From an optimization exercise on the open Yosys and OpenROAD flow, aimed at small area and a short achievable clock period; shortcuts taken in it are not production practice.
At most, simulation tests tie the RTL to the original design; equivalence was not proved.
Some runs may be left out. An edit can pass the tests and still lose a function that they never use.
No functional check of the RTL was part of run 6.

--- flow/config.mk ---
export PLATFORM = sky130hd
export DESIGN_NAME = sub_module16
export DESIGN_NICKNAME = sub_module16
export VERILOG_FILES = /design/flow/design.v
export SDC_FILE = /design/flow/constraint.sdc
export NUM_CORES = 4
export LEC_CHECK = 0
export CAP_MARGIN = 20
export CORE_MARGIN = 2
export CORE_UTILIZATION = 50
export GPL_TIMING_DRIVEN = 0
export PLACE_DENSITY = 0.62
export SLEW_MARGIN = 20
--- flow/constraint.sdc ---
create_clock -name core_clock -period 13.0 [get_ports {clk}]
set_input_delay 2.6000 -clock core_clock [delete_from_list [all_inputs] [get_ports {clk}]]
set_output_delay 2.6000 -clock core_clock [all_outputs]
set_load 0.01 [all_outputs]
--- flow/design.v ---
module sm_lane (
  input         clk,
  input         rst,
  input         en,
  input  [7:0]  data,
  input  [4:0]  addr,
  output [10:0] out1,
  output [10:0] out2,
  output [10:0] t
);
  reg [7:0] d;
  always @(posedge clk)
    if (rst) d <= data;
  wire [7:0] n  = -d;
  wire       nz = |d;
  wire [2:0] a = addr[2:0];
  wire       sn1 = en & addr[4];
  reg        sn2;
  reg  [1:0] k1, k2;
  always @(*) begin
    if (!en) begin
      sn2 = 1'b0; k1 = 2'd0; k2 = 2'd0;
    end else if (!addr[4]) begin
      case (a)
        3'd0: begin k1 = 2'd0; sn2 = 1'b1; k2 = 2'd0; end
        3'd1: begin k1 = 2'd2; sn2 = 1'b1; k2 = 2'd3; end
        3'd2: begin k1 = 2'd1; sn2 = 1'b1; k2 = 2'd2; end
        3'd3: begin k1 = 2'd2; sn2 = 1'b0; k2 = 2'd3; end
        3'd4: begin k1 = 2'd0; sn2 = 1'b1; k2 = 2'd1; end
        3'd5: begin k1 = 2'd1; sn2 = 1'b0; k2 = 2'd3; end
        3'd6: begin k1 = 2'd1; sn2 = 1'b0; k2 = 2'd2; end
        default: begin k1 = 2'd0; sn2 = 1'b1; k2 = 2'd3; end
      endcase
    end else begin
      case (a)
        3'd0: begin k1 = 2'd1; sn2 = 1'b1; k2 = 2'd1; end
        3'd1: begin k1 = 2'd0; sn2 = 1'b0; k2 = 2'd3; end
        3'd2: begin k1 = 2'd1; sn2 = 1'b1; k2 = 2'd2; end
        3'd3: begin k1 = 2'd1; sn2 = 1'b1; k2 = 2'd3; end
        3'd4: begin k1 = 2'd0; sn2 = 1'b0; k2 = 2'd1; end
        3'd5: begin k1 = 2'd2; sn2 = 1'b1; k2 = 2'd3; end
        3'd6: begin k1 = 2'd1; sn2 = 1'b0; k2 = 2'd2; end
        default: begin k1 = 2'd2; sn2 = 1'b0; k2 = 2'd3; end
      endcase
    end
  end
  wire [7:0] v1 = sn1 ? n : d;
  wire [7:0] v2 = sn2 ? n : d;
  wire       f1 = sn1 & nz;
  wire       f2 = sn2 & nz;
  assign out1 = ({11{k1 == 2'd0}} & {v1, 3'b000}) |
                ({11{k1 == 2'd1}} & {f1, v1, 2'b00}) |
                ({11{k1 == 2'd2}} & {f1, f1, v1, 1'b0});
  assign out2 = ({11{k2 == 2'd0}} & {v2, 3'b000}) |
                ({11{k2 == 2'd1}} & {f2, v2, 2'b00}) |
                ({11{k2 == 2'd2}} & {f2, f2, v2, 1'b0}) |
                ({11{k2 == 2'd3}} & {f2, f2, f2, v2});
  assign t = (addr[4:3] == 2'b01) ? {d, 3'b000} :
             (addr[4:3] == 2'b10) ? {n, 3'b000} : 11'd0;
endmodule
module sub_module16(
  input clk,rst,en,
  input signed [7:0] data1,data2,data3,data4,data5,data6,data7,data8,
  input signed [4:0] addr1,addr2,addr3,addr4,addr5,addr6,addr7,addr8,
  output signed [10:0] out1,out1_2,out1_3,out1_4,out1_5,out1_6,out1_7,out1_8,
  output signed [10:0] out2,out2_2,out2_3,out2_4,out2_5,out2_6,out2_7,out2_8,
  output signed [11:0] sum_out1,sum_out2,sum_out3,sum_out4,sum_out5,sum_out6,sum_out7,sum_out8,
  output signed [12:0] final_sum1,final_sum2,final_sum3,final_sum4,final_sum5,final_sum6,final_sum7,final_sum8,
  output signed [13:0] partial_sum14,partial_sum14_1,partial_sum14_2,partial_sum14_3,
  output signed [14:0] partial_sum15,partial_sum15_1,
  output signed [15:0] partial_sum16
);
  wire [10:0] t1;
  sm_lane l1 (.clk(clk), .rst(rst), .en(en), .data(data1), .addr(addr1), .out1(out1), .out2(out2), .t(t1));
  wire [10:0] t2;
  sm_lane l2 (.clk(clk), .rst(rst), .en(en), .data(data2), .addr(addr2), .out1(out1_2), .out2(out2_2), .t(t2));
  wire [10:0] t3;
  sm_lane l3 (.clk(clk), .rst(rst), .en(en), .data(data3), .addr(addr3), .out1(out1_3), .out2(out2_3), .t(t3));
  wire [10:0] t4;
  sm_lane l4 (.clk(clk), .rst(rst), .en(en), .data(data4), .addr(addr4), .out1(out1_4), .out2(out2_4), .t(t4));
  wire [10:0] t5;
  sm_lane l5 (.clk(clk), .rst(rst), .en(en), .data(data5), .addr(addr5), .out1(out1_5), .out2(out2_5), .t(t5));
  wire [10:0] t6;
  sm_lane l6 (.clk(clk), .rst(rst), .en(en), .data(data6), .addr(addr6), .out1(out1_6), .out2(out2_6), .t(t6));
  wire [10:0] t7;
  sm_lane l7 (.clk(clk), .rst(rst), .en(en), .data(data7), .addr(addr7), .out1(out1_7), .out2(out2_7), .t(t7));
  wire [10:0] t8;
  sm_lane l8 (.clk(clk), .rst(rst), .en(en), .data(data8), .addr(addr8), .out1(out1_8), .out2(out2_8), .t(t8));
  wire w1 = out1[1] ^ out2[1];
  wire w2 = out1[1] & out2[1];
  wire w3 = out1[2] ^ out2[2];
  wire w4 = out1[2] & out2[2];
  wire w5 = out1[3] ^ out2[3];
  wire w6 = out1[3] & out2[3];
  wire w7 = out1[4] ^ out2[4];
  wire w8 = out1[4] & out2[4];
  wire w9 = out1[5] ^ out2[5];
  wire w10 = out1[5] & out2[5];
  wire w11 = out1[6] ^ out2[6];
  wire w12 = out1[6] & out2[6];
  wire w13 = out1[7] ^ out2[7];
  wire w14 = out1[7] & out2[7];
  wire w15 = out1[8] ^ out2[8];
  wire w16 = out1[8] & out2[8];
  wire w17 = out1[9] ^ out2[9];
  wire w18 = out1[9] & out2[9];
  wire w19 = out1[10] ^ out2[10];
  wire w20 = out1[10] & out2[10];
  wire w21 = out1[10] ^ out2[10];
  wire w22 = out1[10] & out2[10];
  wire w23 = w1 & out2[0];
  wire w24 = w4 | (w3 & w2);
  wire w25 = w3 & w1;
  wire w26 = w6 | (w5 & w4);
  wire w27 = w5 & w3;
  wire w28 = w8 | (w7 & w6);
  wire w29 = w7 & w5;
  wire w30 = w10 | (w9 & w8);
  wire w31 = w9 & w7;
  wire w32 = w12 | (w11 & w10);
  wire w33 = w11 & w9;
  wire w34 = w14 | (w13 & w12);
  wire w35 = w13 & w11;
  wire w36 = w16 | (w15 & w14);
  wire w37 = w15 & w13;
  wire w38 = w18 | (w17 & w16);
  wire w39 = w17 & w15;
  wire w40 = w20 | (w19 & w18);
  wire w41 = w19 & w17;
  wire w42 = w22 | (w21 & w20);
  wire w43 = w21 & w19;
  wire w44 = w25 & out2[0];
  wire w45 = w26 | (w27 & w2);
  wire w46 = w27 & w23;
  wire w47 = w28 | (w29 & w24);
  wire w48 = w29 & w25;
  wire w49 = w30 | (w31 & w26);
  wire w50 = w31 & w27;
  wire w51 = w32 | (w33 & w28);
  wire w52 = w33 & w29;
  wire w53 = w34 | (w35 & w30);
  wire w54 = w35 & w31;
  wire w55 = w36 | (w37 & w32);
  wire w56 = w37 & w33;
  wire w57 = w38 | (w39 & w34);
  wire w58 = w39 & w35;
  wire w59 = w40 | (w41 & w36);
  wire w60 = w41 & w37;
  wire w61 = w42 | (w43 & w38);
  wire w62 = w43 & w39;
  wire w63 = w48 & out2[0];
  wire w64 = w49 | (w50 & w2);
  wire w65 = w50 & w23;
  wire w66 = w51 | (w52 & w24);
  wire w67 = w52 & w44;
  wire w68 = w53 | (w54 & w45);
  wire w69 = w54 & w46;
  wire w70 = w55 | (w56 & w47);
  wire w71 = w56 & w48;
  wire w72 = w57 | (w58 & w49);
  wire w73 = w58 & w50;
  wire w74 = w59 | (w60 & w51);
  wire w75 = w60 & w52;
  wire w76 = w61 | (w62 & w53);
  wire w77 = w62 & w54;
  wire w78 = w71 & out2[0];
  wire w79 = w72 | (w73 & w2);
  wire w80 = w73 & w23;
  wire w81 = w74 | (w75 & w24);
  wire w82 = w75 & w44;
  wire w83 = w76 | (w77 & w45);
  wire w84 = w77 & w46;
  wire w85 = w3 ^ w2;
  wire w86 = w5 ^ w24;
  wire w87 = w7 ^ w45;
  wire w88 = w9 ^ w47;
  wire w89 = w11 ^ w64;
  wire w90 = w13 ^ w66;
  wire w91 = w15 ^ w68;
  wire w92 = w17 ^ w70;
  wire w93 = w19 ^ w79;
  wire w94 = w21 ^ w81;
  wire w95 = t1[3] ^ w86;
  wire w96 = t1[3] & w86;
  wire w97 = t1[4] ^ w87;
  wire w98 = t1[4] & w87;
  wire w99 = t1[5] ^ w88;
  wire w100 = t1[5] & w88;
  wire w101 = t1[6] ^ w89;
  wire w102 = t1[6] & w89;
  wire w103 = t1[7] ^ w90;
  wire w104 = t1[7] & w90;
  wire w105 = t1[8] ^ w91;
  wire w106 = t1[8] & w91;
  wire w107 = t1[9] ^ w92;
  wire w108 = t1[9] & w92;
  wire w109 = t1[10] ^ w93;
  wire w110 = t1[10] & w93;
  wire w111 = w1 & out2[0];
  wire w112 = w85 & w1;
  wire w113 = w95 & w85;
  wire w114 = w98 | (w97 & w96);
  wire w115 = w97 & w95;
  wire w116 = w100 | (w99 & w98);
  wire w117 = w99 & w97;
  wire w118 = w102 | (w101 & w100);
  wire w119 = w101 & w99;
  wire w120 = w104 | (w103 & w102);
  wire w121 = w103 & w101;
  wire w122 = w106 | (w105 & w104);
  wire w123 = w105 & w103;
  wire w124 = w108 | (w107 & w106);
  wire w125 = w107 & w105;
  wire w126 = w110 | (w109 & w108);
  wire w127 = w109 & w107;
  wire w128 = w94 & w110;
  wire w129 = w94 & w109;
  wire w130 = w94 & w94;
  wire w131 = w112 & out2[0];
  wire w132 = w113 & w111;
  wire w133 = w115 & w112;
  wire w134 = w116 | (w117 & w96);
  wire w135 = w117 & w113;
  wire w136 = w118 | (w119 & w114);
  wire w137 = w119 & w115;
  wire w138 = w120 | (w121 & w116);
  wire w139 = w121 & w117;
  wire w140 = w122 | (w123 & w118);
  wire w141 = w123 & w119;
  wire w142 = w124 | (w125 & w120);
  wire w143 = w125 & w121;
  wire w144 = w126 | (w127 & w122);
  wire w145 = w127 & w123;
  wire w146 = w128 | (w129 & w124);
  wire w147 = w129 & w125;
  wire w148 = w130 & w126;
  wire w149 = w130 & w127;
  wire w150 = w133 & out2[0];
  wire w151 = w135 & w111;
  wire w152 = w137 & w131;
  wire w153 = w138 | (w139 & w96);
  wire w154 = w139 & w132;
  wire w155 = w140 | (w141 & w114);
  wire w156 = w141 & w133;
  wire w157 = w142 | (w143 & w134);
  wire w158 = w143 & w135;
  wire w159 = w144 | (w145 & w136);
  wire w160 = w145 & w137;
  wire w161 = w146 | (w147 & w138);
  wire w162 = w147 & w139;
  wire w163 = w148 | (w149 & w140);
  wire w164 = w149 & w141;
  wire w165 = w156 & out2[0];
  wire w166 = w158 & w111;
  wire w167 = w160 & w131;
  wire w168 = w161 | (w162 & w96);
  wire w169 = w162 & w132;
  wire w170 = w163 | (w164 & w114);
  wire w171 = w164 & w150;
  wire w172 = w97 ^ w96;
  wire w173 = w99 ^ w114;
  wire w174 = w101 ^ w134;
  wire w175 = w103 ^ w136;
  wire w176 = w105 ^ w153;
  wire w177 = w107 ^ w155;
  wire w178 = w109 ^ w157;
  wire w179 = w94 ^ w159;
  wire w180 = w94 ^ w168;
  wire w181 = out1_2[1] ^ out2_2[1];
  wire w182 = out1_2[1] & out2_2[1];
  wire w183 = out1_2[2] ^ out2_2[2];
  wire w184 = out1_2[2] & out2_2[2];
  wire w185 = out1_2[3] ^ out2_2[3];
  wire w186 = out1_2[3] & out2_2[3];
  wire w187 = out1_2[4] ^ out2_2[4];
  wire w188 = out1_2[4] & out2_2[4];
  wire w189 = out1_2[5] ^ out2_2[5];
  wire w190 = out1_2[5] & out2_2[5];
  wire w191 = out1_2[6] ^ out2_2[6];
  wire w192 = out1_2[6] & out2_2[6];
  wire w193 = out1_2[7] ^ out2_2[7];
  wire w194 = out1_2[7] & out2_2[7];
  wire w195 = out1_2[8] ^ out2_2[8];
  wire w196 = out1_2[8] & out2_2[8];
  wire w197 = out1_2[9] ^ out2_2[9];
  wire w198 = out1_2[9] & out2_2[9];
  wire w199 = out1_2[10] ^ out2_2[10];
  wire w200 = out1_2[10] & out2_2[10];
  wire w201 = out1_2[10] ^ out2_2[10];
  wire w202 = out1_2[10] & out2_2[10];
  wire w203 = w181 & out2_2[0];
  wire w204 = w184 | (w183 & w182);
  wire w205 = w183 & w181;
  wire w206 = w186 | (w185 & w184);
  wire w207 = w185 & w183;
  wire w208 = w188 | (w187 & w186);
  wire w209 = w187 & w185;
  wire w210 = w190 | (w189 & w188);
  wire w211 = w189 & w187;
  wire w212 = w192 | (w191 & w190);
  wire w213 = w191 & w189;
  wire w214 = w194 | (w193 & w192);
  wire w215 = w193 & w191;
  wire w216 = w196 | (w195 & w194);
  wire w217 = w195 & w193;
  wire w218 = w198 | (w197 & w196);
  wire w219 = w197 & w195;
  wire w220 = w200 | (w199 & w198);
  wire w221 = w199 & w197;
  wire w222 = w202 | (w201 & w200);
  wire w223 = w201 & w199;
  wire w224 = w205 & out2_2[0];
  wire w225 = w206 | (w207 & w182);
  wire w226 = w207 & w203;
  wire w227 = w208 | (w209 & w204);
  wire w228 = w209 & w205;
  wire w229 = w210 | (w211 & w206);
  wire w230 = w211 & w207;
  wire w231 = w212 | (w213 & w208);
  wire w232 = w213 & w209;
  wire w233 = w214 | (w215 & w210);
  wire w234 = w215 & w211;
  wire w235 = w216 | (w217 & w212);
  wire w236 = w217 & w213;
  wire w237 = w218 | (w219 & w214);
  wire w238 = w219 & w215;
  wire w239 = w220 | (w221 & w216);
  wire w240 = w221 & w217;
  wire w241 = w222 | (w223 & w218);
  wire w242 = w223 & w219;
  wire w243 = w228 & out2_2[0];
  wire w244 = w229 | (w230 & w182);
  wire w245 = w230 & w203;
  wire w246 = w231 | (w232 & w204);
  wire w247 = w232 & w224;
  wire w248 = w233 | (w234 & w225);
  wire w249 = w234 & w226;
  wire w250 = w235 | (w236 & w227);
  wire w251 = w236 & w228;
  wire w252 = w237 | (w238 & w229);
  wire w253 = w238 & w230;
  wire w254 = w239 | (w240 & w231);
  wire w255 = w240 & w232;
  wire w256 = w241 | (w242 & w233);
  wire w257 = w242 & w234;
  wire w258 = w251 & out2_2[0];
  wire w259 = w252 | (w253 & w182);
  wire w260 = w253 & w203;
  wire w261 = w254 | (w255 & w204);
  wire w262 = w255 & w224;
  wire w263 = w256 | (w257 & w225);
  wire w264 = w257 & w226;
  wire w265 = w183 ^ w182;
  wire w266 = w185 ^ w204;
  wire w267 = w187 ^ w225;
  wire w268 = w189 ^ w227;
  wire w269 = w191 ^ w244;
  wire w270 = w193 ^ w246;
  wire w271 = w195 ^ w248;
  wire w272 = w197 ^ w250;
  wire w273 = w199 ^ w259;
  wire w274 = w201 ^ w261;
  wire w275 = t2[3] ^ w266;
  wire w276 = t2[3] & w266;
  wire w277 = t2[4] ^ w267;
  wire w278 = t2[4] & w267;
  wire w279 = t2[5] ^ w268;
  wire w280 = t2[5] & w268;
  wire w281 = t2[6] ^ w269;
  wire w282 = t2[6] & w269;
  wire w283 = t2[7] ^ w270;
  wire w284 = t2[7] & w270;
  wire w285 = t2[8] ^ w271;
  wire w286 = t2[8] & w271;
  wire w287 = t2[9] ^ w272;
  wire w288 = t2[9] & w272;
  wire w289 = t2[10] ^ w273;
  wire w290 = t2[10] & w273;
  wire w291 = w181 & out2_2[0];
  wire w292 = w265 & w181;
  wire w293 = w275 & w265;
  wire w294 = w278 | (w277 & w276);
  wire w295 = w277 & w275;
  wire w296 = w280 | (w279 & w278);
  wire w297 = w279 & w277;
  wire w298 = w282 | (w281 & w280);
  wire w299 = w281 & w279;
  wire w300 = w284 | (w283 & w282);
  wire w301 = w283 & w281;
  wire w302 = w286 | (w285 & w284);
  wire w303 = w285 & w283;
  wire w304 = w288 | (w287 & w286);
  wire w305 = w287 & w285;
  wire w306 = w290 | (w289 & w288);
  wire w307 = w289 & w287;
  wire w308 = w274 & w290;
  wire w309 = w274 & w289;
  wire w310 = w274 & w274;
  wire w311 = w292 & out2_2[0];
  wire w312 = w293 & w291;
  wire w313 = w295 & w292;
  wire w314 = w296 | (w297 & w276);
  wire w315 = w297 & w293;
  wire w316 = w298 | (w299 & w294);
  wire w317 = w299 & w295;
  wire w318 = w300 | (w301 & w296);
  wire w319 = w301 & w297;
  wire w320 = w302 | (w303 & w298);
  wire w321 = w303 & w299;
  wire w322 = w304 | (w305 & w300);
  wire w323 = w305 & w301;
  wire w324 = w306 | (w307 & w302);
  wire w325 = w307 & w303;
  wire w326 = w308 | (w309 & w304);
  wire w327 = w309 & w305;
  wire w328 = w310 & w306;
  wire w329 = w310 & w307;
  wire w330 = w313 & out2_2[0];
  wire w331 = w315 & w291;
  wire w332 = w317 & w311;
  wire w333 = w318 | (w319 & w276);
  wire w334 = w319 & w312;
  wire w335 = w320 | (w321 & w294);
  wire w336 = w321 & w313;
  wire w337 = w322 | (w323 & w314);
  wire w338 = w323 & w315;
  wire w339 = w324 | (w325 & w316);
  wire w340 = w325 & w317;
  wire w341 = w326 | (w327 & w318);
  wire w342 = w327 & w319;
  wire w343 = w328 | (w329 & w320);
  wire w344 = w329 & w321;
  wire w345 = w336 & out2_2[0];
  wire w346 = w338 & w291;
  wire w347 = w340 & w311;
  wire w348 = w341 | (w342 & w276);
  wire w349 = w342 & w312;
  wire w350 = w343 | (w344 & w294);
  wire w351 = w344 & w330;
  wire w352 = w277 ^ w276;
  wire w353 = w279 ^ w294;
  wire w354 = w281 ^ w314;
  wire w355 = w283 ^ w316;
  wire w356 = w285 ^ w333;
  wire w357 = w287 ^ w335;
  wire w358 = w289 ^ w337;
  wire w359 = w274 ^ w339;
  wire w360 = w274 ^ w348;
  wire w361 = out1_3[1] ^ out2_3[1];
  wire w362 = out1_3[1] & out2_3[1];
  wire w363 = out1_3[2] ^ out2_3[2];
  wire w364 = out1_3[2] & out2_3[2];
  wire w365 = out1_3[3] ^ out2_3[3];
  wire w366 = out1_3[3] & out2_3[3];
  wire w367 = out1_3[4] ^ out2_3[4];
  wire w368 = out1_3[4] & out2_3[4];
  wire w369 = out1_3[5] ^ out2_3[5];
  wire w370 = out1_3[5] & out2_3[5];
  wire w371 = out1_3[6] ^ out2_3[6];
  wire w372 = out1_3[6] & out2_3[6];
  wire w373 = out1_3[7] ^ out2_3[7];
  wire w374 = out1_3[7] & out2_3[7];
  wire w375 = out1_3[8] ^ out2_3[8];
  wire w376 = out1_3[8] & out2_3[8];
  wire w377 = out1_3[9] ^ out2_3[9];
  wire w378 = out1_3[9] & out2_3[9];
  wire w379 = out1_3[10] ^ out2_3[10];
  wire w380 = out1_3[10] & out2_3[10];
  wire w381 = out1_3[10] ^ out2_3[10];
  wire w382 = out1_3[10] & out2_3[10];
  wire w383 = w361 & out2_3[0];
  wire w384 = w364 | (w363 & w362);
  wire w385 = w363 & w361;
  wire w386 = w366 | (w365 & w364);
  wire w387 = w365 & w363;
  wire w388 = w368 | (w367 & w366);
  wire w389 = w367 & w365;
  wire w390 = w370 | (w369 & w368);
  wire w391 = w369 & w367;
  wire w392 = w372 | (w371 & w370);
  wire w393 = w371 & w369;
  wire w394 = w374 | (w373 & w372);
  wire w395 = w373 & w371;
  wire w396 = w376 | (w375 & w374);
  wire w397 = w375 & w373;
  wire w398 = w378 | (w377 & w376);
  wire w399 = w377 & w375;
  wire w400 = w380 | (w379 & w378);
  wire w401 = w379 & w377;
  wire w402 = w382 | (w381 & w380);
  wire w403 = w381 & w379;
  wire w404 = w385 & out2_3[0];
  wire w405 = w386 | (w387 & w362);
  wire w406 = w387 & w383;
  wire w407 = w388 | (w389 & w384);
  wire w408 = w389 & w385;
  wire w409 = w390 | (w391 & w386);
  wire w410 = w391 & w387;
  wire w411 = w392 | (w393 & w388);
  wire w412 = w393 & w389;
  wire w413 = w394 | (w395 & w390);
  wire w414 = w395 & w391;
  wire w415 = w396 | (w397 & w392);
  wire w416 = w397 & w393;
  wire w417 = w398 | (w399 & w394);
  wire w418 = w399 & w395;
  wire w419 = w400 | (w401 & w396);
  wire w420 = w401 & w397;
  wire w421 = w402 | (w403 & w398);
  wire w422 = w403 & w399;
  wire w423 = w408 & out2_3[0];
  wire w424 = w409 | (w410 & w362);
  wire w425 = w410 & w383;
  wire w426 = w411 | (w412 & w384);
  wire w427 = w412 & w404;
  wire w428 = w413 | (w414 & w405);
  wire w429 = w414 & w406;
  wire w430 = w415 | (w416 & w407);
  wire w431 = w416 & w408;
  wire w432 = w417 | (w418 & w409);
  wire w433 = w418 & w410;
  wire w434 = w419 | (w420 & w411);
  wire w435 = w420 & w412;
  wire w436 = w421 | (w422 & w413);
  wire w437 = w422 & w414;
  wire w438 = w431 & out2_3[0];
  wire w439 = w432 | (w433 & w362);
  wire w440 = w433 & w383;
  wire w441 = w434 | (w435 & w384);
  wire w442 = w435 & w404;
  wire w443 = w436 | (w437 & w405);
  wire w444 = w437 & w406;
  wire w445 = w363 ^ w362;
  wire w446 = w365 ^ w384;
  wire w447 = w367 ^ w405;
  wire w448 = w369 ^ w407;
  wire w449 = w371 ^ w424;
  wire w450 = w373 ^ w426;
  wire w451 = w375 ^ w428;
  wire w452 = w377 ^ w430;
  wire w453 = w379 ^ w439;
  wire w454 = w381 ^ w441;
  wire w455 = t3[3] ^ w446;
  wire w456 = t3[3] & w446;
  wire w457 = t3[4] ^ w447;
  wire w458 = t3[4] & w447;
  wire w459 = t3[5] ^ w448;
  wire w460 = t3[5] & w448;
  wire w461 = t3[6] ^ w449;
  wire w462 = t3[6] & w449;
  wire w463 = t3[7] ^ w450;
  wire w464 = t3[7] & w450;
  wire w465 = t3[8] ^ w451;
  wire w466 = t3[8] & w451;
  wire w467 = t3[9] ^ w452;
  wire w468 = t3[9] & w452;
  wire w469 = t3[10] ^ w453;
  wire w470 = t3[10] & w453;
  wire w471 = w361 & out2_3[0];
  wire w472 = w445 & w361;
  wire w473 = w455 & w445;
  wire w474 = w458 | (w457 & w456);
  wire w475 = w457 & w455;
  wire w476 = w460 | (w459 & w458);
  wire w477 = w459 & w457;
  wire w478 = w462 | (w461 & w460);
  wire w479 = w461 & w459;
  wire w480 = w464 | (w463 & w462);
  wire w481 = w463 & w461;
  wire w482 = w466 | (w465 & w464);
  wire w483 = w465 & w463;
  wire w484 = w468 | (w467 & w466);
  wire w485 = w467 & w465;
  wire w486 = w470 | (w469 & w468);
  wire w487 = w469 & w467;
  wire w488 = w454 & w470;
  wire w489 = w454 & w469;
  wire w490 = w454 & w454;
  wire w491 = w472 & out2_3[0];
  wire w492 = w473 & w471;
  wire w493 = w475 & w472;
  wire w494 = w476 | (w477 & w456);
  wire w495 = w477 & w473;
  wire w496 = w478 | (w479 & w474);
  wire w497 = w479 & w475;
  wire w498 = w480 | (w481 & w476);
  wire w499 = w481 & w477;
  wire w500 = w482 | (w483 & w478);
  wire w501 = w483 & w479;
  wire w502 = w484 | (w485 & w480);
  wire w503 = w485 & w481;
  wire w504 = w486 | (w487 & w482);
  wire w505 = w487 & w483;
  wire w506 = w488 | (w489 & w484);
  wire w507 = w489 & w485;
  wire w508 = w490 & w486;
  wire w509 = w490 & w487;
  wire w510 = w493 & out2_3[0];
  wire w511 = w495 & w471;
  wire w512 = w497 & w491;
  wire w513 = w498 | (w499 & w456);
  wire w514 = w499 & w492;
  wire w515 = w500 | (w501 & w474);
  wire w516 = w501 & w493;
  wire w517 = w502 | (w503 & w494);
  wire w518 = w503 & w495;
  wire w519 = w504 | (w505 & w496);
  wire w520 = w505 & w497;
  wire w521 = w506 | (w507 & w498);
  wire w522 = w507 & w499;
  wire w523 = w508 | (w509 & w500);
  wire w524 = w509 & w501;
  wire w525 = w516 & out2_3[0];
  wire w526 = w518 & w471;
  wire w527 = w520 & w491;
  wire w528 = w521 | (w522 & w456);
  wire w529 = w522 & w492;
  wire w530 = w523 | (w524 & w474);
  wire w531 = w524 & w510;
  wire w532 = w457 ^ w456;
  wire w533 = w459 ^ w474;
  wire w534 = w461 ^ w494;
  wire w535 = w463 ^ w496;
  wire w536 = w465 ^ w513;
  wire w537 = w467 ^ w515;
  wire w538 = w469 ^ w517;
  wire w539 = w454 ^ w519;
  wire w540 = w454 ^ w528;
  wire w541 = out1_4[1] ^ out2_4[1];
  wire w542 = out1_4[1] & out2_4[1];
  wire w543 = out1_4[2] ^ out2_4[2];
  wire w544 = out1_4[2] & out2_4[2];
  wire w545 = out1_4[3] ^ out2_4[3];
  wire w546 = out1_4[3] & out2_4[3];
  wire w547 = out1_4[4] ^ out2_4[4];
  wire w548 = out1_4[4] & out2_4[4];
  wire w549 = out1_4[5] ^ out2_4[5];
  wire w550 = out1_4[5] & out2_4[5];
  wire w551 = out1_4[6] ^ out2_4[6];
  wire w552 = out1_4[6] & out2_4[6];
  wire w553 = out1_4[7] ^ out2_4[7];
  wire w554 = out1_4[7] & out2_4[7];
  wire w555 = out1_4[8] ^ out2_4[8];
  wire w556 = out1_4[8] & out2_4[8];
  wire w557 = out1_4[9] ^ out2_4[9];
  wire w558 = out1_4[9] & out2_4[9];
  wire w559 = out1_4[10] ^ out2_4[10];
  wire w560 = out1_4[10] & out2_4[10];
  wire w561 = out1_4[10] ^ out2_4[10];
  wire w562 = out1_4[10] & out2_4[10];
  wire w563 = w541 & out2_4[0];
  wire w564 = w544 | (w543 & w542);
  wire w565 = w543 & w541;
  wire w566 = w546 | (w545 & w544);
  wire w567 = w545 & w543;
  wire w568 = w548 | (w547 & w546);
  wire w569 = w547 & w545;
  wire w570 = w550 | (w549 & w548);
  wire w571 = w549 & w547;
  wire w572 = w552 | (w551 & w550);
  wire w573 = w551 & w549;
  wire w574 = w554 | (w553 & w552);
  wire w575 = w553 & w551;
  wire w576 = w556 | (w555 & w554);
  wire w577 = w555 & w553;
  wire w578 = w558 | (w557 & w556);
  wire w579 = w557 & w555;
  wire w580 = w560 | (w559 & w558);
  wire w581 = w559 & w557;
  wire w582 = w562 | (w561 & w560);
  wire w583 = w561 & w559;
  wire w584 = w565 & out2_4[0];
  wire w585 = w566 | (w567 & w542);
  wire w586 = w567 & w563;
  wire w587 = w568 | (w569 & w564);
  wire w588 = w569 & w565;
  wire w589 = w570 | (w571 & w566);
  wire w590 = w571 & w567;
  wire w591 = w572 | (w573 & w568);
  wire w592 = w573 & w569;
  wire w593 = w574 | (w575 & w570);
  wire w594 = w575 & w571;
  wire w595 = w576 | (w577 & w572);
  wire w596 = w577 & w573;
  wire w597 = w578 | (w579 & w574);
  wire w598 = w579 & w575;
  wire w599 = w580 | (w581 & w576);
  wire w600 = w581 & w577;
  wire w601 = w582 | (w583 & w578);
  wire w602 = w583 & w579;
  wire w603 = w588 & out2_4[0];
  wire w604 = w589 | (w590 & w542);
  wire w605 = w590 & w563;
  wire w606 = w591 | (w592 & w564);
  wire w607 = w592 & w584;
  wire w608 = w593 | (w594 & w585);
  wire w609 = w594 & w586;
  wire w610 = w595 | (w596 & w587);
  wire w611 = w596 & w588;
  wire w612 = w597 | (w598 & w589);
  wire w613 = w598 & w590;
  wire w614 = w599 | (w600 & w591);
  wire w615 = w600 & w592;
  wire w616 = w601 | (w602 & w593);
  wire w617 = w602 & w594;
  wire w618 = w611 & out2_4[0];
  wire w619 = w612 | (w613 & w542);
  wire w620 = w613 & w563;
  wire w621 = w614 | (w615 & w564);
  wire w622 = w615 & w584;
  wire w623 = w616 | (w617 & w585);
  wire w624 = w617 & w586;
  wire w625 = w543 ^ w542;
  wire w626 = w545 ^ w564;
  wire w627 = w547 ^ w585;
  wire w628 = w549 ^ w587;
  wire w629 = w551 ^ w604;
  wire w630 = w553 ^ w606;
  wire w631 = w555 ^ w608;
  wire w632 = w557 ^ w610;
  wire w633 = w559 ^ w619;
  wire w634 = w561 ^ w621;
  wire w635 = t4[3] ^ w626;
  wire w636 = t4[3] & w626;
  wire w637 = t4[4] ^ w627;
  wire w638 = t4[4] & w627;
  wire w639 = t4[5] ^ w628;
  wire w640 = t4[5] & w628;
  wire w641 = t4[6] ^ w629;
  wire w642 = t4[6] & w629;
  wire w643 = t4[7] ^ w630;
  wire w644 = t4[7] & w630;
  wire w645 = t4[8] ^ w631;
  wire w646 = t4[8] & w631;
  wire w647 = t4[9] ^ w632;
  wire w648 = t4[9] & w632;
  wire w649 = t4[10] ^ w633;
  wire w650 = t4[10] & w633;
  wire w651 = w541 & out2_4[0];
  wire w652 = w625 & w541;
  wire w653 = w635 & w625;
  wire w654 = w638 | (w637 & w636);
  wire w655 = w637 & w635;
  wire w656 = w640 | (w639 & w638);
  wire w657 = w639 & w637;
  wire w658 = w642 | (w641 & w640);
  wire w659 = w641 & w639;
  wire w660 = w644 | (w643 & w642);
  wire w661 = w643 & w641;
  wire w662 = w646 | (w645 & w644);
  wire w663 = w645 & w643;
  wire w664 = w648 | (w647 & w646);
  wire w665 = w647 & w645;
  wire w666 = w650 | (w649 & w648);
  wire w667 = w649 & w647;
  wire w668 = w634 & w650;
  wire w669 = w634 & w649;
  wire w670 = w634 & w634;
  wire w671 = w652 & out2_4[0];
  wire w672 = w653 & w651;
  wire w673 = w655 & w652;
  wire w674 = w656 | (w657 & w636);
  wire w675 = w657 & w653;
  wire w676 = w658 | (w659 & w654);
  wire w677 = w659 & w655;
  wire w678 = w660 | (w661 & w656);
  wire w679 = w661 & w657;
  wire w680 = w662 | (w663 & w658);
  wire w681 = w663 & w659;
  wire w682 = w664 | (w665 & w660);
  wire w683 = w665 & w661;
  wire w684 = w666 | (w667 & w662);
  wire w685 = w667 & w663;
  wire w686 = w668 | (w669 & w664);
  wire w687 = w669 & w665;
  wire w688 = w670 & w666;
  wire w689 = w670 & w667;
  wire w690 = w673 & out2_4[0];
  wire w691 = w675 & w651;
  wire w692 = w677 & w671;
  wire w693 = w678 | (w679 & w636);
  wire w694 = w679 & w672;
  wire w695 = w680 | (w681 & w654);
  wire w696 = w681 & w673;
  wire w697 = w682 | (w683 & w674);
  wire w698 = w683 & w675;
  wire w699 = w684 | (w685 & w676);
  wire w700 = w685 & w677;
  wire w701 = w686 | (w687 & w678);
  wire w702 = w687 & w679;
  wire w703 = w688 | (w689 & w680);
  wire w704 = w689 & w681;
  wire w705 = w696 & out2_4[0];
  wire w706 = w698 & w651;
  wire w707 = w700 & w671;
  wire w708 = w701 | (w702 & w636);
  wire w709 = w702 & w672;
  wire w710 = w703 | (w704 & w654);
  wire w711 = w704 & w690;
  wire w712 = w637 ^ w636;
  wire w713 = w639 ^ w654;
  wire w714 = w641 ^ w674;
  wire w715 = w643 ^ w676;
  wire w716 = w645 ^ w693;
  wire w717 = w647 ^ w695;
  wire w718 = w649 ^ w697;
  wire w719 = w634 ^ w699;
  wire w720 = w634 ^ w708;
  wire w721 = out1_5[1] ^ out2_5[1];
  wire w722 = out1_5[1] & out2_5[1];
  wire w723 = out1_5[2] ^ out2_5[2];
  wire w724 = out1_5[2] & out2_5[2];
  wire w725 = out1_5[3] ^ out2_5[3];
  wire w726 = out1_5[3] & out2_5[3];
  wire w727 = out1_5[4] ^ out2_5[4];
  wire w728 = out1_5[4] & out2_5[4];
  wire w729 = out1_5[5] ^ out2_5[5];
  wire w730 = out1_5[5] & out2_5[5];
  wire w731 = out1_5[6] ^ out2_5[6];
  wire w732 = out1_5[6] & out2_5[6];
  wire w733 = out1_5[7] ^ out2_5[7];
  wire w734 = out1_5[7] & out2_5[7];
  wire w735 = out1_5[8] ^ out2_5[8];
  wire w736 = out1_5[8] & out2_5[8];
  wire w737 = out1_5[9] ^ out2_5[9];
  wire w738 = out1_5[9] & out2_5[9];
  wire w739 = out1_5[10] ^ out2_5[10];
  wire w740 = out1_5[10] & out2_5[10];
  wire w741 = out1_5[10] ^ out2_5[10];
  wire w742 = out1_5[10] & out2_5[10];
  wire w743 = w721 & out2_5[0];
  wire w744 = w724 | (w723 & w722);
  wire w745 = w723 & w721;
  wire w746 = w726 | (w725 & w724);
  wire w747 = w725 & w723;
  wire w748 = w728 | (w727 & w726);
  wire w749 = w727 & w725;
  wire w750 = w730 | (w729 & w728);
  wire w751 = w729 & w727;
  wire w752 = w732 | (w731 & w730);
  wire w753 = w731 & w729;
  wire w754 = w734 | (w733 & w732);
  wire w755 = w733 & w731;
  wire w756 = w736 | (w735 & w734);
  wire w757 = w735 & w733;
  wire w758 = w738 | (w737 & w736);
  wire w759 = w737 & w735;
  wire w760 = w740 | (w739 & w738);
  wire w761 = w739 & w737;
  wire w762 = w742 | (w741 & w740);
  wire w763 = w741 & w739;
  wire w764 = w745 & out2_5[0];
  wire w765 = w746 | (w747 & w722);
  wire w766 = w747 & w743;
  wire w767 = w748 | (w749 & w744);
  wire w768 = w749 & w745;
  wire w769 = w750 | (w751 & w746);
  wire w770 = w751 & w747;
  wire w771 = w752 | (w753 & w748);
  wire w772 = w753 & w749;
  wire w773 = w754 | (w755 & w750);
  wire w774 = w755 & w751;
  wire w775 = w756 | (w757 & w752);
  wire w776 = w757 & w753;
  wire w777 = w758 | (w759 & w754);
  wire w778 = w759 & w755;
  wire w779 = w760 | (w761 & w756);
  wire w780 = w761 & w757;
  wire w781 = w762 | (w763 & w758);
  wire w782 = w763 & w759;
  wire w783 = w768 & out2_5[0];
  wire w784 = w769 | (w770 & w722);
  wire w785 = w770 & w743;
  wire w786 = w771 | (w772 & w744);
  wire w787 = w772 & w764;
  wire w788 = w773 | (w774 & w765);
  wire w789 = w774 & w766;
  wire w790 = w775 | (w776 & w767);
  wire w791 = w776 & w768;
  wire w792 = w777 | (w778 & w769);
  wire w793 = w778 & w770;
  wire w794 = w779 | (w780 & w771);
  wire w795 = w780 & w772;
  wire w796 = w781 | (w782 & w773);
  wire w797 = w782 & w774;
  wire w798 = w791 & out2_5[0];
  wire w799 = w792 | (w793 & w722);
  wire w800 = w793 & w743;
  wire w801 = w794 | (w795 & w744);
  wire w802 = w795 & w764;
  wire w803 = w796 | (w797 & w765);
  wire w804 = w797 & w766;
  wire w805 = w723 ^ w722;
  wire w806 = w725 ^ w744;
  wire w807 = w727 ^ w765;
  wire w808 = w729 ^ w767;
  wire w809 = w731 ^ w784;
  wire w810 = w733 ^ w786;
  wire w811 = w735 ^ w788;
  wire w812 = w737 ^ w790;
  wire w813 = w739 ^ w799;
  wire w814 = w741 ^ w801;
  wire w815 = t5[3] ^ w806;
  wire w816 = t5[3] & w806;
  wire w817 = t5[4] ^ w807;
  wire w818 = t5[4] & w807;
  wire w819 = t5[5] ^ w808;
  wire w820 = t5[5] & w808;
  wire w821 = t5[6] ^ w809;
  wire w822 = t5[6] & w809;
  wire w823 = t5[7] ^ w810;
  wire w824 = t5[7] & w810;
  wire w825 = t5[8] ^ w811;
  wire w826 = t5[8] & w811;
  wire w827 = t5[9] ^ w812;
  wire w828 = t5[9] & w812;
  wire w829 = t5[10] ^ w813;
  wire w830 = t5[10] & w813;
  wire w831 = w721 & out2_5[0];
  wire w832 = w805 & w721;
  wire w833 = w815 & w805;
  wire w834 = w818 | (w817 & w816);
  wire w835 = w817 & w815;
  wire w836 = w820 | (w819 & w818);
  wire w837 = w819 & w817;
  wire w838 = w822 | (w821 & w820);
  wire w839 = w821 & w819;
  wire w840 = w824 | (w823 & w822);
  wire w841 = w823 & w821;
  wire w842 = w826 | (w825 & w824);
  wire w843 = w825 & w823;
  wire w844 = w828 | (w827 & w826);
  wire w845 = w827 & w825;
  wire w846 = w830 | (w829 & w828);
  wire w847 = w829 & w827;
  wire w848 = w814 & w830;
  wire w849 = w814 & w829;
  wire w850 = w814 & w814;
  wire w851 = w832 & out2_5[0];
  wire w852 = w833 & w831;
  wire w853 = w835 & w832;
  wire w854 = w836 | (w837 & w816);
  wire w855 = w837 & w833;
  wire w856 = w838 | (w839 & w834);
  wire w857 = w839 & w835;
  wire w858 = w840 | (w841 & w836);
  wire w859 = w841 & w837;
  wire w860 = w842 | (w843 & w838);
  wire w861 = w843 & w839;
  wire w862 = w844 | (w845 & w840);
  wire w863 = w845 & w841;
  wire w864 = w846 | (w847 & w842);
  wire w865 = w847 & w843;
  wire w866 = w848 | (w849 & w844);
  wire w867 = w849 & w845;
  wire w868 = w850 & w846;
  wire w869 = w850 & w847;
  wire w870 = w853 & out2_5[0];
  wire w871 = w855 & w831;
  wire w872 = w857 & w851;
  wire w873 = w858 | (w859 & w816);
  wire w874 = w859 & w852;
  wire w875 = w860 | (w861 & w834);
  wire w876 = w861 & w853;
  wire w877 = w862 | (w863 & w854);
  wire w878 = w863 & w855;
  wire w879 = w864 | (w865 & w856);
  wire w880 = w865 & w857;
  wire w881 = w866 | (w867 & w858);
  wire w882 = w867 & w859;
  wire w883 = w868 | (w869 & w860);
  wire w884 = w869 & w861;
  wire w885 = w876 & out2_5[0];
  wire w886 = w878 & w831;
  wire w887 = w880 & w851;
  wire w888 = w881 | (w882 & w816);
  wire w889 = w882 & w852;
  wire w890 = w883 | (w884 & w834);
  wire w891 = w884 & w870;
  wire w892 = w817 ^ w816;
  wire w893 = w819 ^ w834;
  wire w894 = w821 ^ w854;
  wire w895 = w823 ^ w856;
  wire w896 = w825 ^ w873;
  wire w897 = w827 ^ w875;
  wire w898 = w829 ^ w877;
  wire w899 = w814 ^ w879;
  wire w900 = w814 ^ w888;
  wire w901 = out1_6[1] ^ out2_6[1];
  wire w902 = out1_6[1] & out2_6[1];
  wire w903 = out1_6[2] ^ out2_6[2];
  wire w904 = out1_6[2] & out2_6[2];
  wire w905 = out1_6[3] ^ out2_6[3];
  wire w906 = out1_6[3] & out2_6[3];
  wire w907 = out1_6[4] ^ out2_6[4];
  wire w908 = out1_6[4] & out2_6[4];
  wire w909 = out1_6[5] ^ out2_6[5];
  wire w910 = out1_6[5] & out2_6[5];
  wire w911 = out1_6[6] ^ out2_6[6];
  wire w912 = out1_6[6] & out2_6[6];
  wire w913 = out1_6[7] ^ out2_6[7];
  wire w914 = out1_6[7] & out2_6[7];
  wire w915 = out1_6[8] ^ out2_6[8];
  wire w916 = out1_6[8] & out2_6[8];
  wire w917 = out1_6[9] ^ out2_6[9];
  wire w918 = out1_6[9] & out2_6[9];
  wire w919 = out1_6[10] ^ out2_6[10];
  wire w920 = out1_6[10] & out2_6[10];
  wire w921 = out1_6[10] ^ out2_6[10];
  wire w922 = out1_6[10] & out2_6[10];
  wire w923 = w901 & out2_6[0];
  wire w924 = w904 | (w903 & w902);
  wire w925 = w903 & w901;
  wire w926 = w906 | (w905 & w904);
  wire w927 = w905 & w903;
  wire w928 = w908 | (w907 & w906);
  wire w929 = w907 & w905;
  wire w930 = w910 | (w909 & w908);
  wire w931 = w909 & w907;
  wire w932 = w912 | (w911 & w910);
  wire w933 = w911 & w909;
  wire w934 = w914 | (w913 & w912);
  wire w935 = w913 & w911;
  wire w936 = w916 | (w915 & w914);
  wire w937 = w915 & w913;
  wire w938 = w918 | (w917 & w916);
  wire w939 = w917 & w915;
  wire w940 = w920 | (w919 & w918);
  wire w941 = w919 & w917;
  wire w942 = w922 | (w921 & w920);
  wire w943 = w921 & w919;
  wire w944 = w925 & out2_6[0];
  wire w945 = w926 | (w927 & w902);
  wire w946 = w927 & w923;
  wire w947 = w928 | (w929 & w924);
  wire w948 = w929 & w925;
  wire w949 = w930 | (w931 & w926);
  wire w950 = w931 & w927;
  wire w951 = w932 | (w933 & w928);
  wire w952 = w933 & w929;
  wire w953 = w934 | (w935 & w930);
  wire w954 = w935 & w931;
  wire w955 = w936 | (w937 & w932);
  wire w956 = w937 & w933;
  wire w957 = w938 | (w939 & w934);
  wire w958 = w939 & w935;
  wire w959 = w940 | (w941 & w936);
  wire w960 = w941 & w937;
  wire w961 = w942 | (w943 & w938);
  wire w962 = w943 & w939;
  wire w963 = w948 & out2_6[0];
  wire w964 = w949 | (w950 & w902);
  wire w965 = w950 & w923;
  wire w966 = w951 | (w952 & w924);
  wire w967 = w952 & w944;
  wire w968 = w953 | (w954 & w945);
  wire w969 = w954 & w946;
  wire w970 = w955 | (w956 & w947);
  wire w971 = w956 & w948;
  wire w972 = w957 | (w958 & w949);
  wire w973 = w958 & w950;
  wire w974 = w959 | (w960 & w951);
  wire w975 = w960 & w952;
  wire w976 = w961 | (w962 & w953);
  wire w977 = w962 & w954;
  wire w978 = w971 & out2_6[0];
  wire w979 = w972 | (w973 & w902);
  wire w980 = w973 & w923;
  wire w981 = w974 | (w975 & w924);
  wire w982 = w975 & w944;
  wire w983 = w976 | (w977 & w945);
  wire w984 = w977 & w946;
  wire w985 = w903 ^ w902;
  wire w986 = w905 ^ w924;
  wire w987 = w907 ^ w945;
  wire w988 = w909 ^ w947;
  wire w989 = w911 ^ w964;
  wire w990 = w913 ^ w966;
  wire w991 = w915 ^ w968;
  wire w992 = w917 ^ w970;
  wire w993 = w919 ^ w979;
  wire w994 = w921 ^ w981;
  wire w995 = t6[3] ^ w986;
  wire w996 = t6[3] & w986;
  wire w997 = t6[4] ^ w987;
  wire w998 = t6[4] & w987;
  wire w999 = t6[5] ^ w988;
  wire w1000 = t6[5] & w988;
  wire w1001 = t6[6] ^ w989;
  wire w1002 = t6[6] & w989;
  wire w1003 = t6[7] ^ w990;
  wire w1004 = t6[7] & w990;
  wire w1005 = t6[8] ^ w991;
  wire w1006 = t6[8] & w991;
  wire w1007 = t6[9] ^ w992;
  wire w1008 = t6[9] & w992;
  wire w1009 = t6[10] ^ w993;
  wire w1010 = t6[10] & w993;
  wire w1011 = w901 & out2_6[0];
  wire w1012 = w985 & w901;
  wire w1013 = w995 & w985;
  wire w1014 = w998 | (w997 & w996);
  wire w1015 = w997 & w995;
  wire w1016 = w1000 | (w999 & w998);
  wire w1017 = w999 & w997;
  wire w1018 = w1002 | (w1001 & w1000);
  wire w1019 = w1001 & w999;
  wire w1020 = w1004 | (w1003 & w1002);
  wire w1021 = w1003 & w1001;
  wire w1022 = w1006 | (w1005 & w1004);
  wire w1023 = w1005 & w1003;
  wire w1024 = w1008 | (w1007 & w1006);
  wire w1025 = w1007 & w1005;
  wire w1026 = w1010 | (w1009 & w1008);
  wire w1027 = w1009 & w1007;
  wire w1028 = w994 & w1010;
  wire w1029 = w994 & w1009;
  wire w1030 = w994 & w994;
  wire w1031 = w1012 & out2_6[0];
  wire w1032 = w1013 & w1011;
  wire w1033 = w1015 & w1012;
  wire w1034 = w1016 | (w1017 & w996);
  wire w1035 = w1017 & w1013;
  wire w1036 = w1018 | (w1019 & w1014);
  wire w1037 = w1019 & w1015;
  wire w1038 = w1020 | (w1021 & w1016);
  wire w1039 = w1021 & w1017;
  wire w1040 = w1022 | (w1023 & w1018);
  wire w1041 = w1023 & w1019;
  wire w1042 = w1024 | (w1025 & w1020);
  wire w1043 = w1025 & w1021;
  wire w1044 = w1026 | (w1027 & w1022);
  wire w1045 = w1027 & w1023;
  wire w1046 = w1028 | (w1029 & w1024);
  wire w1047 = w1029 & w1025;
  wire w1048 = w1030 & w1026;
  wire w1049 = w1030 & w1027;
  wire w1050 = w1033 & out2_6[0];
  wire w1051 = w1035 & w1011;
  wire w1052 = w1037 & w1031;
  wire w1053 = w1038 | (w1039 & w996);
  wire w1054 = w1039 & w1032;
  wire w1055 = w1040 | (w1041 & w1014);
  wire w1056 = w1041 & w1033;
  wire w1057 = w1042 | (w1043 & w1034);
  wire w1058 = w1043 & w1035;
  wire w1059 = w1044 | (w1045 & w1036);
  wire w1060 = w1045 & w1037;
  wire w1061 = w1046 | (w1047 & w1038);
  wire w1062 = w1047 & w1039;
  wire w1063 = w1048 | (w1049 & w1040);
  wire w1064 = w1049 & w1041;
  wire w1065 = w1056 & out2_6[0];
  wire w1066 = w1058 & w1011;
  wire w1067 = w1060 & w1031;
  wire w1068 = w1061 | (w1062 & w996);
  wire w1069 = w1062 & w1032;
  wire w1070 = w1063 | (w1064 & w1014);
  wire w1071 = w1064 & w1050;
  wire w1072 = w997 ^ w996;
  wire w1073 = w999 ^ w1014;
  wire w1074 = w1001 ^ w1034;
  wire w1075 = w1003 ^ w1036;
  wire w1076 = w1005 ^ w1053;
  wire w1077 = w1007 ^ w1055;
  wire w1078 = w1009 ^ w1057;
  wire w1079 = w994 ^ w1059;
  wire w1080 = w994 ^ w1068;
  wire w1081 = out1_7[1] ^ out2_7[1];
  wire w1082 = out1_7[1] & out2_7[1];
  wire w1083 = out1_7[2] ^ out2_7[2];
  wire w1084 = out1_7[2] & out2_7[2];
  wire w1085 = out1_7[3] ^ out2_7[3];
  wire w1086 = out1_7[3] & out2_7[3];
  wire w1087 = out1_7[4] ^ out2_7[4];
  wire w1088 = out1_7[4] & out2_7[4];
  wire w1089 = out1_7[5] ^ out2_7[5];
  wire w1090 = out1_7[5] & out2_7[5];
  wire w1091 = out1_7[6] ^ out2_7[6];
  wire w1092 = out1_7[6] & out2_7[6];
  wire w1093 = out1_7[7] ^ out2_7[7];
  wire w1094 = out1_7[7] & out2_7[7];
  wire w1095 = out1_7[8] ^ out2_7[8];
  wire w1096 = out1_7[8] & out2_7[8];
  wire w1097 = out1_7[9] ^ out2_7[9];
  wire w1098 = out1_7[9] & out2_7[9];
  wire w1099 = out1_7[10] ^ out2_7[10];
  wire w1100 = out1_7[10] & out2_7[10];
  wire w1101 = out1_7[10] ^ out2_7[10];
  wire w1102 = out1_7[10] & out2_7[10];
  wire w1103 = w1081 & out2_7[0];
  wire w1104 = w1084 | (w1083 & w1082);
  wire w1105 = w1083 & w1081;
  wire w1106 = w1086 | (w1085 & w1084);
  wire w1107 = w1085 & w1083;
  wire w1108 = w1088 | (w1087 & w1086);
  wire w1109 = w1087 & w1085;
  wire w1110 = w1090 | (w1089 & w1088);
  wire w1111 = w1089 & w1087;
  wire w1112 = w1092 | (w1091 & w1090);
  wire w1113 = w1091 & w1089;
  wire w1114 = w1094 | (w1093 & w1092);
  wire w1115 = w1093 & w1091;
  wire w1116 = w1096 | (w1095 & w1094);
  wire w1117 = w1095 & w1093;
  wire w1118 = w1098 | (w1097 & w1096);
  wire w1119 = w1097 & w1095;
  wire w1120 = w1100 | (w1099 & w1098);
  wire w1121 = w1099 & w1097;
  wire w1122 = w1102 | (w1101 & w1100);
  wire w1123 = w1101 & w1099;
  wire w1124 = w1105 & out2_7[0];
  wire w1125 = w1106 | (w1107 & w1082);
  wire w1126 = w1107 & w1103;
  wire w1127 = w1108 | (w1109 & w1104);
  wire w1128 = w1109 & w1105;
  wire w1129 = w1110 | (w1111 & w1106);
  wire w1130 = w1111 & w1107;
  wire w1131 = w1112 | (w1113 & w1108);
  wire w1132 = w1113 & w1109;
  wire w1133 = w1114 | (w1115 & w1110);
  wire w1134 = w1115 & w1111;
  wire w1135 = w1116 | (w1117 & w1112);
  wire w1136 = w1117 & w1113;
  wire w1137 = w1118 | (w1119 & w1114);
  wire w1138 = w1119 & w1115;
  wire w1139 = w1120 | (w1121 & w1116);
  wire w1140 = w1121 & w1117;
  wire w1141 = w1122 | (w1123 & w1118);
  wire w1142 = w1123 & w1119;
  wire w1143 = w1128 & out2_7[0];
  wire w1144 = w1129 | (w1130 & w1082);
  wire w1145 = w1130 & w1103;
  wire w1146 = w1131 | (w1132 & w1104);
  wire w1147 = w1132 & w1124;
  wire w1148 = w1133 | (w1134 & w1125);
  wire w1149 = w1134 & w1126;
  wire w1150 = w1135 | (w1136 & w1127);
  wire w1151 = w1136 & w1128;
  wire w1152 = w1137 | (w1138 & w1129);
  wire w1153 = w1138 & w1130;
  wire w1154 = w1139 | (w1140 & w1131);
  wire w1155 = w1140 & w1132;
  wire w1156 = w1141 | (w1142 & w1133);
  wire w1157 = w1142 & w1134;
  wire w1158 = w1151 & out2_7[0];
  wire w1159 = w1152 | (w1153 & w1082);
  wire w1160 = w1153 & w1103;
  wire w1161 = w1154 | (w1155 & w1104);
  wire w1162 = w1155 & w1124;
  wire w1163 = w1156 | (w1157 & w1125);
  wire w1164 = w1157 & w1126;
  wire w1165 = w1083 ^ w1082;
  wire w1166 = w1085 ^ w1104;
  wire w1167 = w1087 ^ w1125;
  wire w1168 = w1089 ^ w1127;
  wire w1169 = w1091 ^ w1144;
  wire w1170 = w1093 ^ w1146;
  wire w1171 = w1095 ^ w1148;
  wire w1172 = w1097 ^ w1150;
  wire w1173 = w1099 ^ w1159;
  wire w1174 = w1101 ^ w1161;
  wire w1175 = t7[3] ^ w1166;
  wire w1176 = t7[3] & w1166;
  wire w1177 = t7[4] ^ w1167;
  wire w1178 = t7[4] & w1167;
  wire w1179 = t7[5] ^ w1168;
  wire w1180 = t7[5] & w1168;
  wire w1181 = t7[6] ^ w1169;
  wire w1182 = t7[6] & w1169;
  wire w1183 = t7[7] ^ w1170;
  wire w1184 = t7[7] & w1170;
  wire w1185 = t7[8] ^ w1171;
  wire w1186 = t7[8] & w1171;
  wire w1187 = t7[9] ^ w1172;
  wire w1188 = t7[9] & w1172;
  wire w1189 = t7[10] ^ w1173;
  wire w1190 = t7[10] & w1173;
  wire w1191 = w1081 & out2_7[0];
  wire w1192 = w1165 & w1081;
  wire w1193 = w1175 & w1165;
  wire w1194 = w1178 | (w1177 & w1176);
  wire w1195 = w1177 & w1175;
  wire w1196 = w1180 | (w1179 & w1178);
  wire w1197 = w1179 & w1177;
  wire w1198 = w1182 | (w1181 & w1180);
  wire w1199 = w1181 & w1179;
  wire w1200 = w1184 | (w1183 & w1182);
  wire w1201 = w1183 & w1181;
  wire w1202 = w1186 | (w1185 & w1184);
  wire w1203 = w1185 & w1183;
  wire w1204 = w1188 | (w1187 & w1186);
  wire w1205 = w1187 & w1185;
  wire w1206 = w1190 | (w1189 & w1188);
  wire w1207 = w1189 & w1187;
  wire w1208 = w1174 & w1190;
  wire w1209 = w1174 & w1189;
  wire w1210 = w1174 & w1174;
  wire w1211 = w1192 & out2_7[0];
  wire w1212 = w1193 & w1191;
  wire w1213 = w1195 & w1192;
  wire w1214 = w1196 | (w1197 & w1176);
  wire w1215 = w1197 & w1193;
  wire w1216 = w1198 | (w1199 & w1194);
  wire w1217 = w1199 & w1195;
  wire w1218 = w1200 | (w1201 & w1196);
  wire w1219 = w1201 & w1197;
  wire w1220 = w1202 | (w1203 & w1198);
  wire w1221 = w1203 & w1199;
  wire w1222 = w1204 | (w1205 & w1200);
  wire w1223 = w1205 & w1201;
  wire w1224 = w1206 | (w1207 & w1202);
  wire w1225 = w1207 & w1203;
  wire w1226 = w1208 | (w1209 & w1204);
  wire w1227 = w1209 & w1205;
  wire w1228 = w1210 & w1206;
  wire w1229 = w1210 & w1207;
  wire w1230 = w1213 & out2_7[0];
  wire w1231 = w1215 & w1191;
  wire w1232 = w1217 & w1211;
  wire w1233 = w1218 | (w1219 & w1176);
  wire w1234 = w1219 & w1212;
  wire w1235 = w1220 | (w1221 & w1194);
  wire w1236 = w1221 & w1213;
  wire w1237 = w1222 | (w1223 & w1214);
  wire w1238 = w1223 & w1215;
  wire w1239 = w1224 | (w1225 & w1216);
  wire w1240 = w1225 & w1217;
  wire w1241 = w1226 | (w1227 & w1218);
  wire w1242 = w1227 & w1219;
  wire w1243 = w1228 | (w1229 & w1220);
  wire w1244 = w1229 & w1221;
  wire w1245 = w1236 & out2_7[0];
  wire w1246 = w1238 & w1191;
  wire w1247 = w1240 & w1211;
  wire w1248 = w1241 | (w1242 & w1176);
  wire w1249 = w1242 & w1212;
  wire w1250 = w1243 | (w1244 & w1194);
  wire w1251 = w1244 & w1230;
  wire w1252 = w1177 ^ w1176;
  wire w1253 = w1179 ^ w1194;
  wire w1254 = w1181 ^ w1214;
  wire w1255 = w1183 ^ w1216;
  wire w1256 = w1185 ^ w1233;
  wire w1257 = w1187 ^ w1235;
  wire w1258 = w1189 ^ w1237;
  wire w1259 = w1174 ^ w1239;
  wire w1260 = w1174 ^ w1248;
  wire w1261 = out1_8[1] ^ out2_8[1];
  wire w1262 = out1_8[1] & out2_8[1];
  wire w1263 = out1_8[2] ^ out2_8[2];
  wire w1264 = out1_8[2] & out2_8[2];
  wire w1265 = out1_8[3] ^ out2_8[3];
  wire w1266 = out1_8[3] & out2_8[3];
  wire w1267 = out1_8[4] ^ out2_8[4];
  wire w1268 = out1_8[4] & out2_8[4];
  wire w1269 = out1_8[5] ^ out2_8[5];
  wire w1270 = out1_8[5] & out2_8[5];
  wire w1271 = out1_8[6] ^ out2_8[6];
  wire w1272 = out1_8[6] & out2_8[6];
  wire w1273 = out1_8[7] ^ out2_8[7];
  wire w1274 = out1_8[7] & out2_8[7];
  wire w1275 = out1_8[8] ^ out2_8[8];
  wire w1276 = out1_8[8] & out2_8[8];
  wire w1277 = out1_8[9] ^ out2_8[9];
  wire w1278 = out1_8[9] & out2_8[9];
  wire w1279 = out1_8[10] ^ out2_8[10];
  wire w1280 = out1_8[10] & out2_8[10];
  wire w1281 = out1_8[10] ^ out2_8[10];
  wire w1282 = out1_8[10] & out2_8[10];
  wire w1283 = w1261 & out2_8[0];
  wire w1284 = w1264 | (w1263 & w1262);
  wire w1285 = w1263 & w1261;
  wire w1286 = w1266 | (w1265 & w1264);
  wire w1287 = w1265 & w1263;
  wire w1288 = w1268 | (w1267 & w1266);
  wire w1289 = w1267 & w1265;
  wire w1290 = w1270 | (w1269 & w1268);
  wire w1291 = w1269 & w1267;
  wire w1292 = w1272 | (w1271 & w1270);
  wire w1293 = w1271 & w1269;
  wire w1294 = w1274 | (w1273 & w1272);
  wire w1295 = w1273 & w1271;
  wire w1296 = w1276 | (w1275 & w1274);
  wire w1297 = w1275 & w1273;
  wire w1298 = w1278 | (w1277 & w1276);
  wire w1299 = w1277 & w1275;
  wire w1300 = w1280 | (w1279 & w1278);
  wire w1301 = w1279 & w1277;
  wire w1302 = w1282 | (w1281 & w1280);
  wire w1303 = w1281 & w1279;
  wire w1304 = w1285 & out2_8[0];
  wire w1305 = w1286 | (w1287 & w1262);
  wire w1306 = w1287 & w1283;
  wire w1307 = w1288 | (w1289 & w1284);
  wire w1308 = w1289 & w1285;
  wire w1309 = w1290 | (w1291 & w1286);
  wire w1310 = w1291 & w1287;
  wire w1311 = w1292 | (w1293 & w1288);
  wire w1312 = w1293 & w1289;
  wire w1313 = w1294 | (w1295 & w1290);
  wire w1314 = w1295 & w1291;
  wire w1315 = w1296 | (w1297 & w1292);
  wire w1316 = w1297 & w1293;
  wire w1317 = w1298 | (w1299 & w1294);
  wire w1318 = w1299 & w1295;
  wire w1319 = w1300 | (w1301 & w1296);
  wire w1320 = w1301 & w1297;
  wire w1321 = w1302 | (w1303 & w1298);
  wire w1322 = w1303 & w1299;
  wire w1323 = w1308 & out2_8[0];
  wire w1324 = w1309 | (w1310 & w1262);
  wire w1325 = w1310 & w1283;
  wire w1326 = w1311 | (w1312 & w1284);
  wire w1327 = w1312 & w1304;
  wire w1328 = w1313 | (w1314 & w1305);
  wire w1329 = w1314 & w1306;
  wire w1330 = w1315 | (w1316 & w1307);
  wire w1331 = w1316 & w1308;
  wire w1332 = w1317 | (w1318 & w1309);
  wire w1333 = w1318 & w1310;
  wire w1334 = w1319 | (w1320 & w1311);
  wire w1335 = w1320 & w1312;
  wire w1336 = w1321 | (w1322 & w1313);
  wire w1337 = w1322 & w1314;
  wire w1338 = w1331 & out2_8[0];
  wire w1339 = w1332 | (w1333 & w1262);
  wire w1340 = w1333 & w1283;
  wire w1341 = w1334 | (w1335 & w1284);
  wire w1342 = w1335 & w1304;
  wire w1343 = w1336 | (w1337 & w1305);
  wire w1344 = w1337 & w1306;
  wire w1345 = w1263 ^ w1262;
  wire w1346 = w1265 ^ w1284;
  wire w1347 = w1267 ^ w1305;
  wire w1348 = w1269 ^ w1307;
  wire w1349 = w1271 ^ w1324;
  wire w1350 = w1273 ^ w1326;
  wire w1351 = w1275 ^ w1328;
  wire w1352 = w1277 ^ w1330;
  wire w1353 = w1279 ^ w1339;
  wire w1354 = w1281 ^ w1341;
  wire w1355 = t8[3] ^ w1346;
  wire w1356 = t8[3] & w1346;
  wire w1357 = t8[4] ^ w1347;
  wire w1358 = t8[4] & w1347;
  wire w1359 = t8[5] ^ w1348;
  wire w1360 = t8[5] & w1348;
  wire w1361 = t8[6] ^ w1349;
  wire w1362 = t8[6] & w1349;
  wire w1363 = t8[7] ^ w1350;
  wire w1364 = t8[7] & w1350;
  wire w1365 = t8[8] ^ w1351;
  wire w1366 = t8[8] & w1351;
  wire w1367 = t8[9] ^ w1352;
  wire w1368 = t8[9] & w1352;
  wire w1369 = t8[10] ^ w1353;
  wire w1370 = t8[10] & w1353;
  wire w1371 = w1261 & out2_8[0];
  wire w1372 = w1345 & w1261;
  wire w1373 = w1355 & w1345;
  wire w1374 = w1358 | (w1357 & w1356);
  wire w1375 = w1357 & w1355;
  wire w1376 = w1360 | (w1359 & w1358);
  wire w1377 = w1359 & w1357;
  wire w1378 = w1362 | (w1361 & w1360);
  wire w1379 = w1361 & w1359;
  wire w1380 = w1364 | (w1363 & w1362);
  wire w1381 = w1363 & w1361;
  wire w1382 = w1366 | (w1365 & w1364);
  wire w1383 = w1365 & w1363;
  wire w1384 = w1368 | (w1367 & w1366);
  wire w1385 = w1367 & w1365;
  wire w1386 = w1370 | (w1369 & w1368);
  wire w1387 = w1369 & w1367;
  wire w1388 = w1354 & w1370;
  wire w1389 = w1354 & w1369;
  wire w1390 = w1354 & w1354;
  wire w1391 = w1372 & out2_8[0];
  wire w1392 = w1373 & w1371;
  wire w1393 = w1375 & w1372;
  wire w1394 = w1376 | (w1377 & w1356);
  wire w1395 = w1377 & w1373;
  wire w1396 = w1378 | (w1379 & w1374);
  wire w1397 = w1379 & w1375;
  wire w1398 = w1380 | (w1381 & w1376);
  wire w1399 = w1381 & w1377;
  wire w1400 = w1382 | (w1383 & w1378);
  wire w1401 = w1383 & w1379;
  wire w1402 = w1384 | (w1385 & w1380);
  wire w1403 = w1385 & w1381;
  wire w1404 = w1386 | (w1387 & w1382);
  wire w1405 = w1387 & w1383;
  wire w1406 = w1388 | (w1389 & w1384);
  wire w1407 = w1389 & w1385;
  wire w1408 = w1390 & w1386;
  wire w1409 = w1390 & w1387;
  wire w1410 = w1393 & out2_8[0];
  wire w1411 = w1395 & w1371;
  wire w1412 = w1397 & w1391;
  wire w1413 = w1398 | (w1399 & w1356);
  wire w1414 = w1399 & w1392;
  wire w1415 = w1400 | (w1401 & w1374);
  wire w1416 = w1401 & w1393;
  wire w1417 = w1402 | (w1403 & w1394);
  wire w1418 = w1403 & w1395;
  wire w1419 = w1404 | (w1405 & w1396);
  wire w1420 = w1405 & w1397;
  wire w1421 = w1406 | (w1407 & w1398);
  wire w1422 = w1407 & w1399;
  wire w1423 = w1408 | (w1409 & w1400);
  wire w1424 = w1409 & w1401;
  wire w1425 = w1416 & out2_8[0];
  wire w1426 = w1418 & w1371;
  wire w1427 = w1420 & w1391;
  wire w1428 = w1421 | (w1422 & w1356);
  wire w1429 = w1422 & w1392;
  wire w1430 = w1423 | (w1424 & w1374);
  wire w1431 = w1424 & w1410;
  wire w1432 = w1357 ^ w1356;
  wire w1433 = w1359 ^ w1374;
  wire w1434 = w1361 ^ w1394;
  wire w1435 = w1363 ^ w1396;
  wire w1436 = w1365 ^ w1413;
  wire w1437 = w1367 ^ w1415;
  wire w1438 = w1369 ^ w1417;
  wire w1439 = w1354 ^ w1419;
  wire w1440 = w1354 ^ w1428;
  wire w1441 = out2[0] ^ out2_2[0];
  wire w1442 = out2[0] & out2_2[0];
  wire w1443 = w1 ^ w181;
  wire w1444 = w1 & w181;
  wire w1445 = w85 ^ w265;
  wire w1446 = w85 & w265;
  wire w1447 = w95 ^ w275;
  wire w1448 = w95 & w275;
  wire w1449 = w172 ^ w352;
  wire w1450 = w172 & w352;
  wire w1451 = w173 ^ w353;
  wire w1452 = w173 & w353;
  wire w1453 = w174 ^ w354;
  wire w1454 = w174 & w354;
  wire w1455 = w175 ^ w355;
  wire w1456 = w175 & w355;
  wire w1457 = w176 ^ w356;
  wire w1458 = w176 & w356;
  wire w1459 = w177 ^ w357;
  wire w1460 = w177 & w357;
  wire w1461 = w178 ^ w358;
  wire w1462 = w178 & w358;
  wire w1463 = w179 ^ w359;
  wire w1464 = w179 & w359;
  wire w1465 = w180 ^ w360;
  wire w1466 = w180 & w360;
  wire w1467 = w180 ^ w360;
  wire w1468 = w180 & w360;
  wire w1469 = w1444 | (w1443 & w1442);
  wire w1470 = w1443 & w1441;
  wire w1471 = w1446 | (w1445 & w1444);
  wire w1472 = w1445 & w1443;
  wire w1473 = w1448 | (w1447 & w1446);
  wire w1474 = w1447 & w1445;
  wire w1475 = w1450 | (w1449 & w1448);
  wire w1476 = w1449 & w1447;
  wire w1477 = w1452 | (w1451 & w1450);
  wire w1478 = w1451 & w1449;
  wire w1479 = w1454 | (w1453 & w1452);
  wire w1480 = w1453 & w1451;
  wire w1481 = w1456 | (w1455 & w1454);
  wire w1482 = w1455 & w1453;
  wire w1483 = w1458 | (w1457 & w1456);
  wire w1484 = w1457 & w1455;
  wire w1485 = w1460 | (w1459 & w1458);
  wire w1486 = w1459 & w1457;
  wire w1487 = w1462 | (w1461 & w1460);
  wire w1488 = w1461 & w1459;
  wire w1489 = w1464 | (w1463 & w1462);
  wire w1490 = w1463 & w1461;
  wire w1491 = w1466 | (w1465 & w1464);
  wire w1492 = w1465 & w1463;
  wire w1493 = w1468 | (w1467 & w1466);
  wire w1494 = w1467 & w1465;
  wire w1495 = w1471 | (w1472 & w1442);
  wire w1496 = w1472 & w1441;
  wire w1497 = w1473 | (w1474 & w1469);
  wire w1498 = w1474 & w1470;
  wire w1499 = w1475 | (w1476 & w1471);
  wire w1500 = w1476 & w1472;
  wire w1501 = w1477 | (w1478 & w1473);
  wire w1502 = w1478 & w1474;
  wire w1503 = w1479 | (w1480 & w1475);
  wire w1504 = w1480 & w1476;
  wire w1505 = w1481 | (w1482 & w1477);
  wire w1506 = w1482 & w1478;
  wire w1507 = w1483 | (w1484 & w1479);
  wire w1508 = w1484 & w1480;
  wire w1509 = w1485 | (w1486 & w1481);
  wire w1510 = w1486 & w1482;
  wire w1511 = w1487 | (w1488 & w1483);
  wire w1512 = w1488 & w1484;
  wire w1513 = w1489 | (w1490 & w1485);
  wire w1514 = w1490 & w1486;
  wire w1515 = w1491 | (w1492 & w1487);
  wire w1516 = w1492 & w1488;
  wire w1517 = w1493 | (w1494 & w1489);
  wire w1518 = w1494 & w1490;
  wire w1519 = w1499 | (w1500 & w1442);
  wire w1520 = w1500 & w1441;
  wire w1521 = w1501 | (w1502 & w1469);
  wire w1522 = w1502 & w1470;
  wire w1523 = w1503 | (w1504 & w1495);
  wire w1524 = w1504 & w1496;
  wire w1525 = w1505 | (w1506 & w1497);
  wire w1526 = w1506 & w1498;
  wire w1527 = w1507 | (w1508 & w1499);
  wire w1528 = w1508 & w1500;
  wire w1529 = w1509 | (w1510 & w1501);
  wire w1530 = w1510 & w1502;
  wire w1531 = w1511 | (w1512 & w1503);
  wire w1532 = w1512 & w1504;
  wire w1533 = w1513 | (w1514 & w1505);
  wire w1534 = w1514 & w1506;
  wire w1535 = w1515 | (w1516 & w1507);
  wire w1536 = w1516 & w1508;
  wire w1537 = w1517 | (w1518 & w1509);
  wire w1538 = w1518 & w1510;
  wire w1539 = w1527 | (w1528 & w1442);
  wire w1540 = w1528 & w1441;
  wire w1541 = w1529 | (w1530 & w1469);
  wire w1542 = w1530 & w1470;
  wire w1543 = w1531 | (w1532 & w1495);
  wire w1544 = w1532 & w1496;
  wire w1545 = w1533 | (w1534 & w1497);
  wire w1546 = w1534 & w1498;
  wire w1547 = w1535 | (w1536 & w1519);
  wire w1548 = w1536 & w1520;
  wire w1549 = w1537 | (w1538 & w1521);
  wire w1550 = w1538 & w1522;
  wire w1551 = w1443 ^ w1442;
  wire w1552 = w1445 ^ w1469;
  wire w1553 = w1447 ^ w1495;
  wire w1554 = w1449 ^ w1497;
  wire w1555 = w1451 ^ w1519;
  wire w1556 = w1453 ^ w1521;
  wire w1557 = w1455 ^ w1523;
  wire w1558 = w1457 ^ w1525;
  wire w1559 = w1459 ^ w1539;
  wire w1560 = w1461 ^ w1541;
  wire w1561 = w1463 ^ w1543;
  wire w1562 = w1465 ^ w1545;
  wire w1563 = w1467 ^ w1547;
  wire w1564 = out2_3[0] ^ out2_4[0];
  wire w1565 = out2_3[0] & out2_4[0];
  wire w1566 = w361 ^ w541;
  wire w1567 = w361 & w541;
  wire w1568 = w445 ^ w625;
  wire w1569 = w445 & w625;
  wire w1570 = w455 ^ w635;
  wire w1571 = w455 & w635;
  wire w1572 = w532 ^ w712;
  wire w1573 = w532 & w712;
  wire w1574 = w533 ^ w713;
  wire w1575 = w533 & w713;
  wire w1576 = w534 ^ w714;
  wire w1577 = w534 & w714;
  wire w1578 = w535 ^ w715;
  wire w1579 = w535 & w715;
  wire w1580 = w536 ^ w716;
  wire w1581 = w536 & w716;
  wire w1582 = w537 ^ w717;
  wire w1583 = w537 & w717;
  wire w1584 = w538 ^ w718;
  wire w1585 = w538 & w718;
  wire w1586 = w539 ^ w719;
  wire w1587 = w539 & w719;
  wire w1588 = w540 ^ w720;
  wire w1589 = w540 & w720;
  wire w1590 = w540 ^ w720;
  wire w1591 = w540 & w720;
  wire w1592 = w1567 | (w1566 & w1565);
  wire w1593 = w1566 & w1564;
  wire w1594 = w1569 | (w1568 & w1567);
  wire w1595 = w1568 & w1566;
  wire w1596 = w1571 | (w1570 & w1569);
  wire w1597 = w1570 & w1568;
  wire w1598 = w1573 | (w1572 & w1571);
  wire w1599 = w1572 & w1570;
  wire w1600 = w1575 | (w1574 & w1573);
  wire w1601 = w1574 & w1572;
  wire w1602 = w1577 | (w1576 & w1575);
  wire w1603 = w1576 & w1574;
  wire w1604 = w1579 | (w1578 & w1577);
  wire w1605 = w1578 & w1576;
  wire w1606 = w1581 | (w1580 & w1579);
  wire w1607 = w1580 & w1578;
  wire w1608 = w1583 | (w1582 & w1581);
  wire w1609 = w1582 & w1580;
  wire w1610 = w1585 | (w1584 & w1583);
  wire w1611 = w1584 & w1582;
  wire w1612 = w1587 | (w1586 & w1585);
  wire w1613 = w1586 & w1584;
  wire w1614 = w1589 | (w1588 & w1587);
  wire w1615 = w1588 & w1586;
  wire w1616 = w1591 | (w1590 & w1589);
  wire w1617 = w1590 & w1588;
  wire w1618 = w1594 | (w1595 & w1565);
  wire w1619 = w1595 & w1564;
  wire w1620 = w1596 | (w1597 & w1592);
  wire w1621 = w1597 & w1593;
  wire w1622 = w1598 | (w1599 & w1594);
  wire w1623 = w1599 & w1595;
  wire w1624 = w1600 | (w1601 & w1596);
  wire w1625 = w1601 & w1597;
  wire w1626 = w1602 | (w1603 & w1598);
  wire w1627 = w1603 & w1599;
  wire w1628 = w1604 | (w1605 & w1600);
  wire w1629 = w1605 & w1601;
  wire w1630 = w1606 | (w1607 & w1602);
  wire w1631 = w1607 & w1603;
  wire w1632 = w1608 | (w1609 & w1604);
  wire w1633 = w1609 & w1605;
  wire w1634 = w1610 | (w1611 & w1606);
  wire w1635 = w1611 & w1607;
  wire w1636 = w1612 | (w1613 & w1608);
  wire w1637 = w1613 & w1609;
  wire w1638 = w1614 | (w1615 & w1610);
  wire w1639 = w1615 & w1611;
  wire w1640 = w1616 | (w1617 & w1612);
  wire w1641 = w1617 & w1613;
  wire w1642 = w1622 | (w1623 & w1565);
  wire w1643 = w1623 & w1564;
  wire w1644 = w1624 | (w1625 & w1592);
  wire w1645 = w1625 & w1593;
  wire w1646 = w1626 | (w1627 & w1618);
  wire w1647 = w1627 & w1619;
  wire w1648 = w1628 | (w1629 & w1620);
  wire w1649 = w1629 & w1621;
  wire w1650 = w1630 | (w1631 & w1622);
  wire w1651 = w1631 & w1623;
  wire w1652 = w1632 | (w1633 & w1624);
  wire w1653 = w1633 & w1625;
  wire w1654 = w1634 | (w1635 & w1626);
  wire w1655 = w1635 & w1627;
  wire w1656 = w1636 | (w1637 & w1628);
  wire w1657 = w1637 & w1629;
  wire w1658 = w1638 | (w1639 & w1630);
  wire w1659 = w1639 & w1631;
  wire w1660 = w1640 | (w1641 & w1632);
  wire w1661 = w1641 & w1633;
  wire w1662 = w1650 | (w1651 & w1565);
  wire w1663 = w1651 & w1564;
  wire w1664 = w1652 | (w1653 & w1592);
  wire w1665 = w1653 & w1593;
  wire w1666 = w1654 | (w1655 & w1618);
  wire w1667 = w1655 & w1619;
  wire w1668 = w1656 | (w1657 & w1620);
  wire w1669 = w1657 & w1621;
  wire w1670 = w1658 | (w1659 & w1642);
  wire w1671 = w1659 & w1643;
  wire w1672 = w1660 | (w1661 & w1644);
  wire w1673 = w1661 & w1645;
  wire w1674 = w1566 ^ w1565;
  wire w1675 = w1568 ^ w1592;
  wire w1676 = w1570 ^ w1618;
  wire w1677 = w1572 ^ w1620;
  wire w1678 = w1574 ^ w1642;
  wire w1679 = w1576 ^ w1644;
  wire w1680 = w1578 ^ w1646;
  wire w1681 = w1580 ^ w1648;
  wire w1682 = w1582 ^ w1662;
  wire w1683 = w1584 ^ w1664;
  wire w1684 = w1586 ^ w1666;
  wire w1685 = w1588 ^ w1668;
  wire w1686 = w1590 ^ w1670;
  wire w1687 = out2_5[0] ^ out2_6[0];
  wire w1688 = out2_5[0] & out2_6[0];
  wire w1689 = w721 ^ w901;
  wire w1690 = w721 & w901;
  wire w1691 = w805 ^ w985;
  wire w1692 = w805 & w985;
  wire w1693 = w815 ^ w995;
  wire w1694 = w815 & w995;
  wire w1695 = w892 ^ w1072;
  wire w1696 = w892 & w1072;
  wire w1697 = w893 ^ w1073;
  wire w1698 = w893 & w1073;
  wire w1699 = w894 ^ w1074;
  wire w1700 = w894 & w1074;
  wire w1701 = w895 ^ w1075;
  wire w1702 = w895 & w1075;
  wire w1703 = w896 ^ w1076;
  wire w1704 = w896 & w1076;
  wire w1705 = w897 ^ w1077;
  wire w1706 = w897 & w1077;
  wire w1707 = w898 ^ w1078;
  wire w1708 = w898 & w1078;
  wire w1709 = w899 ^ w1079;
  wire w1710 = w899 & w1079;
  wire w1711 = w900 ^ w1080;
  wire w1712 = w900 & w1080;
  wire w1713 = w900 ^ w1080;
  wire w1714 = w900 & w1080;
  wire w1715 = w1690 | (w1689 & w1688);
  wire w1716 = w1689 & w1687;
  wire w1717 = w1692 | (w1691 & w1690);
  wire w1718 = w1691 & w1689;
  wire w1719 = w1694 | (w1693 & w1692);
  wire w1720 = w1693 & w1691;
  wire w1721 = w1696 | (w1695 & w1694);
  wire w1722 = w1695 & w1693;
  wire w1723 = w1698 | (w1697 & w1696);
  wire w1724 = w1697 & w1695;
  wire w1725 = w1700 | (w1699 & w1698);
  wire w1726 = w1699 & w1697;
  wire w1727 = w1702 | (w1701 & w1700);
  wire w1728 = w1701 & w1699;
  wire w1729 = w1704 | (w1703 & w1702);
  wire w1730 = w1703 & w1701;
  wire w1731 = w1706 | (w1705 & w1704);
  wire w1732 = w1705 & w1703;
  wire w1733 = w1708 | (w1707 & w1706);
  wire w1734 = w1707 & w1705;
  wire w1735 = w1710 | (w1709 & w1708);
  wire w1736 = w1709 & w1707;
  wire w1737 = w1712 | (w1711 & w1710);
  wire w1738 = w1711 & w1709;
  wire w1739 = w1714 | (w1713 & w1712);
  wire w1740 = w1713 & w1711;
  wire w1741 = w1717 | (w1718 & w1688);
  wire w1742 = w1718 & w1687;
  wire w1743 = w1719 | (w1720 & w1715);
  wire w1744 = w1720 & w1716;
  wire w1745 = w1721 | (w1722 & w1717);
  wire w1746 = w1722 & w1718;
  wire w1747 = w1723 | (w1724 & w1719);
  wire w1748 = w1724 & w1720;
  wire w1749 = w1725 | (w1726 & w1721);
  wire w1750 = w1726 & w1722;
  wire w1751 = w1727 | (w1728 & w1723);
  wire w1752 = w1728 & w1724;
  wire w1753 = w1729 | (w1730 & w1725);
  wire w1754 = w1730 & w1726;
  wire w1755 = w1731 | (w1732 & w1727);
  wire w1756 = w1732 & w1728;
  wire w1757 = w1733 | (w1734 & w1729);
  wire w1758 = w1734 & w1730;
  wire w1759 = w1735 | (w1736 & w1731);
  wire w1760 = w1736 & w1732;
  wire w1761 = w1737 | (w1738 & w1733);
  wire w1762 = w1738 & w1734;
  wire w1763 = w1739 | (w1740 & w1735);
  wire w1764 = w1740 & w1736;
  wire w1765 = w1745 | (w1746 & w1688);
  wire w1766 = w1746 & w1687;
  wire w1767 = w1747 | (w1748 & w1715);
  wire w1768 = w1748 & w1716;
  wire w1769 = w1749 | (w1750 & w1741);
  wire w1770 = w1750 & w1742;
  wire w1771 = w1751 | (w1752 & w1743);
  wire w1772 = w1752 & w1744;
  wire w1773 = w1753 | (w1754 & w1745);
  wire w1774 = w1754 & w1746;
  wire w1775 = w1755 | (w1756 & w1747);
  wire w1776 = w1756 & w1748;
  wire w1777 = w1757 | (w1758 & w1749);
  wire w1778 = w1758 & w1750;
  wire w1779 = w1759 | (w1760 & w1751);
  wire w1780 = w1760 & w1752;
  wire w1781 = w1761 | (w1762 & w1753);
  wire w1782 = w1762 & w1754;
  wire w1783 = w1763 | (w1764 & w1755);
  wire w1784 = w1764 & w1756;
  wire w1785 = w1773 | (w1774 & w1688);
  wire w1786 = w1774 & w1687;
  wire w1787 = w1775 | (w1776 & w1715);
  wire w1788 = w1776 & w1716;
  wire w1789 = w1777 | (w1778 & w1741);
  wire w1790 = w1778 & w1742;
  wire w1791 = w1779 | (w1780 & w1743);
  wire w1792 = w1780 & w1744;
  wire w1793 = w1781 | (w1782 & w1765);
  wire w1794 = w1782 & w1766;
  wire w1795 = w1783 | (w1784 & w1767);
  wire w1796 = w1784 & w1768;
  wire w1797 = w1689 ^ w1688;
  wire w1798 = w1691 ^ w1715;
  wire w1799 = w1693 ^ w1741;
  wire w1800 = w1695 ^ w1743;
  wire w1801 = w1697 ^ w1765;
  wire w1802 = w1699 ^ w1767;
  wire w1803 = w1701 ^ w1769;
  wire w1804 = w1703 ^ w1771;
  wire w1805 = w1705 ^ w1785;
  wire w1806 = w1707 ^ w1787;
  wire w1807 = w1709 ^ w1789;
  wire w1808 = w1711 ^ w1791;
  wire w1809 = w1713 ^ w1793;
  wire w1810 = out2_7[0] ^ out2_8[0];
  wire w1811 = out2_7[0] & out2_8[0];
  wire w1812 = w1081 ^ w1261;
  wire w1813 = w1081 & w1261;
  wire w1814 = w1165 ^ w1345;
  wire w1815 = w1165 & w1345;
  wire w1816 = w1175 ^ w1355;
  wire w1817 = w1175 & w1355;
  wire w1818 = w1252 ^ w1432;
  wire w1819 = w1252 & w1432;
  wire w1820 = w1253 ^ w1433;
  wire w1821 = w1253 & w1433;
  wire w1822 = w1254 ^ w1434;
  wire w1823 = w1254 & w1434;
  wire w1824 = w1255 ^ w1435;
  wire w1825 = w1255 & w1435;
  wire w1826 = w1256 ^ w1436;
  wire w1827 = w1256 & w1436;
  wire w1828 = w1257 ^ w1437;
  wire w1829 = w1257 & w1437;
  wire w1830 = w1258 ^ w1438;
  wire w1831 = w1258 & w1438;
  wire w1832 = w1259 ^ w1439;
  wire w1833 = w1259 & w1439;
  wire w1834 = w1260 ^ w1440;
  wire w1835 = w1260 & w1440;
  wire w1836 = w1260 ^ w1440;
  wire w1837 = w1260 & w1440;
  wire w1838 = w1813 | (w1812 & w1811);
  wire w1839 = w1812 & w1810;
  wire w1840 = w1815 | (w1814 & w1813);
  wire w1841 = w1814 & w1812;
  wire w1842 = w1817 | (w1816 & w1815);
  wire w1843 = w1816 & w1814;
  wire w1844 = w1819 | (w1818 & w1817);
  wire w1845 = w1818 & w1816;
  wire w1846 = w1821 | (w1820 & w1819);
  wire w1847 = w1820 & w1818;
  wire w1848 = w1823 | (w1822 & w1821);
  wire w1849 = w1822 & w1820;
  wire w1850 = w1825 | (w1824 & w1823);
  wire w1851 = w1824 & w1822;
  wire w1852 = w1827 | (w1826 & w1825);
  wire w1853 = w1826 & w1824;
  wire w1854 = w1829 | (w1828 & w1827);
  wire w1855 = w1828 & w1826;
  wire w1856 = w1831 | (w1830 & w1829);
  wire w1857 = w1830 & w1828;
  wire w1858 = w1833 | (w1832 & w1831);
  wire w1859 = w1832 & w1830;
  wire w1860 = w1835 | (w1834 & w1833);
  wire w1861 = w1834 & w1832;
  wire w1862 = w1837 | (w1836 & w1835);
  wire w1863 = w1836 & w1834;
  wire w1864 = w1840 | (w1841 & w1811);
  wire w1865 = w1841 & w1810;
  wire w1866 = w1842 | (w1843 & w1838);
  wire w1867 = w1843 & w1839;
  wire w1868 = w1844 | (w1845 & w1840);
  wire w1869 = w1845 & w1841;
  wire w1870 = w1846 | (w1847 & w1842);
  wire w1871 = w1847 & w1843;
  wire w1872 = w1848 | (w1849 & w1844);
  wire w1873 = w1849 & w1845;
  wire w1874 = w1850 | (w1851 & w1846);
  wire w1875 = w1851 & w1847;
  wire w1876 = w1852 | (w1853 & w1848);
  wire w1877 = w1853 & w1849;
  wire w1878 = w1854 | (w1855 & w1850);
  wire w1879 = w1855 & w1851;
  wire w1880 = w1856 | (w1857 & w1852);
  wire w1881 = w1857 & w1853;
  wire w1882 = w1858 | (w1859 & w1854);
  wire w1883 = w1859 & w1855;
  wire w1884 = w1860 | (w1861 & w1856);
  wire w1885 = w1861 & w1857;
  wire w1886 = w1862 | (w1863 & w1858);
  wire w1887 = w1863 & w1859;
  wire w1888 = w1868 | (w1869 & w1811);
  wire w1889 = w1869 & w1810;
  wire w1890 = w1870 | (w1871 & w1838);
  wire w1891 = w1871 & w1839;
  wire w1892 = w1872 | (w1873 & w1864);
  wire w1893 = w1873 & w1865;
  wire w1894 = w1874 | (w1875 & w1866);
  wire w1895 = w1875 & w1867;
  wire w1896 = w1876 | (w1877 & w1868);
  wire w1897 = w1877 & w1869;
  wire w1898 = w1878 | (w1879 & w1870);
  wire w1899 = w1879 & w1871;
  wire w1900 = w1880 | (w1881 & w1872);
  wire w1901 = w1881 & w1873;
  wire w1902 = w1882 | (w1883 & w1874);
  wire w1903 = w1883 & w1875;
  wire w1904 = w1884 | (w1885 & w1876);
  wire w1905 = w1885 & w1877;
  wire w1906 = w1886 | (w1887 & w1878);
  wire w1907 = w1887 & w1879;
  wire w1908 = w1896 | (w1897 & w1811);
  wire w1909 = w1897 & w1810;
  wire w1910 = w1898 | (w1899 & w1838);
  wire w1911 = w1899 & w1839;
  wire w1912 = w1900 | (w1901 & w1864);
  wire w1913 = w1901 & w1865;
  wire w1914 = w1902 | (w1903 & w1866);
  wire w1915 = w1903 & w1867;
  wire w1916 = w1904 | (w1905 & w1888);
  wire w1917 = w1905 & w1889;
  wire w1918 = w1906 | (w1907 & w1890);
  wire w1919 = w1907 & w1891;
  wire w1920 = w1812 ^ w1811;
  wire w1921 = w1814 ^ w1838;
  wire w1922 = w1816 ^ w1864;
  wire w1923 = w1818 ^ w1866;
  wire w1924 = w1820 ^ w1888;
  wire w1925 = w1822 ^ w1890;
  wire w1926 = w1824 ^ w1892;
  wire w1927 = w1826 ^ w1894;
  wire w1928 = w1828 ^ w1908;
  wire w1929 = w1830 ^ w1910;
  wire w1930 = w1832 ^ w1912;
  wire w1931 = w1834 ^ w1914;
  wire w1932 = w1836 ^ w1916;
  wire w1933 = w1441 ^ w1564;
  wire w1934 = w1441 & w1564;
  wire w1935 = w1551 ^ w1674;
  wire w1936 = w1551 & w1674;
  wire w1937 = w1552 ^ w1675;
  wire w1938 = w1552 & w1675;
  wire w1939 = w1553 ^ w1676;
  wire w1940 = w1553 & w1676;
  wire w1941 = w1554 ^ w1677;
  wire w1942 = w1554 & w1677;
  wire w1943 = w1555 ^ w1678;
  wire w1944 = w1555 & w1678;
  wire w1945 = w1556 ^ w1679;
  wire w1946 = w1556 & w1679;
  wire w1947 = w1557 ^ w1680;
  wire w1948 = w1557 & w1680;
  wire w1949 = w1558 ^ w1681;
  wire w1950 = w1558 & w1681;
  wire w1951 = w1559 ^ w1682;
  wire w1952 = w1559 & w1682;
  wire w1953 = w1560 ^ w1683;
  wire w1954 = w1560 & w1683;
  wire w1955 = w1561 ^ w1684;
  wire w1956 = w1561 & w1684;
  wire w1957 = w1562 ^ w1685;
  wire w1958 = w1562 & w1685;
  wire w1959 = w1563 ^ w1686;
  wire w1960 = w1563 & w1686;
  wire w1961 = w1563 ^ w1686;
  wire w1962 = w1563 & w1686;
  wire w1963 = w1936 | (w1935 & w1934);
  wire w1964 = w1935 & w1933;
  wire w1965 = w1938 | (w1937 & w1936);
  wire w1966 = w1937 & w1935;
  wire w1967 = w1940 | (w1939 & w1938);
  wire w1968 = w1939 & w1937;
  wire w1969 = w1942 | (w1941 & w1940);
  wire w1970 = w1941 & w1939;
  wire w1971 = w1944 | (w1943 & w1942);
  wire w1972 = w1943 & w1941;
  wire w1973 = w1946 | (w1945 & w1944);
  wire w1974 = w1945 & w1943;
  wire w1975 = w1948 | (w1947 & w1946);
  wire w1976 = w1947 & w1945;
  wire w1977 = w1950 | (w1949 & w1948);
  wire w1978 = w1949 & w1947;
  wire w1979 = w1952 | (w1951 & w1950);
  wire w1980 = w1951 & w1949;
  wire w1981 = w1954 | (w1953 & w1952);
  wire w1982 = w1953 & w1951;
  wire w1983 = w1956 | (w1955 & w1954);
  wire w1984 = w1955 & w1953;
  wire w1985 = w1958 | (w1957 & w1956);
  wire w1986 = w1957 & w1955;
  wire w1987 = w1960 | (w1959 & w1958);
  wire w1988 = w1959 & w1957;
  wire w1989 = w1962 | (w1961 & w1960);
  wire w1990 = w1961 & w1959;
  wire w1991 = w1965 | (w1966 & w1934);
  wire w1992 = w1966 & w1933;
  wire w1993 = w1967 | (w1968 & w1963);
  wire w1994 = w1968 & w1964;
  wire w1995 = w1969 | (w1970 & w1965);
  wire w1996 = w1970 & w1966;
  wire w1997 = w1971 | (w1972 & w1967);
  wire w1998 = w1972 & w1968;
  wire w1999 = w1973 | (w1974 & w1969);
  wire w2000 = w1974 & w1970;
  wire w2001 = w1975 | (w1976 & w1971);
  wire w2002 = w1976 & w1972;
  wire w2003 = w1977 | (w1978 & w1973);
  wire w2004 = w1978 & w1974;
  wire w2005 = w1979 | (w1980 & w1975);
  wire w2006 = w1980 & w1976;
  wire w2007 = w1981 | (w1982 & w1977);
  wire w2008 = w1982 & w1978;
  wire w2009 = w1983 | (w1984 & w1979);
  wire w2010 = w1984 & w1980;
  wire w2011 = w1985 | (w1986 & w1981);
  wire w2012 = w1986 & w1982;
  wire w2013 = w1987 | (w1988 & w1983);
  wire w2014 = w1988 & w1984;
  wire w2015 = w1989 | (w1990 & w1985);
  wire w2016 = w1990 & w1986;
  wire w2017 = w1995 | (w1996 & w1934);
  wire w2018 = w1996 & w1933;
  wire w2019 = w1997 | (w1998 & w1963);
  wire w2020 = w1998 & w1964;
  wire w2021 = w1999 | (w2000 & w1991);
  wire w2022 = w2000 & w1992;
  wire w2023 = w2001 | (w2002 & w1993);
  wire w2024 = w2002 & w1994;
  wire w2025 = w2003 | (w2004 & w1995);
  wire w2026 = w2004 & w1996;
  wire w2027 = w2005 | (w2006 & w1997);
  wire w2028 = w2006 & w1998;
  wire w2029 = w2007 | (w2008 & w1999);
  wire w2030 = w2008 & w2000;
  wire w2031 = w2009 | (w2010 & w2001);
  wire w2032 = w2010 & w2002;
  wire w2033 = w2011 | (w2012 & w2003);
  wire w2034 = w2012 & w2004;
  wire w2035 = w2013 | (w2014 & w2005);
  wire w2036 = w2014 & w2006;
  wire w2037 = w2015 | (w2016 & w2007);
  wire w2038 = w2016 & w2008;
  wire w2039 = w2025 | (w2026 & w1934);
  wire w2040 = w2026 & w1933;
  wire w2041 = w2027 | (w2028 & w1963);
  wire w2042 = w2028 & w1964;
  wire w2043 = w2029 | (w2030 & w1991);
  wire w2044 = w2030 & w1992;
  wire w2045 = w2031 | (w2032 & w1993);
  wire w2046 = w2032 & w1994;
  wire w2047 = w2033 | (w2034 & w2017);
  wire w2048 = w2034 & w2018;
  wire w2049 = w2035 | (w2036 & w2019);
  wire w2050 = w2036 & w2020;
  wire w2051 = w2037 | (w2038 & w2021);
  wire w2052 = w2038 & w2022;
  wire w2053 = w1935 ^ w1934;
  wire w2054 = w1937 ^ w1963;
  wire w2055 = w1939 ^ w1991;
  wire w2056 = w1941 ^ w1993;
  wire w2057 = w1943 ^ w2017;
  wire w2058 = w1945 ^ w2019;
  wire w2059 = w1947 ^ w2021;
  wire w2060 = w1949 ^ w2023;
  wire w2061 = w1951 ^ w2039;
  wire w2062 = w1953 ^ w2041;
  wire w2063 = w1955 ^ w2043;
  wire w2064 = w1957 ^ w2045;
  wire w2065 = w1959 ^ w2047;
  wire w2066 = w1961 ^ w2049;
  wire w2067 = w1687 ^ w1810;
  wire w2068 = w1687 & w1810;
  wire w2069 = w1797 ^ w1920;
  wire w2070 = w1797 & w1920;
  wire w2071 = w1798 ^ w1921;
  wire w2072 = w1798 & w1921;
  wire w2073 = w1799 ^ w1922;
  wire w2074 = w1799 & w1922;
  wire w2075 = w1800 ^ w1923;
  wire w2076 = w1800 & w1923;
  wire w2077 = w1801 ^ w1924;
  wire w2078 = w1801 & w1924;
  wire w2079 = w1802 ^ w1925;
  wire w2080 = w1802 & w1925;
  wire w2081 = w1803 ^ w1926;
  wire w2082 = w1803 & w1926;
  wire w2083 = w1804 ^ w1927;
  wire w2084 = w1804 & w1927;
  wire w2085 = w1805 ^ w1928;
  wire w2086 = w1805 & w1928;
  wire w2087 = w1806 ^ w1929;
  wire w2088 = w1806 & w1929;
  wire w2089 = w1807 ^ w1930;
  wire w2090 = w1807 & w1930;
  wire w2091 = w1808 ^ w1931;
  wire w2092 = w1808 & w1931;
  wire w2093 = w1809 ^ w1932;
  wire w2094 = w1809 & w1932;
  wire w2095 = w1809 ^ w1932;
  wire w2096 = w1809 & w1932;
  wire w2097 = w2070 | (w2069 & w2068);
  wire w2098 = w2069 & w2067;
  wire w2099 = w2072 | (w2071 & w2070);
  wire w2100 = w2071 & w2069;
  wire w2101 = w2074 | (w2073 & w2072);
  wire w2102 = w2073 & w2071;
  wire w2103 = w2076 | (w2075 & w2074);
  wire w2104 = w2075 & w2073;
  wire w2105 = w2078 | (w2077 & w2076);
  wire w2106 = w2077 & w2075;
  wire w2107 = w2080 | (w2079 & w2078);
  wire w2108 = w2079 & w2077;
  wire w2109 = w2082 | (w2081 & w2080);
  wire w2110 = w2081 & w2079;
  wire w2111 = w2084 | (w2083 & w2082);
  wire w2112 = w2083 & w2081;
  wire w2113 = w2086 | (w2085 & w2084);
  wire w2114 = w2085 & w2083;
  wire w2115 = w2088 | (w2087 & w2086);
  wire w2116 = w2087 & w2085;
  wire w2117 = w2090 | (w2089 & w2088);
  wire w2118 = w2089 & w2087;
  wire w2119 = w2092 | (w2091 & w2090);
  wire w2120 = w2091 & w2089;
  wire w2121 = w2094 | (w2093 & w2092);
  wire w2122 = w2093 & w2091;
  wire w2123 = w2096 | (w2095 & w2094);
  wire w2124 = w2095 & w2093;
  wire w2125 = w2099 | (w2100 & w2068);
  wire w2126 = w2100 & w2067;
  wire w2127 = w2101 | (w2102 & w2097);
  wire w2128 = w2102 & w2098;
  wire w2129 = w2103 | (w2104 & w2099);
  wire w2130 = w2104 & w2100;
  wire w2131 = w2105 | (w2106 & w2101);
  wire w2132 = w2106 & w2102;
  wire w2133 = w2107 | (w2108 & w2103);
  wire w2134 = w2108 & w2104;
  wire w2135 = w2109 | (w2110 & w2105);
  wire w2136 = w2110 & w2106;
  wire w2137 = w2111 | (w2112 & w2107);
  wire w2138 = w2112 & w2108;
  wire w2139 = w2113 | (w2114 & w2109);
  wire w2140 = w2114 & w2110;
  wire w2141 = w2115 | (w2116 & w2111);
  wire w2142 = w2116 & w2112;
  wire w2143 = w2117 | (w2118 & w2113);
  wire w2144 = w2118 & w2114;
  wire w2145 = w2119 | (w2120 & w2115);
  wire w2146 = w2120 & w2116;
  wire w2147 = w2121 | (w2122 & w2117);
  wire w2148 = w2122 & w2118;
  wire w2149 = w2123 | (w2124 & w2119);
  wire w2150 = w2124 & w2120;
  wire w2151 = w2129 | (w2130 & w2068);
  wire w2152 = w2130 & w2067;
  wire w2153 = w2131 | (w2132 & w2097);
  wire w2154 = w2132 & w2098;
  wire w2155 = w2133 | (w2134 & w2125);
  wire w2156 = w2134 & w2126;
  wire w2157 = w2135 | (w2136 & w2127);
  wire w2158 = w2136 & w2128;
  wire w2159 = w2137 | (w2138 & w2129);
  wire w2160 = w2138 & w2130;
  wire w2161 = w2139 | (w2140 & w2131);
  wire w2162 = w2140 & w2132;
  wire w2163 = w2141 | (w2142 & w2133);
  wire w2164 = w2142 & w2134;
  wire w2165 = w2143 | (w2144 & w2135);
  wire w2166 = w2144 & w2136;
  wire w2167 = w2145 | (w2146 & w2137);
  wire w2168 = w2146 & w2138;
  wire w2169 = w2147 | (w2148 & w2139);
  wire w2170 = w2148 & w2140;
  wire w2171 = w2149 | (w2150 & w2141);
  wire w2172 = w2150 & w2142;
  wire w2173 = w2159 | (w2160 & w2068);
  wire w2174 = w2160 & w2067;
  wire w2175 = w2161 | (w2162 & w2097);
  wire w2176 = w2162 & w2098;
  wire w2177 = w2163 | (w2164 & w2125);
  wire w2178 = w2164 & w2126;
  wire w2179 = w2165 | (w2166 & w2127);
  wire w2180 = w2166 & w2128;
  wire w2181 = w2167 | (w2168 & w2151);
  wire w2182 = w2168 & w2152;
  wire w2183 = w2169 | (w2170 & w2153);
  wire w2184 = w2170 & w2154;
  wire w2185 = w2171 | (w2172 & w2155);
  wire w2186 = w2172 & w2156;
  wire w2187 = w2069 ^ w2068;
  wire w2188 = w2071 ^ w2097;
  wire w2189 = w2073 ^ w2125;
  wire w2190 = w2075 ^ w2127;
  wire w2191 = w2077 ^ w2151;
  wire w2192 = w2079 ^ w2153;
  wire w2193 = w2081 ^ w2155;
  wire w2194 = w2083 ^ w2157;
  wire w2195 = w2085 ^ w2173;
  wire w2196 = w2087 ^ w2175;
  wire w2197 = w2089 ^ w2177;
  wire w2198 = w2091 ^ w2179;
  wire w2199 = w2093 ^ w2181;
  wire w2200 = w2095 ^ w2183;
  wire w2201 = w1933 ^ w2067;
  wire w2202 = w1933 & w2067;
  wire w2203 = w2053 ^ w2187;
  wire w2204 = w2053 & w2187;
  wire w2205 = w2054 ^ w2188;
  wire w2206 = w2054 & w2188;
  wire w2207 = w2055 ^ w2189;
  wire w2208 = w2055 & w2189;
  wire w2209 = w2056 ^ w2190;
  wire w2210 = w2056 & w2190;
  wire w2211 = w2057 ^ w2191;
  wire w2212 = w2057 & w2191;
  wire w2213 = w2058 ^ w2192;
  wire w2214 = w2058 & w2192;
  wire w2215 = w2059 ^ w2193;
  wire w2216 = w2059 & w2193;
  wire w2217 = w2060 ^ w2194;
  wire w2218 = w2060 & w2194;
  wire w2219 = w2061 ^ w2195;
  wire w2220 = w2061 & w2195;
  wire w2221 = w2062 ^ w2196;
  wire w2222 = w2062 & w2196;
  wire w2223 = w2063 ^ w2197;
  wire w2224 = w2063 & w2197;
  wire w2225 = w2064 ^ w2198;
  wire w2226 = w2064 & w2198;
  wire w2227 = w2065 ^ w2199;
  wire w2228 = w2065 & w2199;
  wire w2229 = w2066 ^ w2200;
  wire w2230 = w2066 & w2200;
  wire w2231 = w2066 ^ w2200;
  wire w2232 = w2066 & w2200;
  wire w2233 = w2204 | (w2203 & w2202);
  wire w2234 = w2203 & w2201;
  wire w2235 = w2206 | (w2205 & w2204);
  wire w2236 = w2205 & w2203;
  wire w2237 = w2208 | (w2207 & w2206);
  wire w2238 = w2207 & w2205;
  wire w2239 = w2210 | (w2209 & w2208);
  wire w2240 = w2209 & w2207;
  wire w2241 = w2212 | (w2211 & w2210);
  wire w2242 = w2211 & w2209;
  wire w2243 = w2214 | (w2213 & w2212);
  wire w2244 = w2213 & w2211;
  wire w2245 = w2216 | (w2215 & w2214);
  wire w2246 = w2215 & w2213;
  wire w2247 = w2218 | (w2217 & w2216);
  wire w2248 = w2217 & w2215;
  wire w2249 = w2220 | (w2219 & w2218);
  wire w2250 = w2219 & w2217;
  wire w2251 = w2222 | (w2221 & w2220);
  wire w2252 = w2221 & w2219;
  wire w2253 = w2224 | (w2223 & w2222);
  wire w2254 = w2223 & w2221;
  wire w2255 = w2226 | (w2225 & w2224);
  wire w2256 = w2225 & w2223;
  wire w2257 = w2228 | (w2227 & w2226);
  wire w2258 = w2227 & w2225;
  wire w2259 = w2230 | (w2229 & w2228);
  wire w2260 = w2229 & w2227;
  wire w2261 = w2232 | (w2231 & w2230);
  wire w2262 = w2231 & w2229;
  wire w2263 = w2235 | (w2236 & w2202);
  wire w2264 = w2236 & w2201;
  wire w2265 = w2237 | (w2238 & w2233);
  wire w2266 = w2238 & w2234;
  wire w2267 = w2239 | (w2240 & w2235);
  wire w2268 = w2240 & w2236;
  wire w2269 = w2241 | (w2242 & w2237);
  wire w2270 = w2242 & w2238;
  wire w2271 = w2243 | (w2244 & w2239);
  wire w2272 = w2244 & w2240;
  wire w2273 = w2245 | (w2246 & w2241);
  wire w2274 = w2246 & w2242;
  wire w2275 = w2247 | (w2248 & w2243);
  wire w2276 = w2248 & w2244;
  wire w2277 = w2249 | (w2250 & w2245);
  wire w2278 = w2250 & w2246;
  wire w2279 = w2251 | (w2252 & w2247);
  wire w2280 = w2252 & w2248;
  wire w2281 = w2253 | (w2254 & w2249);
  wire w2282 = w2254 & w2250;
  wire w2283 = w2255 | (w2256 & w2251);
  wire w2284 = w2256 & w2252;
  wire w2285 = w2257 | (w2258 & w2253);
  wire w2286 = w2258 & w2254;
  wire w2287 = w2259 | (w2260 & w2255);
  wire w2288 = w2260 & w2256;
  wire w2289 = w2261 | (w2262 & w2257);
  wire w2290 = w2262 & w2258;
  wire w2291 = w2267 | (w2268 & w2202);
  wire w2292 = w2268 & w2201;
  wire w2293 = w2269 | (w2270 & w2233);
  wire w2294 = w2270 & w2234;
  wire w2295 = w2271 | (w2272 & w2263);
  wire w2296 = w2272 & w2264;
  wire w2297 = w2273 | (w2274 & w2265);
  wire w2298 = w2274 & w2266;
  wire w2299 = w2275 | (w2276 & w2267);
  wire w2300 = w2276 & w2268;
  wire w2301 = w2277 | (w2278 & w2269);
  wire w2302 = w2278 & w2270;
  wire w2303 = w2279 | (w2280 & w2271);
  wire w2304 = w2280 & w2272;
  wire w2305 = w2281 | (w2282 & w2273);
  wire w2306 = w2282 & w2274;
  wire w2307 = w2283 | (w2284 & w2275);
  wire w2308 = w2284 & w2276;
  wire w2309 = w2285 | (w2286 & w2277);
  wire w2310 = w2286 & w2278;
  wire w2311 = w2287 | (w2288 & w2279);
  wire w2312 = w2288 & w2280;
  wire w2313 = w2289 | (w2290 & w2281);
  wire w2314 = w2290 & w2282;
  wire w2315 = w2299 | (w2300 & w2202);
  wire w2316 = w2300 & w2201;
  wire w2317 = w2301 | (w2302 & w2233);
  wire w2318 = w2302 & w2234;
  wire w2319 = w2303 | (w2304 & w2263);
  wire w2320 = w2304 & w2264;
  wire w2321 = w2305 | (w2306 & w2265);
  wire w2322 = w2306 & w2266;
  wire w2323 = w2307 | (w2308 & w2291);
  wire w2324 = w2308 & w2292;
  wire w2325 = w2309 | (w2310 & w2293);
  wire w2326 = w2310 & w2294;
  wire w2327 = w2311 | (w2312 & w2295);
  wire w2328 = w2312 & w2296;
  wire w2329 = w2313 | (w2314 & w2297);
  wire w2330 = w2314 & w2298;
  wire w2331 = w2203 ^ w2202;
  wire w2332 = w2205 ^ w2233;
  wire w2333 = w2207 ^ w2263;
  wire w2334 = w2209 ^ w2265;
  wire w2335 = w2211 ^ w2291;
  wire w2336 = w2213 ^ w2293;
  wire w2337 = w2215 ^ w2295;
  wire w2338 = w2217 ^ w2297;
  wire w2339 = w2219 ^ w2315;
  wire w2340 = w2221 ^ w2317;
  wire w2341 = w2223 ^ w2319;
  wire w2342 = w2225 ^ w2321;
  wire w2343 = w2227 ^ w2323;
  wire w2344 = w2229 ^ w2325;
  wire w2345 = w2231 ^ w2327;
  assign sum_out1[0] = out2[0];
  assign sum_out1[1] = w1;
  assign sum_out1[2] = w85;
  assign sum_out1[3] = w86;
  assign sum_out1[4] = w87;
  assign sum_out1[5] = w88;
  assign sum_out1[6] = w89;
  assign sum_out1[7] = w90;
  assign sum_out1[8] = w91;
  assign sum_out1[9] = w92;
  assign sum_out1[10] = w93;
  assign sum_out1[11] = w94;
  assign final_sum1[0] = out2[0];
  assign final_sum1[1] = w1;
  assign final_sum1[2] = w85;
  assign final_sum1[3] = w95;
  assign final_sum1[4] = w172;
  assign final_sum1[5] = w173;
  assign final_sum1[6] = w174;
  assign final_sum1[7] = w175;
  assign final_sum1[8] = w176;
  assign final_sum1[9] = w177;
  assign final_sum1[10] = w178;
  assign final_sum1[11] = w179;
  assign final_sum1[12] = w180;
  assign sum_out2[0] = out2_2[0];
  assign sum_out2[1] = w181;
  assign sum_out2[2] = w265;
  assign sum_out2[3] = w266;
  assign sum_out2[4] = w267;
  assign sum_out2[5] = w268;
  assign sum_out2[6] = w269;
  assign sum_out2[7] = w270;
  assign sum_out2[8] = w271;
  assign sum_out2[9] = w272;
  assign sum_out2[10] = w273;
  assign sum_out2[11] = w274;
  assign final_sum2[0] = out2_2[0];
  assign final_sum2[1] = w181;
  assign final_sum2[2] = w265;
  assign final_sum2[3] = w275;
  assign final_sum2[4] = w352;
  assign final_sum2[5] = w353;
  assign final_sum2[6] = w354;
  assign final_sum2[7] = w355;
  assign final_sum2[8] = w356;
  assign final_sum2[9] = w357;
  assign final_sum2[10] = w358;
  assign final_sum2[11] = w359;
  assign final_sum2[12] = w360;
  assign sum_out3[0] = out2_3[0];
  assign sum_out3[1] = w361;
  assign sum_out3[2] = w445;
  assign sum_out3[3] = w446;
  assign sum_out3[4] = w447;
  assign sum_out3[5] = w448;
  assign sum_out3[6] = w449;
  assign sum_out3[7] = w450;
  assign sum_out3[8] = w451;
  assign sum_out3[9] = w452;
  assign sum_out3[10] = w453;
  assign sum_out3[11] = w454;
  assign final_sum3[0] = out2_3[0];
  assign final_sum3[1] = w361;
  assign final_sum3[2] = w445;
  assign final_sum3[3] = w455;
  assign final_sum3[4] = w532;
  assign final_sum3[5] = w533;
  assign final_sum3[6] = w534;
  assign final_sum3[7] = w535;
  assign final_sum3[8] = w536;
  assign final_sum3[9] = w537;
  assign final_sum3[10] = w538;
  assign final_sum3[11] = w539;
  assign final_sum3[12] = w540;
  assign sum_out4[0] = out2_4[0];
  assign sum_out4[1] = w541;
  assign sum_out4[2] = w625;
  assign sum_out4[3] = w626;
  assign sum_out4[4] = w627;
  assign sum_out4[5] = w628;
  assign sum_out4[6] = w629;
  assign sum_out4[7] = w630;
  assign sum_out4[8] = w631;
  assign sum_out4[9] = w632;
  assign sum_out4[10] = w633;
  assign sum_out4[11] = w634;
  assign final_sum4[0] = out2_4[0];
  assign final_sum4[1] = w541;
  assign final_sum4[2] = w625;
  assign final_sum4[3] = w635;
  assign final_sum4[4] = w712;
  assign final_sum4[5] = w713;
  assign final_sum4[6] = w714;
  assign final_sum4[7] = w715;
  assign final_sum4[8] = w716;
  assign final_sum4[9] = w717;
  assign final_sum4[10] = w718;
  assign final_sum4[11] = w719;
  assign final_sum4[12] = w720;
  assign sum_out5[0] = out2_5[0];
  assign sum_out5[1] = w721;
  assign sum_out5[2] = w805;
  assign sum_out5[3] = w806;
  assign sum_out5[4] = w807;
  assign sum_out5[5] = w808;
  assign sum_out5[6] = w809;
  assign sum_out5[7] = w810;
  assign sum_out5[8] = w811;
  assign sum_out5[9] = w812;
  assign sum_out5[10] = w813;
  assign sum_out5[11] = w814;
  assign final_sum5[0] = out2_5[0];
  assign final_sum5[1] = w721;
  assign final_sum5[2] = w805;
  assign final_sum5[3] = w815;
  assign final_sum5[4] = w892;
  assign final_sum5[5] = w893;
  assign final_sum5[6] = w894;
  assign final_sum5[7] = w895;
  assign final_sum5[8] = w896;
  assign final_sum5[9] = w897;
  assign final_sum5[10] = w898;
  assign final_sum5[11] = w899;
  assign final_sum5[12] = w900;
  assign sum_out6[0] = out2_6[0];
  assign sum_out6[1] = w901;
  assign sum_out6[2] = w985;
  assign sum_out6[3] = w986;
  assign sum_out6[4] = w987;
  assign sum_out6[5] = w988;
  assign sum_out6[6] = w989;
  assign sum_out6[7] = w990;
  assign sum_out6[8] = w991;
  assign sum_out6[9] = w992;
  assign sum_out6[10] = w993;
  assign sum_out6[11] = w994;
  assign final_sum6[0] = out2_6[0];
  assign final_sum6[1] = w901;
  assign final_sum6[2] = w985;
  assign final_sum6[3] = w995;
  assign final_sum6[4] = w1072;
  assign final_sum6[5] = w1073;
  assign final_sum6[6] = w1074;
  assign final_sum6[7] = w1075;
  assign final_sum6[8] = w1076;
  assign final_sum6[9] = w1077;
  assign final_sum6[10] = w1078;
  assign final_sum6[11] = w1079;
  assign final_sum6[12] = w1080;
  assign sum_out7[0] = out2_7[0];
  assign sum_out7[1] = w1081;
  assign sum_out7[2] = w1165;
  assign sum_out7[3] = w1166;
  assign sum_out7[4] = w1167;
  assign sum_out7[5] = w1168;
  assign sum_out7[6] = w1169;
  assign sum_out7[7] = w1170;
  assign sum_out7[8] = w1171;
  assign sum_out7[9] = w1172;
  assign sum_out7[10] = w1173;
  assign sum_out7[11] = w1174;
  assign final_sum7[0] = out2_7[0];
  assign final_sum7[1] = w1081;
  assign final_sum7[2] = w1165;
  assign final_sum7[3] = w1175;
  assign final_sum7[4] = w1252;
  assign final_sum7[5] = w1253;
  assign final_sum7[6] = w1254;
  assign final_sum7[7] = w1255;
  assign final_sum7[8] = w1256;
  assign final_sum7[9] = w1257;
  assign final_sum7[10] = w1258;
  assign final_sum7[11] = w1259;
  assign final_sum7[12] = w1260;
  assign sum_out8[0] = out2_8[0];
  assign sum_out8[1] = w1261;
  assign sum_out8[2] = w1345;
  assign sum_out8[3] = w1346;
  assign sum_out8[4] = w1347;
  assign sum_out8[5] = w1348;
  assign sum_out8[6] = w1349;
  assign sum_out8[7] = w1350;
  assign sum_out8[8] = w1351;
  assign sum_out8[9] = w1352;
  assign sum_out8[10] = w1353;
  assign sum_out8[11] = w1354;
  assign final_sum8[0] = out2_8[0];
  assign final_sum8[1] = w1261;
  assign final_sum8[2] = w1345;
  assign final_sum8[3] = w1355;
  assign final_sum8[4] = w1432;
  assign final_sum8[5] = w1433;
  assign final_sum8[6] = w1434;
  assign final_sum8[7] = w1435;
  assign final_sum8[8] = w1436;
  assign final_sum8[9] = w1437;
  assign final_sum8[10] = w1438;
  assign final_sum8[11] = w1439;
  assign final_sum8[12] = w1440;
  assign partial_sum14[0] = w1441;
  assign partial_sum14[1] = w1551;
  assign partial_sum14[2] = w1552;
  assign partial_sum14[3] = w1553;
  assign partial_sum14[4] = w1554;
  assign partial_sum14[5] = w1555;
  assign partial_sum14[6] = w1556;
  assign partial_sum14[7] = w1557;
  assign partial_sum14[8] = w1558;
  assign partial_sum14[9] = w1559;
  assign partial_sum14[10] = w1560;
  assign partial_sum14[11] = w1561;
  assign partial_sum14[12] = w1562;
  assign partial_sum14[13] = w1563;
  assign partial_sum14_1[0] = w1564;
  assign partial_sum14_1[1] = w1674;
  assign partial_sum14_1[2] = w1675;
  assign partial_sum14_1[3] = w1676;
  assign partial_sum14_1[4] = w1677;
  assign partial_sum14_1[5] = w1678;
  assign partial_sum14_1[6] = w1679;
  assign partial_sum14_1[7] = w1680;
  assign partial_sum14_1[8] = w1681;
  assign partial_sum14_1[9] = w1682;
  assign partial_sum14_1[10] = w1683;
  assign partial_sum14_1[11] = w1684;
  assign partial_sum14_1[12] = w1685;
  assign partial_sum14_1[13] = w1686;
  assign partial_sum14_2[0] = w1687;
  assign partial_sum14_2[1] = w1797;
  assign partial_sum14_2[2] = w1798;
  assign partial_sum14_2[3] = w1799;
  assign partial_sum14_2[4] = w1800;
  assign partial_sum14_2[5] = w1801;
  assign partial_sum14_2[6] = w1802;
  assign partial_sum14_2[7] = w1803;
  assign partial_sum14_2[8] = w1804;
  assign partial_sum14_2[9] = w1805;
  assign partial_sum14_2[10] = w1806;
  assign partial_sum14_2[11] = w1807;
  assign partial_sum14_2[12] = w1808;
  assign partial_sum14_2[13] = w1809;
  assign partial_sum14_3[0] = w1810;
  assign partial_sum14_3[1] = w1920;
  assign partial_sum14_3[2] = w1921;
  assign partial_sum14_3[3] = w1922;
  assign partial_sum14_3[4] = w1923;
  assign partial_sum14_3[5] = w1924;
  assign partial_sum14_3[6] = w1925;
  assign partial_sum14_3[7] = w1926;
  assign partial_sum14_3[8] = w1927;
  assign partial_sum14_3[9] = w1928;
  assign partial_sum14_3[10] = w1929;
  assign partial_sum14_3[11] = w1930;
  assign partial_sum14_3[12] = w1931;
  assign partial_sum14_3[13] = w1932;
  assign partial_sum15[0] = w1933;
  assign partial_sum15[1] = w2053;
  assign partial_sum15[2] = w2054;
  assign partial_sum15[3] = w2055;
  assign partial_sum15[4] = w2056;
  assign partial_sum15[5] = w2057;
  assign partial_sum15[6] = w2058;
  assign partial_sum15[7] = w2059;
  assign partial_sum15[8] = w2060;
  assign partial_sum15[9] = w2061;
  assign partial_sum15[10] = w2062;
  assign partial_sum15[11] = w2063;
  assign partial_sum15[12] = w2064;
  assign partial_sum15[13] = w2065;
  assign partial_sum15[14] = w2066;
  assign partial_sum15_1[0] = w2067;
  assign partial_sum15_1[1] = w2187;
  assign partial_sum15_1[2] = w2188;
  assign partial_sum15_1[3] = w2189;
  assign partial_sum15_1[4] = w2190;
  assign partial_sum15_1[5] = w2191;
  assign partial_sum15_1[6] = w2192;
  assign partial_sum15_1[7] = w2193;
  assign partial_sum15_1[8] = w2194;
  assign partial_sum15_1[9] = w2195;
  assign partial_sum15_1[10] = w2196;
  assign partial_sum15_1[11] = w2197;
  assign partial_sum15_1[12] = w2198;
  assign partial_sum15_1[13] = w2199;
  assign partial_sum15_1[14] = w2200;
  assign partial_sum16[0] = w2201;
  assign partial_sum16[1] = w2331;
  assign partial_sum16[2] = w2332;
  assign partial_sum16[3] = w2333;
  assign partial_sum16[4] = w2334;
  assign partial_sum16[5] = w2335;
  assign partial_sum16[6] = w2336;
  assign partial_sum16[7] = w2337;
  assign partial_sum16[8] = w2338;
  assign partial_sum16[9] = w2339;
  assign partial_sum16[10] = w2340;
  assign partial_sum16[11] = w2341;
  assign partial_sum16[12] = w2342;
  assign partial_sum16[13] = w2343;
  assign partial_sum16[14] = w2344;
  assign partial_sum16[15] = w2345;
endmodule
--- flow/flow/run.sh ---
#!/bin/bash
# The standard ORFS layout (standard.sh, unchanged synthesis) with two changes
# before global placement:
#  - the buffers that synthesis left in the netlist are removed, as the
#    standard flow does only when timing-driven placement is on;
#  - every port gets a sky130_fd_sc_hd__buf_1 as its buffer rather than the
#    larger cell buffer_ports picks by default (the resizer may still upsize it).
# make's whole output goes to standard.log; ORFS keeps each step's log under orfs/logs.
set -euo pipefail
work=$(pwd)
export PRE_GLOBAL_PLACE_TCL="$work/flow/pre_global_place.tcl"
export BUFFER_PORTS_ARGS="-buffer_cell sky130_fd_sc_hd__buf_1"
bash standard.sh > "$work/standard.log" 2>&1
--- flow/flow/pre_global_place.tcl ---
# Sourced by ORFS's global_place.tcl before it buffers the ports.
remove_buffers
--- flow/standard.sh ---
#!/bin/bash
# synth_recipe.tcl (not shown) runs the flow's synth.tcl, then flattens the netlist and writes it again
# the make line also repeats each setting of config.mk as NAME=value (left out here)
make -C /OpenROAD-flow-scripts/flow DESIGN_CONFIG=/design/flow/config.mk WORK_HOME=/design/flow/orfs CLKGATE_MAP_FILE= SYNTH_SCRIPT=/design/flow/synth_recipe.tcl "${@:-finish}"
**Run 1: pin map**

Pins as bars across the die edge, other pins in gray.
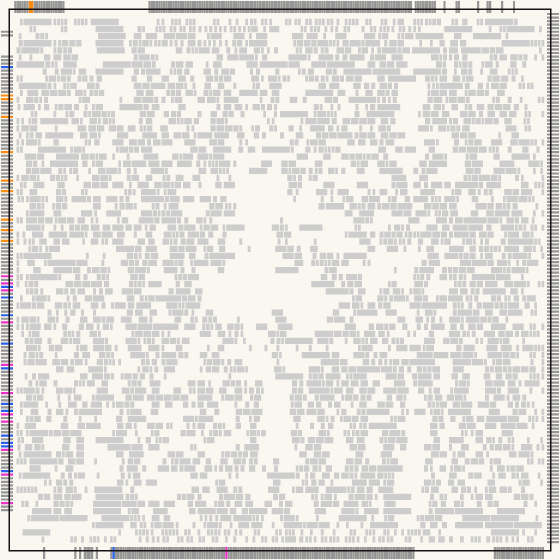
out2_8 -> orange  # pins 11, direction output, edge 9 left, 2 top
final_sum6 -> blue  # pins 13, direction output, edge 12 left, 1 bottom
sum_out6 -> magenta  # pins 12, direction output, edge 11 left, 1 bottom
all pins by edge = 156 bottom, 150 right, 148 top, 131 left
die height: 207 um
number of port buffers: 576
Die X: 207 um

**Run 1: gate families picked out**

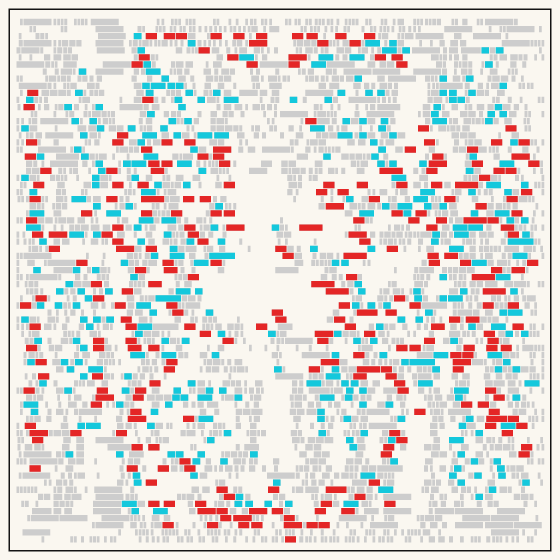
XOR/XNOR gates -> cyan  # cells 332, most used xnor2_1, where widely spread
adder and majority cells -> red  # cells 270, most used ha_1, where widely spread

==> summary.md, run 1 <==
| Metric | Value |
|---|---|
| Via density per instance | `5.98` |
| Post-synth top cells | `310 x buf_4, 247 x ha_1, 212 x xnor2_1` |
| DP Area | `0.0208 mm^2` |
| Setup TNS Final | `0 ps` |
| Yosys warnings | `1` |
| Initial Util | `0.506` |
| Worst Setup SP | `addr7[1]` |
| Synthesized area | `0.0207 mm^2` |
| Period minus WS final | `12640 ps` |
| DRC viols | `0` |
| Critical path class | `input port to output pin` |
| Total CTS buffers | `9` |
| Fraction of layout cells with a size suffix above 1 | `0.118` |
| Yosys top cell area share | `0.150` |
| Arr. time, crit path | `10040 ps` |
| Post-synthesis sequential area ratio | `0.0931` |
| Final Max Tran Viols | `0` |
| Largest net degree at the start of global routing | `44` |
| CP Max Fanout | `10` |
| Hold buffer count at CTS | `0` |
| Design Area, Final | `0.0228 mm^2` |
| Critical Path End | `partial_sum16[15]` |
| Final Hold Fails | `0` |
| Most common cell on crit path | `ha_1` |
| FP Rows | `74` |
| Cells after Synth | `2752` |
| Grt total ovfl | `0` |
| DR WL/cell | `21.5 um` |
| Final Instance Count excl. Fillers | `3496` |
| Register area | `0.00192 mm^2` |
| Largest cells by area after synthesis | `ha_1 15%, buf_4 11%, edfxtp_1 9.3%, xnor2_1 9.0%, xor2_1 5.0%` |
| Critical Path End Type | `output pin` |
| Vias in the first global route | `19300` |
| Core area | `0.0408 mm^2` |
| Antenna violations before repair | `2` |
| Relative slew margins | `0.451` |
| First-pass DRT Iterations | `5` |
| EDFF count, synth | `64` |
| Count leader, synth | `buf_4` |
| Antenna viol nets, final | `0` |
| Area delta synth->final | `10.4%` |
| Biggest area consumer among synthesized cells | `ha_1` |
| Post-Syn Area per Cell | `7.50 um^2` |
| Final Cycle Share | `0.972` |
| CTS Sinks | `64` |
| Post-synth ARST share | `0` |
| RSZ-0062 raised after global routing | `yes` |
| Root buf cell | `clkbuf_16` |
| Global-route wire length before repair | `110000 um` |
| Netlist cell types | `73` |
| Die area | `0.0429 mm^2` |
| Top Ports | `585` |
| CTS tree | `yes` |
| Area of the multi-input gates | `0.0167 mm^2` |
| Status | `complete, no violations` |
| DRT iter0 DRCs | `1261` |
| Slew @ Worst Pin | `818 ps` |
| # setup viols final | `0` |
| Largest stage delay, worst path | `510 ps` |
| Main flop type after synthesis | `edfxtp_1` |
| CP Launch Type | `input port` |
| Fin nets | `3335` |
| Hold Crit Class | `input port to register` |
| DP Cell Count | `3427` |
| Post-detail-place hpwl | `63300 um` |
| Final GP Congestion | `1.02` |
| CTS clk-pin slew, worst paths | `60 ps` |
| CTS Buffer Depth | `2` |
| # fillers | `3954` |
| Critical Path Slowest Stage Cell | `fa_1` |
| #FFs+latches synth | `64` |
| Max-cap violation count | `0` |
| Layout Utilization | `0.559` |
| WP data required | `10400 ps` |
| Max Freq | `79.1 MHz` |
| Total GRT Usage | `0.326` |
| CTS H-tree depth | `3` |
**Run 1: signal wires on met3**

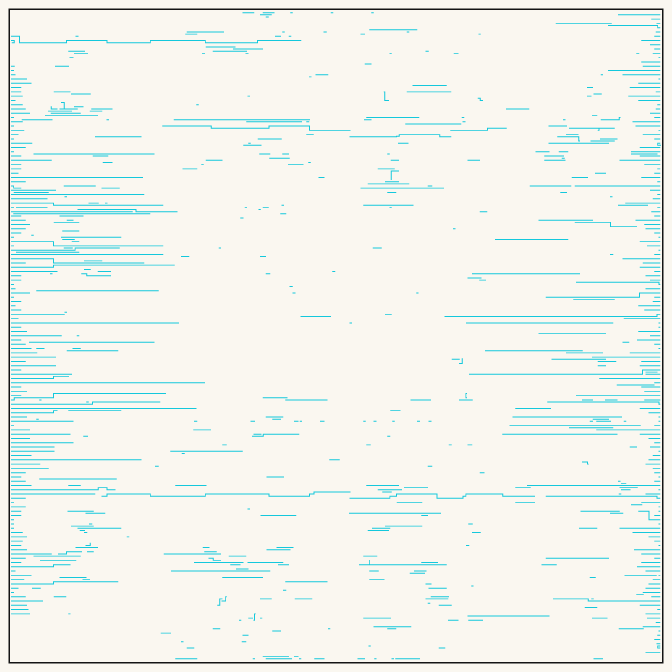
share of all routed wire = 6.7%
wire length on this layer = 5030 um
main direction = horizontal
total wire length: 75000 um
met3 Use GR: 0.0657
via count: 20900

run 1: metal layers:
metal / vias to the layer above / wire (um) / share of wire / global-route usage
met5: - / 0 / 0 / 0
met4: 0 / 4920 / 0.066 / 0.184
met3: 208 / 5030 / 0.067 / 0.0657
met2: 844 / 35900 / 0.48 / 0.563
met1: 9981 / 29200 / 0.39 / 0.376
li1: 9875 / - / - / -
run 1: what timing repair did:
item,4_1_cts,5_1_grt
resized for setup,82,208
setup buffers,7,45
pin swaps,13,67
hold endpoints to repair,0,0
endpoints found under the setup margin,7,9
run 1: critical path, delay by kind of cell:
family | cells | cell delay (ps)
AO/OA/AOI/OAI | 13 | 2470
adder cells (fa/ha/maj) | 7 | 2330
XOR/XNOR | 3 | 720
buffers and inverters | 6 | 790
AND/OR/NAND/NOR | 6 | 1110
run 1: cells in the final DEF (no fill, tap or decap), types with 53 or more instances in the layout:
master,count
xnor2_2,55
nand2_1,184
nand3_1,60
nor2b_1,58
ha_1,225
buf_1,546
inv_1,145
a22o_1,53
xor2_1,102
o221ai_1,70
edfxtp_1,64
a21oi_1,132
nor2_1,191
buf_4,53
o21ai_0,105
xnor2_1,155
run 1: state kept, by name (all words and copies together) (netlist names):
name / cells
l1.d: 8
l2.d: 8
l3.d: 8
l4.d: 8
l5.d: 8
l6.d: 8
l7.d: 8
l8.d: 8
run 1: worst min path at each step:
stage                  start       to  slack (ps)  depth (start not counted)
finish              data6[4]  l6.d[4]        2380                          1
global route        data1[4]  l1.d[4]        2370                          1
CTS                 data6[4]  l6.d[4]        2360                          1
detailed placement  data8[7]  l8.d[7]        2770                          1
global placement    data7[0]  l7.d[0]        2770                          1
floorplan           data1[0]  l1.d[0]        2700                          0
run 1: cell families after synthesis:
family	Yosys count	share of synthesized area
AO/OA/AOI/OAI	767	0.256
AND/OR/NAND/NOR	696	0.160
buffers and inverters	597	0.166
XOR/XNOR	332	0.141
adder cells (fa/ha/maj)	270	0.172
flip-flops	64	0.0931
multiplexers	25	0.0123
other	1	0.000182
run 1: per-stage QoR:
stage / hold WS [ps] / worst slack, ps
after CTS: 2360 / 13.3
final: 2380 / 362
after global routing: 2370 / -107
after floorplan: 2700 / 675
after detailed placement: 2770 / -1100
after global placement: 2770 / -4710
run 1: final cells by class:
cell class / count / share of cell area
clock inverter: 4 / 0.00302
tap: 532 / 0.0292
sequential: 64 / 0.0843
timing repair buffer: 632 / 0.117
multi-input combinational: 2098 / 0.730
inverter: 153 / 0.0252
antenna: 1 / 0.000110
clock buffer: 12 / 0.0104
--- run 2 (diff from run 1) ---
--- a/flow/config.mk
+++ b/flow/config.mk
@@ -6,4 +6,5 @@
 export NUM_CORES = 4
 export LEC_CHECK = 0
+export ABC_AREA = 1
 export CAP_MARGIN = 20
 export CORE_MARGIN = 2
**Run 2: signal wires on met3**

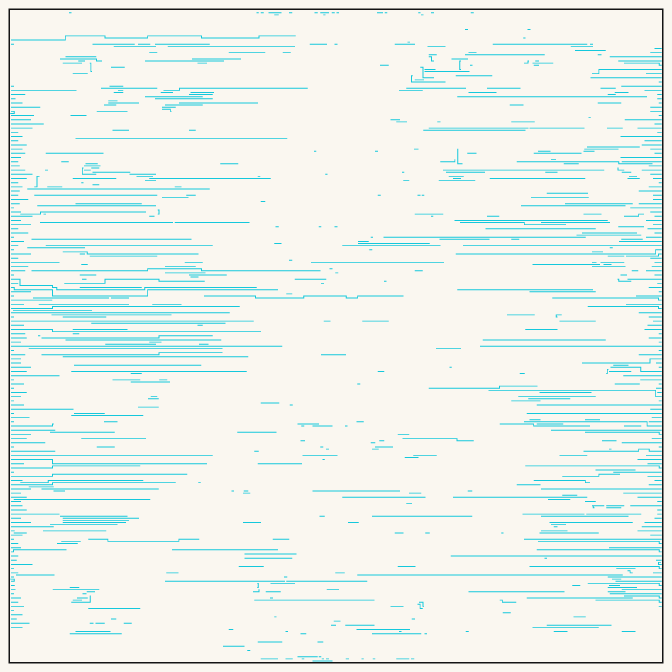
share of all routed wire = 10%
nets with wire on the layer = 596

**Run 2: clock tree after CTS**

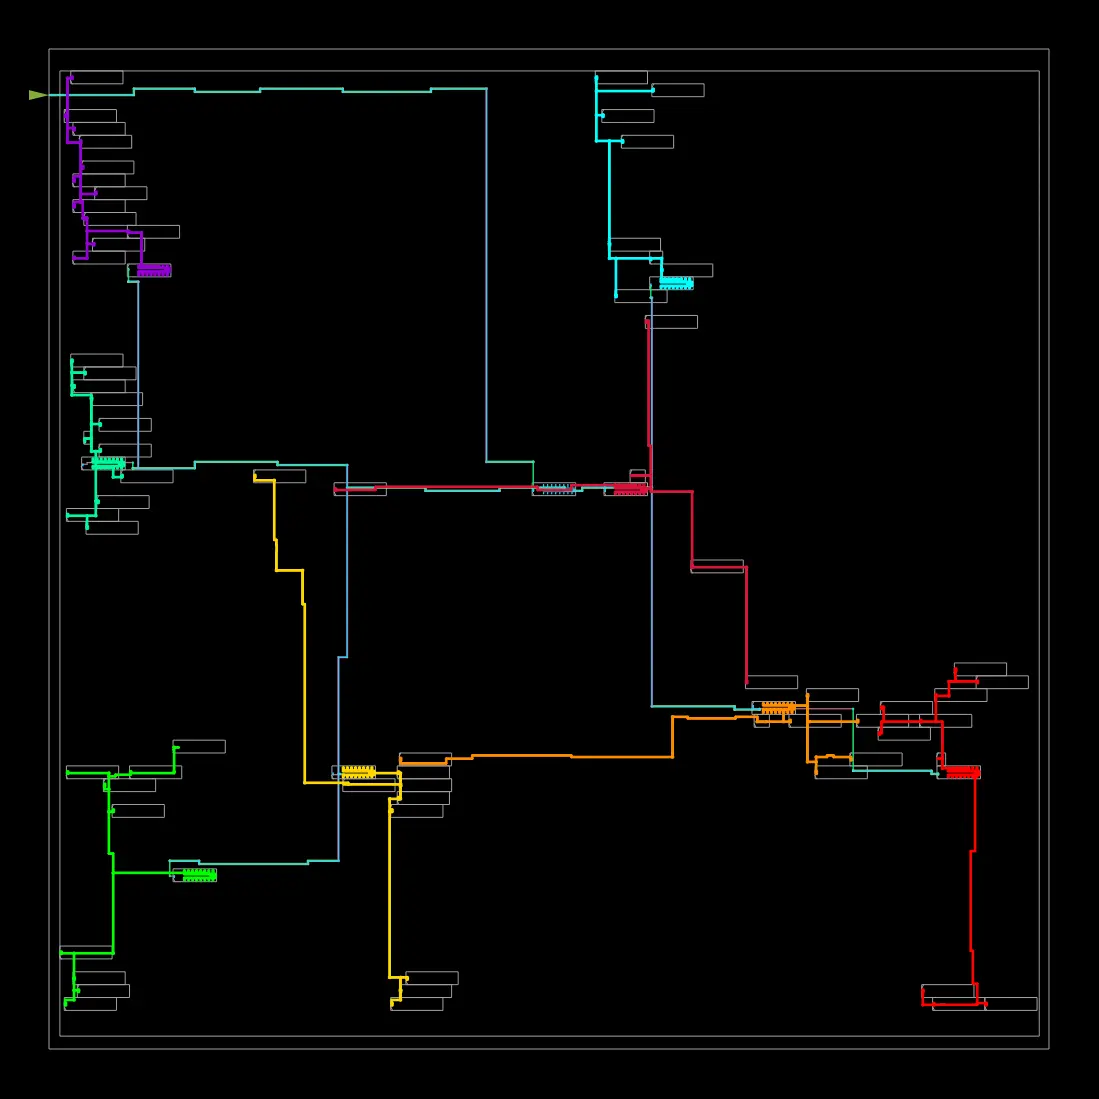
Seq Cell Count: 64
total CTS buffers: 9
CTS H-tree depth: 3

==> summary.md, run 2 <==
| Metric | Value |
|---|---|
| Synthesized area | `0.0215 mm^2 (was 0.0207 mm^2)` |
| Number of port buffers | `576 (unchanged)` |
| Top Family by Delay on Critical Path | `compound AO/OA/AOI/OAI gates (unchanged)` |
| Initial Util | `0.509 (was 0.506)` |
| DP Area | `0.0220 mm^2 (was 0.0208 mm^2)` |
| CP Max Fanout | `10 (unchanged)` |
| Fraction of layout cells with a size suffix above 1 | `0.0634 (was 0.118)` |
| Antenna viol nets, final | `0 (unchanged)` |
| Grt total ovfl | `0 (unchanged)` |
| Most frequent cells in the layout | `865 x nand2_1, 561 x buf_1, 433 x inv_1 (was 546 x buf_1, 225 x ha_1, 191 x nor2_1)` |
| Most common cell on crit path | `nand3_1 (was ha_1)` |
| Hold buffer count at CTS | `0 (unchanged)` |
| First-pass DRT Iterations | `6 (was 5)` |
| Final Cycle Share | `0.976 (was 0.972)` |
| Via density per instance | `5.60 (was 5.98)` |
| CP Buf/Inv Count | `7 (was 6)` |
| Main flop type after synthesis | `edfxtp_1 (unchanged)` |
| CTS Sinks | `64 (unchanged)` |
| CTS clk-pin slew, worst paths | `60 ps (about the same)` |
| DR WL/cell | `19.1 um (was 21.5 um)` |
| Arr. time, crit path | `10090 ps (was 10040 ps)` |
| Largest net degree at the start of global routing | `29 (was 44)` |
| Die X | `211 um (was 207 um)` |
| Commonest non-fill, non-tap cell in the layout | `nand2_1 (was buf_1)` |
| Final GP Congestion | `1.00 (was 1.02)` |
| Post-synthesis sequential area ratio | `0.0894 (was 0.0931)` |
| Design Area, Final | `0.0233 mm^2 (was 0.0228 mm^2)` |
| CTS Buffer Depth | `2 (unchanged)` |
| Count leader, synth | `nand2_1 (was buf_4)` |
| Via count | `24200 (was 20900)` |
| DRC viols | `0 (unchanged)` |
| Post-detail-place hpwl | `70900 um (was 63300 um)` |
| Post-Syn Area per Cell | `6.24 um^2 (was 7.50 um^2)` |
| Global-route wire length before repair | `119000 um (was 110000 um)` |
| Largest cells by area after synthesis | `nand2_1 15%, ha_1 14%, buf_4 11%, edfxtp_1 8.9%, inv_1 7.6% (was ha_1 15%, buf_4 11%, edfxtp_1 9.3%, xnor2_1 9.0%, xor2_1 5.0%)` |
| Largest stage delay, worst path | `450 ps (was 510 ps)` |
| Critical Path Slowest Stage Cell | `fa_1 (unchanged)` |
| FP Rows | `75 (was 74)` |
| WP data required | `10400 ps (about the same)` |
| Total wire length | `82400 um (was 75000 um)` |
| Met1 usage | `0.447 (was 0.376)` |
| Fin nets | `4141 (was 3335)` |
| Top Ports | `585 (unchanged)` |
| Antenna violations before repair | `2 (unchanged)` |
| Hold Crit Class | `input port to register (unchanged)` |
| Final worst slack | `306 ps (was 362 ps)` |
| Area delta synth->final | `8.17% (was 10.4%)` |
| RSZ-0062 raised after global routing | `yes (unchanged)` |
| Met3 Use GR | `0.0826 (was 0.0657)` |
| Die height | `211 um (was 207 um)` |
| Final Max Tran Viols | `0 (unchanged)` |
| Root buf cell | `clkbuf_16 (unchanged)` |
| Period minus WS final | `12690 ps (was 12640 ps)` |
| Yosys top cell area share | `0.153 (was 0.150)` |
| Max-cap violation count | `0 (unchanged)` |
| Post-synth ARST share | `0 (unchanged)` |
| Die area | `0.0447 mm^2 (was 0.0429 mm^2)` |
| Status | `complete, no violations (unchanged)` |
| Relative slew margins | `0.538 (was 0.451)` |
| DRT iter0 DRCs | `2049 (was 1261)` |
| Netlist cell types | `56 (was 73)` |
| Critical Path End Type | `output pin (unchanged)` |
| Final Hold Fails | `0 (unchanged)` |
| Slew @ Worst Pin | `688 ps (was 818 ps)` |
| # setup viols final | `0 (unchanged)` |
| Yosys warnings | `1 (unchanged)` |
| Max Freq | `78.8 MHz (was 79.1 MHz)` |
| Cells after Synth | `3444 (was 2752)` |
| CTS tree | `yes (unchanged)` |
| Core area | `0.0422 mm^2 (was 0.0408 mm^2)` |
| EDFF count, synth | `64 (unchanged)` |
| GR Util met2 | `0.547 (was 0.563)` |
| Final Instance Count excl. Fillers | `4313 (was 3496)` |
| #FFs+latches synth | `64 (unchanged)` |
| Vias in the first global route | `21300 (was 19300)` |
| Critical path class | `input port to output pin (unchanged)` |
| Layout Utilization | `0.551 (was 0.559)` |
| Total GRT Usage | `0.347 (was 0.326)` |
| CP Launch Type | `input port (unchanged)` |
| Biggest area consumer among synthesized cells | `nand2_1 (was ha_1)` |
| Post-Place Worst Slack | `-613 ps (was -1100 ps)` |
**Run 2: pin map**

Pins as bars across the die edge, other pins in gray.
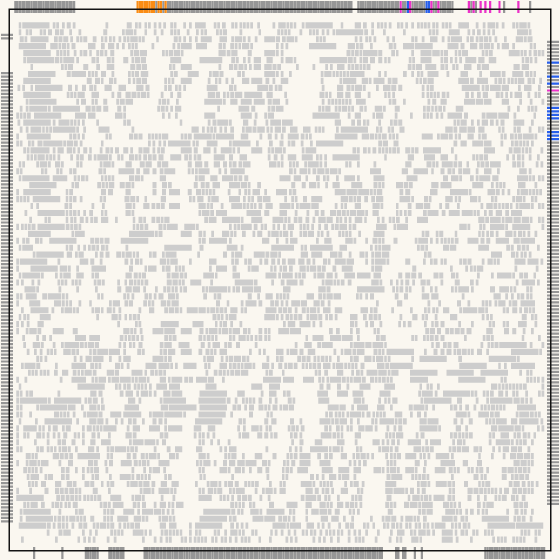
final_sum6 -> blue  # pins 13, direction output, edge 10 right, 3 top
out2_8 -> orange  # pins 11, direction output, edge top
sum_out6 -> magenta  # pins 12, direction output, edge 11 top, 1 right

**Run 2: M2 wires**

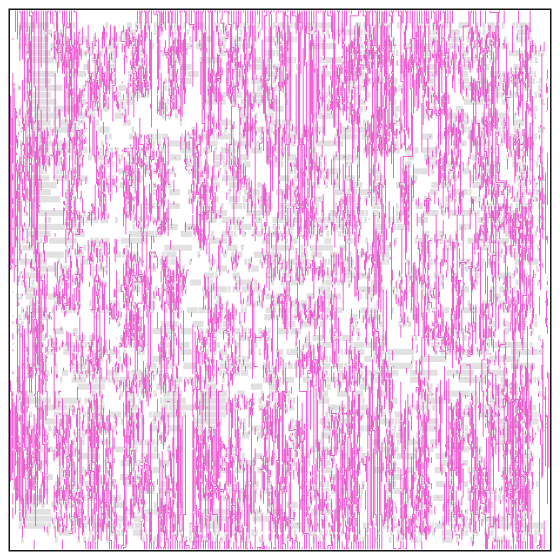
share of all routed wire = 44%
wire length on this layer = 36.2 mm
main direction = vertical
longest straight run = 76.2 um

run 2: cell count changes in the layout (fill, tap and decap cells not counted), moves of 40 or more:
cell / change
nand3_1: +182
nand2b_1: -40
a22o_1: -52
o221ai_1: -67
xor2_1: +53
xnor2_2: -51
nand4_1: +57
nand2_1: +681
a21oi_1: +78
o22a_1: -49
inv_1: +288
nor2b_1: -58
xnor2_1: -103
run 2: final cells by class:
type                    instances  area [um^2]
fillers                      4437        19000
multi-input cells            2600        15900
repair buffers                633         2670
flip-flops and latches         64         1920
inverters                     456         1730
well taps                     539          674
clock buffers                   9          225
clock inverters                 7         93.8
diodes                          5         12.5
run 2: worst paths after layout:
| check | start | end | slack [ps] | depth (start not counted) |
|---|---|---|---|---|
| worst max-delay path | addr6[1] | partial_sum16[14] | 310 | 44 |
| worst min-delay path | data5[7] | l5.d[7] | 2380 | 1 |
run 2: per-layer routing:
layer	wire length [um]	vias up
met4	4150	0
met2	36200	1070
met5	0	-
met3	8220	174
met1	33800	11100
li1	-	11900
run 2: stage by stage:
stage / hold WS [ps] / setup TNS, ps
5_1_grt: 2370 / -172
2_1_floorplan: 2700 / 0
4_1_cts: 2360 / 0
3_5_place_dp: 2770 / -1810
3_3_place_gp: 2770 / -37760
6_report: 2380 / 0
run 2: repair_timing:
action	in CTS	in global routing
buffers inserted	4	50
gates cloned	0	1
endpoints found under the setup margin	5	7
pin swaps	3	42
gates resized for setup	19	133
run 2: cell families (layout without fill, tap and decap cells):
kind of cell | Yosys count | count (layout) | synth area share
AND/OR/NAND/NOR | 1479 | 1480 | 0.291
buffers and inverters | 788 | 1105 | 0.194
AO/OA/AOI/OAI | 621 | 621 | 0.170
adder cells (fa/ha/maj) | 270 | 270 | 0.165
XOR/XNOR | 220 | 220 | 0.0896
flip-flops | 64 | 64 | 0.0894
other | 1 | 13 | 0.000174
multiplexers | 1 | 1 | 0.000466
--- run 3 (diff from run 2) ---
--- a/flow/flow/run.sh
+++ b/flow/flow/run.sh
@@ -11,3 +11,4 @@
 export PRE_GLOBAL_PLACE_TCL="$work/flow/pre_global_place.tcl"
 export BUFFER_PORTS_ARGS="-buffer_cell sky130_fd_sc_hd__buf_1"
+export RECOVER_POWER=100
 bash standard.sh > "$work/standard.log" 2>&1
--- a/flow/config.mk
+++ b/flow/config.mk
@@ -6,8 +6,8 @@
 export NUM_CORES = 4
 export LEC_CHECK = 0
-export ABC_AREA = 1
 export CAP_MARGIN = 20
 export CORE_MARGIN = 2
 export CORE_UTILIZATION = 50
+export CTS_BUF_LIST = sky130_fd_sc_hd__clkbuf_4 sky130_fd_sc_hd__clkbuf_8
 export GPL_TIMING_DRIVEN = 0
 export PLACE_DENSITY = 0.62
**Run 3: clock tree after CTS**

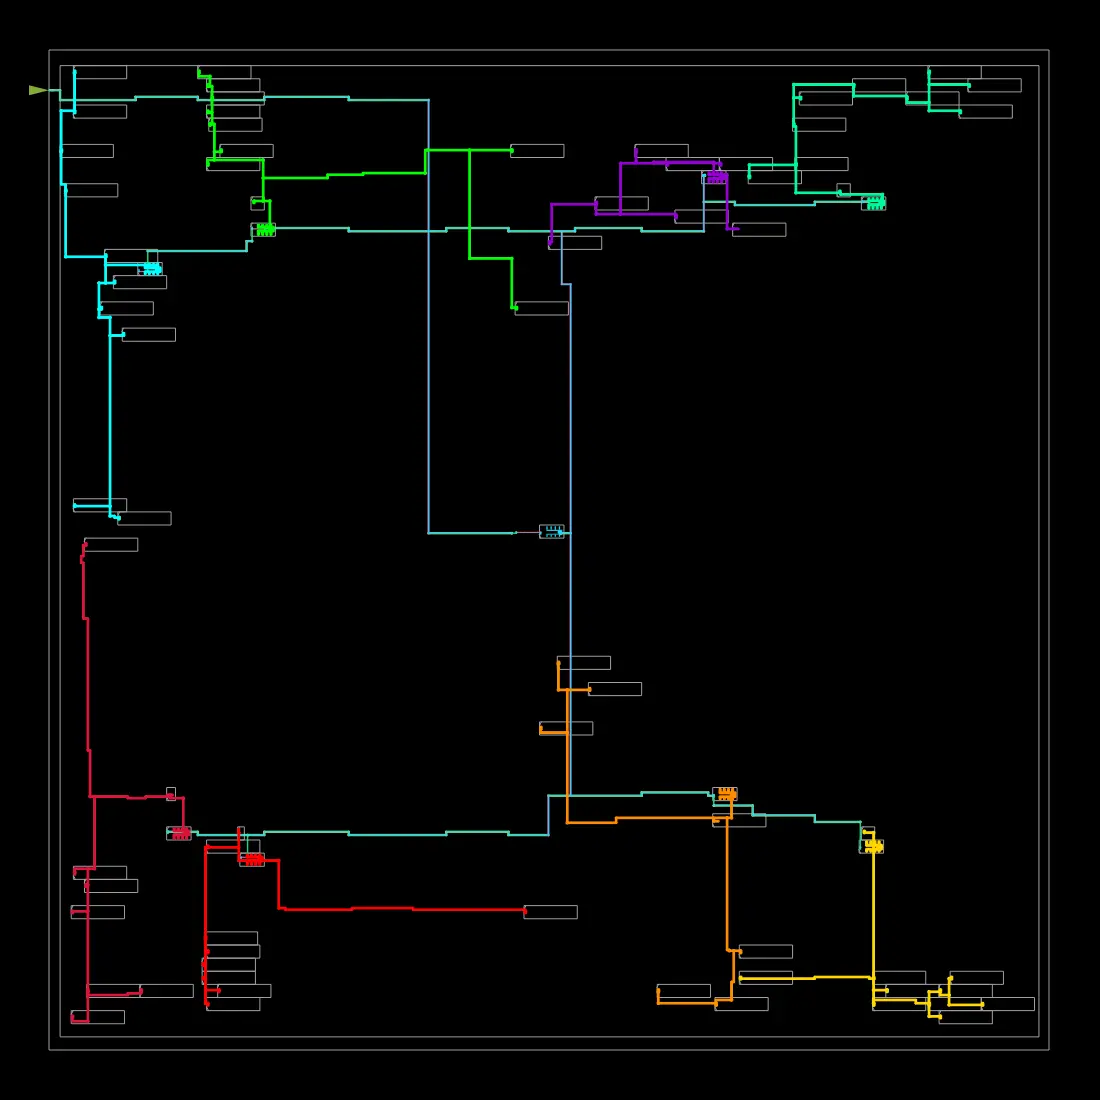
CTS Sinks: 64
root buf cell: clkbuf_8

**Run 3: pin map**

Pins as bars across the die edge, other pins in gray.
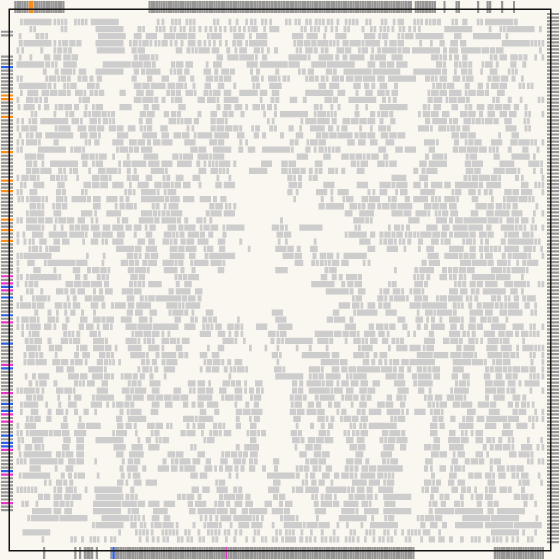
sum_out6 -> magenta  # pins 12, direction output, edge 11 left, 1 bottom
final_sum6 -> blue  # pins 13, direction output, edge 12 left, 1 bottom
out2_8 -> orange  # pins 11, direction output, edge 9 left, 2 top
all pins by edge = 156 bottom, 150 right, 148 top, 131 left

==> summary.md, run 3 <==
| Metric | Value |
|---|---|
| FP Rows | `74 (was 75)` |
| Largest cells by area after synthesis | `ha_1 15%, buf_4 11%, edfxtp_1 9.3%, xnor2_1 9.0%, xor2_1 5.0% (was nand2_1 15%, ha_1 14%, buf_4 11%, edfxtp_1 8.9%, inv_1 7.6%)` |
| DRT iter0 DRCs | `1332 (was 2049)` |
| CP Launch Type | `input port (unchanged)` |
| Yosys warnings | `1 (unchanged)` |
| EDFF count, synth | `64 (unchanged)` |
| Post-synth top cells | `310 x buf_4, 247 x ha_1, 212 x xnor2_1 (was 874 x nand2_1, 438 x inv_1, 312 x buf_4)` |
| CTS H-tree depth | `3 (unchanged)` |
| Post-synthesis sequential area ratio | `0.0931 (was 0.0894)` |
| RSZ-0062 raised after global routing | `yes (unchanged)` |
| Vias in the first global route | `19300 (was 21300)` |
| Critical path class | `input port to output pin (unchanged)` |
| Final hold slack | `2320 ps (was 2380 ps)` |
| Post-detail-place hpwl | `63300 um (was 70900 um)` |
| Max-cap violation count | `2 (was 0)` |
| Yosys top cell area share | `0.150 (was 0.153)` |
| Biggest area consumer among synthesized cells | `ha_1 (was nand2_1)` |
| Most common cell on crit path | `a21oi_2 (was nand3_1)` |
| Max Freq | `79.0 MHz (was 78.8 MHz)` |
| Die area | `0.0429 mm^2 (was 0.0447 mm^2)` |
| Hold Path Cell Cnt | `1 (unchanged)` |
| Top Family by Delay on Critical Path | `compound AO/OA/AOI/OAI gates (unchanged)` |
| Count leader, synth | `buf_4 (was nand2_1)` |
| Initial Util | `0.506 (was 0.509)` |
| Core area | `0.0408 mm^2 (was 0.0422 mm^2)` |
| Hold wc startpoint | `data6[3] (was data5[7])` |
| CP Max Fanout | `10 (unchanged)` |
| #FFs+latches synth | `64 (unchanged)` |
| CTS Buffer Depth | `2 (unchanged)` |
| Final GP Congestion | `1.02 (was 1.00)` |
| Total GRT Usage | `0.326 (was 0.347)` |
| Die height | `207 um (was 211 um)` |
| Hold Crit Class | `input port to register (unchanged)` |
| Relative slew margins | `-0.339 (was 0.538)` |
| Fin nets | `3337 (was 4141)` |
| Design Area, Final | `0.0227 mm^2 (was 0.0233 mm^2)` |
| Die X | `207 um (was 211 um)` |
| Largest net degree at the start of global routing | `44 (was 29)` |
| CTS tree | `yes (unchanged)` |
| Netlist cell types | `73 (was 56)` |
| Largest stage delay, worst path | `380 ps (was 450 ps)` |
| Final Max Tran Viols | `56 (was 0)` |
| Critical Path End Type | `output pin (unchanged)` |
| Number of port buffers | `576 (unchanged)` |
| Antenna violations before repair | `2 (unchanged)` |
| Slew @ Worst Pin | `2010 ps (was 688 ps)` |
| CTS clk-pin slew, worst paths | `90 ps (was 60 ps)` |
| Cells after Synth | `2752 (was 3444)` |
| CP Buf/Inv Count | `6 (was 7)` |
| Top Ports | `585 (unchanged)` |
| # fillers | `3969 (was 4437)` |
| Total CTS buffers | `9 (unchanged)` |
| Synthesized area | `0.0207 mm^2 (was 0.0215 mm^2)` |
| Area delta synth->final | `9.84% (was 8.17%)` |
| Main flop type after synthesis | `edfxtp_1 (unchanged)` |
| Critical Path Slowest Stage Cell | `ha_1 (was fa_1)` |
| Antenna viol nets, final | `0 (unchanged)` |
| Status | `complete, but fails checks (was complete, no violations)` |
| Via density per instance | `5.98 (was 5.60)` |
| Failing Checks | `max-capacitance violations, max-slew violations` |
| Fraction of layout cells with a size suffix above 1 | `0.118 (was 0.0634)` |
| Most frequent cells in the layout | `546 x buf_1, 226 x ha_1, 191 x nor2_1 (was 865 x nand2_1, 561 x buf_1, 433 x inv_1)` |
| WHS Endpoint | `l6.d[3] (was l5.d[7])` |
| DR WL/cell | `21.5 um (was 19.1 um)` |
| Hold buffer count at CTS | `0 (unchanged)` |
| WP data required | `10400 ps (about the same)` |
| DRC viols | `0 (unchanged)` |
| Arr. time, crit path | `10060 ps (was 10090 ps)` |
**Run 3: signal wires on met3**

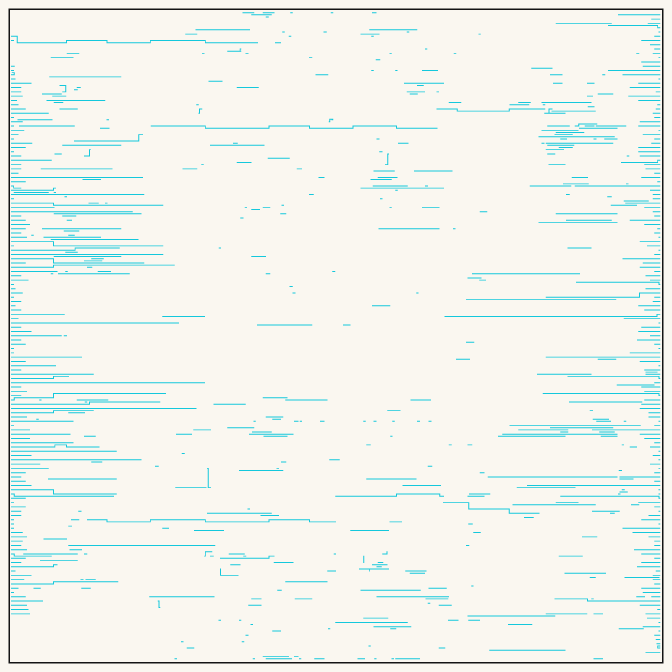
wire length on this layer = 5050 um
share of all routed wire = 6.7%
met3 Use GR: 0.0687
total wire length: 75300 um
via count: 20900

**Run 3: gate families picked out**

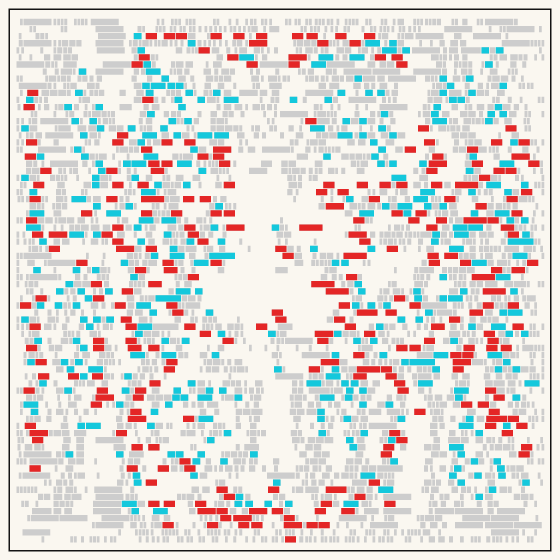
adder and majority cells -> red  # cells 270, most used ha_1, where widely spread
XOR/XNOR gates -> cyan  # cells 332, most used xnor2_1, where widely spread

## run 3: cell count changes in the layout (fill, tap and decap cells not counted), sizes merged, moves of 57 or more
cell and change:
xnor2 +157, nand4 -57, nor2b +67, nand3 -187
inv -304, nand2 -698, o21ai -65, o221ai +65
## run 3: cells by family after synthesis
family                     synth area share
muxes                                0.0123
other                              0.000182
AOI/OAI and AO/OA                     0.256
DFF                                  0.0931
and+or+nand+nor                       0.160
buffers and inverters                 0.166
adders and majority gates             0.172
xor gates and xnor gates              0.141
## run 3: area by class of cell
cell class | count | area [um^2] | share of cell area
Clock inverter | 4 | 68.8 | 0.00303
Multi-Input combinational cell | 2098 | 16600 | 0.734
Timing Repair Buffer | 634 | 2660 | 0.117
Sequential cell | 64 | 1920 | 0.0847
Clock buffer | 12 | 146 | 0.00645
Inverter | 153 | 576 | 0.0254
Tap cell | 532 | 666 | 0.0293
Antenna cell | 2 | 5.00 | 0.000221
## run 3: routing by layer
layer	track usage	vias to the layer above	wire length, um
li1	-	9887	-
met1	0.375	9995	29500
met2	0.561	832	35800
met3	0.0687	209	5050
met4	0.188	0	4970
met5	0	-	0
## run 3: repair_timing
item                                    in CTS  in global routing
resized for setup                           82                208
setup buffers                                7                 47
pin swaps                                   13                 69
gates cloned                                 0                  0
endpoints found under the setup margin       7                  9
## run 3: through the flow
stage / setup slack, ps / cells / util / TNS [ps]
2_1_floorplan: 675 / 2759 / - / 0
3_3_place_gp: -4710 / 3423 / 0.506 / -204520
3_5_place_dp: -1100 / 3427 / 0.508 / -3980
4_1_cts: 22.0 / 3450 / 0.524 / 0
5_1_grt: -128 / 3499 / 0.556 / -182
6_report: 343 / 3499 / 0.556 / 0
## run 3: worst max path at each step
stage,start,to,slack [ps],depth (start not counted)
detailed placement,addr3[0],partial_sum16[14],-1100,36
floorplan,en,partial_sum16[14],670,36
finish,addr7[1],partial_sum16[14],340,39
CTS,addr1[1],partial_sum16[14],20,42
global route,addr1[1],partial_sum16[14],-130,42
global placement,en,partial_sum16[14],-4710,34
--- run 4 (diff from run 3) ---
--- a/flow/flow/run.sh
+++ b/flow/flow/run.sh
@@ -11,4 +11,3 @@
 export PRE_GLOBAL_PLACE_TCL="$work/flow/pre_global_place.tcl"
 export BUFFER_PORTS_ARGS="-buffer_cell sky130_fd_sc_hd__buf_1"
-export RECOVER_POWER=100
 bash standard.sh > "$work/standard.log" 2>&1
**Run 4: clock tree after CTS**

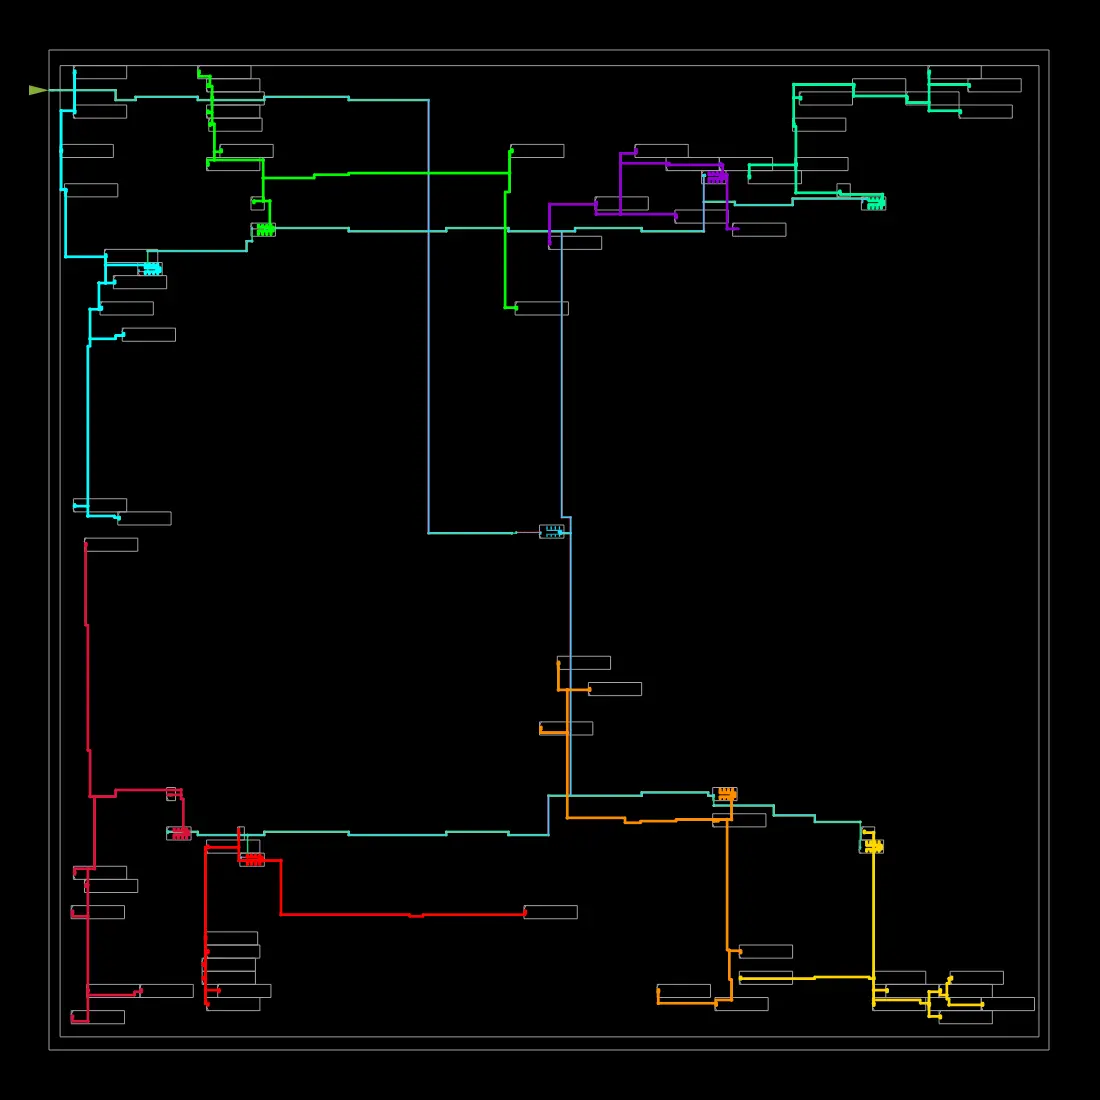

**Run 4: gate families picked out**

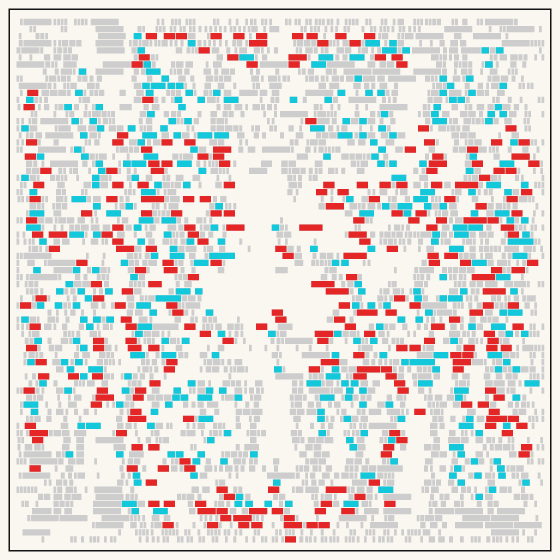
adder and majority cells -> red  # cells 270, most used ha_1, where widely spread
XOR/XNOR gates -> cyan  # cells 332, most used xnor2_1, where widely spread
Final Instance Count excl. Fillers: 3498
fraction of area in multi-input gates: 0.733
commonest non-fill, non-tap cell in the layout: buf_1

==> summary.md, run 4 <==
| Metric | Value |
|---|---|
| Status | `complete, no violations (was complete, but fails checks)` |
| DP Cell Count | `3427 (unchanged)` |
| CTS tree | `yes (unchanged)` |
| Slew @ Worst Pin | `814 ps (was 2010 ps)` |
| Post-detail-place hpwl | `63300 um (unchanged)` |
| Relative slew margins | `0.454 (was -0.339)` |
| Hold Crit Class | `input port to register (unchanged)` |
| Simple-Gate Fraction of Synth Area | `0.160 (unchanged)` |
| Top Ports | `585 (unchanged)` |
| Die X | `207 um (unchanged)` |
| Setup TNS Final | `0 ps (unchanged)` |
| Max-cap violation count | `0 (was 2)` |
| Hold wc startpoint | `data6[2] (was data6[3])` |
| Die height | `207 um (unchanged)` |
| Global-route wire length before repair | `110000 um (unchanged)` |
| Critical Path Slowest Stage Cell | `ha_2 (was ha_1)` |
| # setup viols final | `0 (unchanged)` |
| Total GRT Usage | `0.326 (unchanged)` |
| CTS Sinks | `64 (unchanged)` |
| WHS Endpoint | `l6.d[2] (was l6.d[3])` |
| Final hold slack | `2320 ps (about the same)` |
| Main flop type after synthesis | `edfxtp_1 (unchanged)` |
| Post-synth top cells | `310 x buf_4, 247 x ha_1, 212 x xnor2_1 (unchanged)` |
| DRT iter0 DRCs | `1314 (was 1332)` |
| FP Rows | `74 (unchanged)` |
| Largest family of logic cells by synthesized area | `compound AO/OA/AOI/OAI gates (unchanged)` |
| Netlist cell types | `73 (unchanged)` |
| Antenna violations before repair | `2 (unchanged)` |
| Biggest area consumer among synthesized cells | `ha_1 (unchanged)` |
| Die area | `0.0429 mm^2 (unchanged)` |
| Final worst slack | `370 ps (was 343 ps)` |
| Area delta synth->final | `10.0% (was 9.84%)` |
| Vias in the first global route | `19300 (unchanged)` |
| CTS clk-pin slew, worst paths | `90 ps (about the same)` |
| Largest net degree at the start of global routing | `44 (unchanged)` |
| Yosys warnings | `1 (unchanged)` |
| Largest cells by area after synthesis | `ha_1 15%, buf_4 11%, edfxtp_1 9.3%, xnor2_1 9.0%, xor2_1 5.0% (unchanged)` |
| CTS H-tree depth | `3 (unchanged)` |
| Synth Area in XOR/XNOR | `0.141 (unchanged)` |
| Layout Utilization | `0.556 (about the same)` |
| Root buf cell | `clkbuf_8 (unchanged)` |
| CP Launch Type | `input port (unchanged)` |
| Mux contribution to synthesized area | `0.0123 (unchanged)` |
| RSZ-0062 raised after global routing | `yes (unchanged)` |
| #FFs+latches synth | `64 (unchanged)` |
| Period minus WS final | `12630 ps (was 12660 ps)` |
| Largest stage delay, worst path | `370 ps (was 380 ps)` |
| Total CTS buffers | `9 (unchanged)` |
| Initial Util | `0.506 (unchanged)` |
| Most frequent cells in the layout | `546 x buf_1, 226 x ha_1, 191 x nor2_1 (unchanged)` |
| Top Family by Delay on Critical Path | `compound AO/OA/AOI/OAI gates (unchanged)` |
| Critical Path End Type | `output pin (unchanged)` |
| Final GP Congestion | `1.02 (unchanged)` |
| Post-Syn Area per Cell | `7.50 um^2 (unchanged)` |
| CP Buf/Inv Count | `3 (was 6)` |
| First-pass DRT Iterations | `5 (was 6)` |
| Yosys top cell area share | `0.150 (unchanged)` |
| Most common cell on crit path | `a21oi_2 (unchanged)` |
| Post-synthesis sequential area ratio | `0.0931 (unchanged)` |
| Final Max Tran Viols | `0 (was 56)` |
| Number of port buffers | `576 (unchanged)` |
| Post-synth ARST share | `0 (unchanged)` |
| Final Hold Fails | `0 (unchanged)` |
| Count leader, synth | `buf_4 (unchanged)` |
| CTS Buffer Depth | `2 (unchanged)` |
| Antenna viol nets, final | `0 (unchanged)` |
| Synthesized area | `0.0207 mm^2 (unchanged)` |
| Core area | `0.0408 mm^2 (unchanged)` |
| Grt total ovfl | `0 (unchanged)` |
| Adder-cell share of the synthesized area | `0.172 (unchanged)` |
| Critical path class | `input port to output pin (unchanged)` |
| Compound-cell area share of the yosys netlist | `0.256 (unchanged)` |
| Post-Place Worst Slack | `-1100 ps (unchanged)` |
| WP data required | `10400 ps (about the same)` |
| DR WL/cell | `21.5 um (about the same)` |
| Arr. time, crit path | `10030 ps (was 10060 ps)` |
| Hold Path Cell Cnt | `1 (unchanged)` |
| Final Cycle Share | `0.972 (was 0.974)` |
| Fin nets | `3337 (unchanged)` |
| Fraction of layout cells with a size suffix above 1 | `0.119 (was 0.118)` |
| CP Max Fanout | `9 (was 10)` |
| EDFF count, synth | `64 (unchanged)` |
| Via density per instance | `5.97 (was 5.98)` |
| Max Freq | `79.2 MHz (was 79.0 MHz)` |
| DRC viols | `0 (unchanged)` |
| Cells after Synth | `2752 (unchanged)` |
**Run 4: pin map**

Pins as bars across the die edge, other pins in gray.
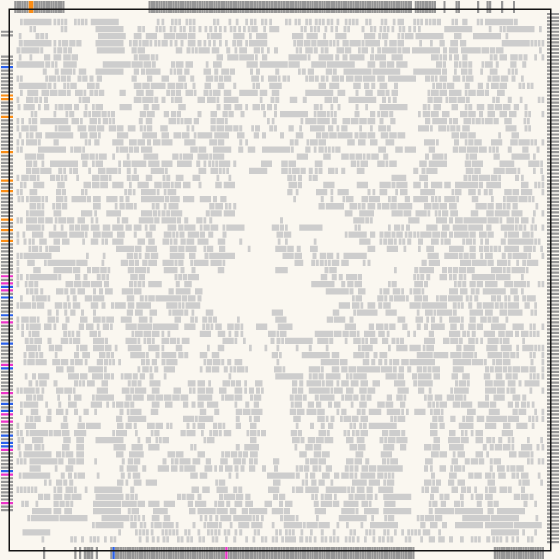
out2_8 -> orange  # pins 11, direction output, edge 9 left, 2 top
sum_out6 -> magenta  # pins 12, direction output, edge 11 left, 1 bottom
final_sum6 -> blue  # pins 13, direction output, edge 12 left, 1 bottom
all pins by edge = 156 bottom, 150 right, 148 top, 131 left

**Run 4: signal wires on met3**

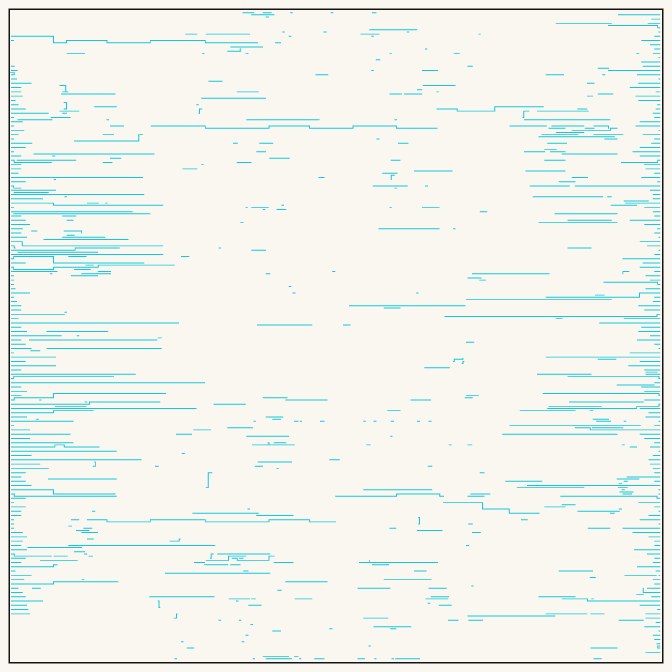
share of all routed wire = 6.9%
nets with wire on the layer = 508
main direction = horizontal
via count: 20900
total wire length: 75200 um

run 4: cell counts after synthesis:
No cell type changed its count.
run 4: what timing repair did:
item,4_1_cts,5_1_grt
gates resized for setup,82,208
endpoints found under the setup margin,7,9
hold buffers,0,0
pin swaps,13,69
hold endpoints to repair,0,0
setup buffers,7,47
run 4: metrics by stage:
stage | area [um^2]
global route | 22700
global placement | 20700
detailed placement | 20800
CTS | 21400
finish | 22700
floorplan | 20700
run 4: cell type report:
| class | instances | area (um^2) |
|---|---|---|
| repair buffers | 634 | 2690 |
| well taps | 532 | 666 |
| flip-flops and latches | 64 | 1920 |
| diodes | 1 | 2.50 |
| clock buffers | 12 | 146 |
| fillers | 3958 | 18100 |
| inverters | 153 | 576 |
| clock inverters | 4 | 68.8 |
| multi-input cells | 2098 | 16600 |
run 4: kinds of logic (layout without fill, tap and decap cells):
family                     Yosys count  count (layout)
adders and majority gates          270             270
muxes                               25              25
buffers and inverters              597             803
and+or+nand+nor                    696             696
other                                1               9
xor gates and xnor gates           332             332
AOI/OAI and AO/OA                  767             767
DFF                                 64              64
run 4: worst max-delay path by stage:
stage                         from                end  cells after the start  slack, ps
final                     addr1[1]  partial_sum16[14]                     41        370
after global routing      addr1[1]  partial_sum16[14]                     42       -130
after CTS                 addr1[1]  partial_sum16[14]                     42         20
after detailed placement  addr3[0]  partial_sum16[14]                     36      -1100
after global placement          en  partial_sum16[14]                     34      -4710
after floorplan                 en  partial_sum16[14]                     36        670
run 4: routing by layer:
metal / track usage / vias to the layer above / routed length (um)
li1: - / 9878 / -
met1: 0.375 / 9975 / 29300
met2: 0.561 / 839 / 35900
met3: 0.0687 / 203 / 5180
met4: 0.188 / 0 / 4860
met5: 0 / - / 0
--- run 5 (diff from run 4) ---
--- a/flow/config.mk
+++ b/flow/config.mk
@@ -8,7 +8,7 @@
 export CAP_MARGIN = 20
 export CORE_MARGIN = 2
-export CORE_UTILIZATION = 50
+export CORE_UTILIZATION = 40
 export CTS_BUF_LIST = sky130_fd_sc_hd__clkbuf_4 sky130_fd_sc_hd__clkbuf_8
 export GPL_TIMING_DRIVEN = 0
-export PLACE_DENSITY = 0.62
+export PLACE_DENSITY = 0.52
 export SLEW_MARGIN = 20
**Run 5: M2 wires**

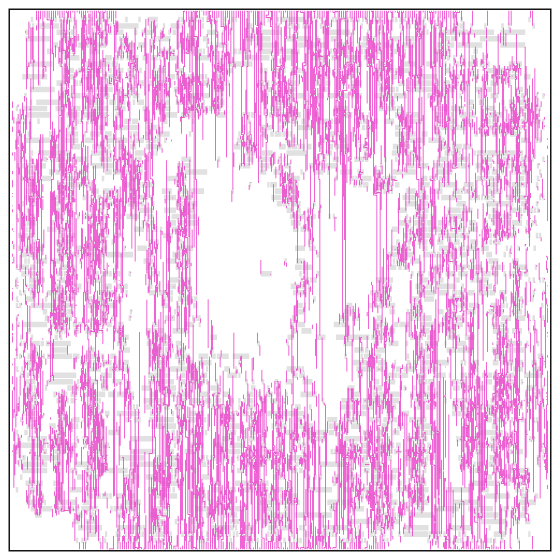
longest straight run = 97.9 um
share of all routed wire = 49%
nets with wire on the layer = 2984

**Run 5: gate families picked out**

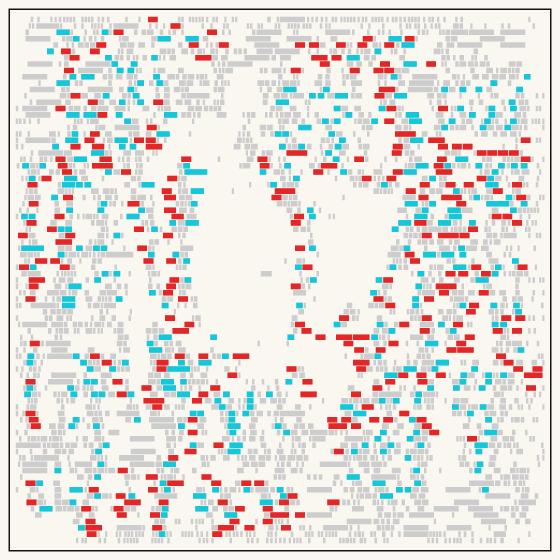
XOR/XNOR gates -> cyan  # cells 332, most used xnor2_1, where widely spread
adder and majority cells -> red  # cells 270, most used ha_1, where widely spread
fraction of area in multi-input gates: 0.725
Final Instance Count excl. Fillers: 3645

==> summary.md, run 5 <==
| Metric | Value |
|---|---|
| CTS clk-pin slew, worst paths | `100 ps (was 90 ps)` |
| Number of port buffers | `576 (unchanged)` |
| Area delta synth->final | `11.5% (was 10.0%)` |
| Vias in the first global route | `19200 (was 19300)` |
| DP Cell Count | `3575 (was 3427)` |
| Cells after Synth | `2752 (unchanged)` |
| Critical path class | `input port to output pin (unchanged)` |
| Top Ports | `585 (unchanged)` |
| Max Freq | `78.4 MHz (was 79.2 MHz)` |
| Post-synthesis sequential area ratio | `0.0931 (unchanged)` |
| Final hold slack | `2330 ps (was 2320 ps)` |
| Critical Path End Type | `output pin (unchanged)` |
| Yosys top cell area share | `0.150 (unchanged)` |
| Largest cells by area after synthesis | `ha_1 15%, buf_4 11%, edfxtp_1 9.3%, xnor2_1 9.0%, xor2_1 5.0% (unchanged)` |
| Grt total ovfl | `0 (unchanged)` |
| Final worst slack | `244 ps (was 370 ps)` |
| Root buf cell | `clkbuf_8 (unchanged)` |
| Critical Path Slowest Stage Cell | `ha_2 (unchanged)` |
| Total CTS buffers | `9 (unchanged)` |
| First-pass DRT Iterations | `8 (was 5)` |
| Hold Crit Class | `input port to register (unchanged)` |
| Post-synth ARST share | `0 (unchanged)` |
| Relative slew margins | `0.453 (was 0.454)` |
| Total GRT Usage | `0.271 (was 0.326)` |
| Die area | `0.0535 mm^2 (was 0.0429 mm^2)` |
| Die height | `231 um (was 207 um)` |
| Synthesized area | `0.0207 mm^2 (unchanged)` |
| Count leader, synth | `buf_4 (unchanged)` |
| CTS H-tree depth | `3 (unchanged)` |
| Final Cycle Share | `0.981 (was 0.972)` |
| # fillers | `5339 (was 3958)` |
| Hold Path Cell Cnt | `1 (unchanged)` |
| DRT iter0 DRCs | `1205 (was 1314)` |
| CTS tree | `yes (unchanged)` |
| WP data required | `10400 ps (about the same)` |
| Period minus WS final | `12760 ps (was 12630 ps)` |
| Die X | `231 um (was 207 um)` |
| Final Hold Fails | `0 (unchanged)` |
| Via density per instance | `5.62 (was 5.97)` |
| Status | `complete, no violations (unchanged)` |
| #FFs+latches synth | `64 (unchanged)` |
| Yosys warnings | `1 (unchanged)` |
| Largest net degree at the start of global routing | `40 (was 44)` |
| Layout Utilization | `0.450 (was 0.556)` |
| Most frequent cells in the layout | `545 x buf_1, 226 x ha_1, 189 x nor2_1 (was 546 x buf_1, 226 x ha_1, 191 x nor2_1)` |
| Max-cap violation count | `0 (unchanged)` |
| Antenna violations before repair | `0 (was 2)` |
| Setup TNS Final | `0 ps (unchanged)` |
| Post-detail-place hpwl | `65200 um (was 63300 um)` |
| Netlist cell types | `73 (unchanged)` |
| CTS Buffer Depth | `2 (unchanged)` |
| DRC viols | `0 (unchanged)` |
| CTS Sinks | `64 (unchanged)` |
| # setup viols final | `0 (unchanged)` |
| Core area | `0.0512 mm^2 (was 0.0408 mm^2)` |
| Final Max Tran Viols | `0 (unchanged)` |
| Antenna viol nets, final | `0 (unchanged)` |
| Initial Util | `0.403 (was 0.506)` |
| Final GP Congestion | `0.981 (was 1.02)` |
| Fin nets | `3336 (was 3337)` |
| CP Max Fanout | `12 (was 9)` |
| Arr. time, crit path | `10160 ps (was 10030 ps)` |
| Post-Syn Area per Cell | `7.50 um^2 (unchanged)` |
| EDFF count, synth | `64 (unchanged)` |
| Largest stage delay, worst path | `380 ps (was 370 ps)` |
**Run 5: signal wires on met3**

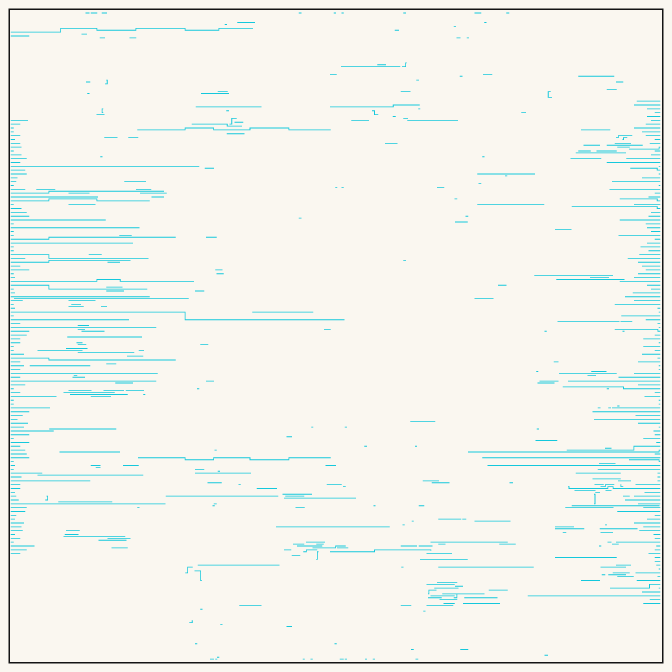
longest straight run = 67.6 um
main direction = horizontal
wire length on this layer = 4710 um
nets with wire on the layer = 448
share of all routed wire = 6.1%
via count: 20500
total wire length: 77500 um

**Run 5: clock tree after CTS**

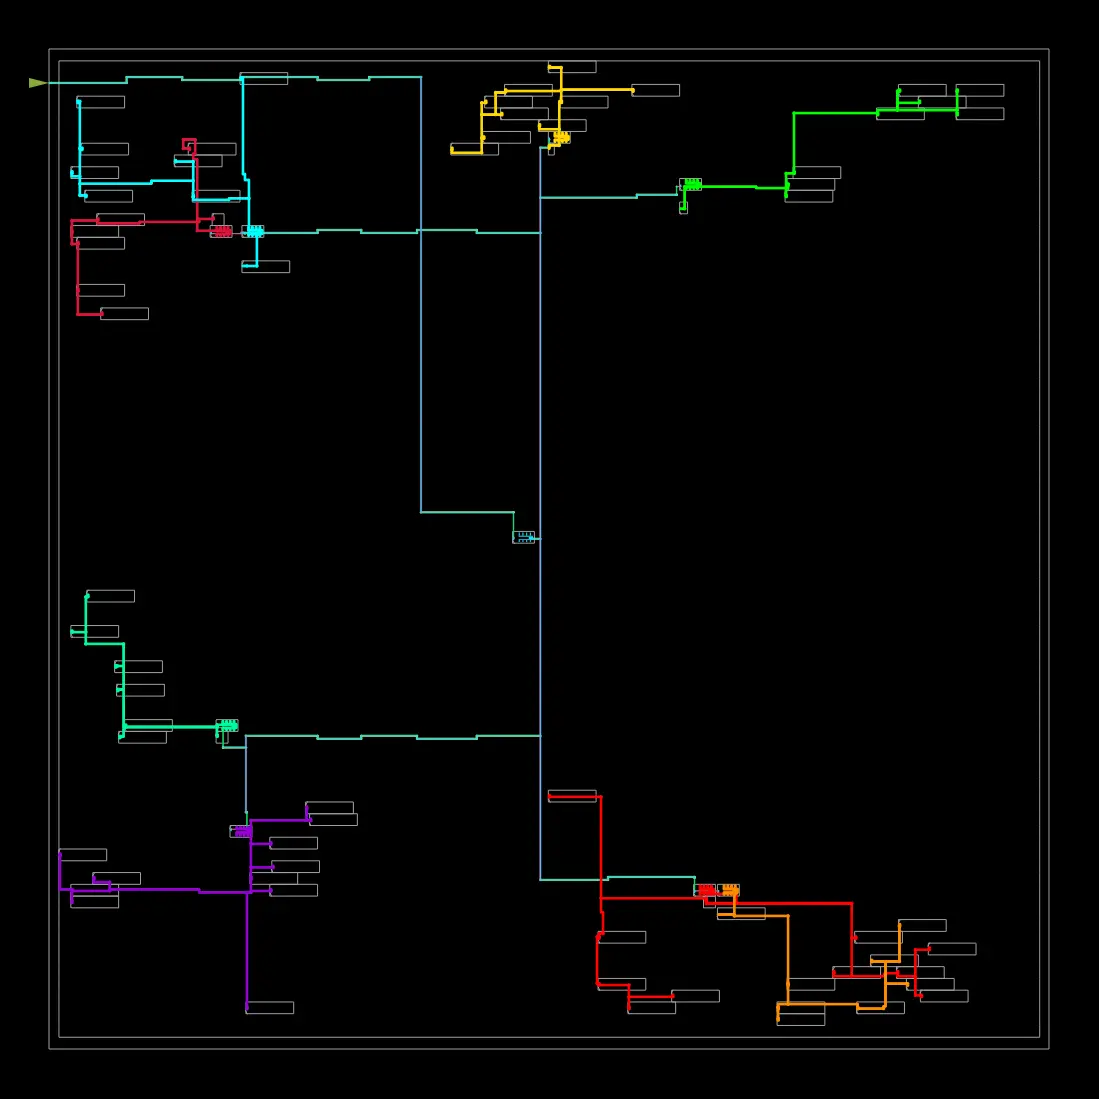

run 5: path summary, 6_finish.rpt:
kind                  startpoint                 to  slack, ps
worst max-delay path    addr5[1]  partial_sum16[14]        240
worst min-delay path    data1[3]            l1.d[3]       2330
run 5: kinds of logic after synthesis:
group                      Yosys count  share of synthesized area
AOI/OAI and AO/OA                  767                      0.256
xor gates and xnor gates           332                      0.141
adders and majority gates          270                      0.172
buffers and inverters              597                      0.166
DFF                                 64                     0.0931
muxes                               25                     0.0123
other                                1                   0.000182
and+or+nand+nor                    696                      0.160
run 5: metal layers:
| metal | track usage | up-vias | part of all wire |
|---|---|---|---|
| met2 | 0.474 | 735 | 0.49 |
| met4 | 0.108 | 0 | 0.041 |
| met3 | 0.0524 | 133 | 0.061 |
| met1 | 0.324 | 9749 | 0.41 |
| met5 | 0 | - | 0 |
| li1 | - | 9875 | - |
run 5: layout make-up:
type                            count  area, um^2  share of cell area
Tap cell                          680         851              0.0370
Sequential cell                    64        1920              0.0835
Inverter                          153         576              0.0250
Clock buffer                       10         131             0.00571
Clock inverter                      6        83.8             0.00364
Antenna cell                        1        2.50            0.000109
Timing Repair Buffer              632        2760               0.120
Multi-Input combinational cell   2099       16700               0.725
run 5: worst max-delay path: cells and delay by family:
kind,cells,cell delay (ps)
compound gates,17,3380
fa+ha+maj,5,1700
simple gates,9,1160
xor+xnor,4,850
buf+inv,3,450
run 5: repair_timing:
item                                    4_1_cts  5_1_grt
buffers inserted                              8       42
endpoints found under the setup margin       12        7
resized for setup                            76      233
pin swaps                                     8       55
hold buffers                                  0        0
cloned                                        2        1
--- run 6 (diff from run 5) ---
--- a/flow/design.v
+++ b/flow/design.v
@@ -49,11 +49,14 @@
   wire       f1 = sn1 & nz;
   wire       f2 = sn2 & nz;
-  assign out1 = ({11{k1 == 2'd0}} & {v1, 3'b000}) |
-                ({11{k1 == 2'd1}} & {f1, v1, 2'b00}) |
-                ({11{k1 == 2'd2}} & {f1, f1, v1, 1'b0});
-  assign out2 = ({11{k2 == 2'd0}} & {v2, 3'b000}) |
-                ({11{k2 == 2'd1}} & {f2, v2, 2'b00}) |
-                ({11{k2 == 2'd2}} & {f2, f2, v2, 1'b0}) |
-                ({11{k2 == 2'd3}} & {f2, f2, f2, v2});
+  assign out1 = (k1 == 2'd0) ? {v1, 3'b000} : (k1 == 2'd1) ? {f1, v1, 2'b00} : {f1, f1, v1, 1'b0};
+  reg [10:0] o2;
+  always @(*)
+    case (k2)
+      2'd0: o2 = {v2, 3'b000};
+      2'd1: o2 = {f2, v2, 2'b00};
+      2'd2: o2 = {f2, f2, v2, 1'b0};
+      default: o2 = {f2, f2, f2, v2};
+    endcase
+  assign out2 = o2;
   assign t = (addr[4:3] == 2'b01) ? {d, 3'b000} :
              (addr[4:3] == 2'b10) ? {n, 3'b000} : 11'd0;
--- a/flow/config.mk
+++ b/flow/config.mk
@@ -8,7 +8,7 @@
 export CAP_MARGIN = 20
 export CORE_MARGIN = 2
-export CORE_UTILIZATION = 40
+export CORE_UTILIZATION = 50
 export CTS_BUF_LIST = sky130_fd_sc_hd__clkbuf_4 sky130_fd_sc_hd__clkbuf_8
 export GPL_TIMING_DRIVEN = 0
-export PLACE_DENSITY = 0.52
+export PLACE_DENSITY = 0.62
 export SLEW_MARGIN = 20
**Run 6: signal wires on met3**

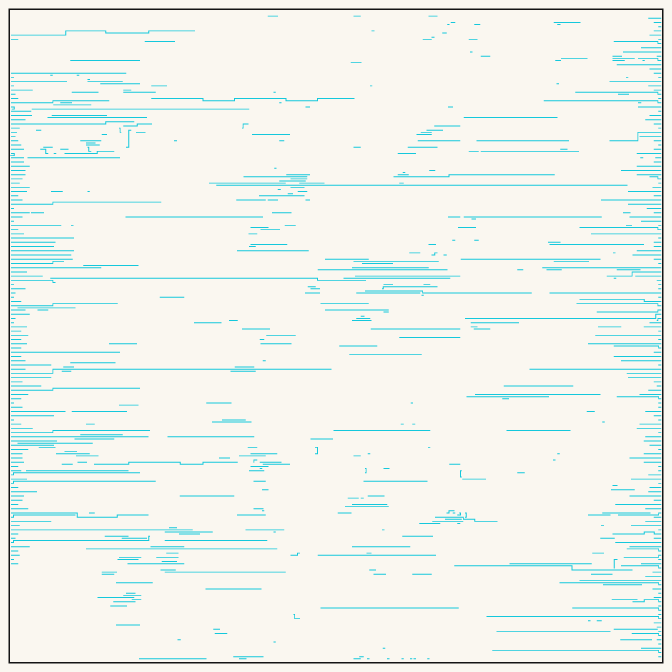
nets with wire on the layer = 508
main direction = horizontal
share of all routed wire = 7.5%
wire length on this layer = 5890 um
longest straight run = 132 um
met3 Use GR: 0.0643
total wire length: 78600 um
via count: 21400

**Run 6: M2 wires**

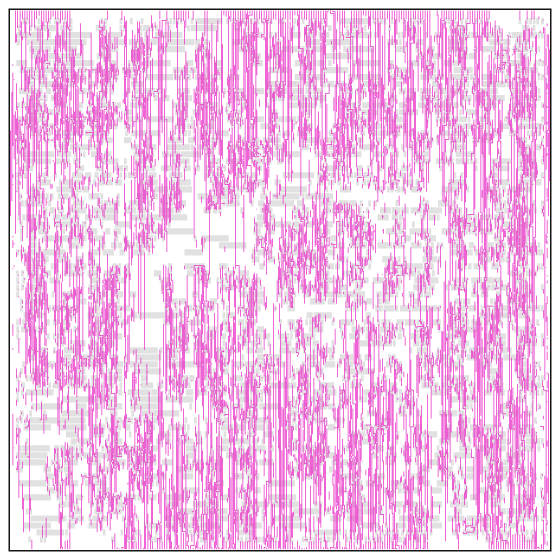
longest straight run = 90.1 um
wire length on this layer = 36.6 mm

==> summary.md, run 6 <==
| Metric | Value |
|---|---|
| Total CTS buffers | `9 (unchanged)` |
| CP Launch Type | `input port (unchanged)` |
| Final GP Congestion | `1.02 (was 0.981)` |
| Critical Path Slowest Stage Cell | `xnor2_1 (was ha_2)` |
| Arr. time, crit path | `10100 ps (was 10160 ps)` |
| DR WL/cell | `21.8 um (was 21.2 um)` |
| Final Cycle Share | `0.977 (was 0.981)` |
| Root buf cell | `clkbuf_8 (unchanged)` |
| Relative slew margins | `0.419 (was 0.453)` |
| Fin nets | `3427 (was 3336)` |
| Total GRT Usage | `0.336 (was 0.271)` |
| Die area | `0.0440 mm^2 (was 0.0535 mm^2)` |
| Die height | `210 um (was 231 um)` |
| CP Max Fanout | `9 (was 12)` |
| Antenna violations before repair | `7 (was 0)` |
| Synthesized area | `0.0212 mm^2 (was 0.0207 mm^2)` |
| Design Area, Final | `0.0228 mm^2 (was 0.0230 mm^2)` |
| CTS tree | `yes (unchanged)` |
| DRT iter0 DRCs | `1513 (was 1205)` |
| Core area | `0.0419 mm^2 (was 0.0512 mm^2)` |
| Biggest area consumer among synthesized cells | `ha_1 (unchanged)` |
| Setup TNS Final | `0 ps (unchanged)` |
| Largest net degree at the start of global routing | `51 (was 40)` |
| Fraction of layout cells with a size suffix above 1 | `0.0851 (was 0.123)` |
| Final hold slack | `2340 ps (was 2330 ps)` |
| RSZ-0062 raised after global routing | `yes` |
| Top Ports | `585 (unchanged)` |
| Cells after Synth | `2866 (was 2752)` |
| Yosys warnings | `1 (unchanged)` |
| Post-synth top cells | `310 x buf_4, 247 x ha_1, 243 x nor2_1 (was 310 x buf_4, 247 x ha_1, 212 x xnor2_1)` |
| WP data required | `10400 ps (about the same)` |
| CTS Buffer Depth | `2 (unchanged)` |
| Die X | `210 um (was 231 um)` |
| Critical path class | `input port to output pin (unchanged)` |
| Hold Crit Class | `input port to register (unchanged)` |
| Count leader, synth | `buf_4 (unchanged)` |
| DP Area | `0.0213 mm^2 (was 0.0209 mm^2)` |
| #FFs+latches synth | `64 (unchanged)` |
| CTS H-tree depth | `3 (unchanged)` |
| Most frequent cells in the layout | `546 x buf_1, 238 x nor2_1, 238 x ha_1 (was 545 x buf_1, 226 x ha_1, 189 x nor2_1)` |
| Initial Util | `0.506 (was 0.403)` |
| Status | `complete, no violations (unchanged)` |
| DRC viols | `0 (unchanged)` |
| Post-synth ARST share | `0 (unchanged)` |
| Netlist cell types | `87 (was 73)` |
| Hold buffer count at CTS | `0 (unchanged)` |
| Slew @ Worst Pin | `865 ps (was 816 ps)` |
| Post-synthesis sequential area ratio | `0.0908 (was 0.0931)` |
| Grt total ovfl | `0 (unchanged)` |
| CTS clk-pin slew, worst paths | `100 ps (about the same)` |
| First-pass DRT Iterations | `7 (was 8)` |
| Vias in the first global route | `19200 (about the same)` |
| Via density per instance | `5.94 (was 5.62)` |
| Commonest non-fill, non-tap cell in the layout | `buf_1 (unchanged)` |
| EDFF count, synth | `64 (unchanged)` |
| CTS Sinks | `64 (unchanged)` |
| # setup viols final | `0 (unchanged)` |
| Global-route wire length before repair | `114000 um (was 112000 um)` |
| Number of port buffers | `576 (unchanged)` |
| FP Rows | `75 (was 83)` |
| Area delta synth->final | `7.58% (was 11.5%)` |
| Max Freq | `78.7 MHz (was 78.4 MHz)` |
| Layout Utilization | `0.544 (was 0.450)` |
| Antenna viol nets, final | `0 (unchanged)` |
| Main flop type after synthesis | `edfxtp_1 (unchanged)` |
| Largest cells by area after synthesis | `ha_1 15%, buf_4 11%, edfxtp_1 9.1%, xnor2_1 8.7%, xor2_1 5.2% (was ha_1 15%, buf_4 11%, edfxtp_1 9.3%, xnor2_1 9.0%, xor2_1 5.0%)` |
| Max-cap violation count | `0 (unchanged)` |
| Yosys top cell area share | `0.146 (was 0.150)` |
| Period minus WS final | `12700 ps (was 12760 ps)` |
| Final Hold Fails | `0 (unchanged)` |
| Largest stage delay, worst path | `710 ps (was 380 ps)` |
| Post-detail-place hpwl | `66600 um (was 65200 um)` |
| Final Max Tran Viols | `0 (unchanged)` |
| Critical Path End Type | `output pin (unchanged)` |
| Post-Syn Area per Cell | `7.38 um^2 (was 7.50 um^2)` |
**Run 6: pin map**

Pins as bars across the die edge, other pins in gray.
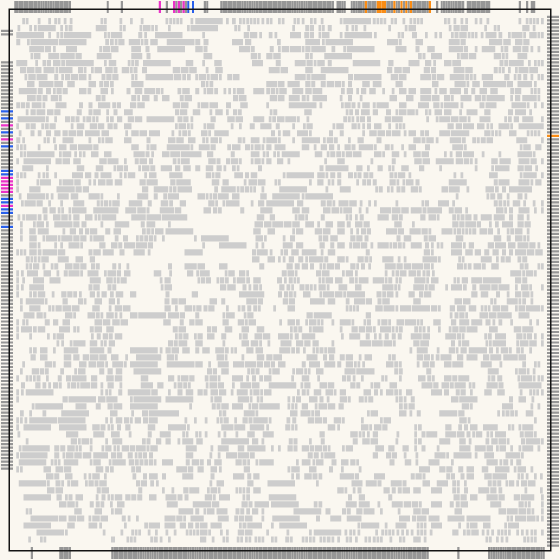
out2_8 -> orange  # pins 11, direction output, edge 10 top, 1 right
final_sum6 -> blue  # pins 13, direction output, edge 11 left, 2 top
sum_out6 -> magenta  # pins 12, direction output, edge 8 left, 4 top
all pins by edge = 165 bottom, 152 right, 149 top, 119 left

**Run 6: clock tree after CTS**

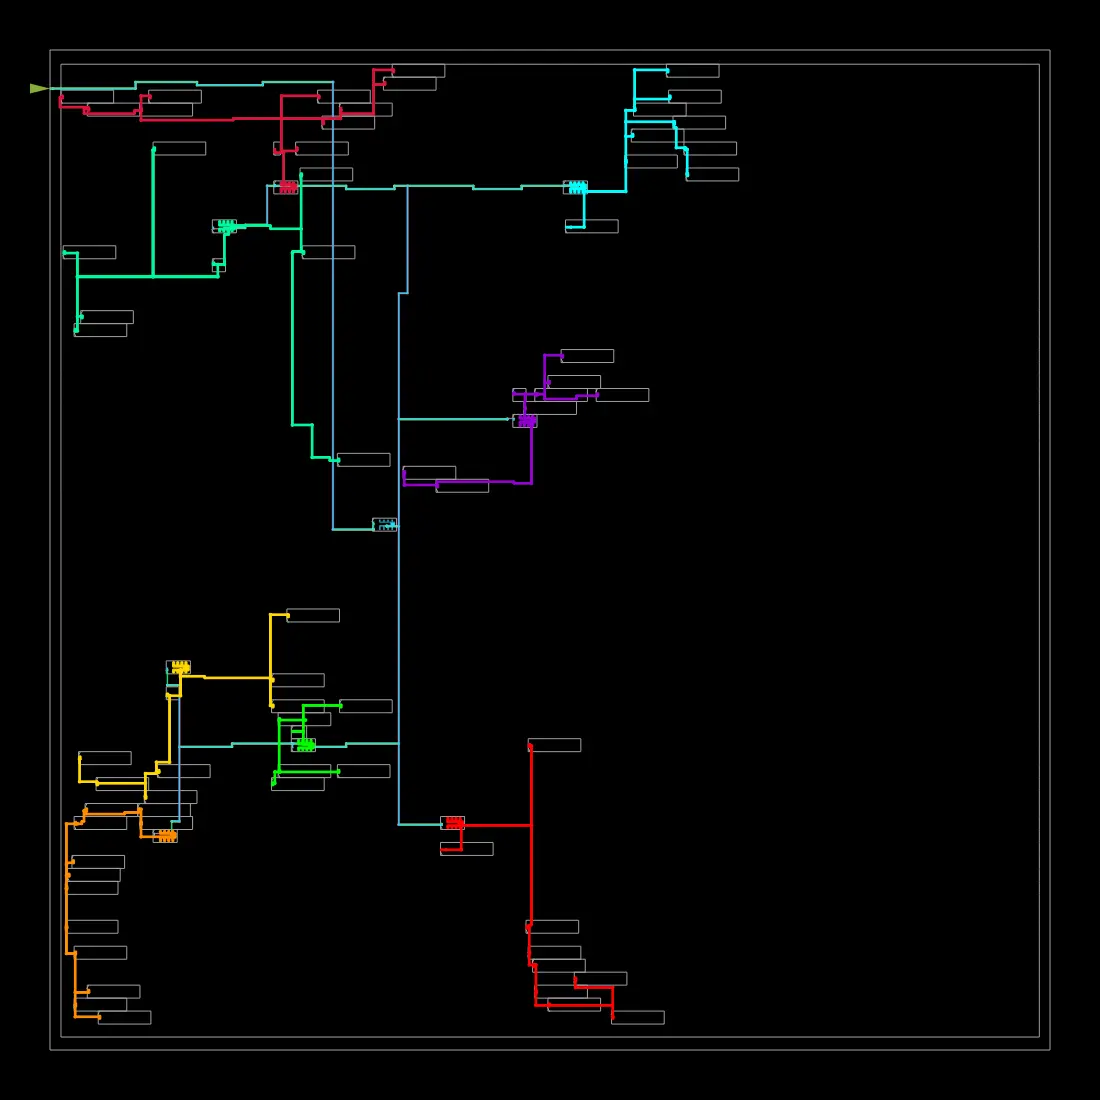

-- run 6: cells by family (layout without fill, tap and decap cells) --
family	count (synthesis)	after routing	synth area share
AOI/OAI and AO/OA	812	812	0.260
and+or+nand+nor	739	739	0.162
adders and majority gates	270	270	0.168
buffers and inverters	610	792	0.163
DFF	64	64	0.0908
other	1	13	0.000177
xor gates and xnor gates	336	336	0.139
muxes	34	34	0.0163
-- run 6: worst paths after layout --
check,startpoint,to,cells past startpoint
max,addr5[0],partial_sum16[13],34
min,data6[2],l6.d[2],1
-- run 6: cell type report --
class / instances / area, um^2
fillers: 4232 / 19100
multi-input cells: 2199 / 16700
repair buffers: 616 / 2670
flip-flops and latches: 64 / 1920
well taps: 539 / 674
inverters: 160 / 601
clock buffers: 9 / 124
clock inverters: 7 / 95.1
diodes: 5 / 12.5
-- run 6: per-stage QoR --
step | cells | setup WS, ps
2_1_floorplan | 2873 | 475
3_3_place_gp | 3538 | -5240
3_5_place_dp | 3543 | -756
4_1_cts | 3571 | 10.1
5_1_grt | 3597 | -143
6_report | 3599 | 298
-- run 6: timing repair --
action	CTS	global route
gates resized for setup	53	148
pin swaps	4	27
endpoints found under the setup margin	8	7
buffers inserted	11	20
cloned	1	3
-- run 6: metal layers --
metal,track usage,vias to the layer above,wire length [um],part of all wire
met3,0.0643,139,5890,0.075
met2,0.560,833,36600,0.47
met4,0.122,4,2910,0.037
met5,0,-,27,0.00034
met1,0.432,10200,33100,0.42
li1,-,10200,-,-
-- run 6: worst max-delay path: cells and delay by family --
family | cells | cell delay [ps]
mux | 1 | 130
buf+inv | 6 | 730
fa+ha+maj | 5 | 1850
xor+xnor | 5 | 1520
simple gates | 4 | 820
compound gates | 13 | 2460
--- run 7 (diff from run 6) ---
--- a/flow/design.v
+++ b/flow/design.v
@@ -49,14 +49,8 @@
   wire       f1 = sn1 & nz;
   wire       f2 = sn2 & nz;
-  assign out1 = (k1 == 2'd0) ? {v1, 3'b000} : (k1 == 2'd1) ? {f1, v1, 2'b00} : {f1, f1, v1, 1'b0};
-  reg [10:0] o2;
-  always @(*)
-    case (k2)
-      2'd0: o2 = {v2, 3'b000};
-      2'd1: o2 = {f2, v2, 2'b00};
-      2'd2: o2 = {f2, f2, v2, 1'b0};
-      default: o2 = {f2, f2, f2, v2};
-    endcase
-  assign out2 = o2;
+  wire [10:0] x1 = k1[0] ? {f1, v1, 2'b00} : {v1, 3'b000};
+  wire [10:0] x2 = k2[0] ? {f2, v2, 2'b00} : {v2, 3'b000};
+  assign out1 = k1[1] ? {f1, f1, x1[10:2]} : x1;
+  assign out2 = k2[1] ? {f2, f2, x2[10:2]} : x2;
   assign t = (addr[4:3] == 2'b01) ? {d, 3'b000} :
              (addr[4:3] == 2'b10) ? {n, 3'b000} : 11'd0;
--- a/flow/config.mk
+++ b/flow/config.mk
@@ -12,3 +12,4 @@
 export GPL_TIMING_DRIVEN = 0
 export PLACE_DENSITY = 0.62
+export SETUP_SLACK_MARGIN = -0.27
 export SLEW_MARGIN = 20
**Run 7: pin map**

Pins as bars across the die edge, other pins in gray.
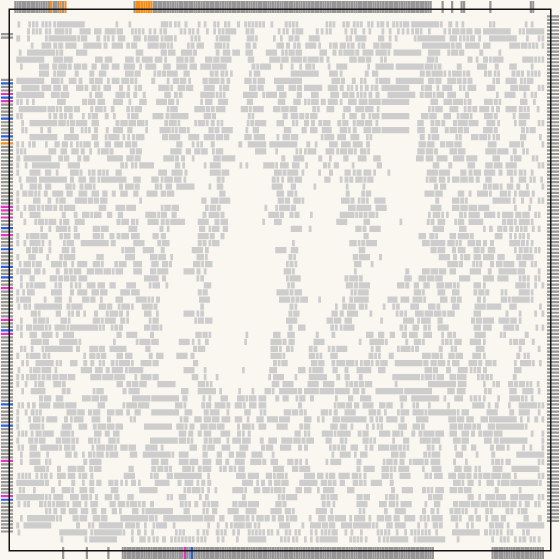
final_sum6 -> blue  # pins 13, direction output, edge 12 left, 1 bottom
out2_8 -> orange  # pins 11, direction output, edge 10 top, 1 left
sum_out6 -> magenta  # pins 12, direction output, edge 11 left, 1 bottom
all pins by edge = 156 bottom, 154 top, 144 right, 131 left

**Run 7: gate families picked out**

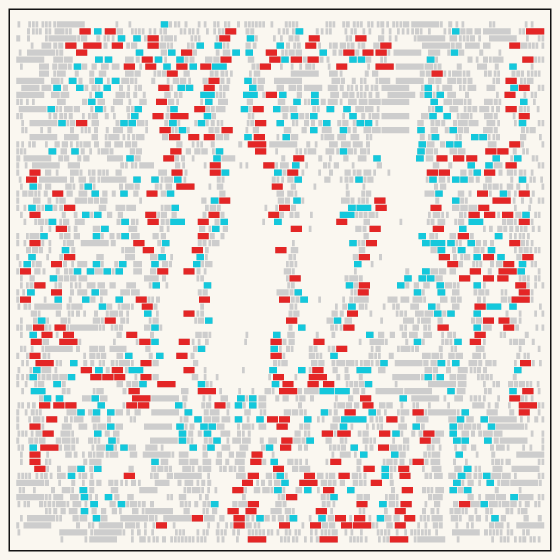
adder and majority cells -> red  # cells 270, most used ha_1, where widely spread
XOR/XNOR gates -> cyan  # cells 340, most used xnor2_1, where widely spread

==> summary.md, run 7 <==
| Metric | Value |
|---|---|
| Post-synth top cells | `310 x buf_4, 247 x ha_1, 209 x nor2_1 (was 310 x buf_4, 247 x ha_1, 243 x nor2_1)` |
| Final Hold Fails | `0 (unchanged)` |
| DRC viols | `0 (unchanged)` |
| Grt total ovfl | `0 (unchanged)` |
| CTS Buffer Depth | `2 (unchanged)` |
| # setup viols final | `0 (unchanged)` |
| First-pass DRT Iterations | `6 (was 7)` |
| FP Rows | `74 (was 75)` |
| Die height | `208 um (was 210 um)` |
| Final GP Congestion | `0.973 (was 1.02)` |
| CTS Sinks | `64 (unchanged)` |
| Post-synthesis sequential area ratio | `0.0922 (was 0.0908)` |
| Core area | `0.0410 mm^2 (was 0.0419 mm^2)` |
| Fraction of layout cells with a size suffix above 1 | `0.0625 (was 0.0851)` |
| Largest stage delay, worst path | `430 ps (was 710 ps)` |
| Critical path class | `input port to output pin (unchanged)` |
| Fin nets | `3303 (was 3427)` |
| Netlist cell types | `67 (was 87)` |
| CTS H-tree depth | `3 (unchanged)` |
| Hold Path Cell Cnt | `1 (unchanged)` |
| DR WL/cell | `20.2 um (was 21.8 um)` |
| Max Freq | `78.1 MHz (was 78.7 MHz)` |
| RSZ-0062 raised after global routing | `yes (unchanged)` |
| Via density per instance | `5.71 (was 5.94)` |
| Yosys warnings | `1 (unchanged)` |
| CP Max Fanout | `14 (was 9)` |
| Most common cell on crit path | `nor2_1` |
| Area of the multi-input gates | `0.0159 mm^2 (was 0.0167 mm^2)` |
| Hold wc startpoint | `data5[2] (was data6[2])` |
| Period minus WS final | `12800 ps (was 12700 ps)` |
| DRT iter0 DRCs | `1048 (was 1513)` |
| Antenna violations before repair | `1 (was 7)` |
| Critical Path End Type | `output pin (unchanged)` |
| Initial Util | `0.508 (was 0.506)` |
| CP Launch Type | `input port (unchanged)` |
| Max-cap violation count | `0 (unchanged)` |
| Largest net degree at the start of global routing | `45 (was 51)` |
| Count leader, synth | `buf_4 (unchanged)` |
| WP data required | `10400 ps (about the same)` |
| Global-route wire length before repair | `105000 um (was 114000 um)` |
| Most frequent cells in the layout | `549 x buf_1, 246 x ha_1, 207 x nor2_1 (was 546 x buf_1, 238 x nor2_1, 238 x ha_1)` |
| CP Buf/Inv Count | `4 (was 6)` |
| EDFF count, synth | `64 (unchanged)` |
| Post-detail-place hpwl | `60400 um (was 66600 um)` |
| CTS clk-pin slew, worst paths | `80 ps (was 100 ps)` |
| Layout Utilization | `0.528 (was 0.544)` |
| Critical Path Slowest Stage Cell | `fa_1 (was xnor2_1)` |
| Post-Syn Area per Cell | `7.59 um^2 (was 7.38 um^2)` |
| Synthesized area | `0.0208 mm^2 (was 0.0212 mm^2)` |
| Antenna viol nets, final | `0 (unchanged)` |
| Biggest area consumer among synthesized cells | `ha_1 (unchanged)` |
| Main flop type after synthesis | `edfxtp_1 (unchanged)` |
| CTS tree | `yes (unchanged)` |
| Total CTS buffers | `9 (unchanged)` |
| Root buf cell | `clkbuf_8 (unchanged)` |
| Post-synth ARST share | `0 (unchanged)` |
| Register area | `0.00192 mm^2 (unchanged)` |
| Die area | `0.0433 mm^2 (was 0.0440 mm^2)` |
| Hold Crit Class | `input port to register (unchanged)` |
| Arr. time, crit path | `10200 ps (was 10100 ps)` |
| Top Ports | `585 (unchanged)` |
| #FFs+latches synth | `64 (unchanged)` |
| Critical Path Stages | `40 (was 34)` |
| Area delta synth->final | `3.96% (was 7.58%)` |
| Final Cycle Share | `0.985 (was 0.977)` |
| Slew @ Worst Pin | `764 ps (was 865 ps)` |
| Largest cells by area after synthesis | `ha_1 15%, buf_4 11%, edfxtp_1 9.2%, xnor2_1 7.8%, xor2_1 6.4% (was ha_1 15%, buf_4 11%, edfxtp_1 9.1%, xnor2_1 8.7%, xor2_1 5.2%)` |
| Total GRT Usage | `0.310 (was 0.336)` |
| Status | `complete, no violations (unchanged)` |
| Cells after Synth | `2745 (was 2866)` |
| Commonest non-fill, non-tap cell in the layout | `buf_1 (unchanged)` |
| Final hold slack | `2340 ps (about the same)` |
| Top Family by Delay on Critical Path | `compound AO/OA/AOI/OAI gates (unchanged)` |
| Vias in the first global route | `18700 (was 19200)` |
| Relative slew margins | `0.488 (was 0.419)` |
| # fillers | `4106 (was 4232)` |
| Final Max Tran Viols | `0 (unchanged)` |
| Number of port buffers | `576 (unchanged)` |
| Die X | `208 um (was 210 um)` |
| WHS Endpoint | `l5.d[2] (was l6.d[2])` |
| Yosys top cell area share | `0.148 (was 0.146)` |
**Run 7: clock tree after CTS**

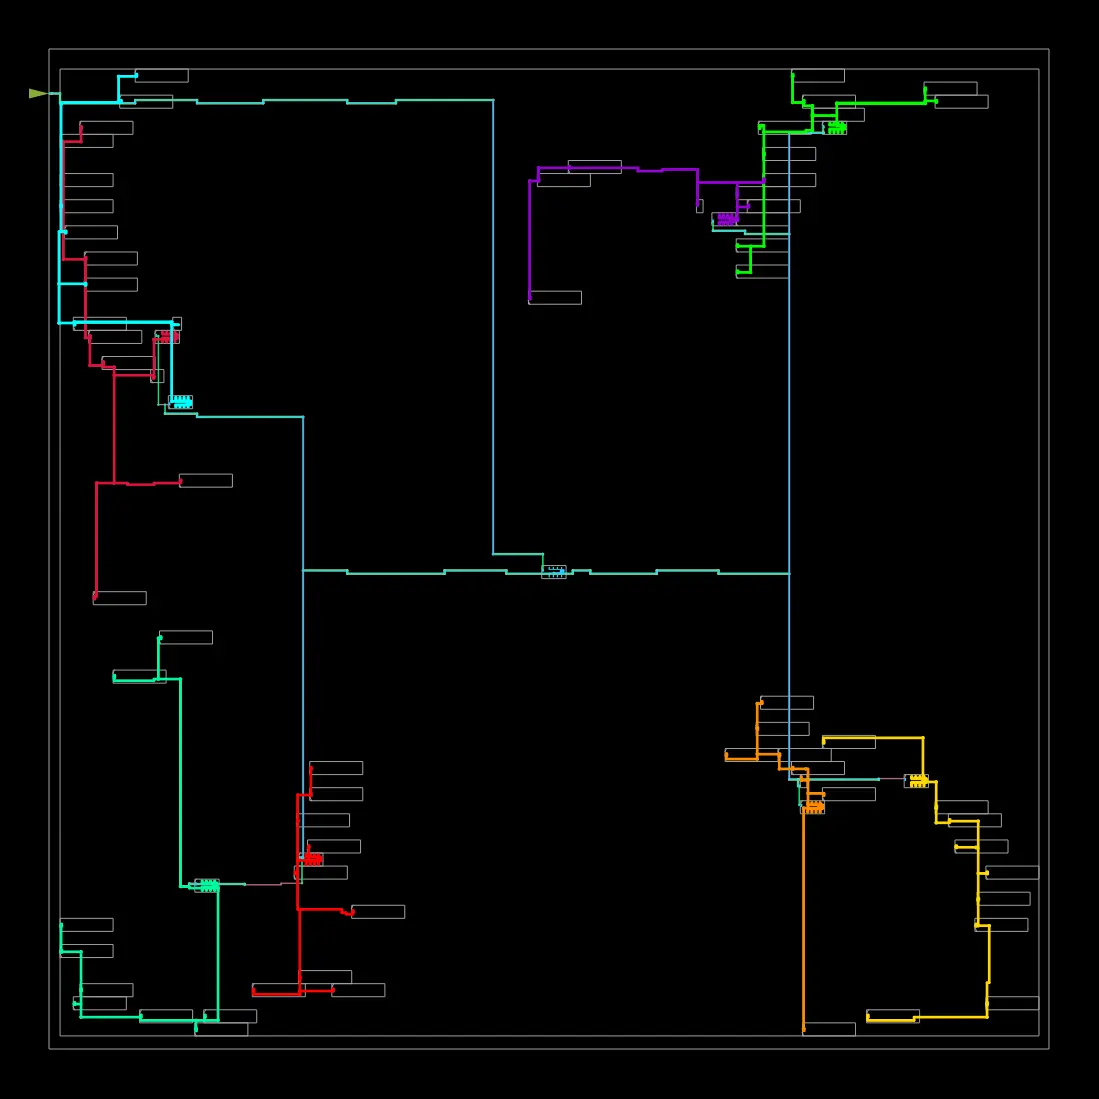

**Run 7: signal wires on met3**

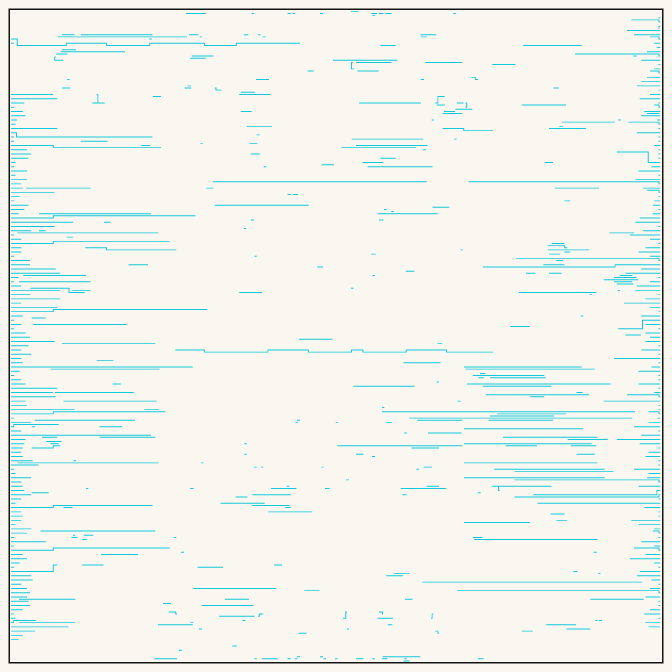
wire length on this layer = 5010 um
main direction = horizontal
nets with wire on the layer = 482
longest straight run = 80.5 um
met3 Use GR: 0.0574
via count: 19800
total wire length: 69900 um

==> run 7: changes by cell type in the layout (fill, tap and decap cells not counted), sizes merged, moves of 13 or more <==
cell	delta
a21oi	-27
a31oi	-15
and2	-16
buf	-19
inv	-13
mux2	+57
mux2i	+77
nor2	-34
nor3	-21
o221ai	-36
o22a	-15
o22ai	-27
xnor2	-23
xor2	+27
==> run 7: kinds of logic after synthesis <==
| family | after synthesis | synth area share |
|---|---|---|
| flops | 64 | 0.0922 |
| simple gates | 690 | 0.155 |
| other cells | 1 | 0.000180 |
| mux | 168 | 0.0842 |
| buf+inv | 583 | 0.161 |
| compound gates | 629 | 0.193 |
| fa+ha+maj | 270 | 0.170 |
| xor+xnor | 340 | 0.144 |
==> run 7: per-layer routing <==
metal  up-vias  global-route usage  part of all wire
met5         -                   0                 0
met4         0               0.165             0.051
met3       144              0.0574             0.072
met2       754               0.532              0.47
met1      9278               0.368              0.40
li1       9592                   -                 -
==> run 7: layout make-up <==
cell class | instances | area share
Multi-Input combinational cell | 2105 | 0.736
Timing Repair Buffer | 599 | 0.113
Sequential cell | 64 | 0.0887
Tap cell | 532 | 0.0307
Inverter | 147 | 0.0255
Clock buffer | 10 | 0.00606
Clock inverter | 3 | 0.000577
Antenna cell | 1 | 0.000115
==> run 7: how the worst max path moves through the flow <==
stage | startpoint | to
2_1_floorplan | addr8[1] | partial_sum16[14]
3_3_place_gp | en | partial_sum16[14]
3_5_place_dp | addr6[4] | partial_sum16[15]
4_1_cts | addr3[0] | partial_sum16[15]
5_1_grt | addr7[4] | partial_sum16[14]
6_report | addr3[4] | partial_sum16[15]
==> run 7: what timing repair did <==
| item | in CTS | in global routing |
|---|---|---|
| cloned | 0 | 0 |
| buffers inserted | 0 | 18 |
| hold buffers | 0 | 0 |
| setup endpoints to repair | 4 | 7 |
| pin swaps | 0 | 9 |
| gates resized for setup | 11 | 96 |
==> run 7: per-stage QoR <==
| stage | worst slack [ps] | instance area (um^2) | std cells | TNS [ps] |
|---|---|---|---|---|
| floorplan | 968 | 20900 | 2752 | 0 |
| global route | -327 | 21700 | 3460 | -721 |
| finish | 199 | 21700 | 3461 | 0 |
| CTS | -268 | 21100 | 3442 | -490 |
| detailed placement | -607 | 21000 | 3429 | -2040 |
| global placement | -4590 | 20900 | 3424 | -252810 |
--- run 8 (diff from run 7) ---
--- a/flow/config.mk
+++ b/flow/config.mk
@@ -12,4 +12,3 @@
 export GPL_TIMING_DRIVEN = 0
 export PLACE_DENSITY = 0.62
-export SETUP_SLACK_MARGIN = -0.27
 export SLEW_MARGIN = 20
**Run 8: gate families picked out**

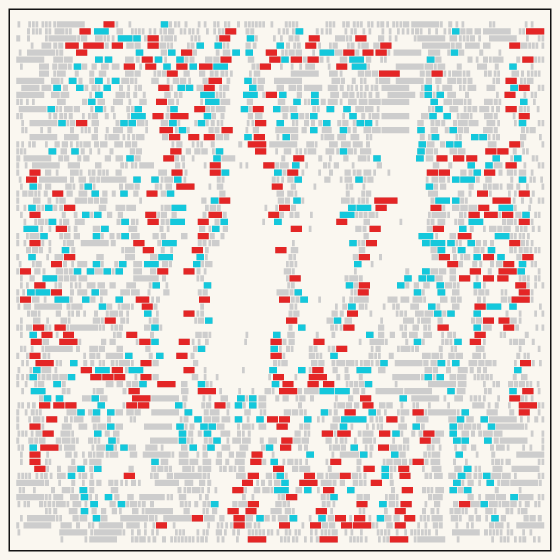
XOR/XNOR gates -> cyan  # cells 340, most used xnor2_1, where widely spread
adder and majority cells -> red  # cells 270, most used ha_1, where widely spread

**Run 8: pin map**

Pins as bars across the die edge, other pins in gray.
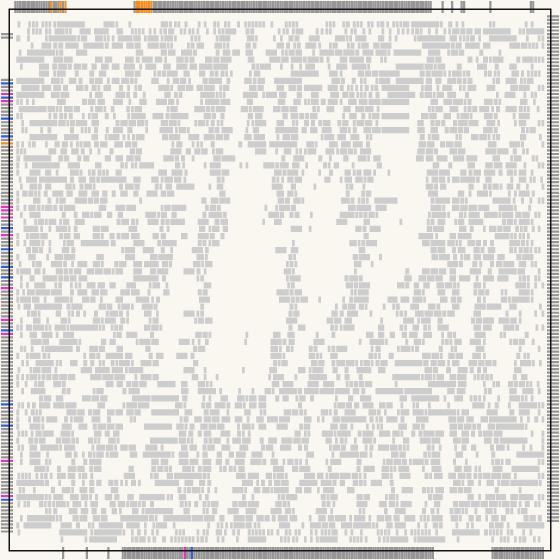
sum_out6 -> magenta  # pins 12, direction output, edge 11 left, 1 bottom
out2_8 -> orange  # pins 11, direction output, edge 10 top, 1 left
final_sum6 -> blue  # pins 13, direction output, edge 12 left, 1 bottom
Die X: 208 um
die height: 208 um

==> summary.md, run 8 <==
| Metric | Value |
|---|---|
| Vias in the first global route | `18800 (was 18700)` |
| Post-Syn Area per Cell | `7.59 um^2 (unchanged)` |
| #FFs+latches synth | `64 (unchanged)` |
| Largest family of logic cells by synthesized area | `compound AO/OA/AOI/OAI gates (unchanged)` |
| # fillers | `4065 (was 4106)` |
| Commonest non-fill, non-tap cell in the layout | `buf_1 (unchanged)` |
| Final Max Tran Viols | `0 (unchanged)` |
| Global-route wire length before repair | `105000 um (about the same)` |
| FP Rows | `74 (unchanged)` |
| Area of the multi-input gates | `0.0163 mm^2 (was 0.0159 mm^2)` |
| EDFF count, synth | `64 (unchanged)` |
| Antenna viol nets, final | `0 (unchanged)` |
| CTS tree | `yes (unchanged)` |
| Netlist cell types | `67 (unchanged)` |
| Count leader, synth | `buf_4 (unchanged)` |
| First-pass DRT Iterations | `5 (was 6)` |
| Grt total ovfl | `0 (unchanged)` |
| Synth Area in XOR/XNOR | `0.144 (unchanged)` |
| Fraction of layout cells with a size suffix above 1 | `0.0944 (was 0.0625)` |
| Critical path class | `input port to output pin (unchanged)` |
| Compound-cell area share of the yosys netlist | `0.193 (unchanged)` |
| DRT iter0 DRCs | `1006 (was 1048)` |
| Yosys warnings | `1 (unchanged)` |
| Largest stage delay, worst path | `460 ps (was 430 ps)` |
| Status | `complete, no violations (unchanged)` |
| Top Ports | `585 (unchanged)` |
| Period minus WS final | `12600 ps (was 12800 ps)` |
| CTS H-tree depth | `3 (unchanged)` |
| Arr. time, crit path | `10000 ps (was 10200 ps)` |
| Final Hold Fails | `0 (unchanged)` |
| Adder-cell share of the synthesized area | `0.170 (unchanged)` |
| Fin nets | `3321 (was 3303)` |
| DP Area | `0.0210 mm^2 (unchanged)` |
| Main flop type after synthesis | `edfxtp_1 (unchanged)` |
| CP Max Fanout | `14 (unchanged)` |
| Biggest area consumer among synthesized cells | `ha_1 (unchanged)` |
| DP Cell Count | `3429 (unchanged)` |
| Area delta synth->final | `6.67% (was 3.96%)` |
| Post-Place Worst Slack | `-607 ps (unchanged)` |
| Hold Crit Class | `input port to register (unchanged)` |
| # setup viols final | `0 (unchanged)` |
| Core area | `0.0410 mm^2 (unchanged)` |
| Most common cell on crit path | `nor2_1 (unchanged)` |
| Die area | `0.0433 mm^2 (unchanged)` |
| CP Launch Type | `input port (unchanged)` |
| Antenna violations before repair | `1 (unchanged)` |
| Synthesized area | `0.0208 mm^2 (unchanged)` |
| Most frequent cells in the layout | `544 x buf_1, 237 x ha_1, 205 x nor2_1 (was 549 x buf_1, 246 x ha_1, 207 x nor2_1)` |
| Post-synthesis sequential area ratio | `0.0922 (unchanged)` |
| Initial Util | `0.508 (unchanged)` |
| Total GRT Usage | `0.311 (was 0.310)` |
| Cells after Synth | `2745 (unchanged)` |
| WP data required | `10400 ps (about the same)` |
| Final Instance Count excl. Fillers | `3479 (was 3461)` |
| DR WL/cell | `20.4 um (was 20.2 um)` |
| Critical Path End Type | `output pin (unchanged)` |
| Root buf cell | `clkbuf_8 (unchanged)` |
| Critical Path Slowest Stage Cell | `fa_1 (unchanged)` |
| Post-detail-place hpwl | `60400 um (unchanged)` |
| Setup TNS Final | `0 ps (unchanged)` |
| Register area | `0.00192 mm^2 (unchanged)` |
| Final worst slack | `398 ps (was 199 ps)` |
| Relative slew margins | `0.486 (was 0.488)` |
| Post-synth top cells | `310 x buf_4, 247 x ha_1, 209 x nor2_1 (unchanged)` |
| Max-cap violation count | `0 (unchanged)` |
| CTS clk-pin slew, worst paths | `90 ps (was 80 ps)` |
| Final GP Congestion | `0.973 (unchanged)` |
| Yosys top cell area share | `0.148 (unchanged)` |
| CTS Sinks | `64 (unchanged)` |
| Total CTS buffers | `9 (unchanged)` |
| Largest net degree at the start of global routing | `45 (unchanged)` |
| Via density per instance | `5.72 (was 5.71)` |
| RSZ-0062 raised after global routing | `yes (unchanged)` |
| Mux contribution to synthesized area | `0.0842 (unchanged)` |
| Design Area, Final | `0.0222 mm^2 (was 0.0217 mm^2)` |
| Layout Utilization | `0.542 (was 0.528)` |
| Largest cells by area after synthesis | `ha_1 15%, buf_4 11%, edfxtp_1 9.2%, xnor2_1 7.8%, xor2_1 6.4% (unchanged)` |
| Hold buffer count at CTS | `0 (unchanged)` |
| Max Freq | `79.4 MHz (was 78.1 MHz)` |
| CTS Buffer Depth | `2 (unchanged)` |
| Number of port buffers | `576 (unchanged)` |
| Post-synth ARST share | `0 (unchanged)` |
| DRC viols | `0 (unchanged)` |
| Slew @ Worst Pin | `766 ps (was 764 ps)` |
| Final Cycle Share | `0.969 (was 0.985)` |
| Simple-Gate Fraction of Synth Area | `0.155 (unchanged)` |
**Run 8: clock tree after CTS**

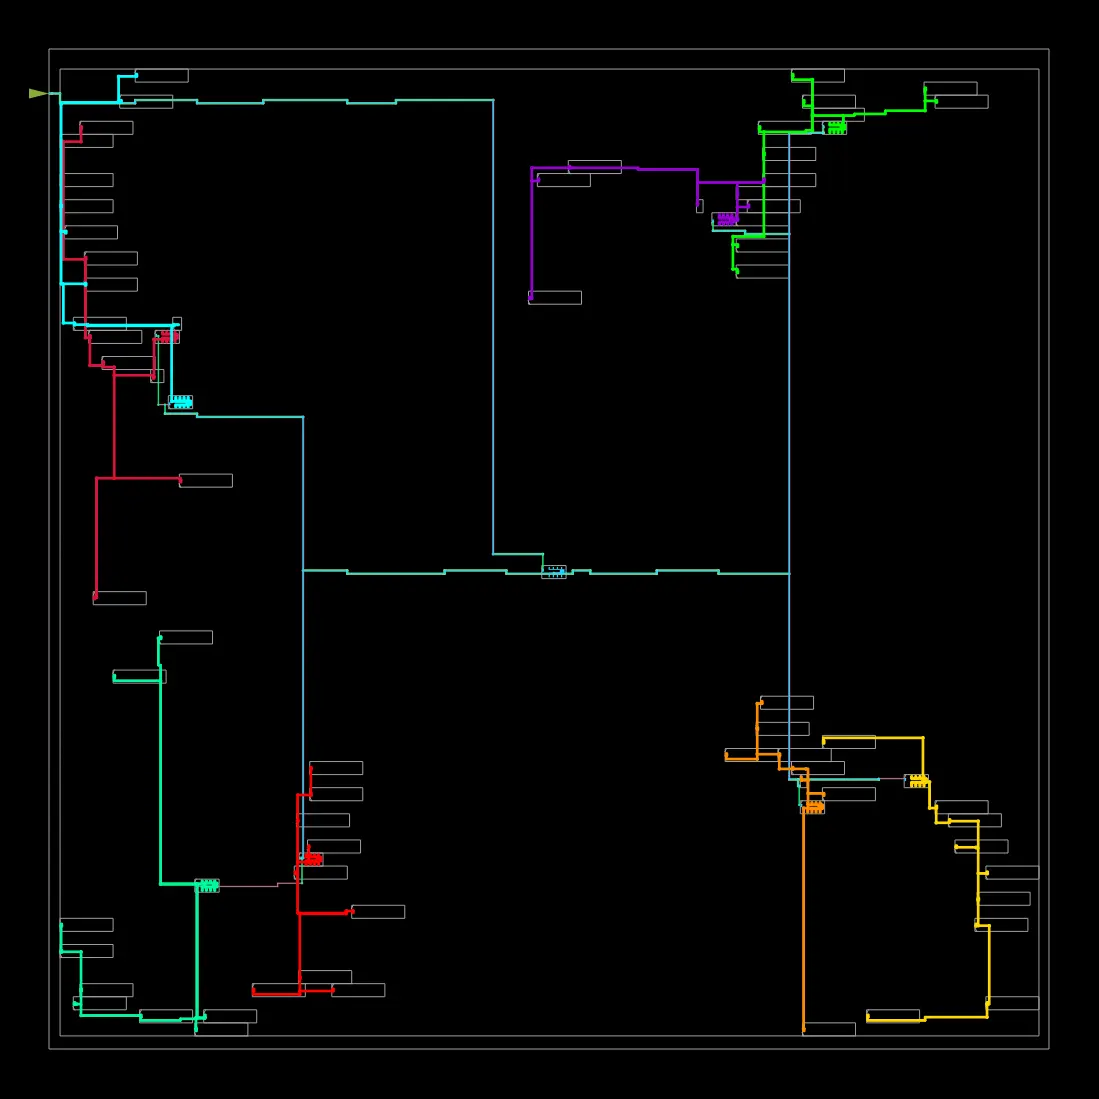

**Run 8: signal wires on met3**

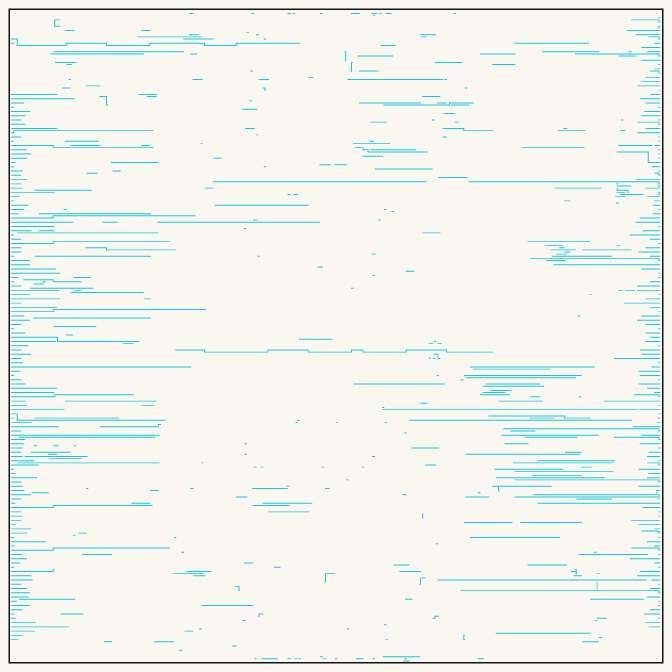
wire length on this layer = 5050 um
nets with wire on the layer = 480
met3 Use GR: 0.0575
via count: 19900
total wire length: 70900 um

[run 8: cell counts after synthesis]
No cell type changed its count.
[run 8: kinds of logic (layout without fill, tap and decap cells)]
kind of cell | Yosys count | in the layout
AO/OA/AOI/OAI | 629 | 629
AND/OR/NAND/NOR | 690 | 690
other | 1 | 9
XOR/XNOR | 340 | 340
multiplexers | 168 | 168
buffers and inverters | 583 | 777
flip-flops | 64 | 64
adder cells (fa/ha/maj) | 270 | 270
[run 8: layout make-up]
cell class	count	area share
multi-input cells	2105	0.734
repair buffers	617	0.118
flip-flops and latches	64	0.0864
well taps	532	0.0299
inverters	147	0.0248
clock buffers	10	0.00591
clock inverters	3	0.000563
diodes	1	0.000113
[run 8: worst max-delay path, delay by kind of cell]
family | cells | cell delay (ps)
AO/OA/AOI/OAI | 13 | 2320
XOR/XNOR | 5 | 1130
adder cells (fa/ha/maj) | 7 | 2360
buffers and inverters | 4 | 610
AND/OR/NAND/NOR | 9 | 990
[run 8: what timing repair did]
action	4_1_cts	5_1_grt
setup endpoints to repair	7	7
hold endpoints to repair	0	0
resized for setup	43	150
buffers inserted	3	32
gates cloned	0	1
pin swaps	0	34
[run 8: worst paths after layout]
kind | from | to | slack (ps) | cells past startpoint
setup / recovery | addr3[4] | partial_sum16[15] | 400 | 38
hold / removal | data5[7] | l5.d[7] | 2330 | 1
[run 8: through the flow]
stage               hold WS [ps]
floorplan                   2700
global placement            2770
detailed placement          2770
CTS                         2290
global route                2310
finish                      2330
[run 8: metal layers]
metal	wire, um	part of all wire	track usage
met1	28500	0.40	0.368
met3	5050	0.071	0.0575
met4	3790	0.053	0.163
met5	0	0	0
met2	33600	0.47	0.536
--- run 9 (diff from run 8) ---
--- a/flow/config.mk
+++ b/flow/config.mk
@@ -12,3 +12,4 @@
 export GPL_TIMING_DRIVEN = 0
 export PLACE_DENSITY = 0.62
+export SETUP_SLACK_MARGIN = -0.2
 export SLEW_MARGIN = 20
**Run 9: M2 wires**

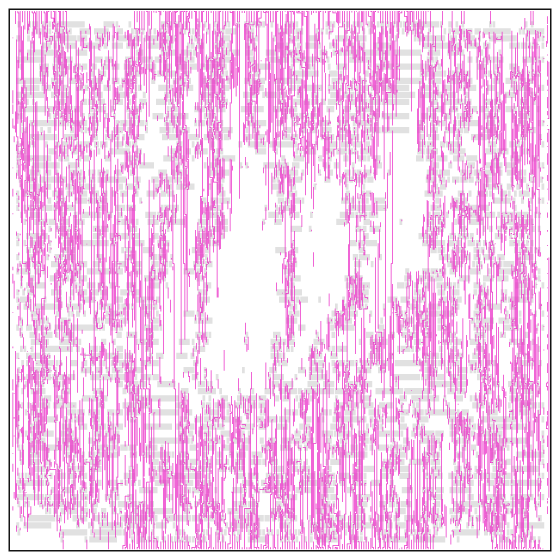
share of all routed wire = 47%
nets with wire on the layer = 2950
longest straight run = 92.5 um
main direction = vertical

**Run 9: pin map**

Pins as bars across the die edge, other pins in gray.
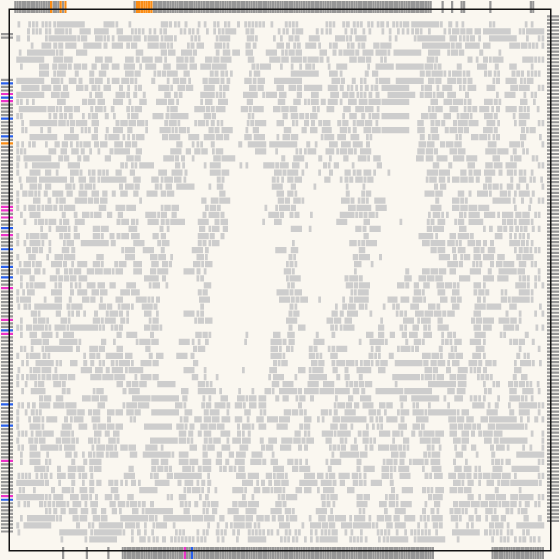
out2_8 -> orange  # pins 11, direction output, edge 10 top, 1 left
sum_out6 -> magenta  # pins 12, direction output, edge 11 left, 1 bottom
final_sum6 -> blue  # pins 13, direction output, edge 12 left, 1 bottom
all pins by edge = 156 bottom, 154 top, 144 right, 131 left

==> summary.md, run 9 <==
| Metric | Value |
|---|---|
| Status | `complete, no violations (unchanged)` |
| DRC viols | `0 (unchanged)` |
| Fin nets | `3304 (was 3321)` |
| Main flop type after synthesis | `edfxtp_1 (unchanged)` |
| Top Ports | `585 (unchanged)` |
| CTS Sinks | `64 (unchanged)` |
| Total wire length | `70200 um (was 70900 um)` |
| Post-synth ARST share | `0 (unchanged)` |
| Fraction of layout cells with a size suffix above 1 | `0.0673 (was 0.0944)` |
| Setup TNS Final | `0 ps (unchanged)` |
| Hold buffer count at CTS | `0 (unchanged)` |
| # setup viols final | `0 (unchanged)` |
| Post-synth top cells | `310 x buf_4, 247 x ha_1, 209 x nor2_1 (unchanged)` |
| DP Cell Count | `3429 (unchanged)` |
| Largest net degree at the start of global routing | `45 (unchanged)` |
| Final Instance Count excl. Fillers | `3462 (was 3479)` |
| Netlist cell types | `67 (unchanged)` |
| Critical Path Slowest Stage Cell | `fa_1 (unchanged)` |
| CP Buf/Inv Count | `4 (unchanged)` |
| Global-route wire length before repair | `105000 um (about the same)` |
| Commonest non-fill, non-tap cell in the layout | `buf_1 (unchanged)` |
| CTS H-tree depth | `3 (unchanged)` |
| Synthesized area | `0.0208 mm^2 (unchanged)` |
| Max-cap violation count | `0 (unchanged)` |
| # fillers | `4097 (was 4065)` |
| Yosys warnings | `1 (unchanged)` |
| Max Freq | `78.5 MHz (was 79.4 MHz)` |
| Final Cycle Share | `0.980 (was 0.969)` |
| Hold Path Cell Cnt | `1 (unchanged)` |
| Yosys top cell area share | `0.148 (unchanged)` |
| Initial Util | `0.508 (unchanged)` |
| Most frequent cells in the layout | `548 x buf_1, 246 x ha_1, 207 x nor2_1 (was 544 x buf_1, 237 x ha_1, 205 x nor2_1)` |
| Post-synthesis sequential area ratio | `0.0922 (unchanged)` |
| Critical path class | `input port to output pin (unchanged)` |
| Post-detail-place hpwl | `60400 um (unchanged)` |
| Grt total ovfl | `0 (unchanged)` |
| Via count | `19800 (was 19900)` |
| Final Hold Fails | `0 (unchanged)` |
| FP Rows | `74 (unchanged)` |
| Slew @ Worst Pin | `770 ps (was 766 ps)` |
| CTS tree | `yes (unchanged)` |
| Die height | `208 um (unchanged)` |
| Die area | `0.0433 mm^2 (unchanged)` |
| Via density per instance | `5.73 (was 5.72)` |
| DRT iter0 DRCs | `1089 (was 1006)` |
| Total CTS buffers | `9 (unchanged)` |
| Area delta synth->final | `4.34% (was 6.67%)` |
| Antenna viol nets, final | `0 (unchanged)` |
| Top Family by Delay on Critical Path | `adder cells (unchanged)` |
| Total GRT Usage | `0.311 (about the same)` |
| Vias in the first global route | `18700 (was 18800)` |
| Core area | `0.0410 mm^2 (unchanged)` |
| DR WL/cell | `20.3 um (was 20.4 um)` |
| CP Max Fanout | `14 (unchanged)` |
| CP Launch Type | `input port (unchanged)` |
| Largest cells by area after synthesis | `ha_1 15%, buf_4 11%, edfxtp_1 9.2%, xnor2_1 7.8%, xor2_1 6.4% (unchanged)` |
| CTS clk-pin slew, worst paths | `90 ps (about the same)` |
| #FFs+latches synth | `64 (unchanged)` |
| Post-Syn Area per Cell | `7.59 um^2 (unchanged)` |
| Final Max Tran Viols | `0 (unchanged)` |
| Antenna violations before repair | `1 (unchanged)` |
| Most common cell on crit path | `nor2_1 (unchanged)` |
| Hold wc startpoint | `data5[7] (unchanged)` |
| Relative slew margins | `0.483 (was 0.486)` |
| Final GP Congestion | `0.973 (unchanged)` |
| WP data required | `10400 ps (about the same)` |
| Biggest area consumer among synthesized cells | `ha_1 (unchanged)` |
| Count leader, synth | `buf_4 (unchanged)` |
| Critical Path End Type | `output pin (unchanged)` |
| WHS Endpoint | `l5.d[7] (unchanged)` |
| Cells after Synth | `2745 (unchanged)` |
| EDFF count, synth | `64 (unchanged)` |
| Largest stage delay, worst path | `460 ps (about the same)` |
| Arr. time, crit path | `10140 ps (was 10000 ps)` |
| Root buf cell | `clkbuf_8 (unchanged)` |
| Hold Crit Class | `input port to register (unchanged)` |
| Period minus WS final | `12740 ps (was 12600 ps)` |
| Number of port buffers | `576 (unchanged)` |
| Area of the multi-input gates | `0.0160 mm^2 (was 0.0163 mm^2)` |
| Die X | `208 um (unchanged)` |
| CTS Buffer Depth | `2 (unchanged)` |
| First-pass DRT Iterations | `6 (was 5)` |
| Register area | `0.00192 mm^2 (unchanged)` |
**Run 9: clock tree after CTS**

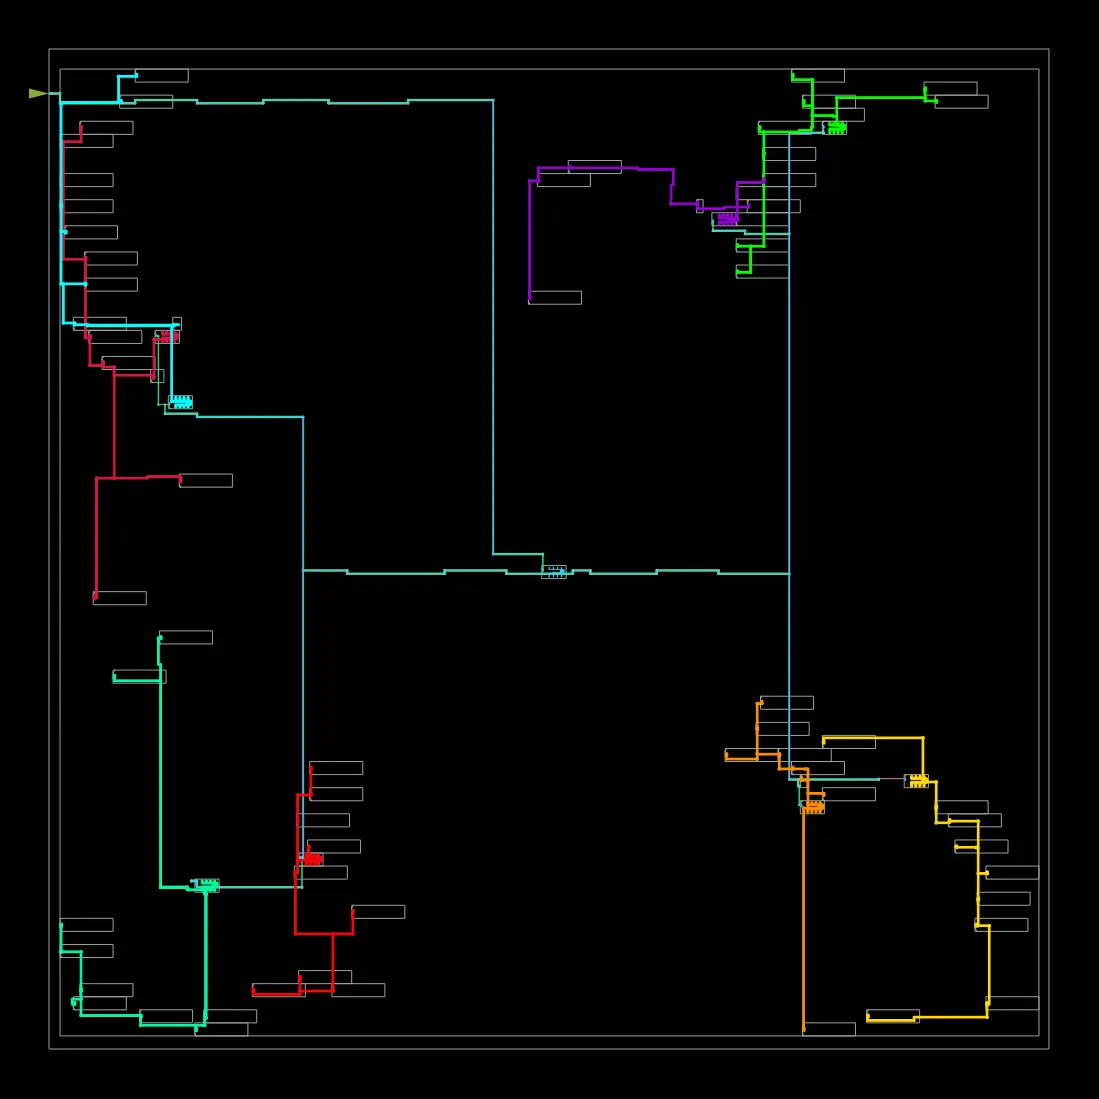

**Run 9: gate families picked out**

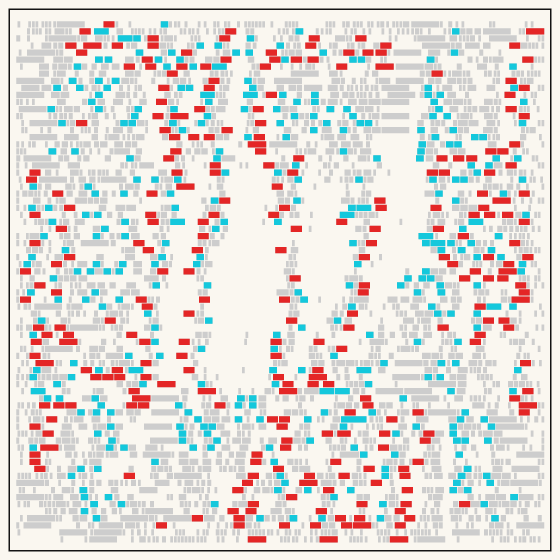
XOR/XNOR gates -> cyan  # cells 340, most used xnor2_1, where widely spread
adder and majority cells -> red  # cells 270, most used ha_1, where widely spread

## run 9: layout make-up
cell class              instances  share of cell area
inverters                     147              0.0254
flip-flops and latches         64              0.0884
well taps                     532              0.0306
clock inverters                 3            0.000575
diodes                          1            0.000115
multi-input cells            2105               0.736
repair buffers                600               0.113
clock buffers                  10             0.00604
## run 9: logic make-up after synthesis
group                      Yosys count  share of synthesized area
and+or+nand+nor                    690                      0.155
AOI/OAI and AO/OA                  629                      0.193
buffers and inverters              583                      0.161
xor gates and xnor gates           340                      0.144
adders and majority gates          270                      0.170
muxes                              168                     0.0842
DFF                                 64                     0.0922
other                                1                   0.000180
## run 9: worst max-delay path by stage
stage	start	endpoint	cells past startpoint
4_1_cts	addr8[1]	partial_sum16[14]	37
3_5_place_dp	addr6[4]	partial_sum16[15]	34
2_1_floorplan	addr8[1]	partial_sum16[14]	37
5_1_grt	addr7[4]	partial_sum16[14]	39
6_report	addr3[4]	partial_sum16[15]	38
3_3_place_gp	en	partial_sum16[14]	34
## run 9: routing by layer
layer / global-route usage / wire length [um]
met3: 0.0572 / 4950
met4: 0.164 / 3720
met5: 0 / 0
met1: 0.368 / 28300
met2: 0.534 / 33200
## run 9: repair_timing
| action | CTS | global route |
|---|---|---|
| setup buffers | 0 | 19 |
| pin swaps | 0 | 10 |
| endpoints found under the setup margin | 4 | 7 |
| gates resized for setup | 17 | 104 |
## run 9: stage by stage
| stage | cell area, um^2 | util | hold WS, ps | setup slack, ps |
|---|---|---|---|---|
| finish | 21700 | 0.530 | 2330 | 264 |
| global route | 21700 | 0.530 | 2310 | -249 |
| CTS | 21200 | 0.516 | 2290 | -193 |
| detailed placement | 21000 | 0.511 | 2770 | -607 |
| global placement | 20900 | 0.509 | 2770 | -4590 |
| floorplan | 20900 | - | 2700 | 968 |
--- run 10 (diff from run 9) ---
--- a/flow/config.mk
+++ b/flow/config.mk
@@ -11,5 +11,5 @@
 export CTS_BUF_LIST = sky130_fd_sc_hd__clkbuf_4 sky130_fd_sc_hd__clkbuf_8
 export GPL_TIMING_DRIVEN = 0
-export PLACE_DENSITY = 0.62
+export PLACE_DENSITY = 0.7
 export SETUP_SLACK_MARGIN = -0.2
 export SLEW_MARGIN = 20
**Run 10: clock tree after CTS**

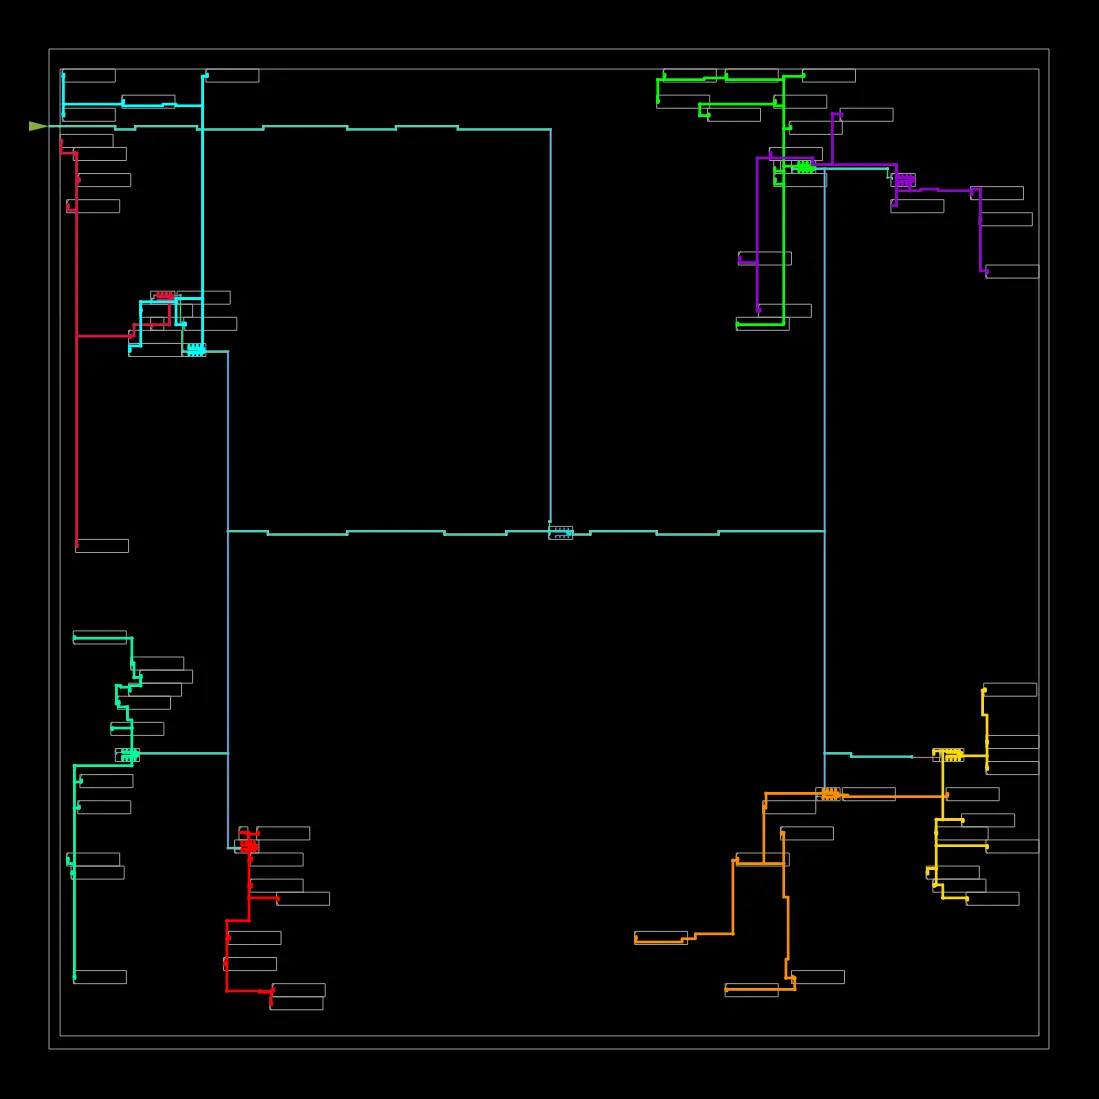

**Run 10: pin map**

Pins as bars across the die edge, other pins in gray.
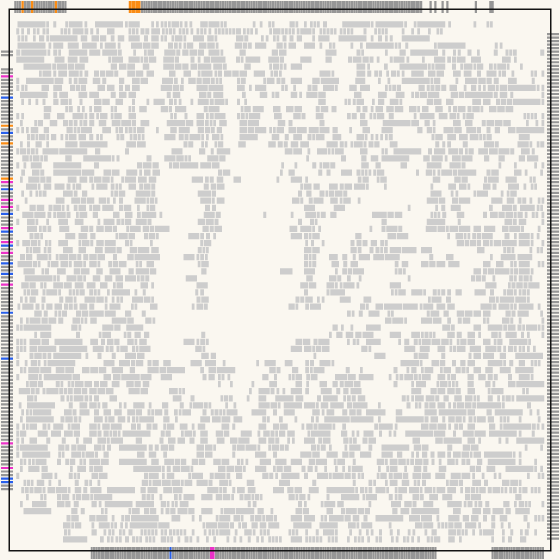
out2_8 -> orange  # pins 11, direction output, edge 8 top, 3 left
sum_out6 -> magenta  # pins 12, direction output, edge 10 left, 2 bottom
final_sum6 -> blue  # pins 13, direction output, edge 12 left, 1 bottom
all pins by edge = 167 bottom, 152 top, 144 right, 122 left

==> summary.md, run 10 <==
| Metric | Value |
|---|---|
| Vias in the first global route | `19000 (was 18700)` |
| Final Max Tran Viols | `0 (unchanged)` |
| CTS Buffer Depth | `2 (unchanged)` |
| Grt total ovfl | `0 (unchanged)` |
| Top Family by Delay on Critical Path | `compound AO/OA/AOI/OAI gates (was adder cells)` |
| Layout Utilization | `0.539 (was 0.530)` |
| Initial Util | `0.508 (unchanged)` |
| # fillers | `4050 (was 4097)` |
| Global-route wire length before repair | `109000 um (was 105000 um)` |
| Final Instance Count excl. Fillers | `3469 (was 3462)` |
| Die X | `208 um (unchanged)` |
| Slew @ Worst Pin | `1070 ps (was 770 ps)` |
| Count leader, synth | `buf_4 (unchanged)` |
| Synthesized area | `0.0208 mm^2 (unchanged)` |
| Fraction of layout cells with a size suffix above 1 | `0.0845 (was 0.0673)` |
| EDFF count, synth | `64 (unchanged)` |
| Antenna violations before repair | `0 (was 1)` |
| Max-cap violation count | `0 (unchanged)` |
| Register area | `0.00192 mm^2 (unchanged)` |
| Post-synthesis sequential area ratio | `0.0922 (unchanged)` |
| Cells after Synth | `2745 (unchanged)` |
| Number of port buffers | `576 (unchanged)` |
| Post-detail-place hpwl | `62700 um (was 60400 um)` |
| WP data required | `10400 ps (about the same)` |
| Antenna viol nets, final | `0 (unchanged)` |
| Relative slew margins | `0.282 (was 0.483)` |
| Hold buffer count at CTS | `0 (unchanged)` |
| Critical path class | `input port to output pin (unchanged)` |
| CTS Sinks | `64 (unchanged)` |
| Hold Crit Class | `input port to register (unchanged)` |
| Die height | `208 um (unchanged)` |
| Period minus WS final | `12800 ps (was 12740 ps)` |
| DR WL/cell | `21.1 um (was 20.3 um)` |
| Main flop type after synthesis | `edfxtp_1 (unchanged)` |
| FP Rows | `74 (unchanged)` |
| Arr. time, crit path | `10200 ps (was 10140 ps)` |
| CP Max Fanout | `14 (unchanged)` |
| Fin nets | `3307 (was 3304)` |
| DRT iter0 DRCs | `1524 (was 1089)` |
| Critical Path Slowest Stage Cell | `fa_1 (unchanged)` |
| CTS clk-pin slew, worst paths | `80 ps (was 90 ps)` |
| Critical Path End Type | `output pin (unchanged)` |
| Largest stage delay, worst path | `480 ps (was 460 ps)` |
| Total CTS buffers | `9 (unchanged)` |
| Area of the multi-input gates | `0.0163 mm^2 (was 0.0160 mm^2)` |
| WHS Endpoint | `l4.d[3] (was l5.d[7])` |
| CTS H-tree depth | `3 (unchanged)` |
| Final Hold Fails | `0 (unchanged)` |
| Area delta synth->final | `6.11% (was 4.34%)` |
| First-pass DRT Iterations | `6 (unchanged)` |
| Yosys top cell area share | `0.148 (unchanged)` |
| Largest cells by area after synthesis | `ha_1 15%, buf_4 11%, edfxtp_1 9.2%, xnor2_1 7.8%, xor2_1 6.4% (unchanged)` |
| Core area | `0.0410 mm^2 (unchanged)` |
| CP Launch Type | `input port (unchanged)` |
| Setup TNS Final | `0 ps (unchanged)` |
| Via density per instance | `5.79 (was 5.73)` |
| Commonest non-fill, non-tap cell in the layout | `buf_1 (unchanged)` |
| Total GRT Usage | `0.321 (was 0.311)` |
| Status | `complete, no violations (unchanged)` |
| # setup viols final | `0 (unchanged)` |
| Yosys warnings | `1 (unchanged)` |
| Root buf cell | `clkbuf_8 (unchanged)` |
| Hold Path Cell Cnt | `1 (unchanged)` |
| DP Cell Count | `3429 (unchanged)` |
| Final Cycle Share | `0.985 (was 0.980)` |
| Total wire length | `73200 um (was 70200 um)` |
| #FFs+latches synth | `64 (unchanged)` |
| RSZ-0062 raised after global routing | `yes` |
| Hold wc startpoint | `data4[3] (was data5[7])` |
| Final GP Congestion | `1.03 (was 0.973)` |
| Largest net degree at the start of global routing | `42 (was 45)` |
| CTS tree | `yes (unchanged)` |
| Most frequent cells in the layout | `546 x buf_1, 239 x ha_1, 201 x nor2_1 (was 548 x buf_1, 246 x ha_1, 207 x nor2_1)` |
| Max Freq | `78.1 MHz (was 78.5 MHz)` |
| Post-Syn Area per Cell | `7.59 um^2 (unchanged)` |
| Post-synth ARST share | `0 (unchanged)` |
| Netlist cell types | `67 (unchanged)` |
| Biggest area consumer among synthesized cells | `ha_1 (unchanged)` |
| DRC viols | `0 (unchanged)` |
| Via count | `20100 (was 19800)` |
| Top Ports | `585 (unchanged)` |
| Die area | `0.0433 mm^2 (unchanged)` |
| Post-synth top cells | `310 x buf_4, 247 x ha_1, 209 x nor2_1 (unchanged)` |
| CP Buf/Inv Count | `3 (was 4)` |
**Run 10: M2 wires**

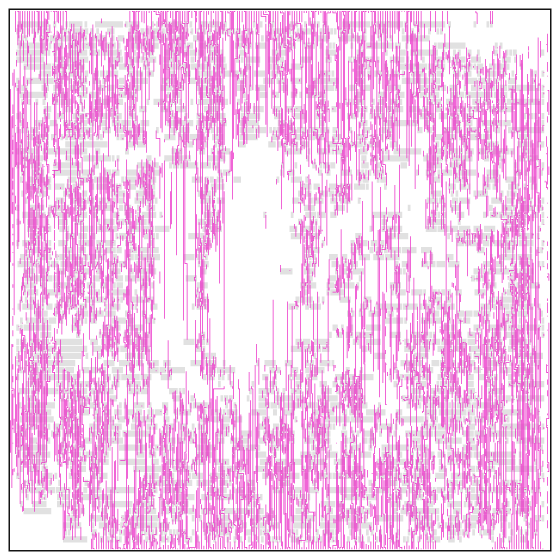
nets with wire on the layer = 2943
share of all routed wire = 48%
longest straight run = 94.7 um

**Run 10: gate families picked out**

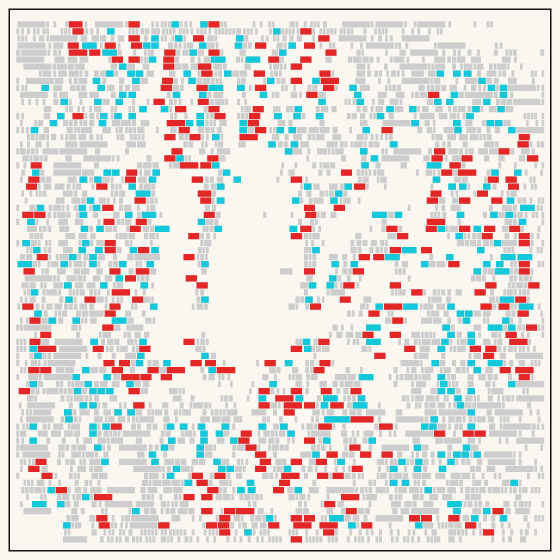
XOR/XNOR gates -> cyan  # cells 340, most used xnor2_1, where widely spread
adder and majority cells -> red  # cells 270, most used ha_1, where widely spread

## run 10: repair_timing
action / in CTS / in global routing
pin swaps: 0 / 18
setup endpoints to repair: 6 / 8
buffers inserted: 1 / 21
resized for setup: 35 / 137
## run 10: worst max-delay path by stage
stage                     slack [ps]                 to  cells after the start     start
after floorplan                  970  partial_sum16[14]                     37  addr8[1]
after global placement         -4880  partial_sum16[15]                     34        en
after detailed placement        -670  partial_sum16[14]                     37  addr2[4]
after CTS                       -190  partial_sum16[15]                     35  addr3[1]
after global routing            -350  partial_sum16[14]                     37  addr8[4]
final                            200  partial_sum16[15]                     37  addr2[4]
## run 10: through the flow
stage / instance area (um^2) / setup slack [ps] / hold WS (ps)
floorplan: 20900 / 968 / 2700
global placement: 20900 / -4880 / 2770
detailed placement: 21000 / -674 / 2770
CTS: 21400 / -185 / 2290
global route: 22100 / -351 / 2310
finish: 22100 / 198 / 2330
## run 10: layout make-up
type | count | area share
diodes | 2 | 0.000226
clock buffers | 9 | 0.00560
clock inverters | 7 | 0.00498
inverters | 147 | 0.0249
multi-input cells | 2105 | 0.735
flip-flops and latches | 64 | 0.0869
well taps | 532 | 0.0301
repair buffers | 603 | 0.112
## run 10: kinds of logic after synthesis
family	Yosys count	synth area share
simple gates	690	0.155
fa+ha+maj	270	0.170
xor+xnor	340	0.144
mux	168	0.0842
compound gates	629	0.193
buf+inv	583	0.161
other cells	1	0.000180
flops	64	0.0922
## run 10: routing by layer
| metal | GRT usage | wire length [um] | vias up |
|---|---|---|---|
| met4 | 0.138 | 3410 | 0 |
| met5 | 0 | 0 | - |
| met3 | 0.0608 | 5400 | 161 |
| met2 | 0.559 | 35100 | 830 |
| li1 | - | - | 9573 |
| met1 | 0.384 | 29300 | 9513 |
--- run 11 (diff from run 10) ---
--- a/flow/config.mk
+++ b/flow/config.mk
@@ -8,8 +8,8 @@
 export CAP_MARGIN = 20
 export CORE_MARGIN = 2
-export CORE_UTILIZATION = 50
+export CORE_UTILIZATION = 45
 export CTS_BUF_LIST = sky130_fd_sc_hd__clkbuf_4 sky130_fd_sc_hd__clkbuf_8
 export GPL_TIMING_DRIVEN = 0
-export PLACE_DENSITY = 0.7
+export PLACE_DENSITY = 0.57
 export SETUP_SLACK_MARGIN = -0.2
 export SLEW_MARGIN = 20
**Run 11: signal wires on met3**

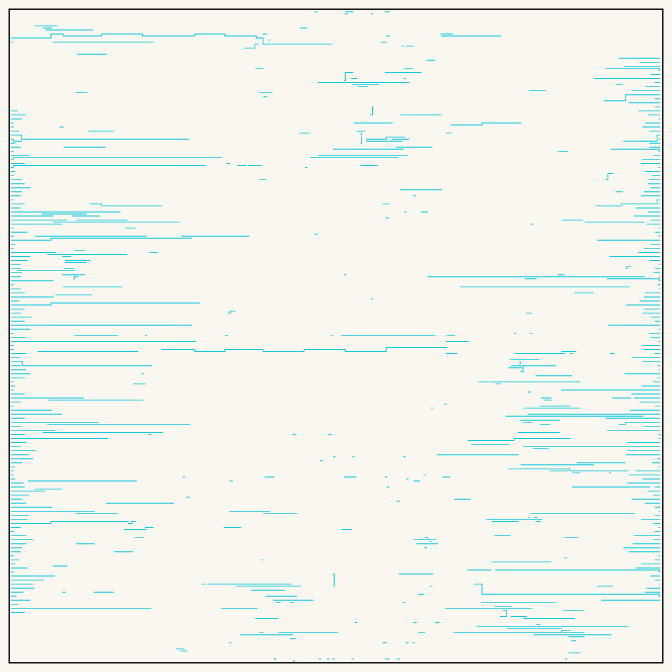
main direction = horizontal
wire length on this layer = 4760 um

**Run 11: pin map**

Pins as bars across the die edge, other pins in gray.
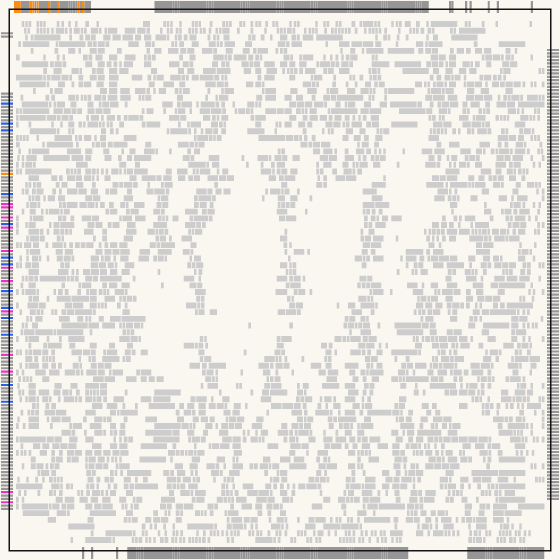
sum_out6 -> magenta  # pins 12, direction output, edge left
out2_8 -> orange  # pins 11, direction output, edge 10 top, 1 left
final_sum6 -> blue  # pins 13, direction output, edge left
all pins by edge = 162 top, 161 bottom, 135 right, 127 left
die height: 219 um
Die X: 219 um

==> summary.md, run 11 <==
| Metric | Value |
|---|---|
| CP Max Fanout | `14 (unchanged)` |
| Most frequent cells in the layout | `547 x buf_1, 240 x ha_1, 206 x nor2_1 (was 546 x buf_1, 239 x ha_1, 201 x nor2_1)` |
| Critical Path End Type | `output pin (unchanged)` |
| Critical Path Slowest Stage Cell | `o31a_1 (was fa_1)` |
| Die area | `0.0481 mm^2 (was 0.0433 mm^2)` |
| Synthesized area | `0.0208 mm^2 (unchanged)` |
| Global-route wire length before repair | `104000 um (was 109000 um)` |
| Setup TNS Final | `0 ps (unchanged)` |
| Antenna viol nets, final | `0 (unchanged)` |
| Most common cell on crit path | `ha_1` |
| Critical path class | `input port to output pin (unchanged)` |
| Grt total ovfl | `0 (unchanged)` |
| Yosys top cell area share | `0.148 (unchanged)` |
| Final worst slack | `246 ps (was 198 ps)` |
| Arr. time, crit path | `10150 ps (was 10200 ps)` |
| FP Rows | `78 (was 74)` |
| Post-synth ARST share | `0 (unchanged)` |
| CTS Buffer Depth | `2 (unchanged)` |
| Relative slew margins | `0.428 (was 0.282)` |
| Fin nets | `3306 (was 3307)` |
| Fraction of layout cells with a size suffix above 1 | `0.0737 (was 0.0845)` |
| CTS clk-pin slew, worst paths | `90 ps (was 80 ps)` |
| CTS tree | `yes (unchanged)` |
| Biggest area consumer among synthesized cells | `ha_1 (unchanged)` |
| DP Cell Count | `3498 (was 3429)` |
| Antenna violations before repair | `2 (was 0)` |
| Max-cap violation count | `0 (unchanged)` |
| Vias in the first global route | `18600 (was 19000)` |
| #FFs+latches synth | `64 (unchanged)` |
| Slew @ Worst Pin | `852 ps (was 1070 ps)` |
| Cells after Synth | `2745 (unchanged)` |
| Number of port buffers | `576 (unchanged)` |
| CTS H-tree depth | `3 (unchanged)` |
| Hold wc startpoint | `data6[5] (was data4[3])` |
| Final Cycle Share | `0.981 (was 0.985)` |
| Max Freq | `78.4 MHz (was 78.1 MHz)` |
| Initial Util | `0.457 (was 0.508)` |
| Via density per instance | `5.59 (was 5.79)` |
| Total GRT Usage | `0.283 (was 0.321)` |
| Total CTS buffers | `9 (unchanged)` |
| Status | `complete, no violations (unchanged)` |
| Via count | `19700 (was 20100)` |
| Met3 wire length | `4760 um (was 5400 um)` |
| Largest cells by area after synthesis | `ha_1 15%, buf_4 11%, edfxtp_1 9.2%, xnor2_1 7.8%, xor2_1 6.4% (unchanged)` |
| Largest stage delay, worst path | `420 ps (was 480 ps)` |
| EDFF count, synth | `64 (unchanged)` |
| # setup viols final | `0 (unchanged)` |
| CP Launch Type | `input port (unchanged)` |
| Hold buffer count at CTS | `0 (unchanged)` |
| DP Area | `0.0211 mm^2 (was 0.0210 mm^2)` |
| DR WL/cell | `20.3 um (was 21.1 um)` |
| Total wire length | `71900 um (was 73200 um)` |
| Post-synth top cells | `310 x buf_4, 247 x ha_1, 209 x nor2_1 (unchanged)` |
| Commonest non-fill, non-tap cell in the layout | `buf_1 (unchanged)` |
| DRC viols | `0 (unchanged)` |
| Final Hold Fails | `0 (unchanged)` |
| Post-Syn Area per Cell | `7.59 um^2 (unchanged)` |
| Final GP Congestion | `0.970 (was 1.03)` |
| CTS Sinks | `64 (unchanged)` |
| Hold Path Cell Cnt | `1 (unchanged)` |
| Final Max Tran Viols | `0 (unchanged)` |
| Top Ports | `585 (unchanged)` |
| Yosys warnings | `1 (unchanged)` |
| WP data required | `10400 ps (about the same)` |
| Worst Setup SP | `addr1[4] (was addr2[4])` |
| RSZ-0062 raised after global routing | `yes (unchanged)` |
| DRT iter0 DRCs | `1236 (was 1524)` |
| Largest net degree at the start of global routing | `42 (unchanged)` |
| Root buf cell | `clkbuf_8 (unchanged)` |
| Post-detail-place hpwl | `61500 um (was 62700 um)` |
| Post-Place Worst Slack | `-772 ps (was -674 ps)` |
| Routed met1 length | `29500 um (was 29300 um)` |
| Period minus WS final | `12750 ps (was 12800 ps)` |
| Metal2 WL | `34500 um (was 35100 um)` |
| Main flop type after synthesis | `edfxtp_1 (unchanged)` |
| First-pass DRT Iterations | `5 (was 6)` |
| Core area | `0.0456 mm^2 (was 0.0410 mm^2)` |
| Top sig layer | `met4 (unchanged)` |
| Count leader, synth | `buf_4 (unchanged)` |
| Post-synthesis sequential area ratio | `0.0922 (unchanged)` |
| Design Area, Final | `0.0220 mm^2 (was 0.0221 mm^2)` |
| Hold Crit Class | `input port to register (unchanged)` |
| Netlist cell types | `67 (unchanged)` |
| Area delta synth->final | `5.60% (was 6.11%)` |
**Run 11: gate families picked out**

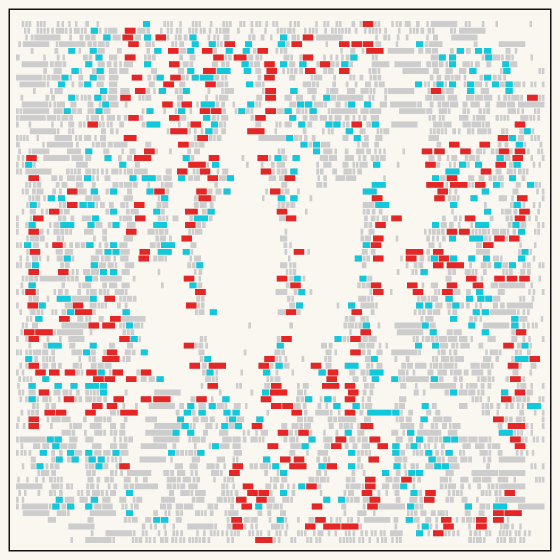
adder and majority cells -> red  # cells 270, most used ha_1, where widely spread
XOR/XNOR gates -> cyan  # cells 340, most used xnor2_1, where widely spread
Final Instance Count excl. Fillers: 3534
fraction of area in multi-input gates: 0.733

**Run 11: M2 wires**

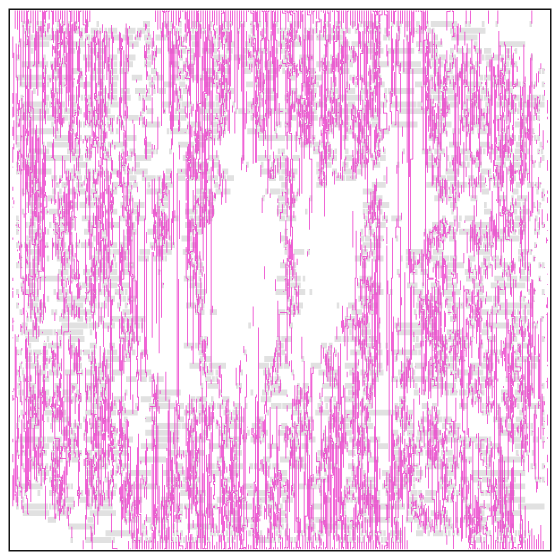
wire length on this layer = 34.5 mm
share of all routed wire = 48%
nets with wire on the layer = 2953
main direction = vertical

==> run 11: cell counts after synthesis <==
Identical to the previous run, type by type.
==> run 11: cell type report <==
class / count / area [um^2]
diodes: 3 / 7.51
clock buffers: 10 / 131
clock inverters: 3 / 12.5
fillers: 4604 / 23600
inverters: 147 / 552
multi-input cells: 2105 / 16100
flip-flops and latches: 64 / 1920
well taps: 600 / 751
repair buffers: 602 / 2500
==> run 11: kinds of logic (layout without fill, tap and decap cells) <==
group,count (synthesis),count (layout),share of synthesized area
multiplexers,168,168,0.0842
AND/OR/NAND/NOR,690,690,0.155
adder cells (fa/ha/maj),270,270,0.170
other,1,11,0.000180
buffers and inverters,583,762,0.161
flip-flops,64,64,0.0922
AO/OA/AOI/OAI,629,629,0.193
XOR/XNOR,340,340,0.144
==> run 11: routing by layer <==
layer | vias to the layer above | global-route usage
met2 | 686 | 0.488
met1 | 9348 | 0.339
li1 | 9583 | -
met4 | 0 | 0.123
met3 | 125 | 0.0564
met5 | - | 0
==> run 11: stage by stage <==
stage | hold WS (ps) | util
5_1_grt | 2300 | 0.483
3_5_place_dp | 2770 | 0.462
2_1_floorplan | 2700 | -
6_report | 2340 | 0.483
4_1_cts | 2290 | 0.468
3_3_place_gp | 2770 | 0.460
==> run 11: path summary, 6_finish.rpt <==
kind                            end  slack, ps
setup / recovery  partial_sum16[15]        250
hold / removal              l6.d[5]       2340
==> run 11: worst max-delay path, delay by kind of cell <==
family	cells	cell delay (ps)
AOI/OAI and AO/OA	16	3120
xor gates and xnor gates	5	860
adders and majority gates	5	1590
buffers and inverters	3	670
muxes	1	250
and+or+nand+nor	7	1050
==> run 11: timing repair <==
action / 4_1_cts / 5_1_grt
pin swaps: 0 / 15
hold endpoints to repair: 0 / 0
cloned: 0 / 1
resized for setup: 29 / 118
buffers inserted: 2 / 17
endpoints found under the setup margin: 6 / 8

==> re-timing with driven ports <==
No port has a modelled driver above. Below, the same layouts with a new extraction and two added sets of constraints.
Step 1 assumes that a clkbuf_16 drives the clock port and a buf_2 every other input.
Step 2 adds t to the input delays and takes it off the output delays; t is the mean of the earliest and latest rising clock arrival at the registers after step 1. Input paths then give back, and output paths get back, about the clock's delay inside the block.
Three values: ideal ports, drivers, drivers and shift; two values: the first two.
run | t, ns | setup WS [ns] | worst hold slack (ns) | clock arrival spread, ns | cell pins on the clock port's net
run 1 | 0.439 | 0.362 / 0.328 / 0.329 | 2.376 / 2.342 / 2.781 | 0.009 / 0.009 | 1
run 2 | 0.438 | 0.306 / 0.249 / 0.249 | 2.383 / 2.353 / 2.790 | 0.012 / 0.013 | 1
run 3 | 0.488 | 0.343 / 0.304 / 0.304 | 2.319 / 2.289 / 2.777 | 0.013 / 0.013 | 1
run 4 | 0.486 | 0.370 / 0.309 / 0.309 | 2.318 / 2.288 / 2.774 | 0.016 / 0.016 | 1
run 5 | 0.478 | 0.244 / 0.181 / 0.181 | 2.326 / 2.298 / 2.775 | 0.027 / 0.027 | 1
run 6 | 0.455 | 0.298 / 0.265 / 0.265 | 2.341 / 2.315 / 2.770 | 0.029 / 0.029 | 1
run 7 | 0.472 | 0.199 / 0.156 / 0.156 | 2.336 / 2.305 / 2.777 | 0.016 / 0.016 | 1
run 8 | 0.470 | 0.398 / 0.360 / 0.360 | 2.333 / 2.303 / 2.773 | 0.018 / 0.018 | 1
run 9 | 0.475 | 0.264 / 0.221 / 0.221 | 2.330 / 2.300 / 2.774 | 0.015 / 0.015 | 1
run 10 | 0.483 | 0.198 / 0.154 / 0.154 | 2.327 / 2.297 / 2.780 | 0.020 / 0.020 | 1
run 11 | 0.472 | 0.246 / 0.222 / 0.222 | 2.336 / 2.305 / 2.777 | 0.018 / 0.018 | 1
For run 5, which loses most, drivers alone change the setup slack by -0.063 ns; drivers and shift together by -0.063 ns.
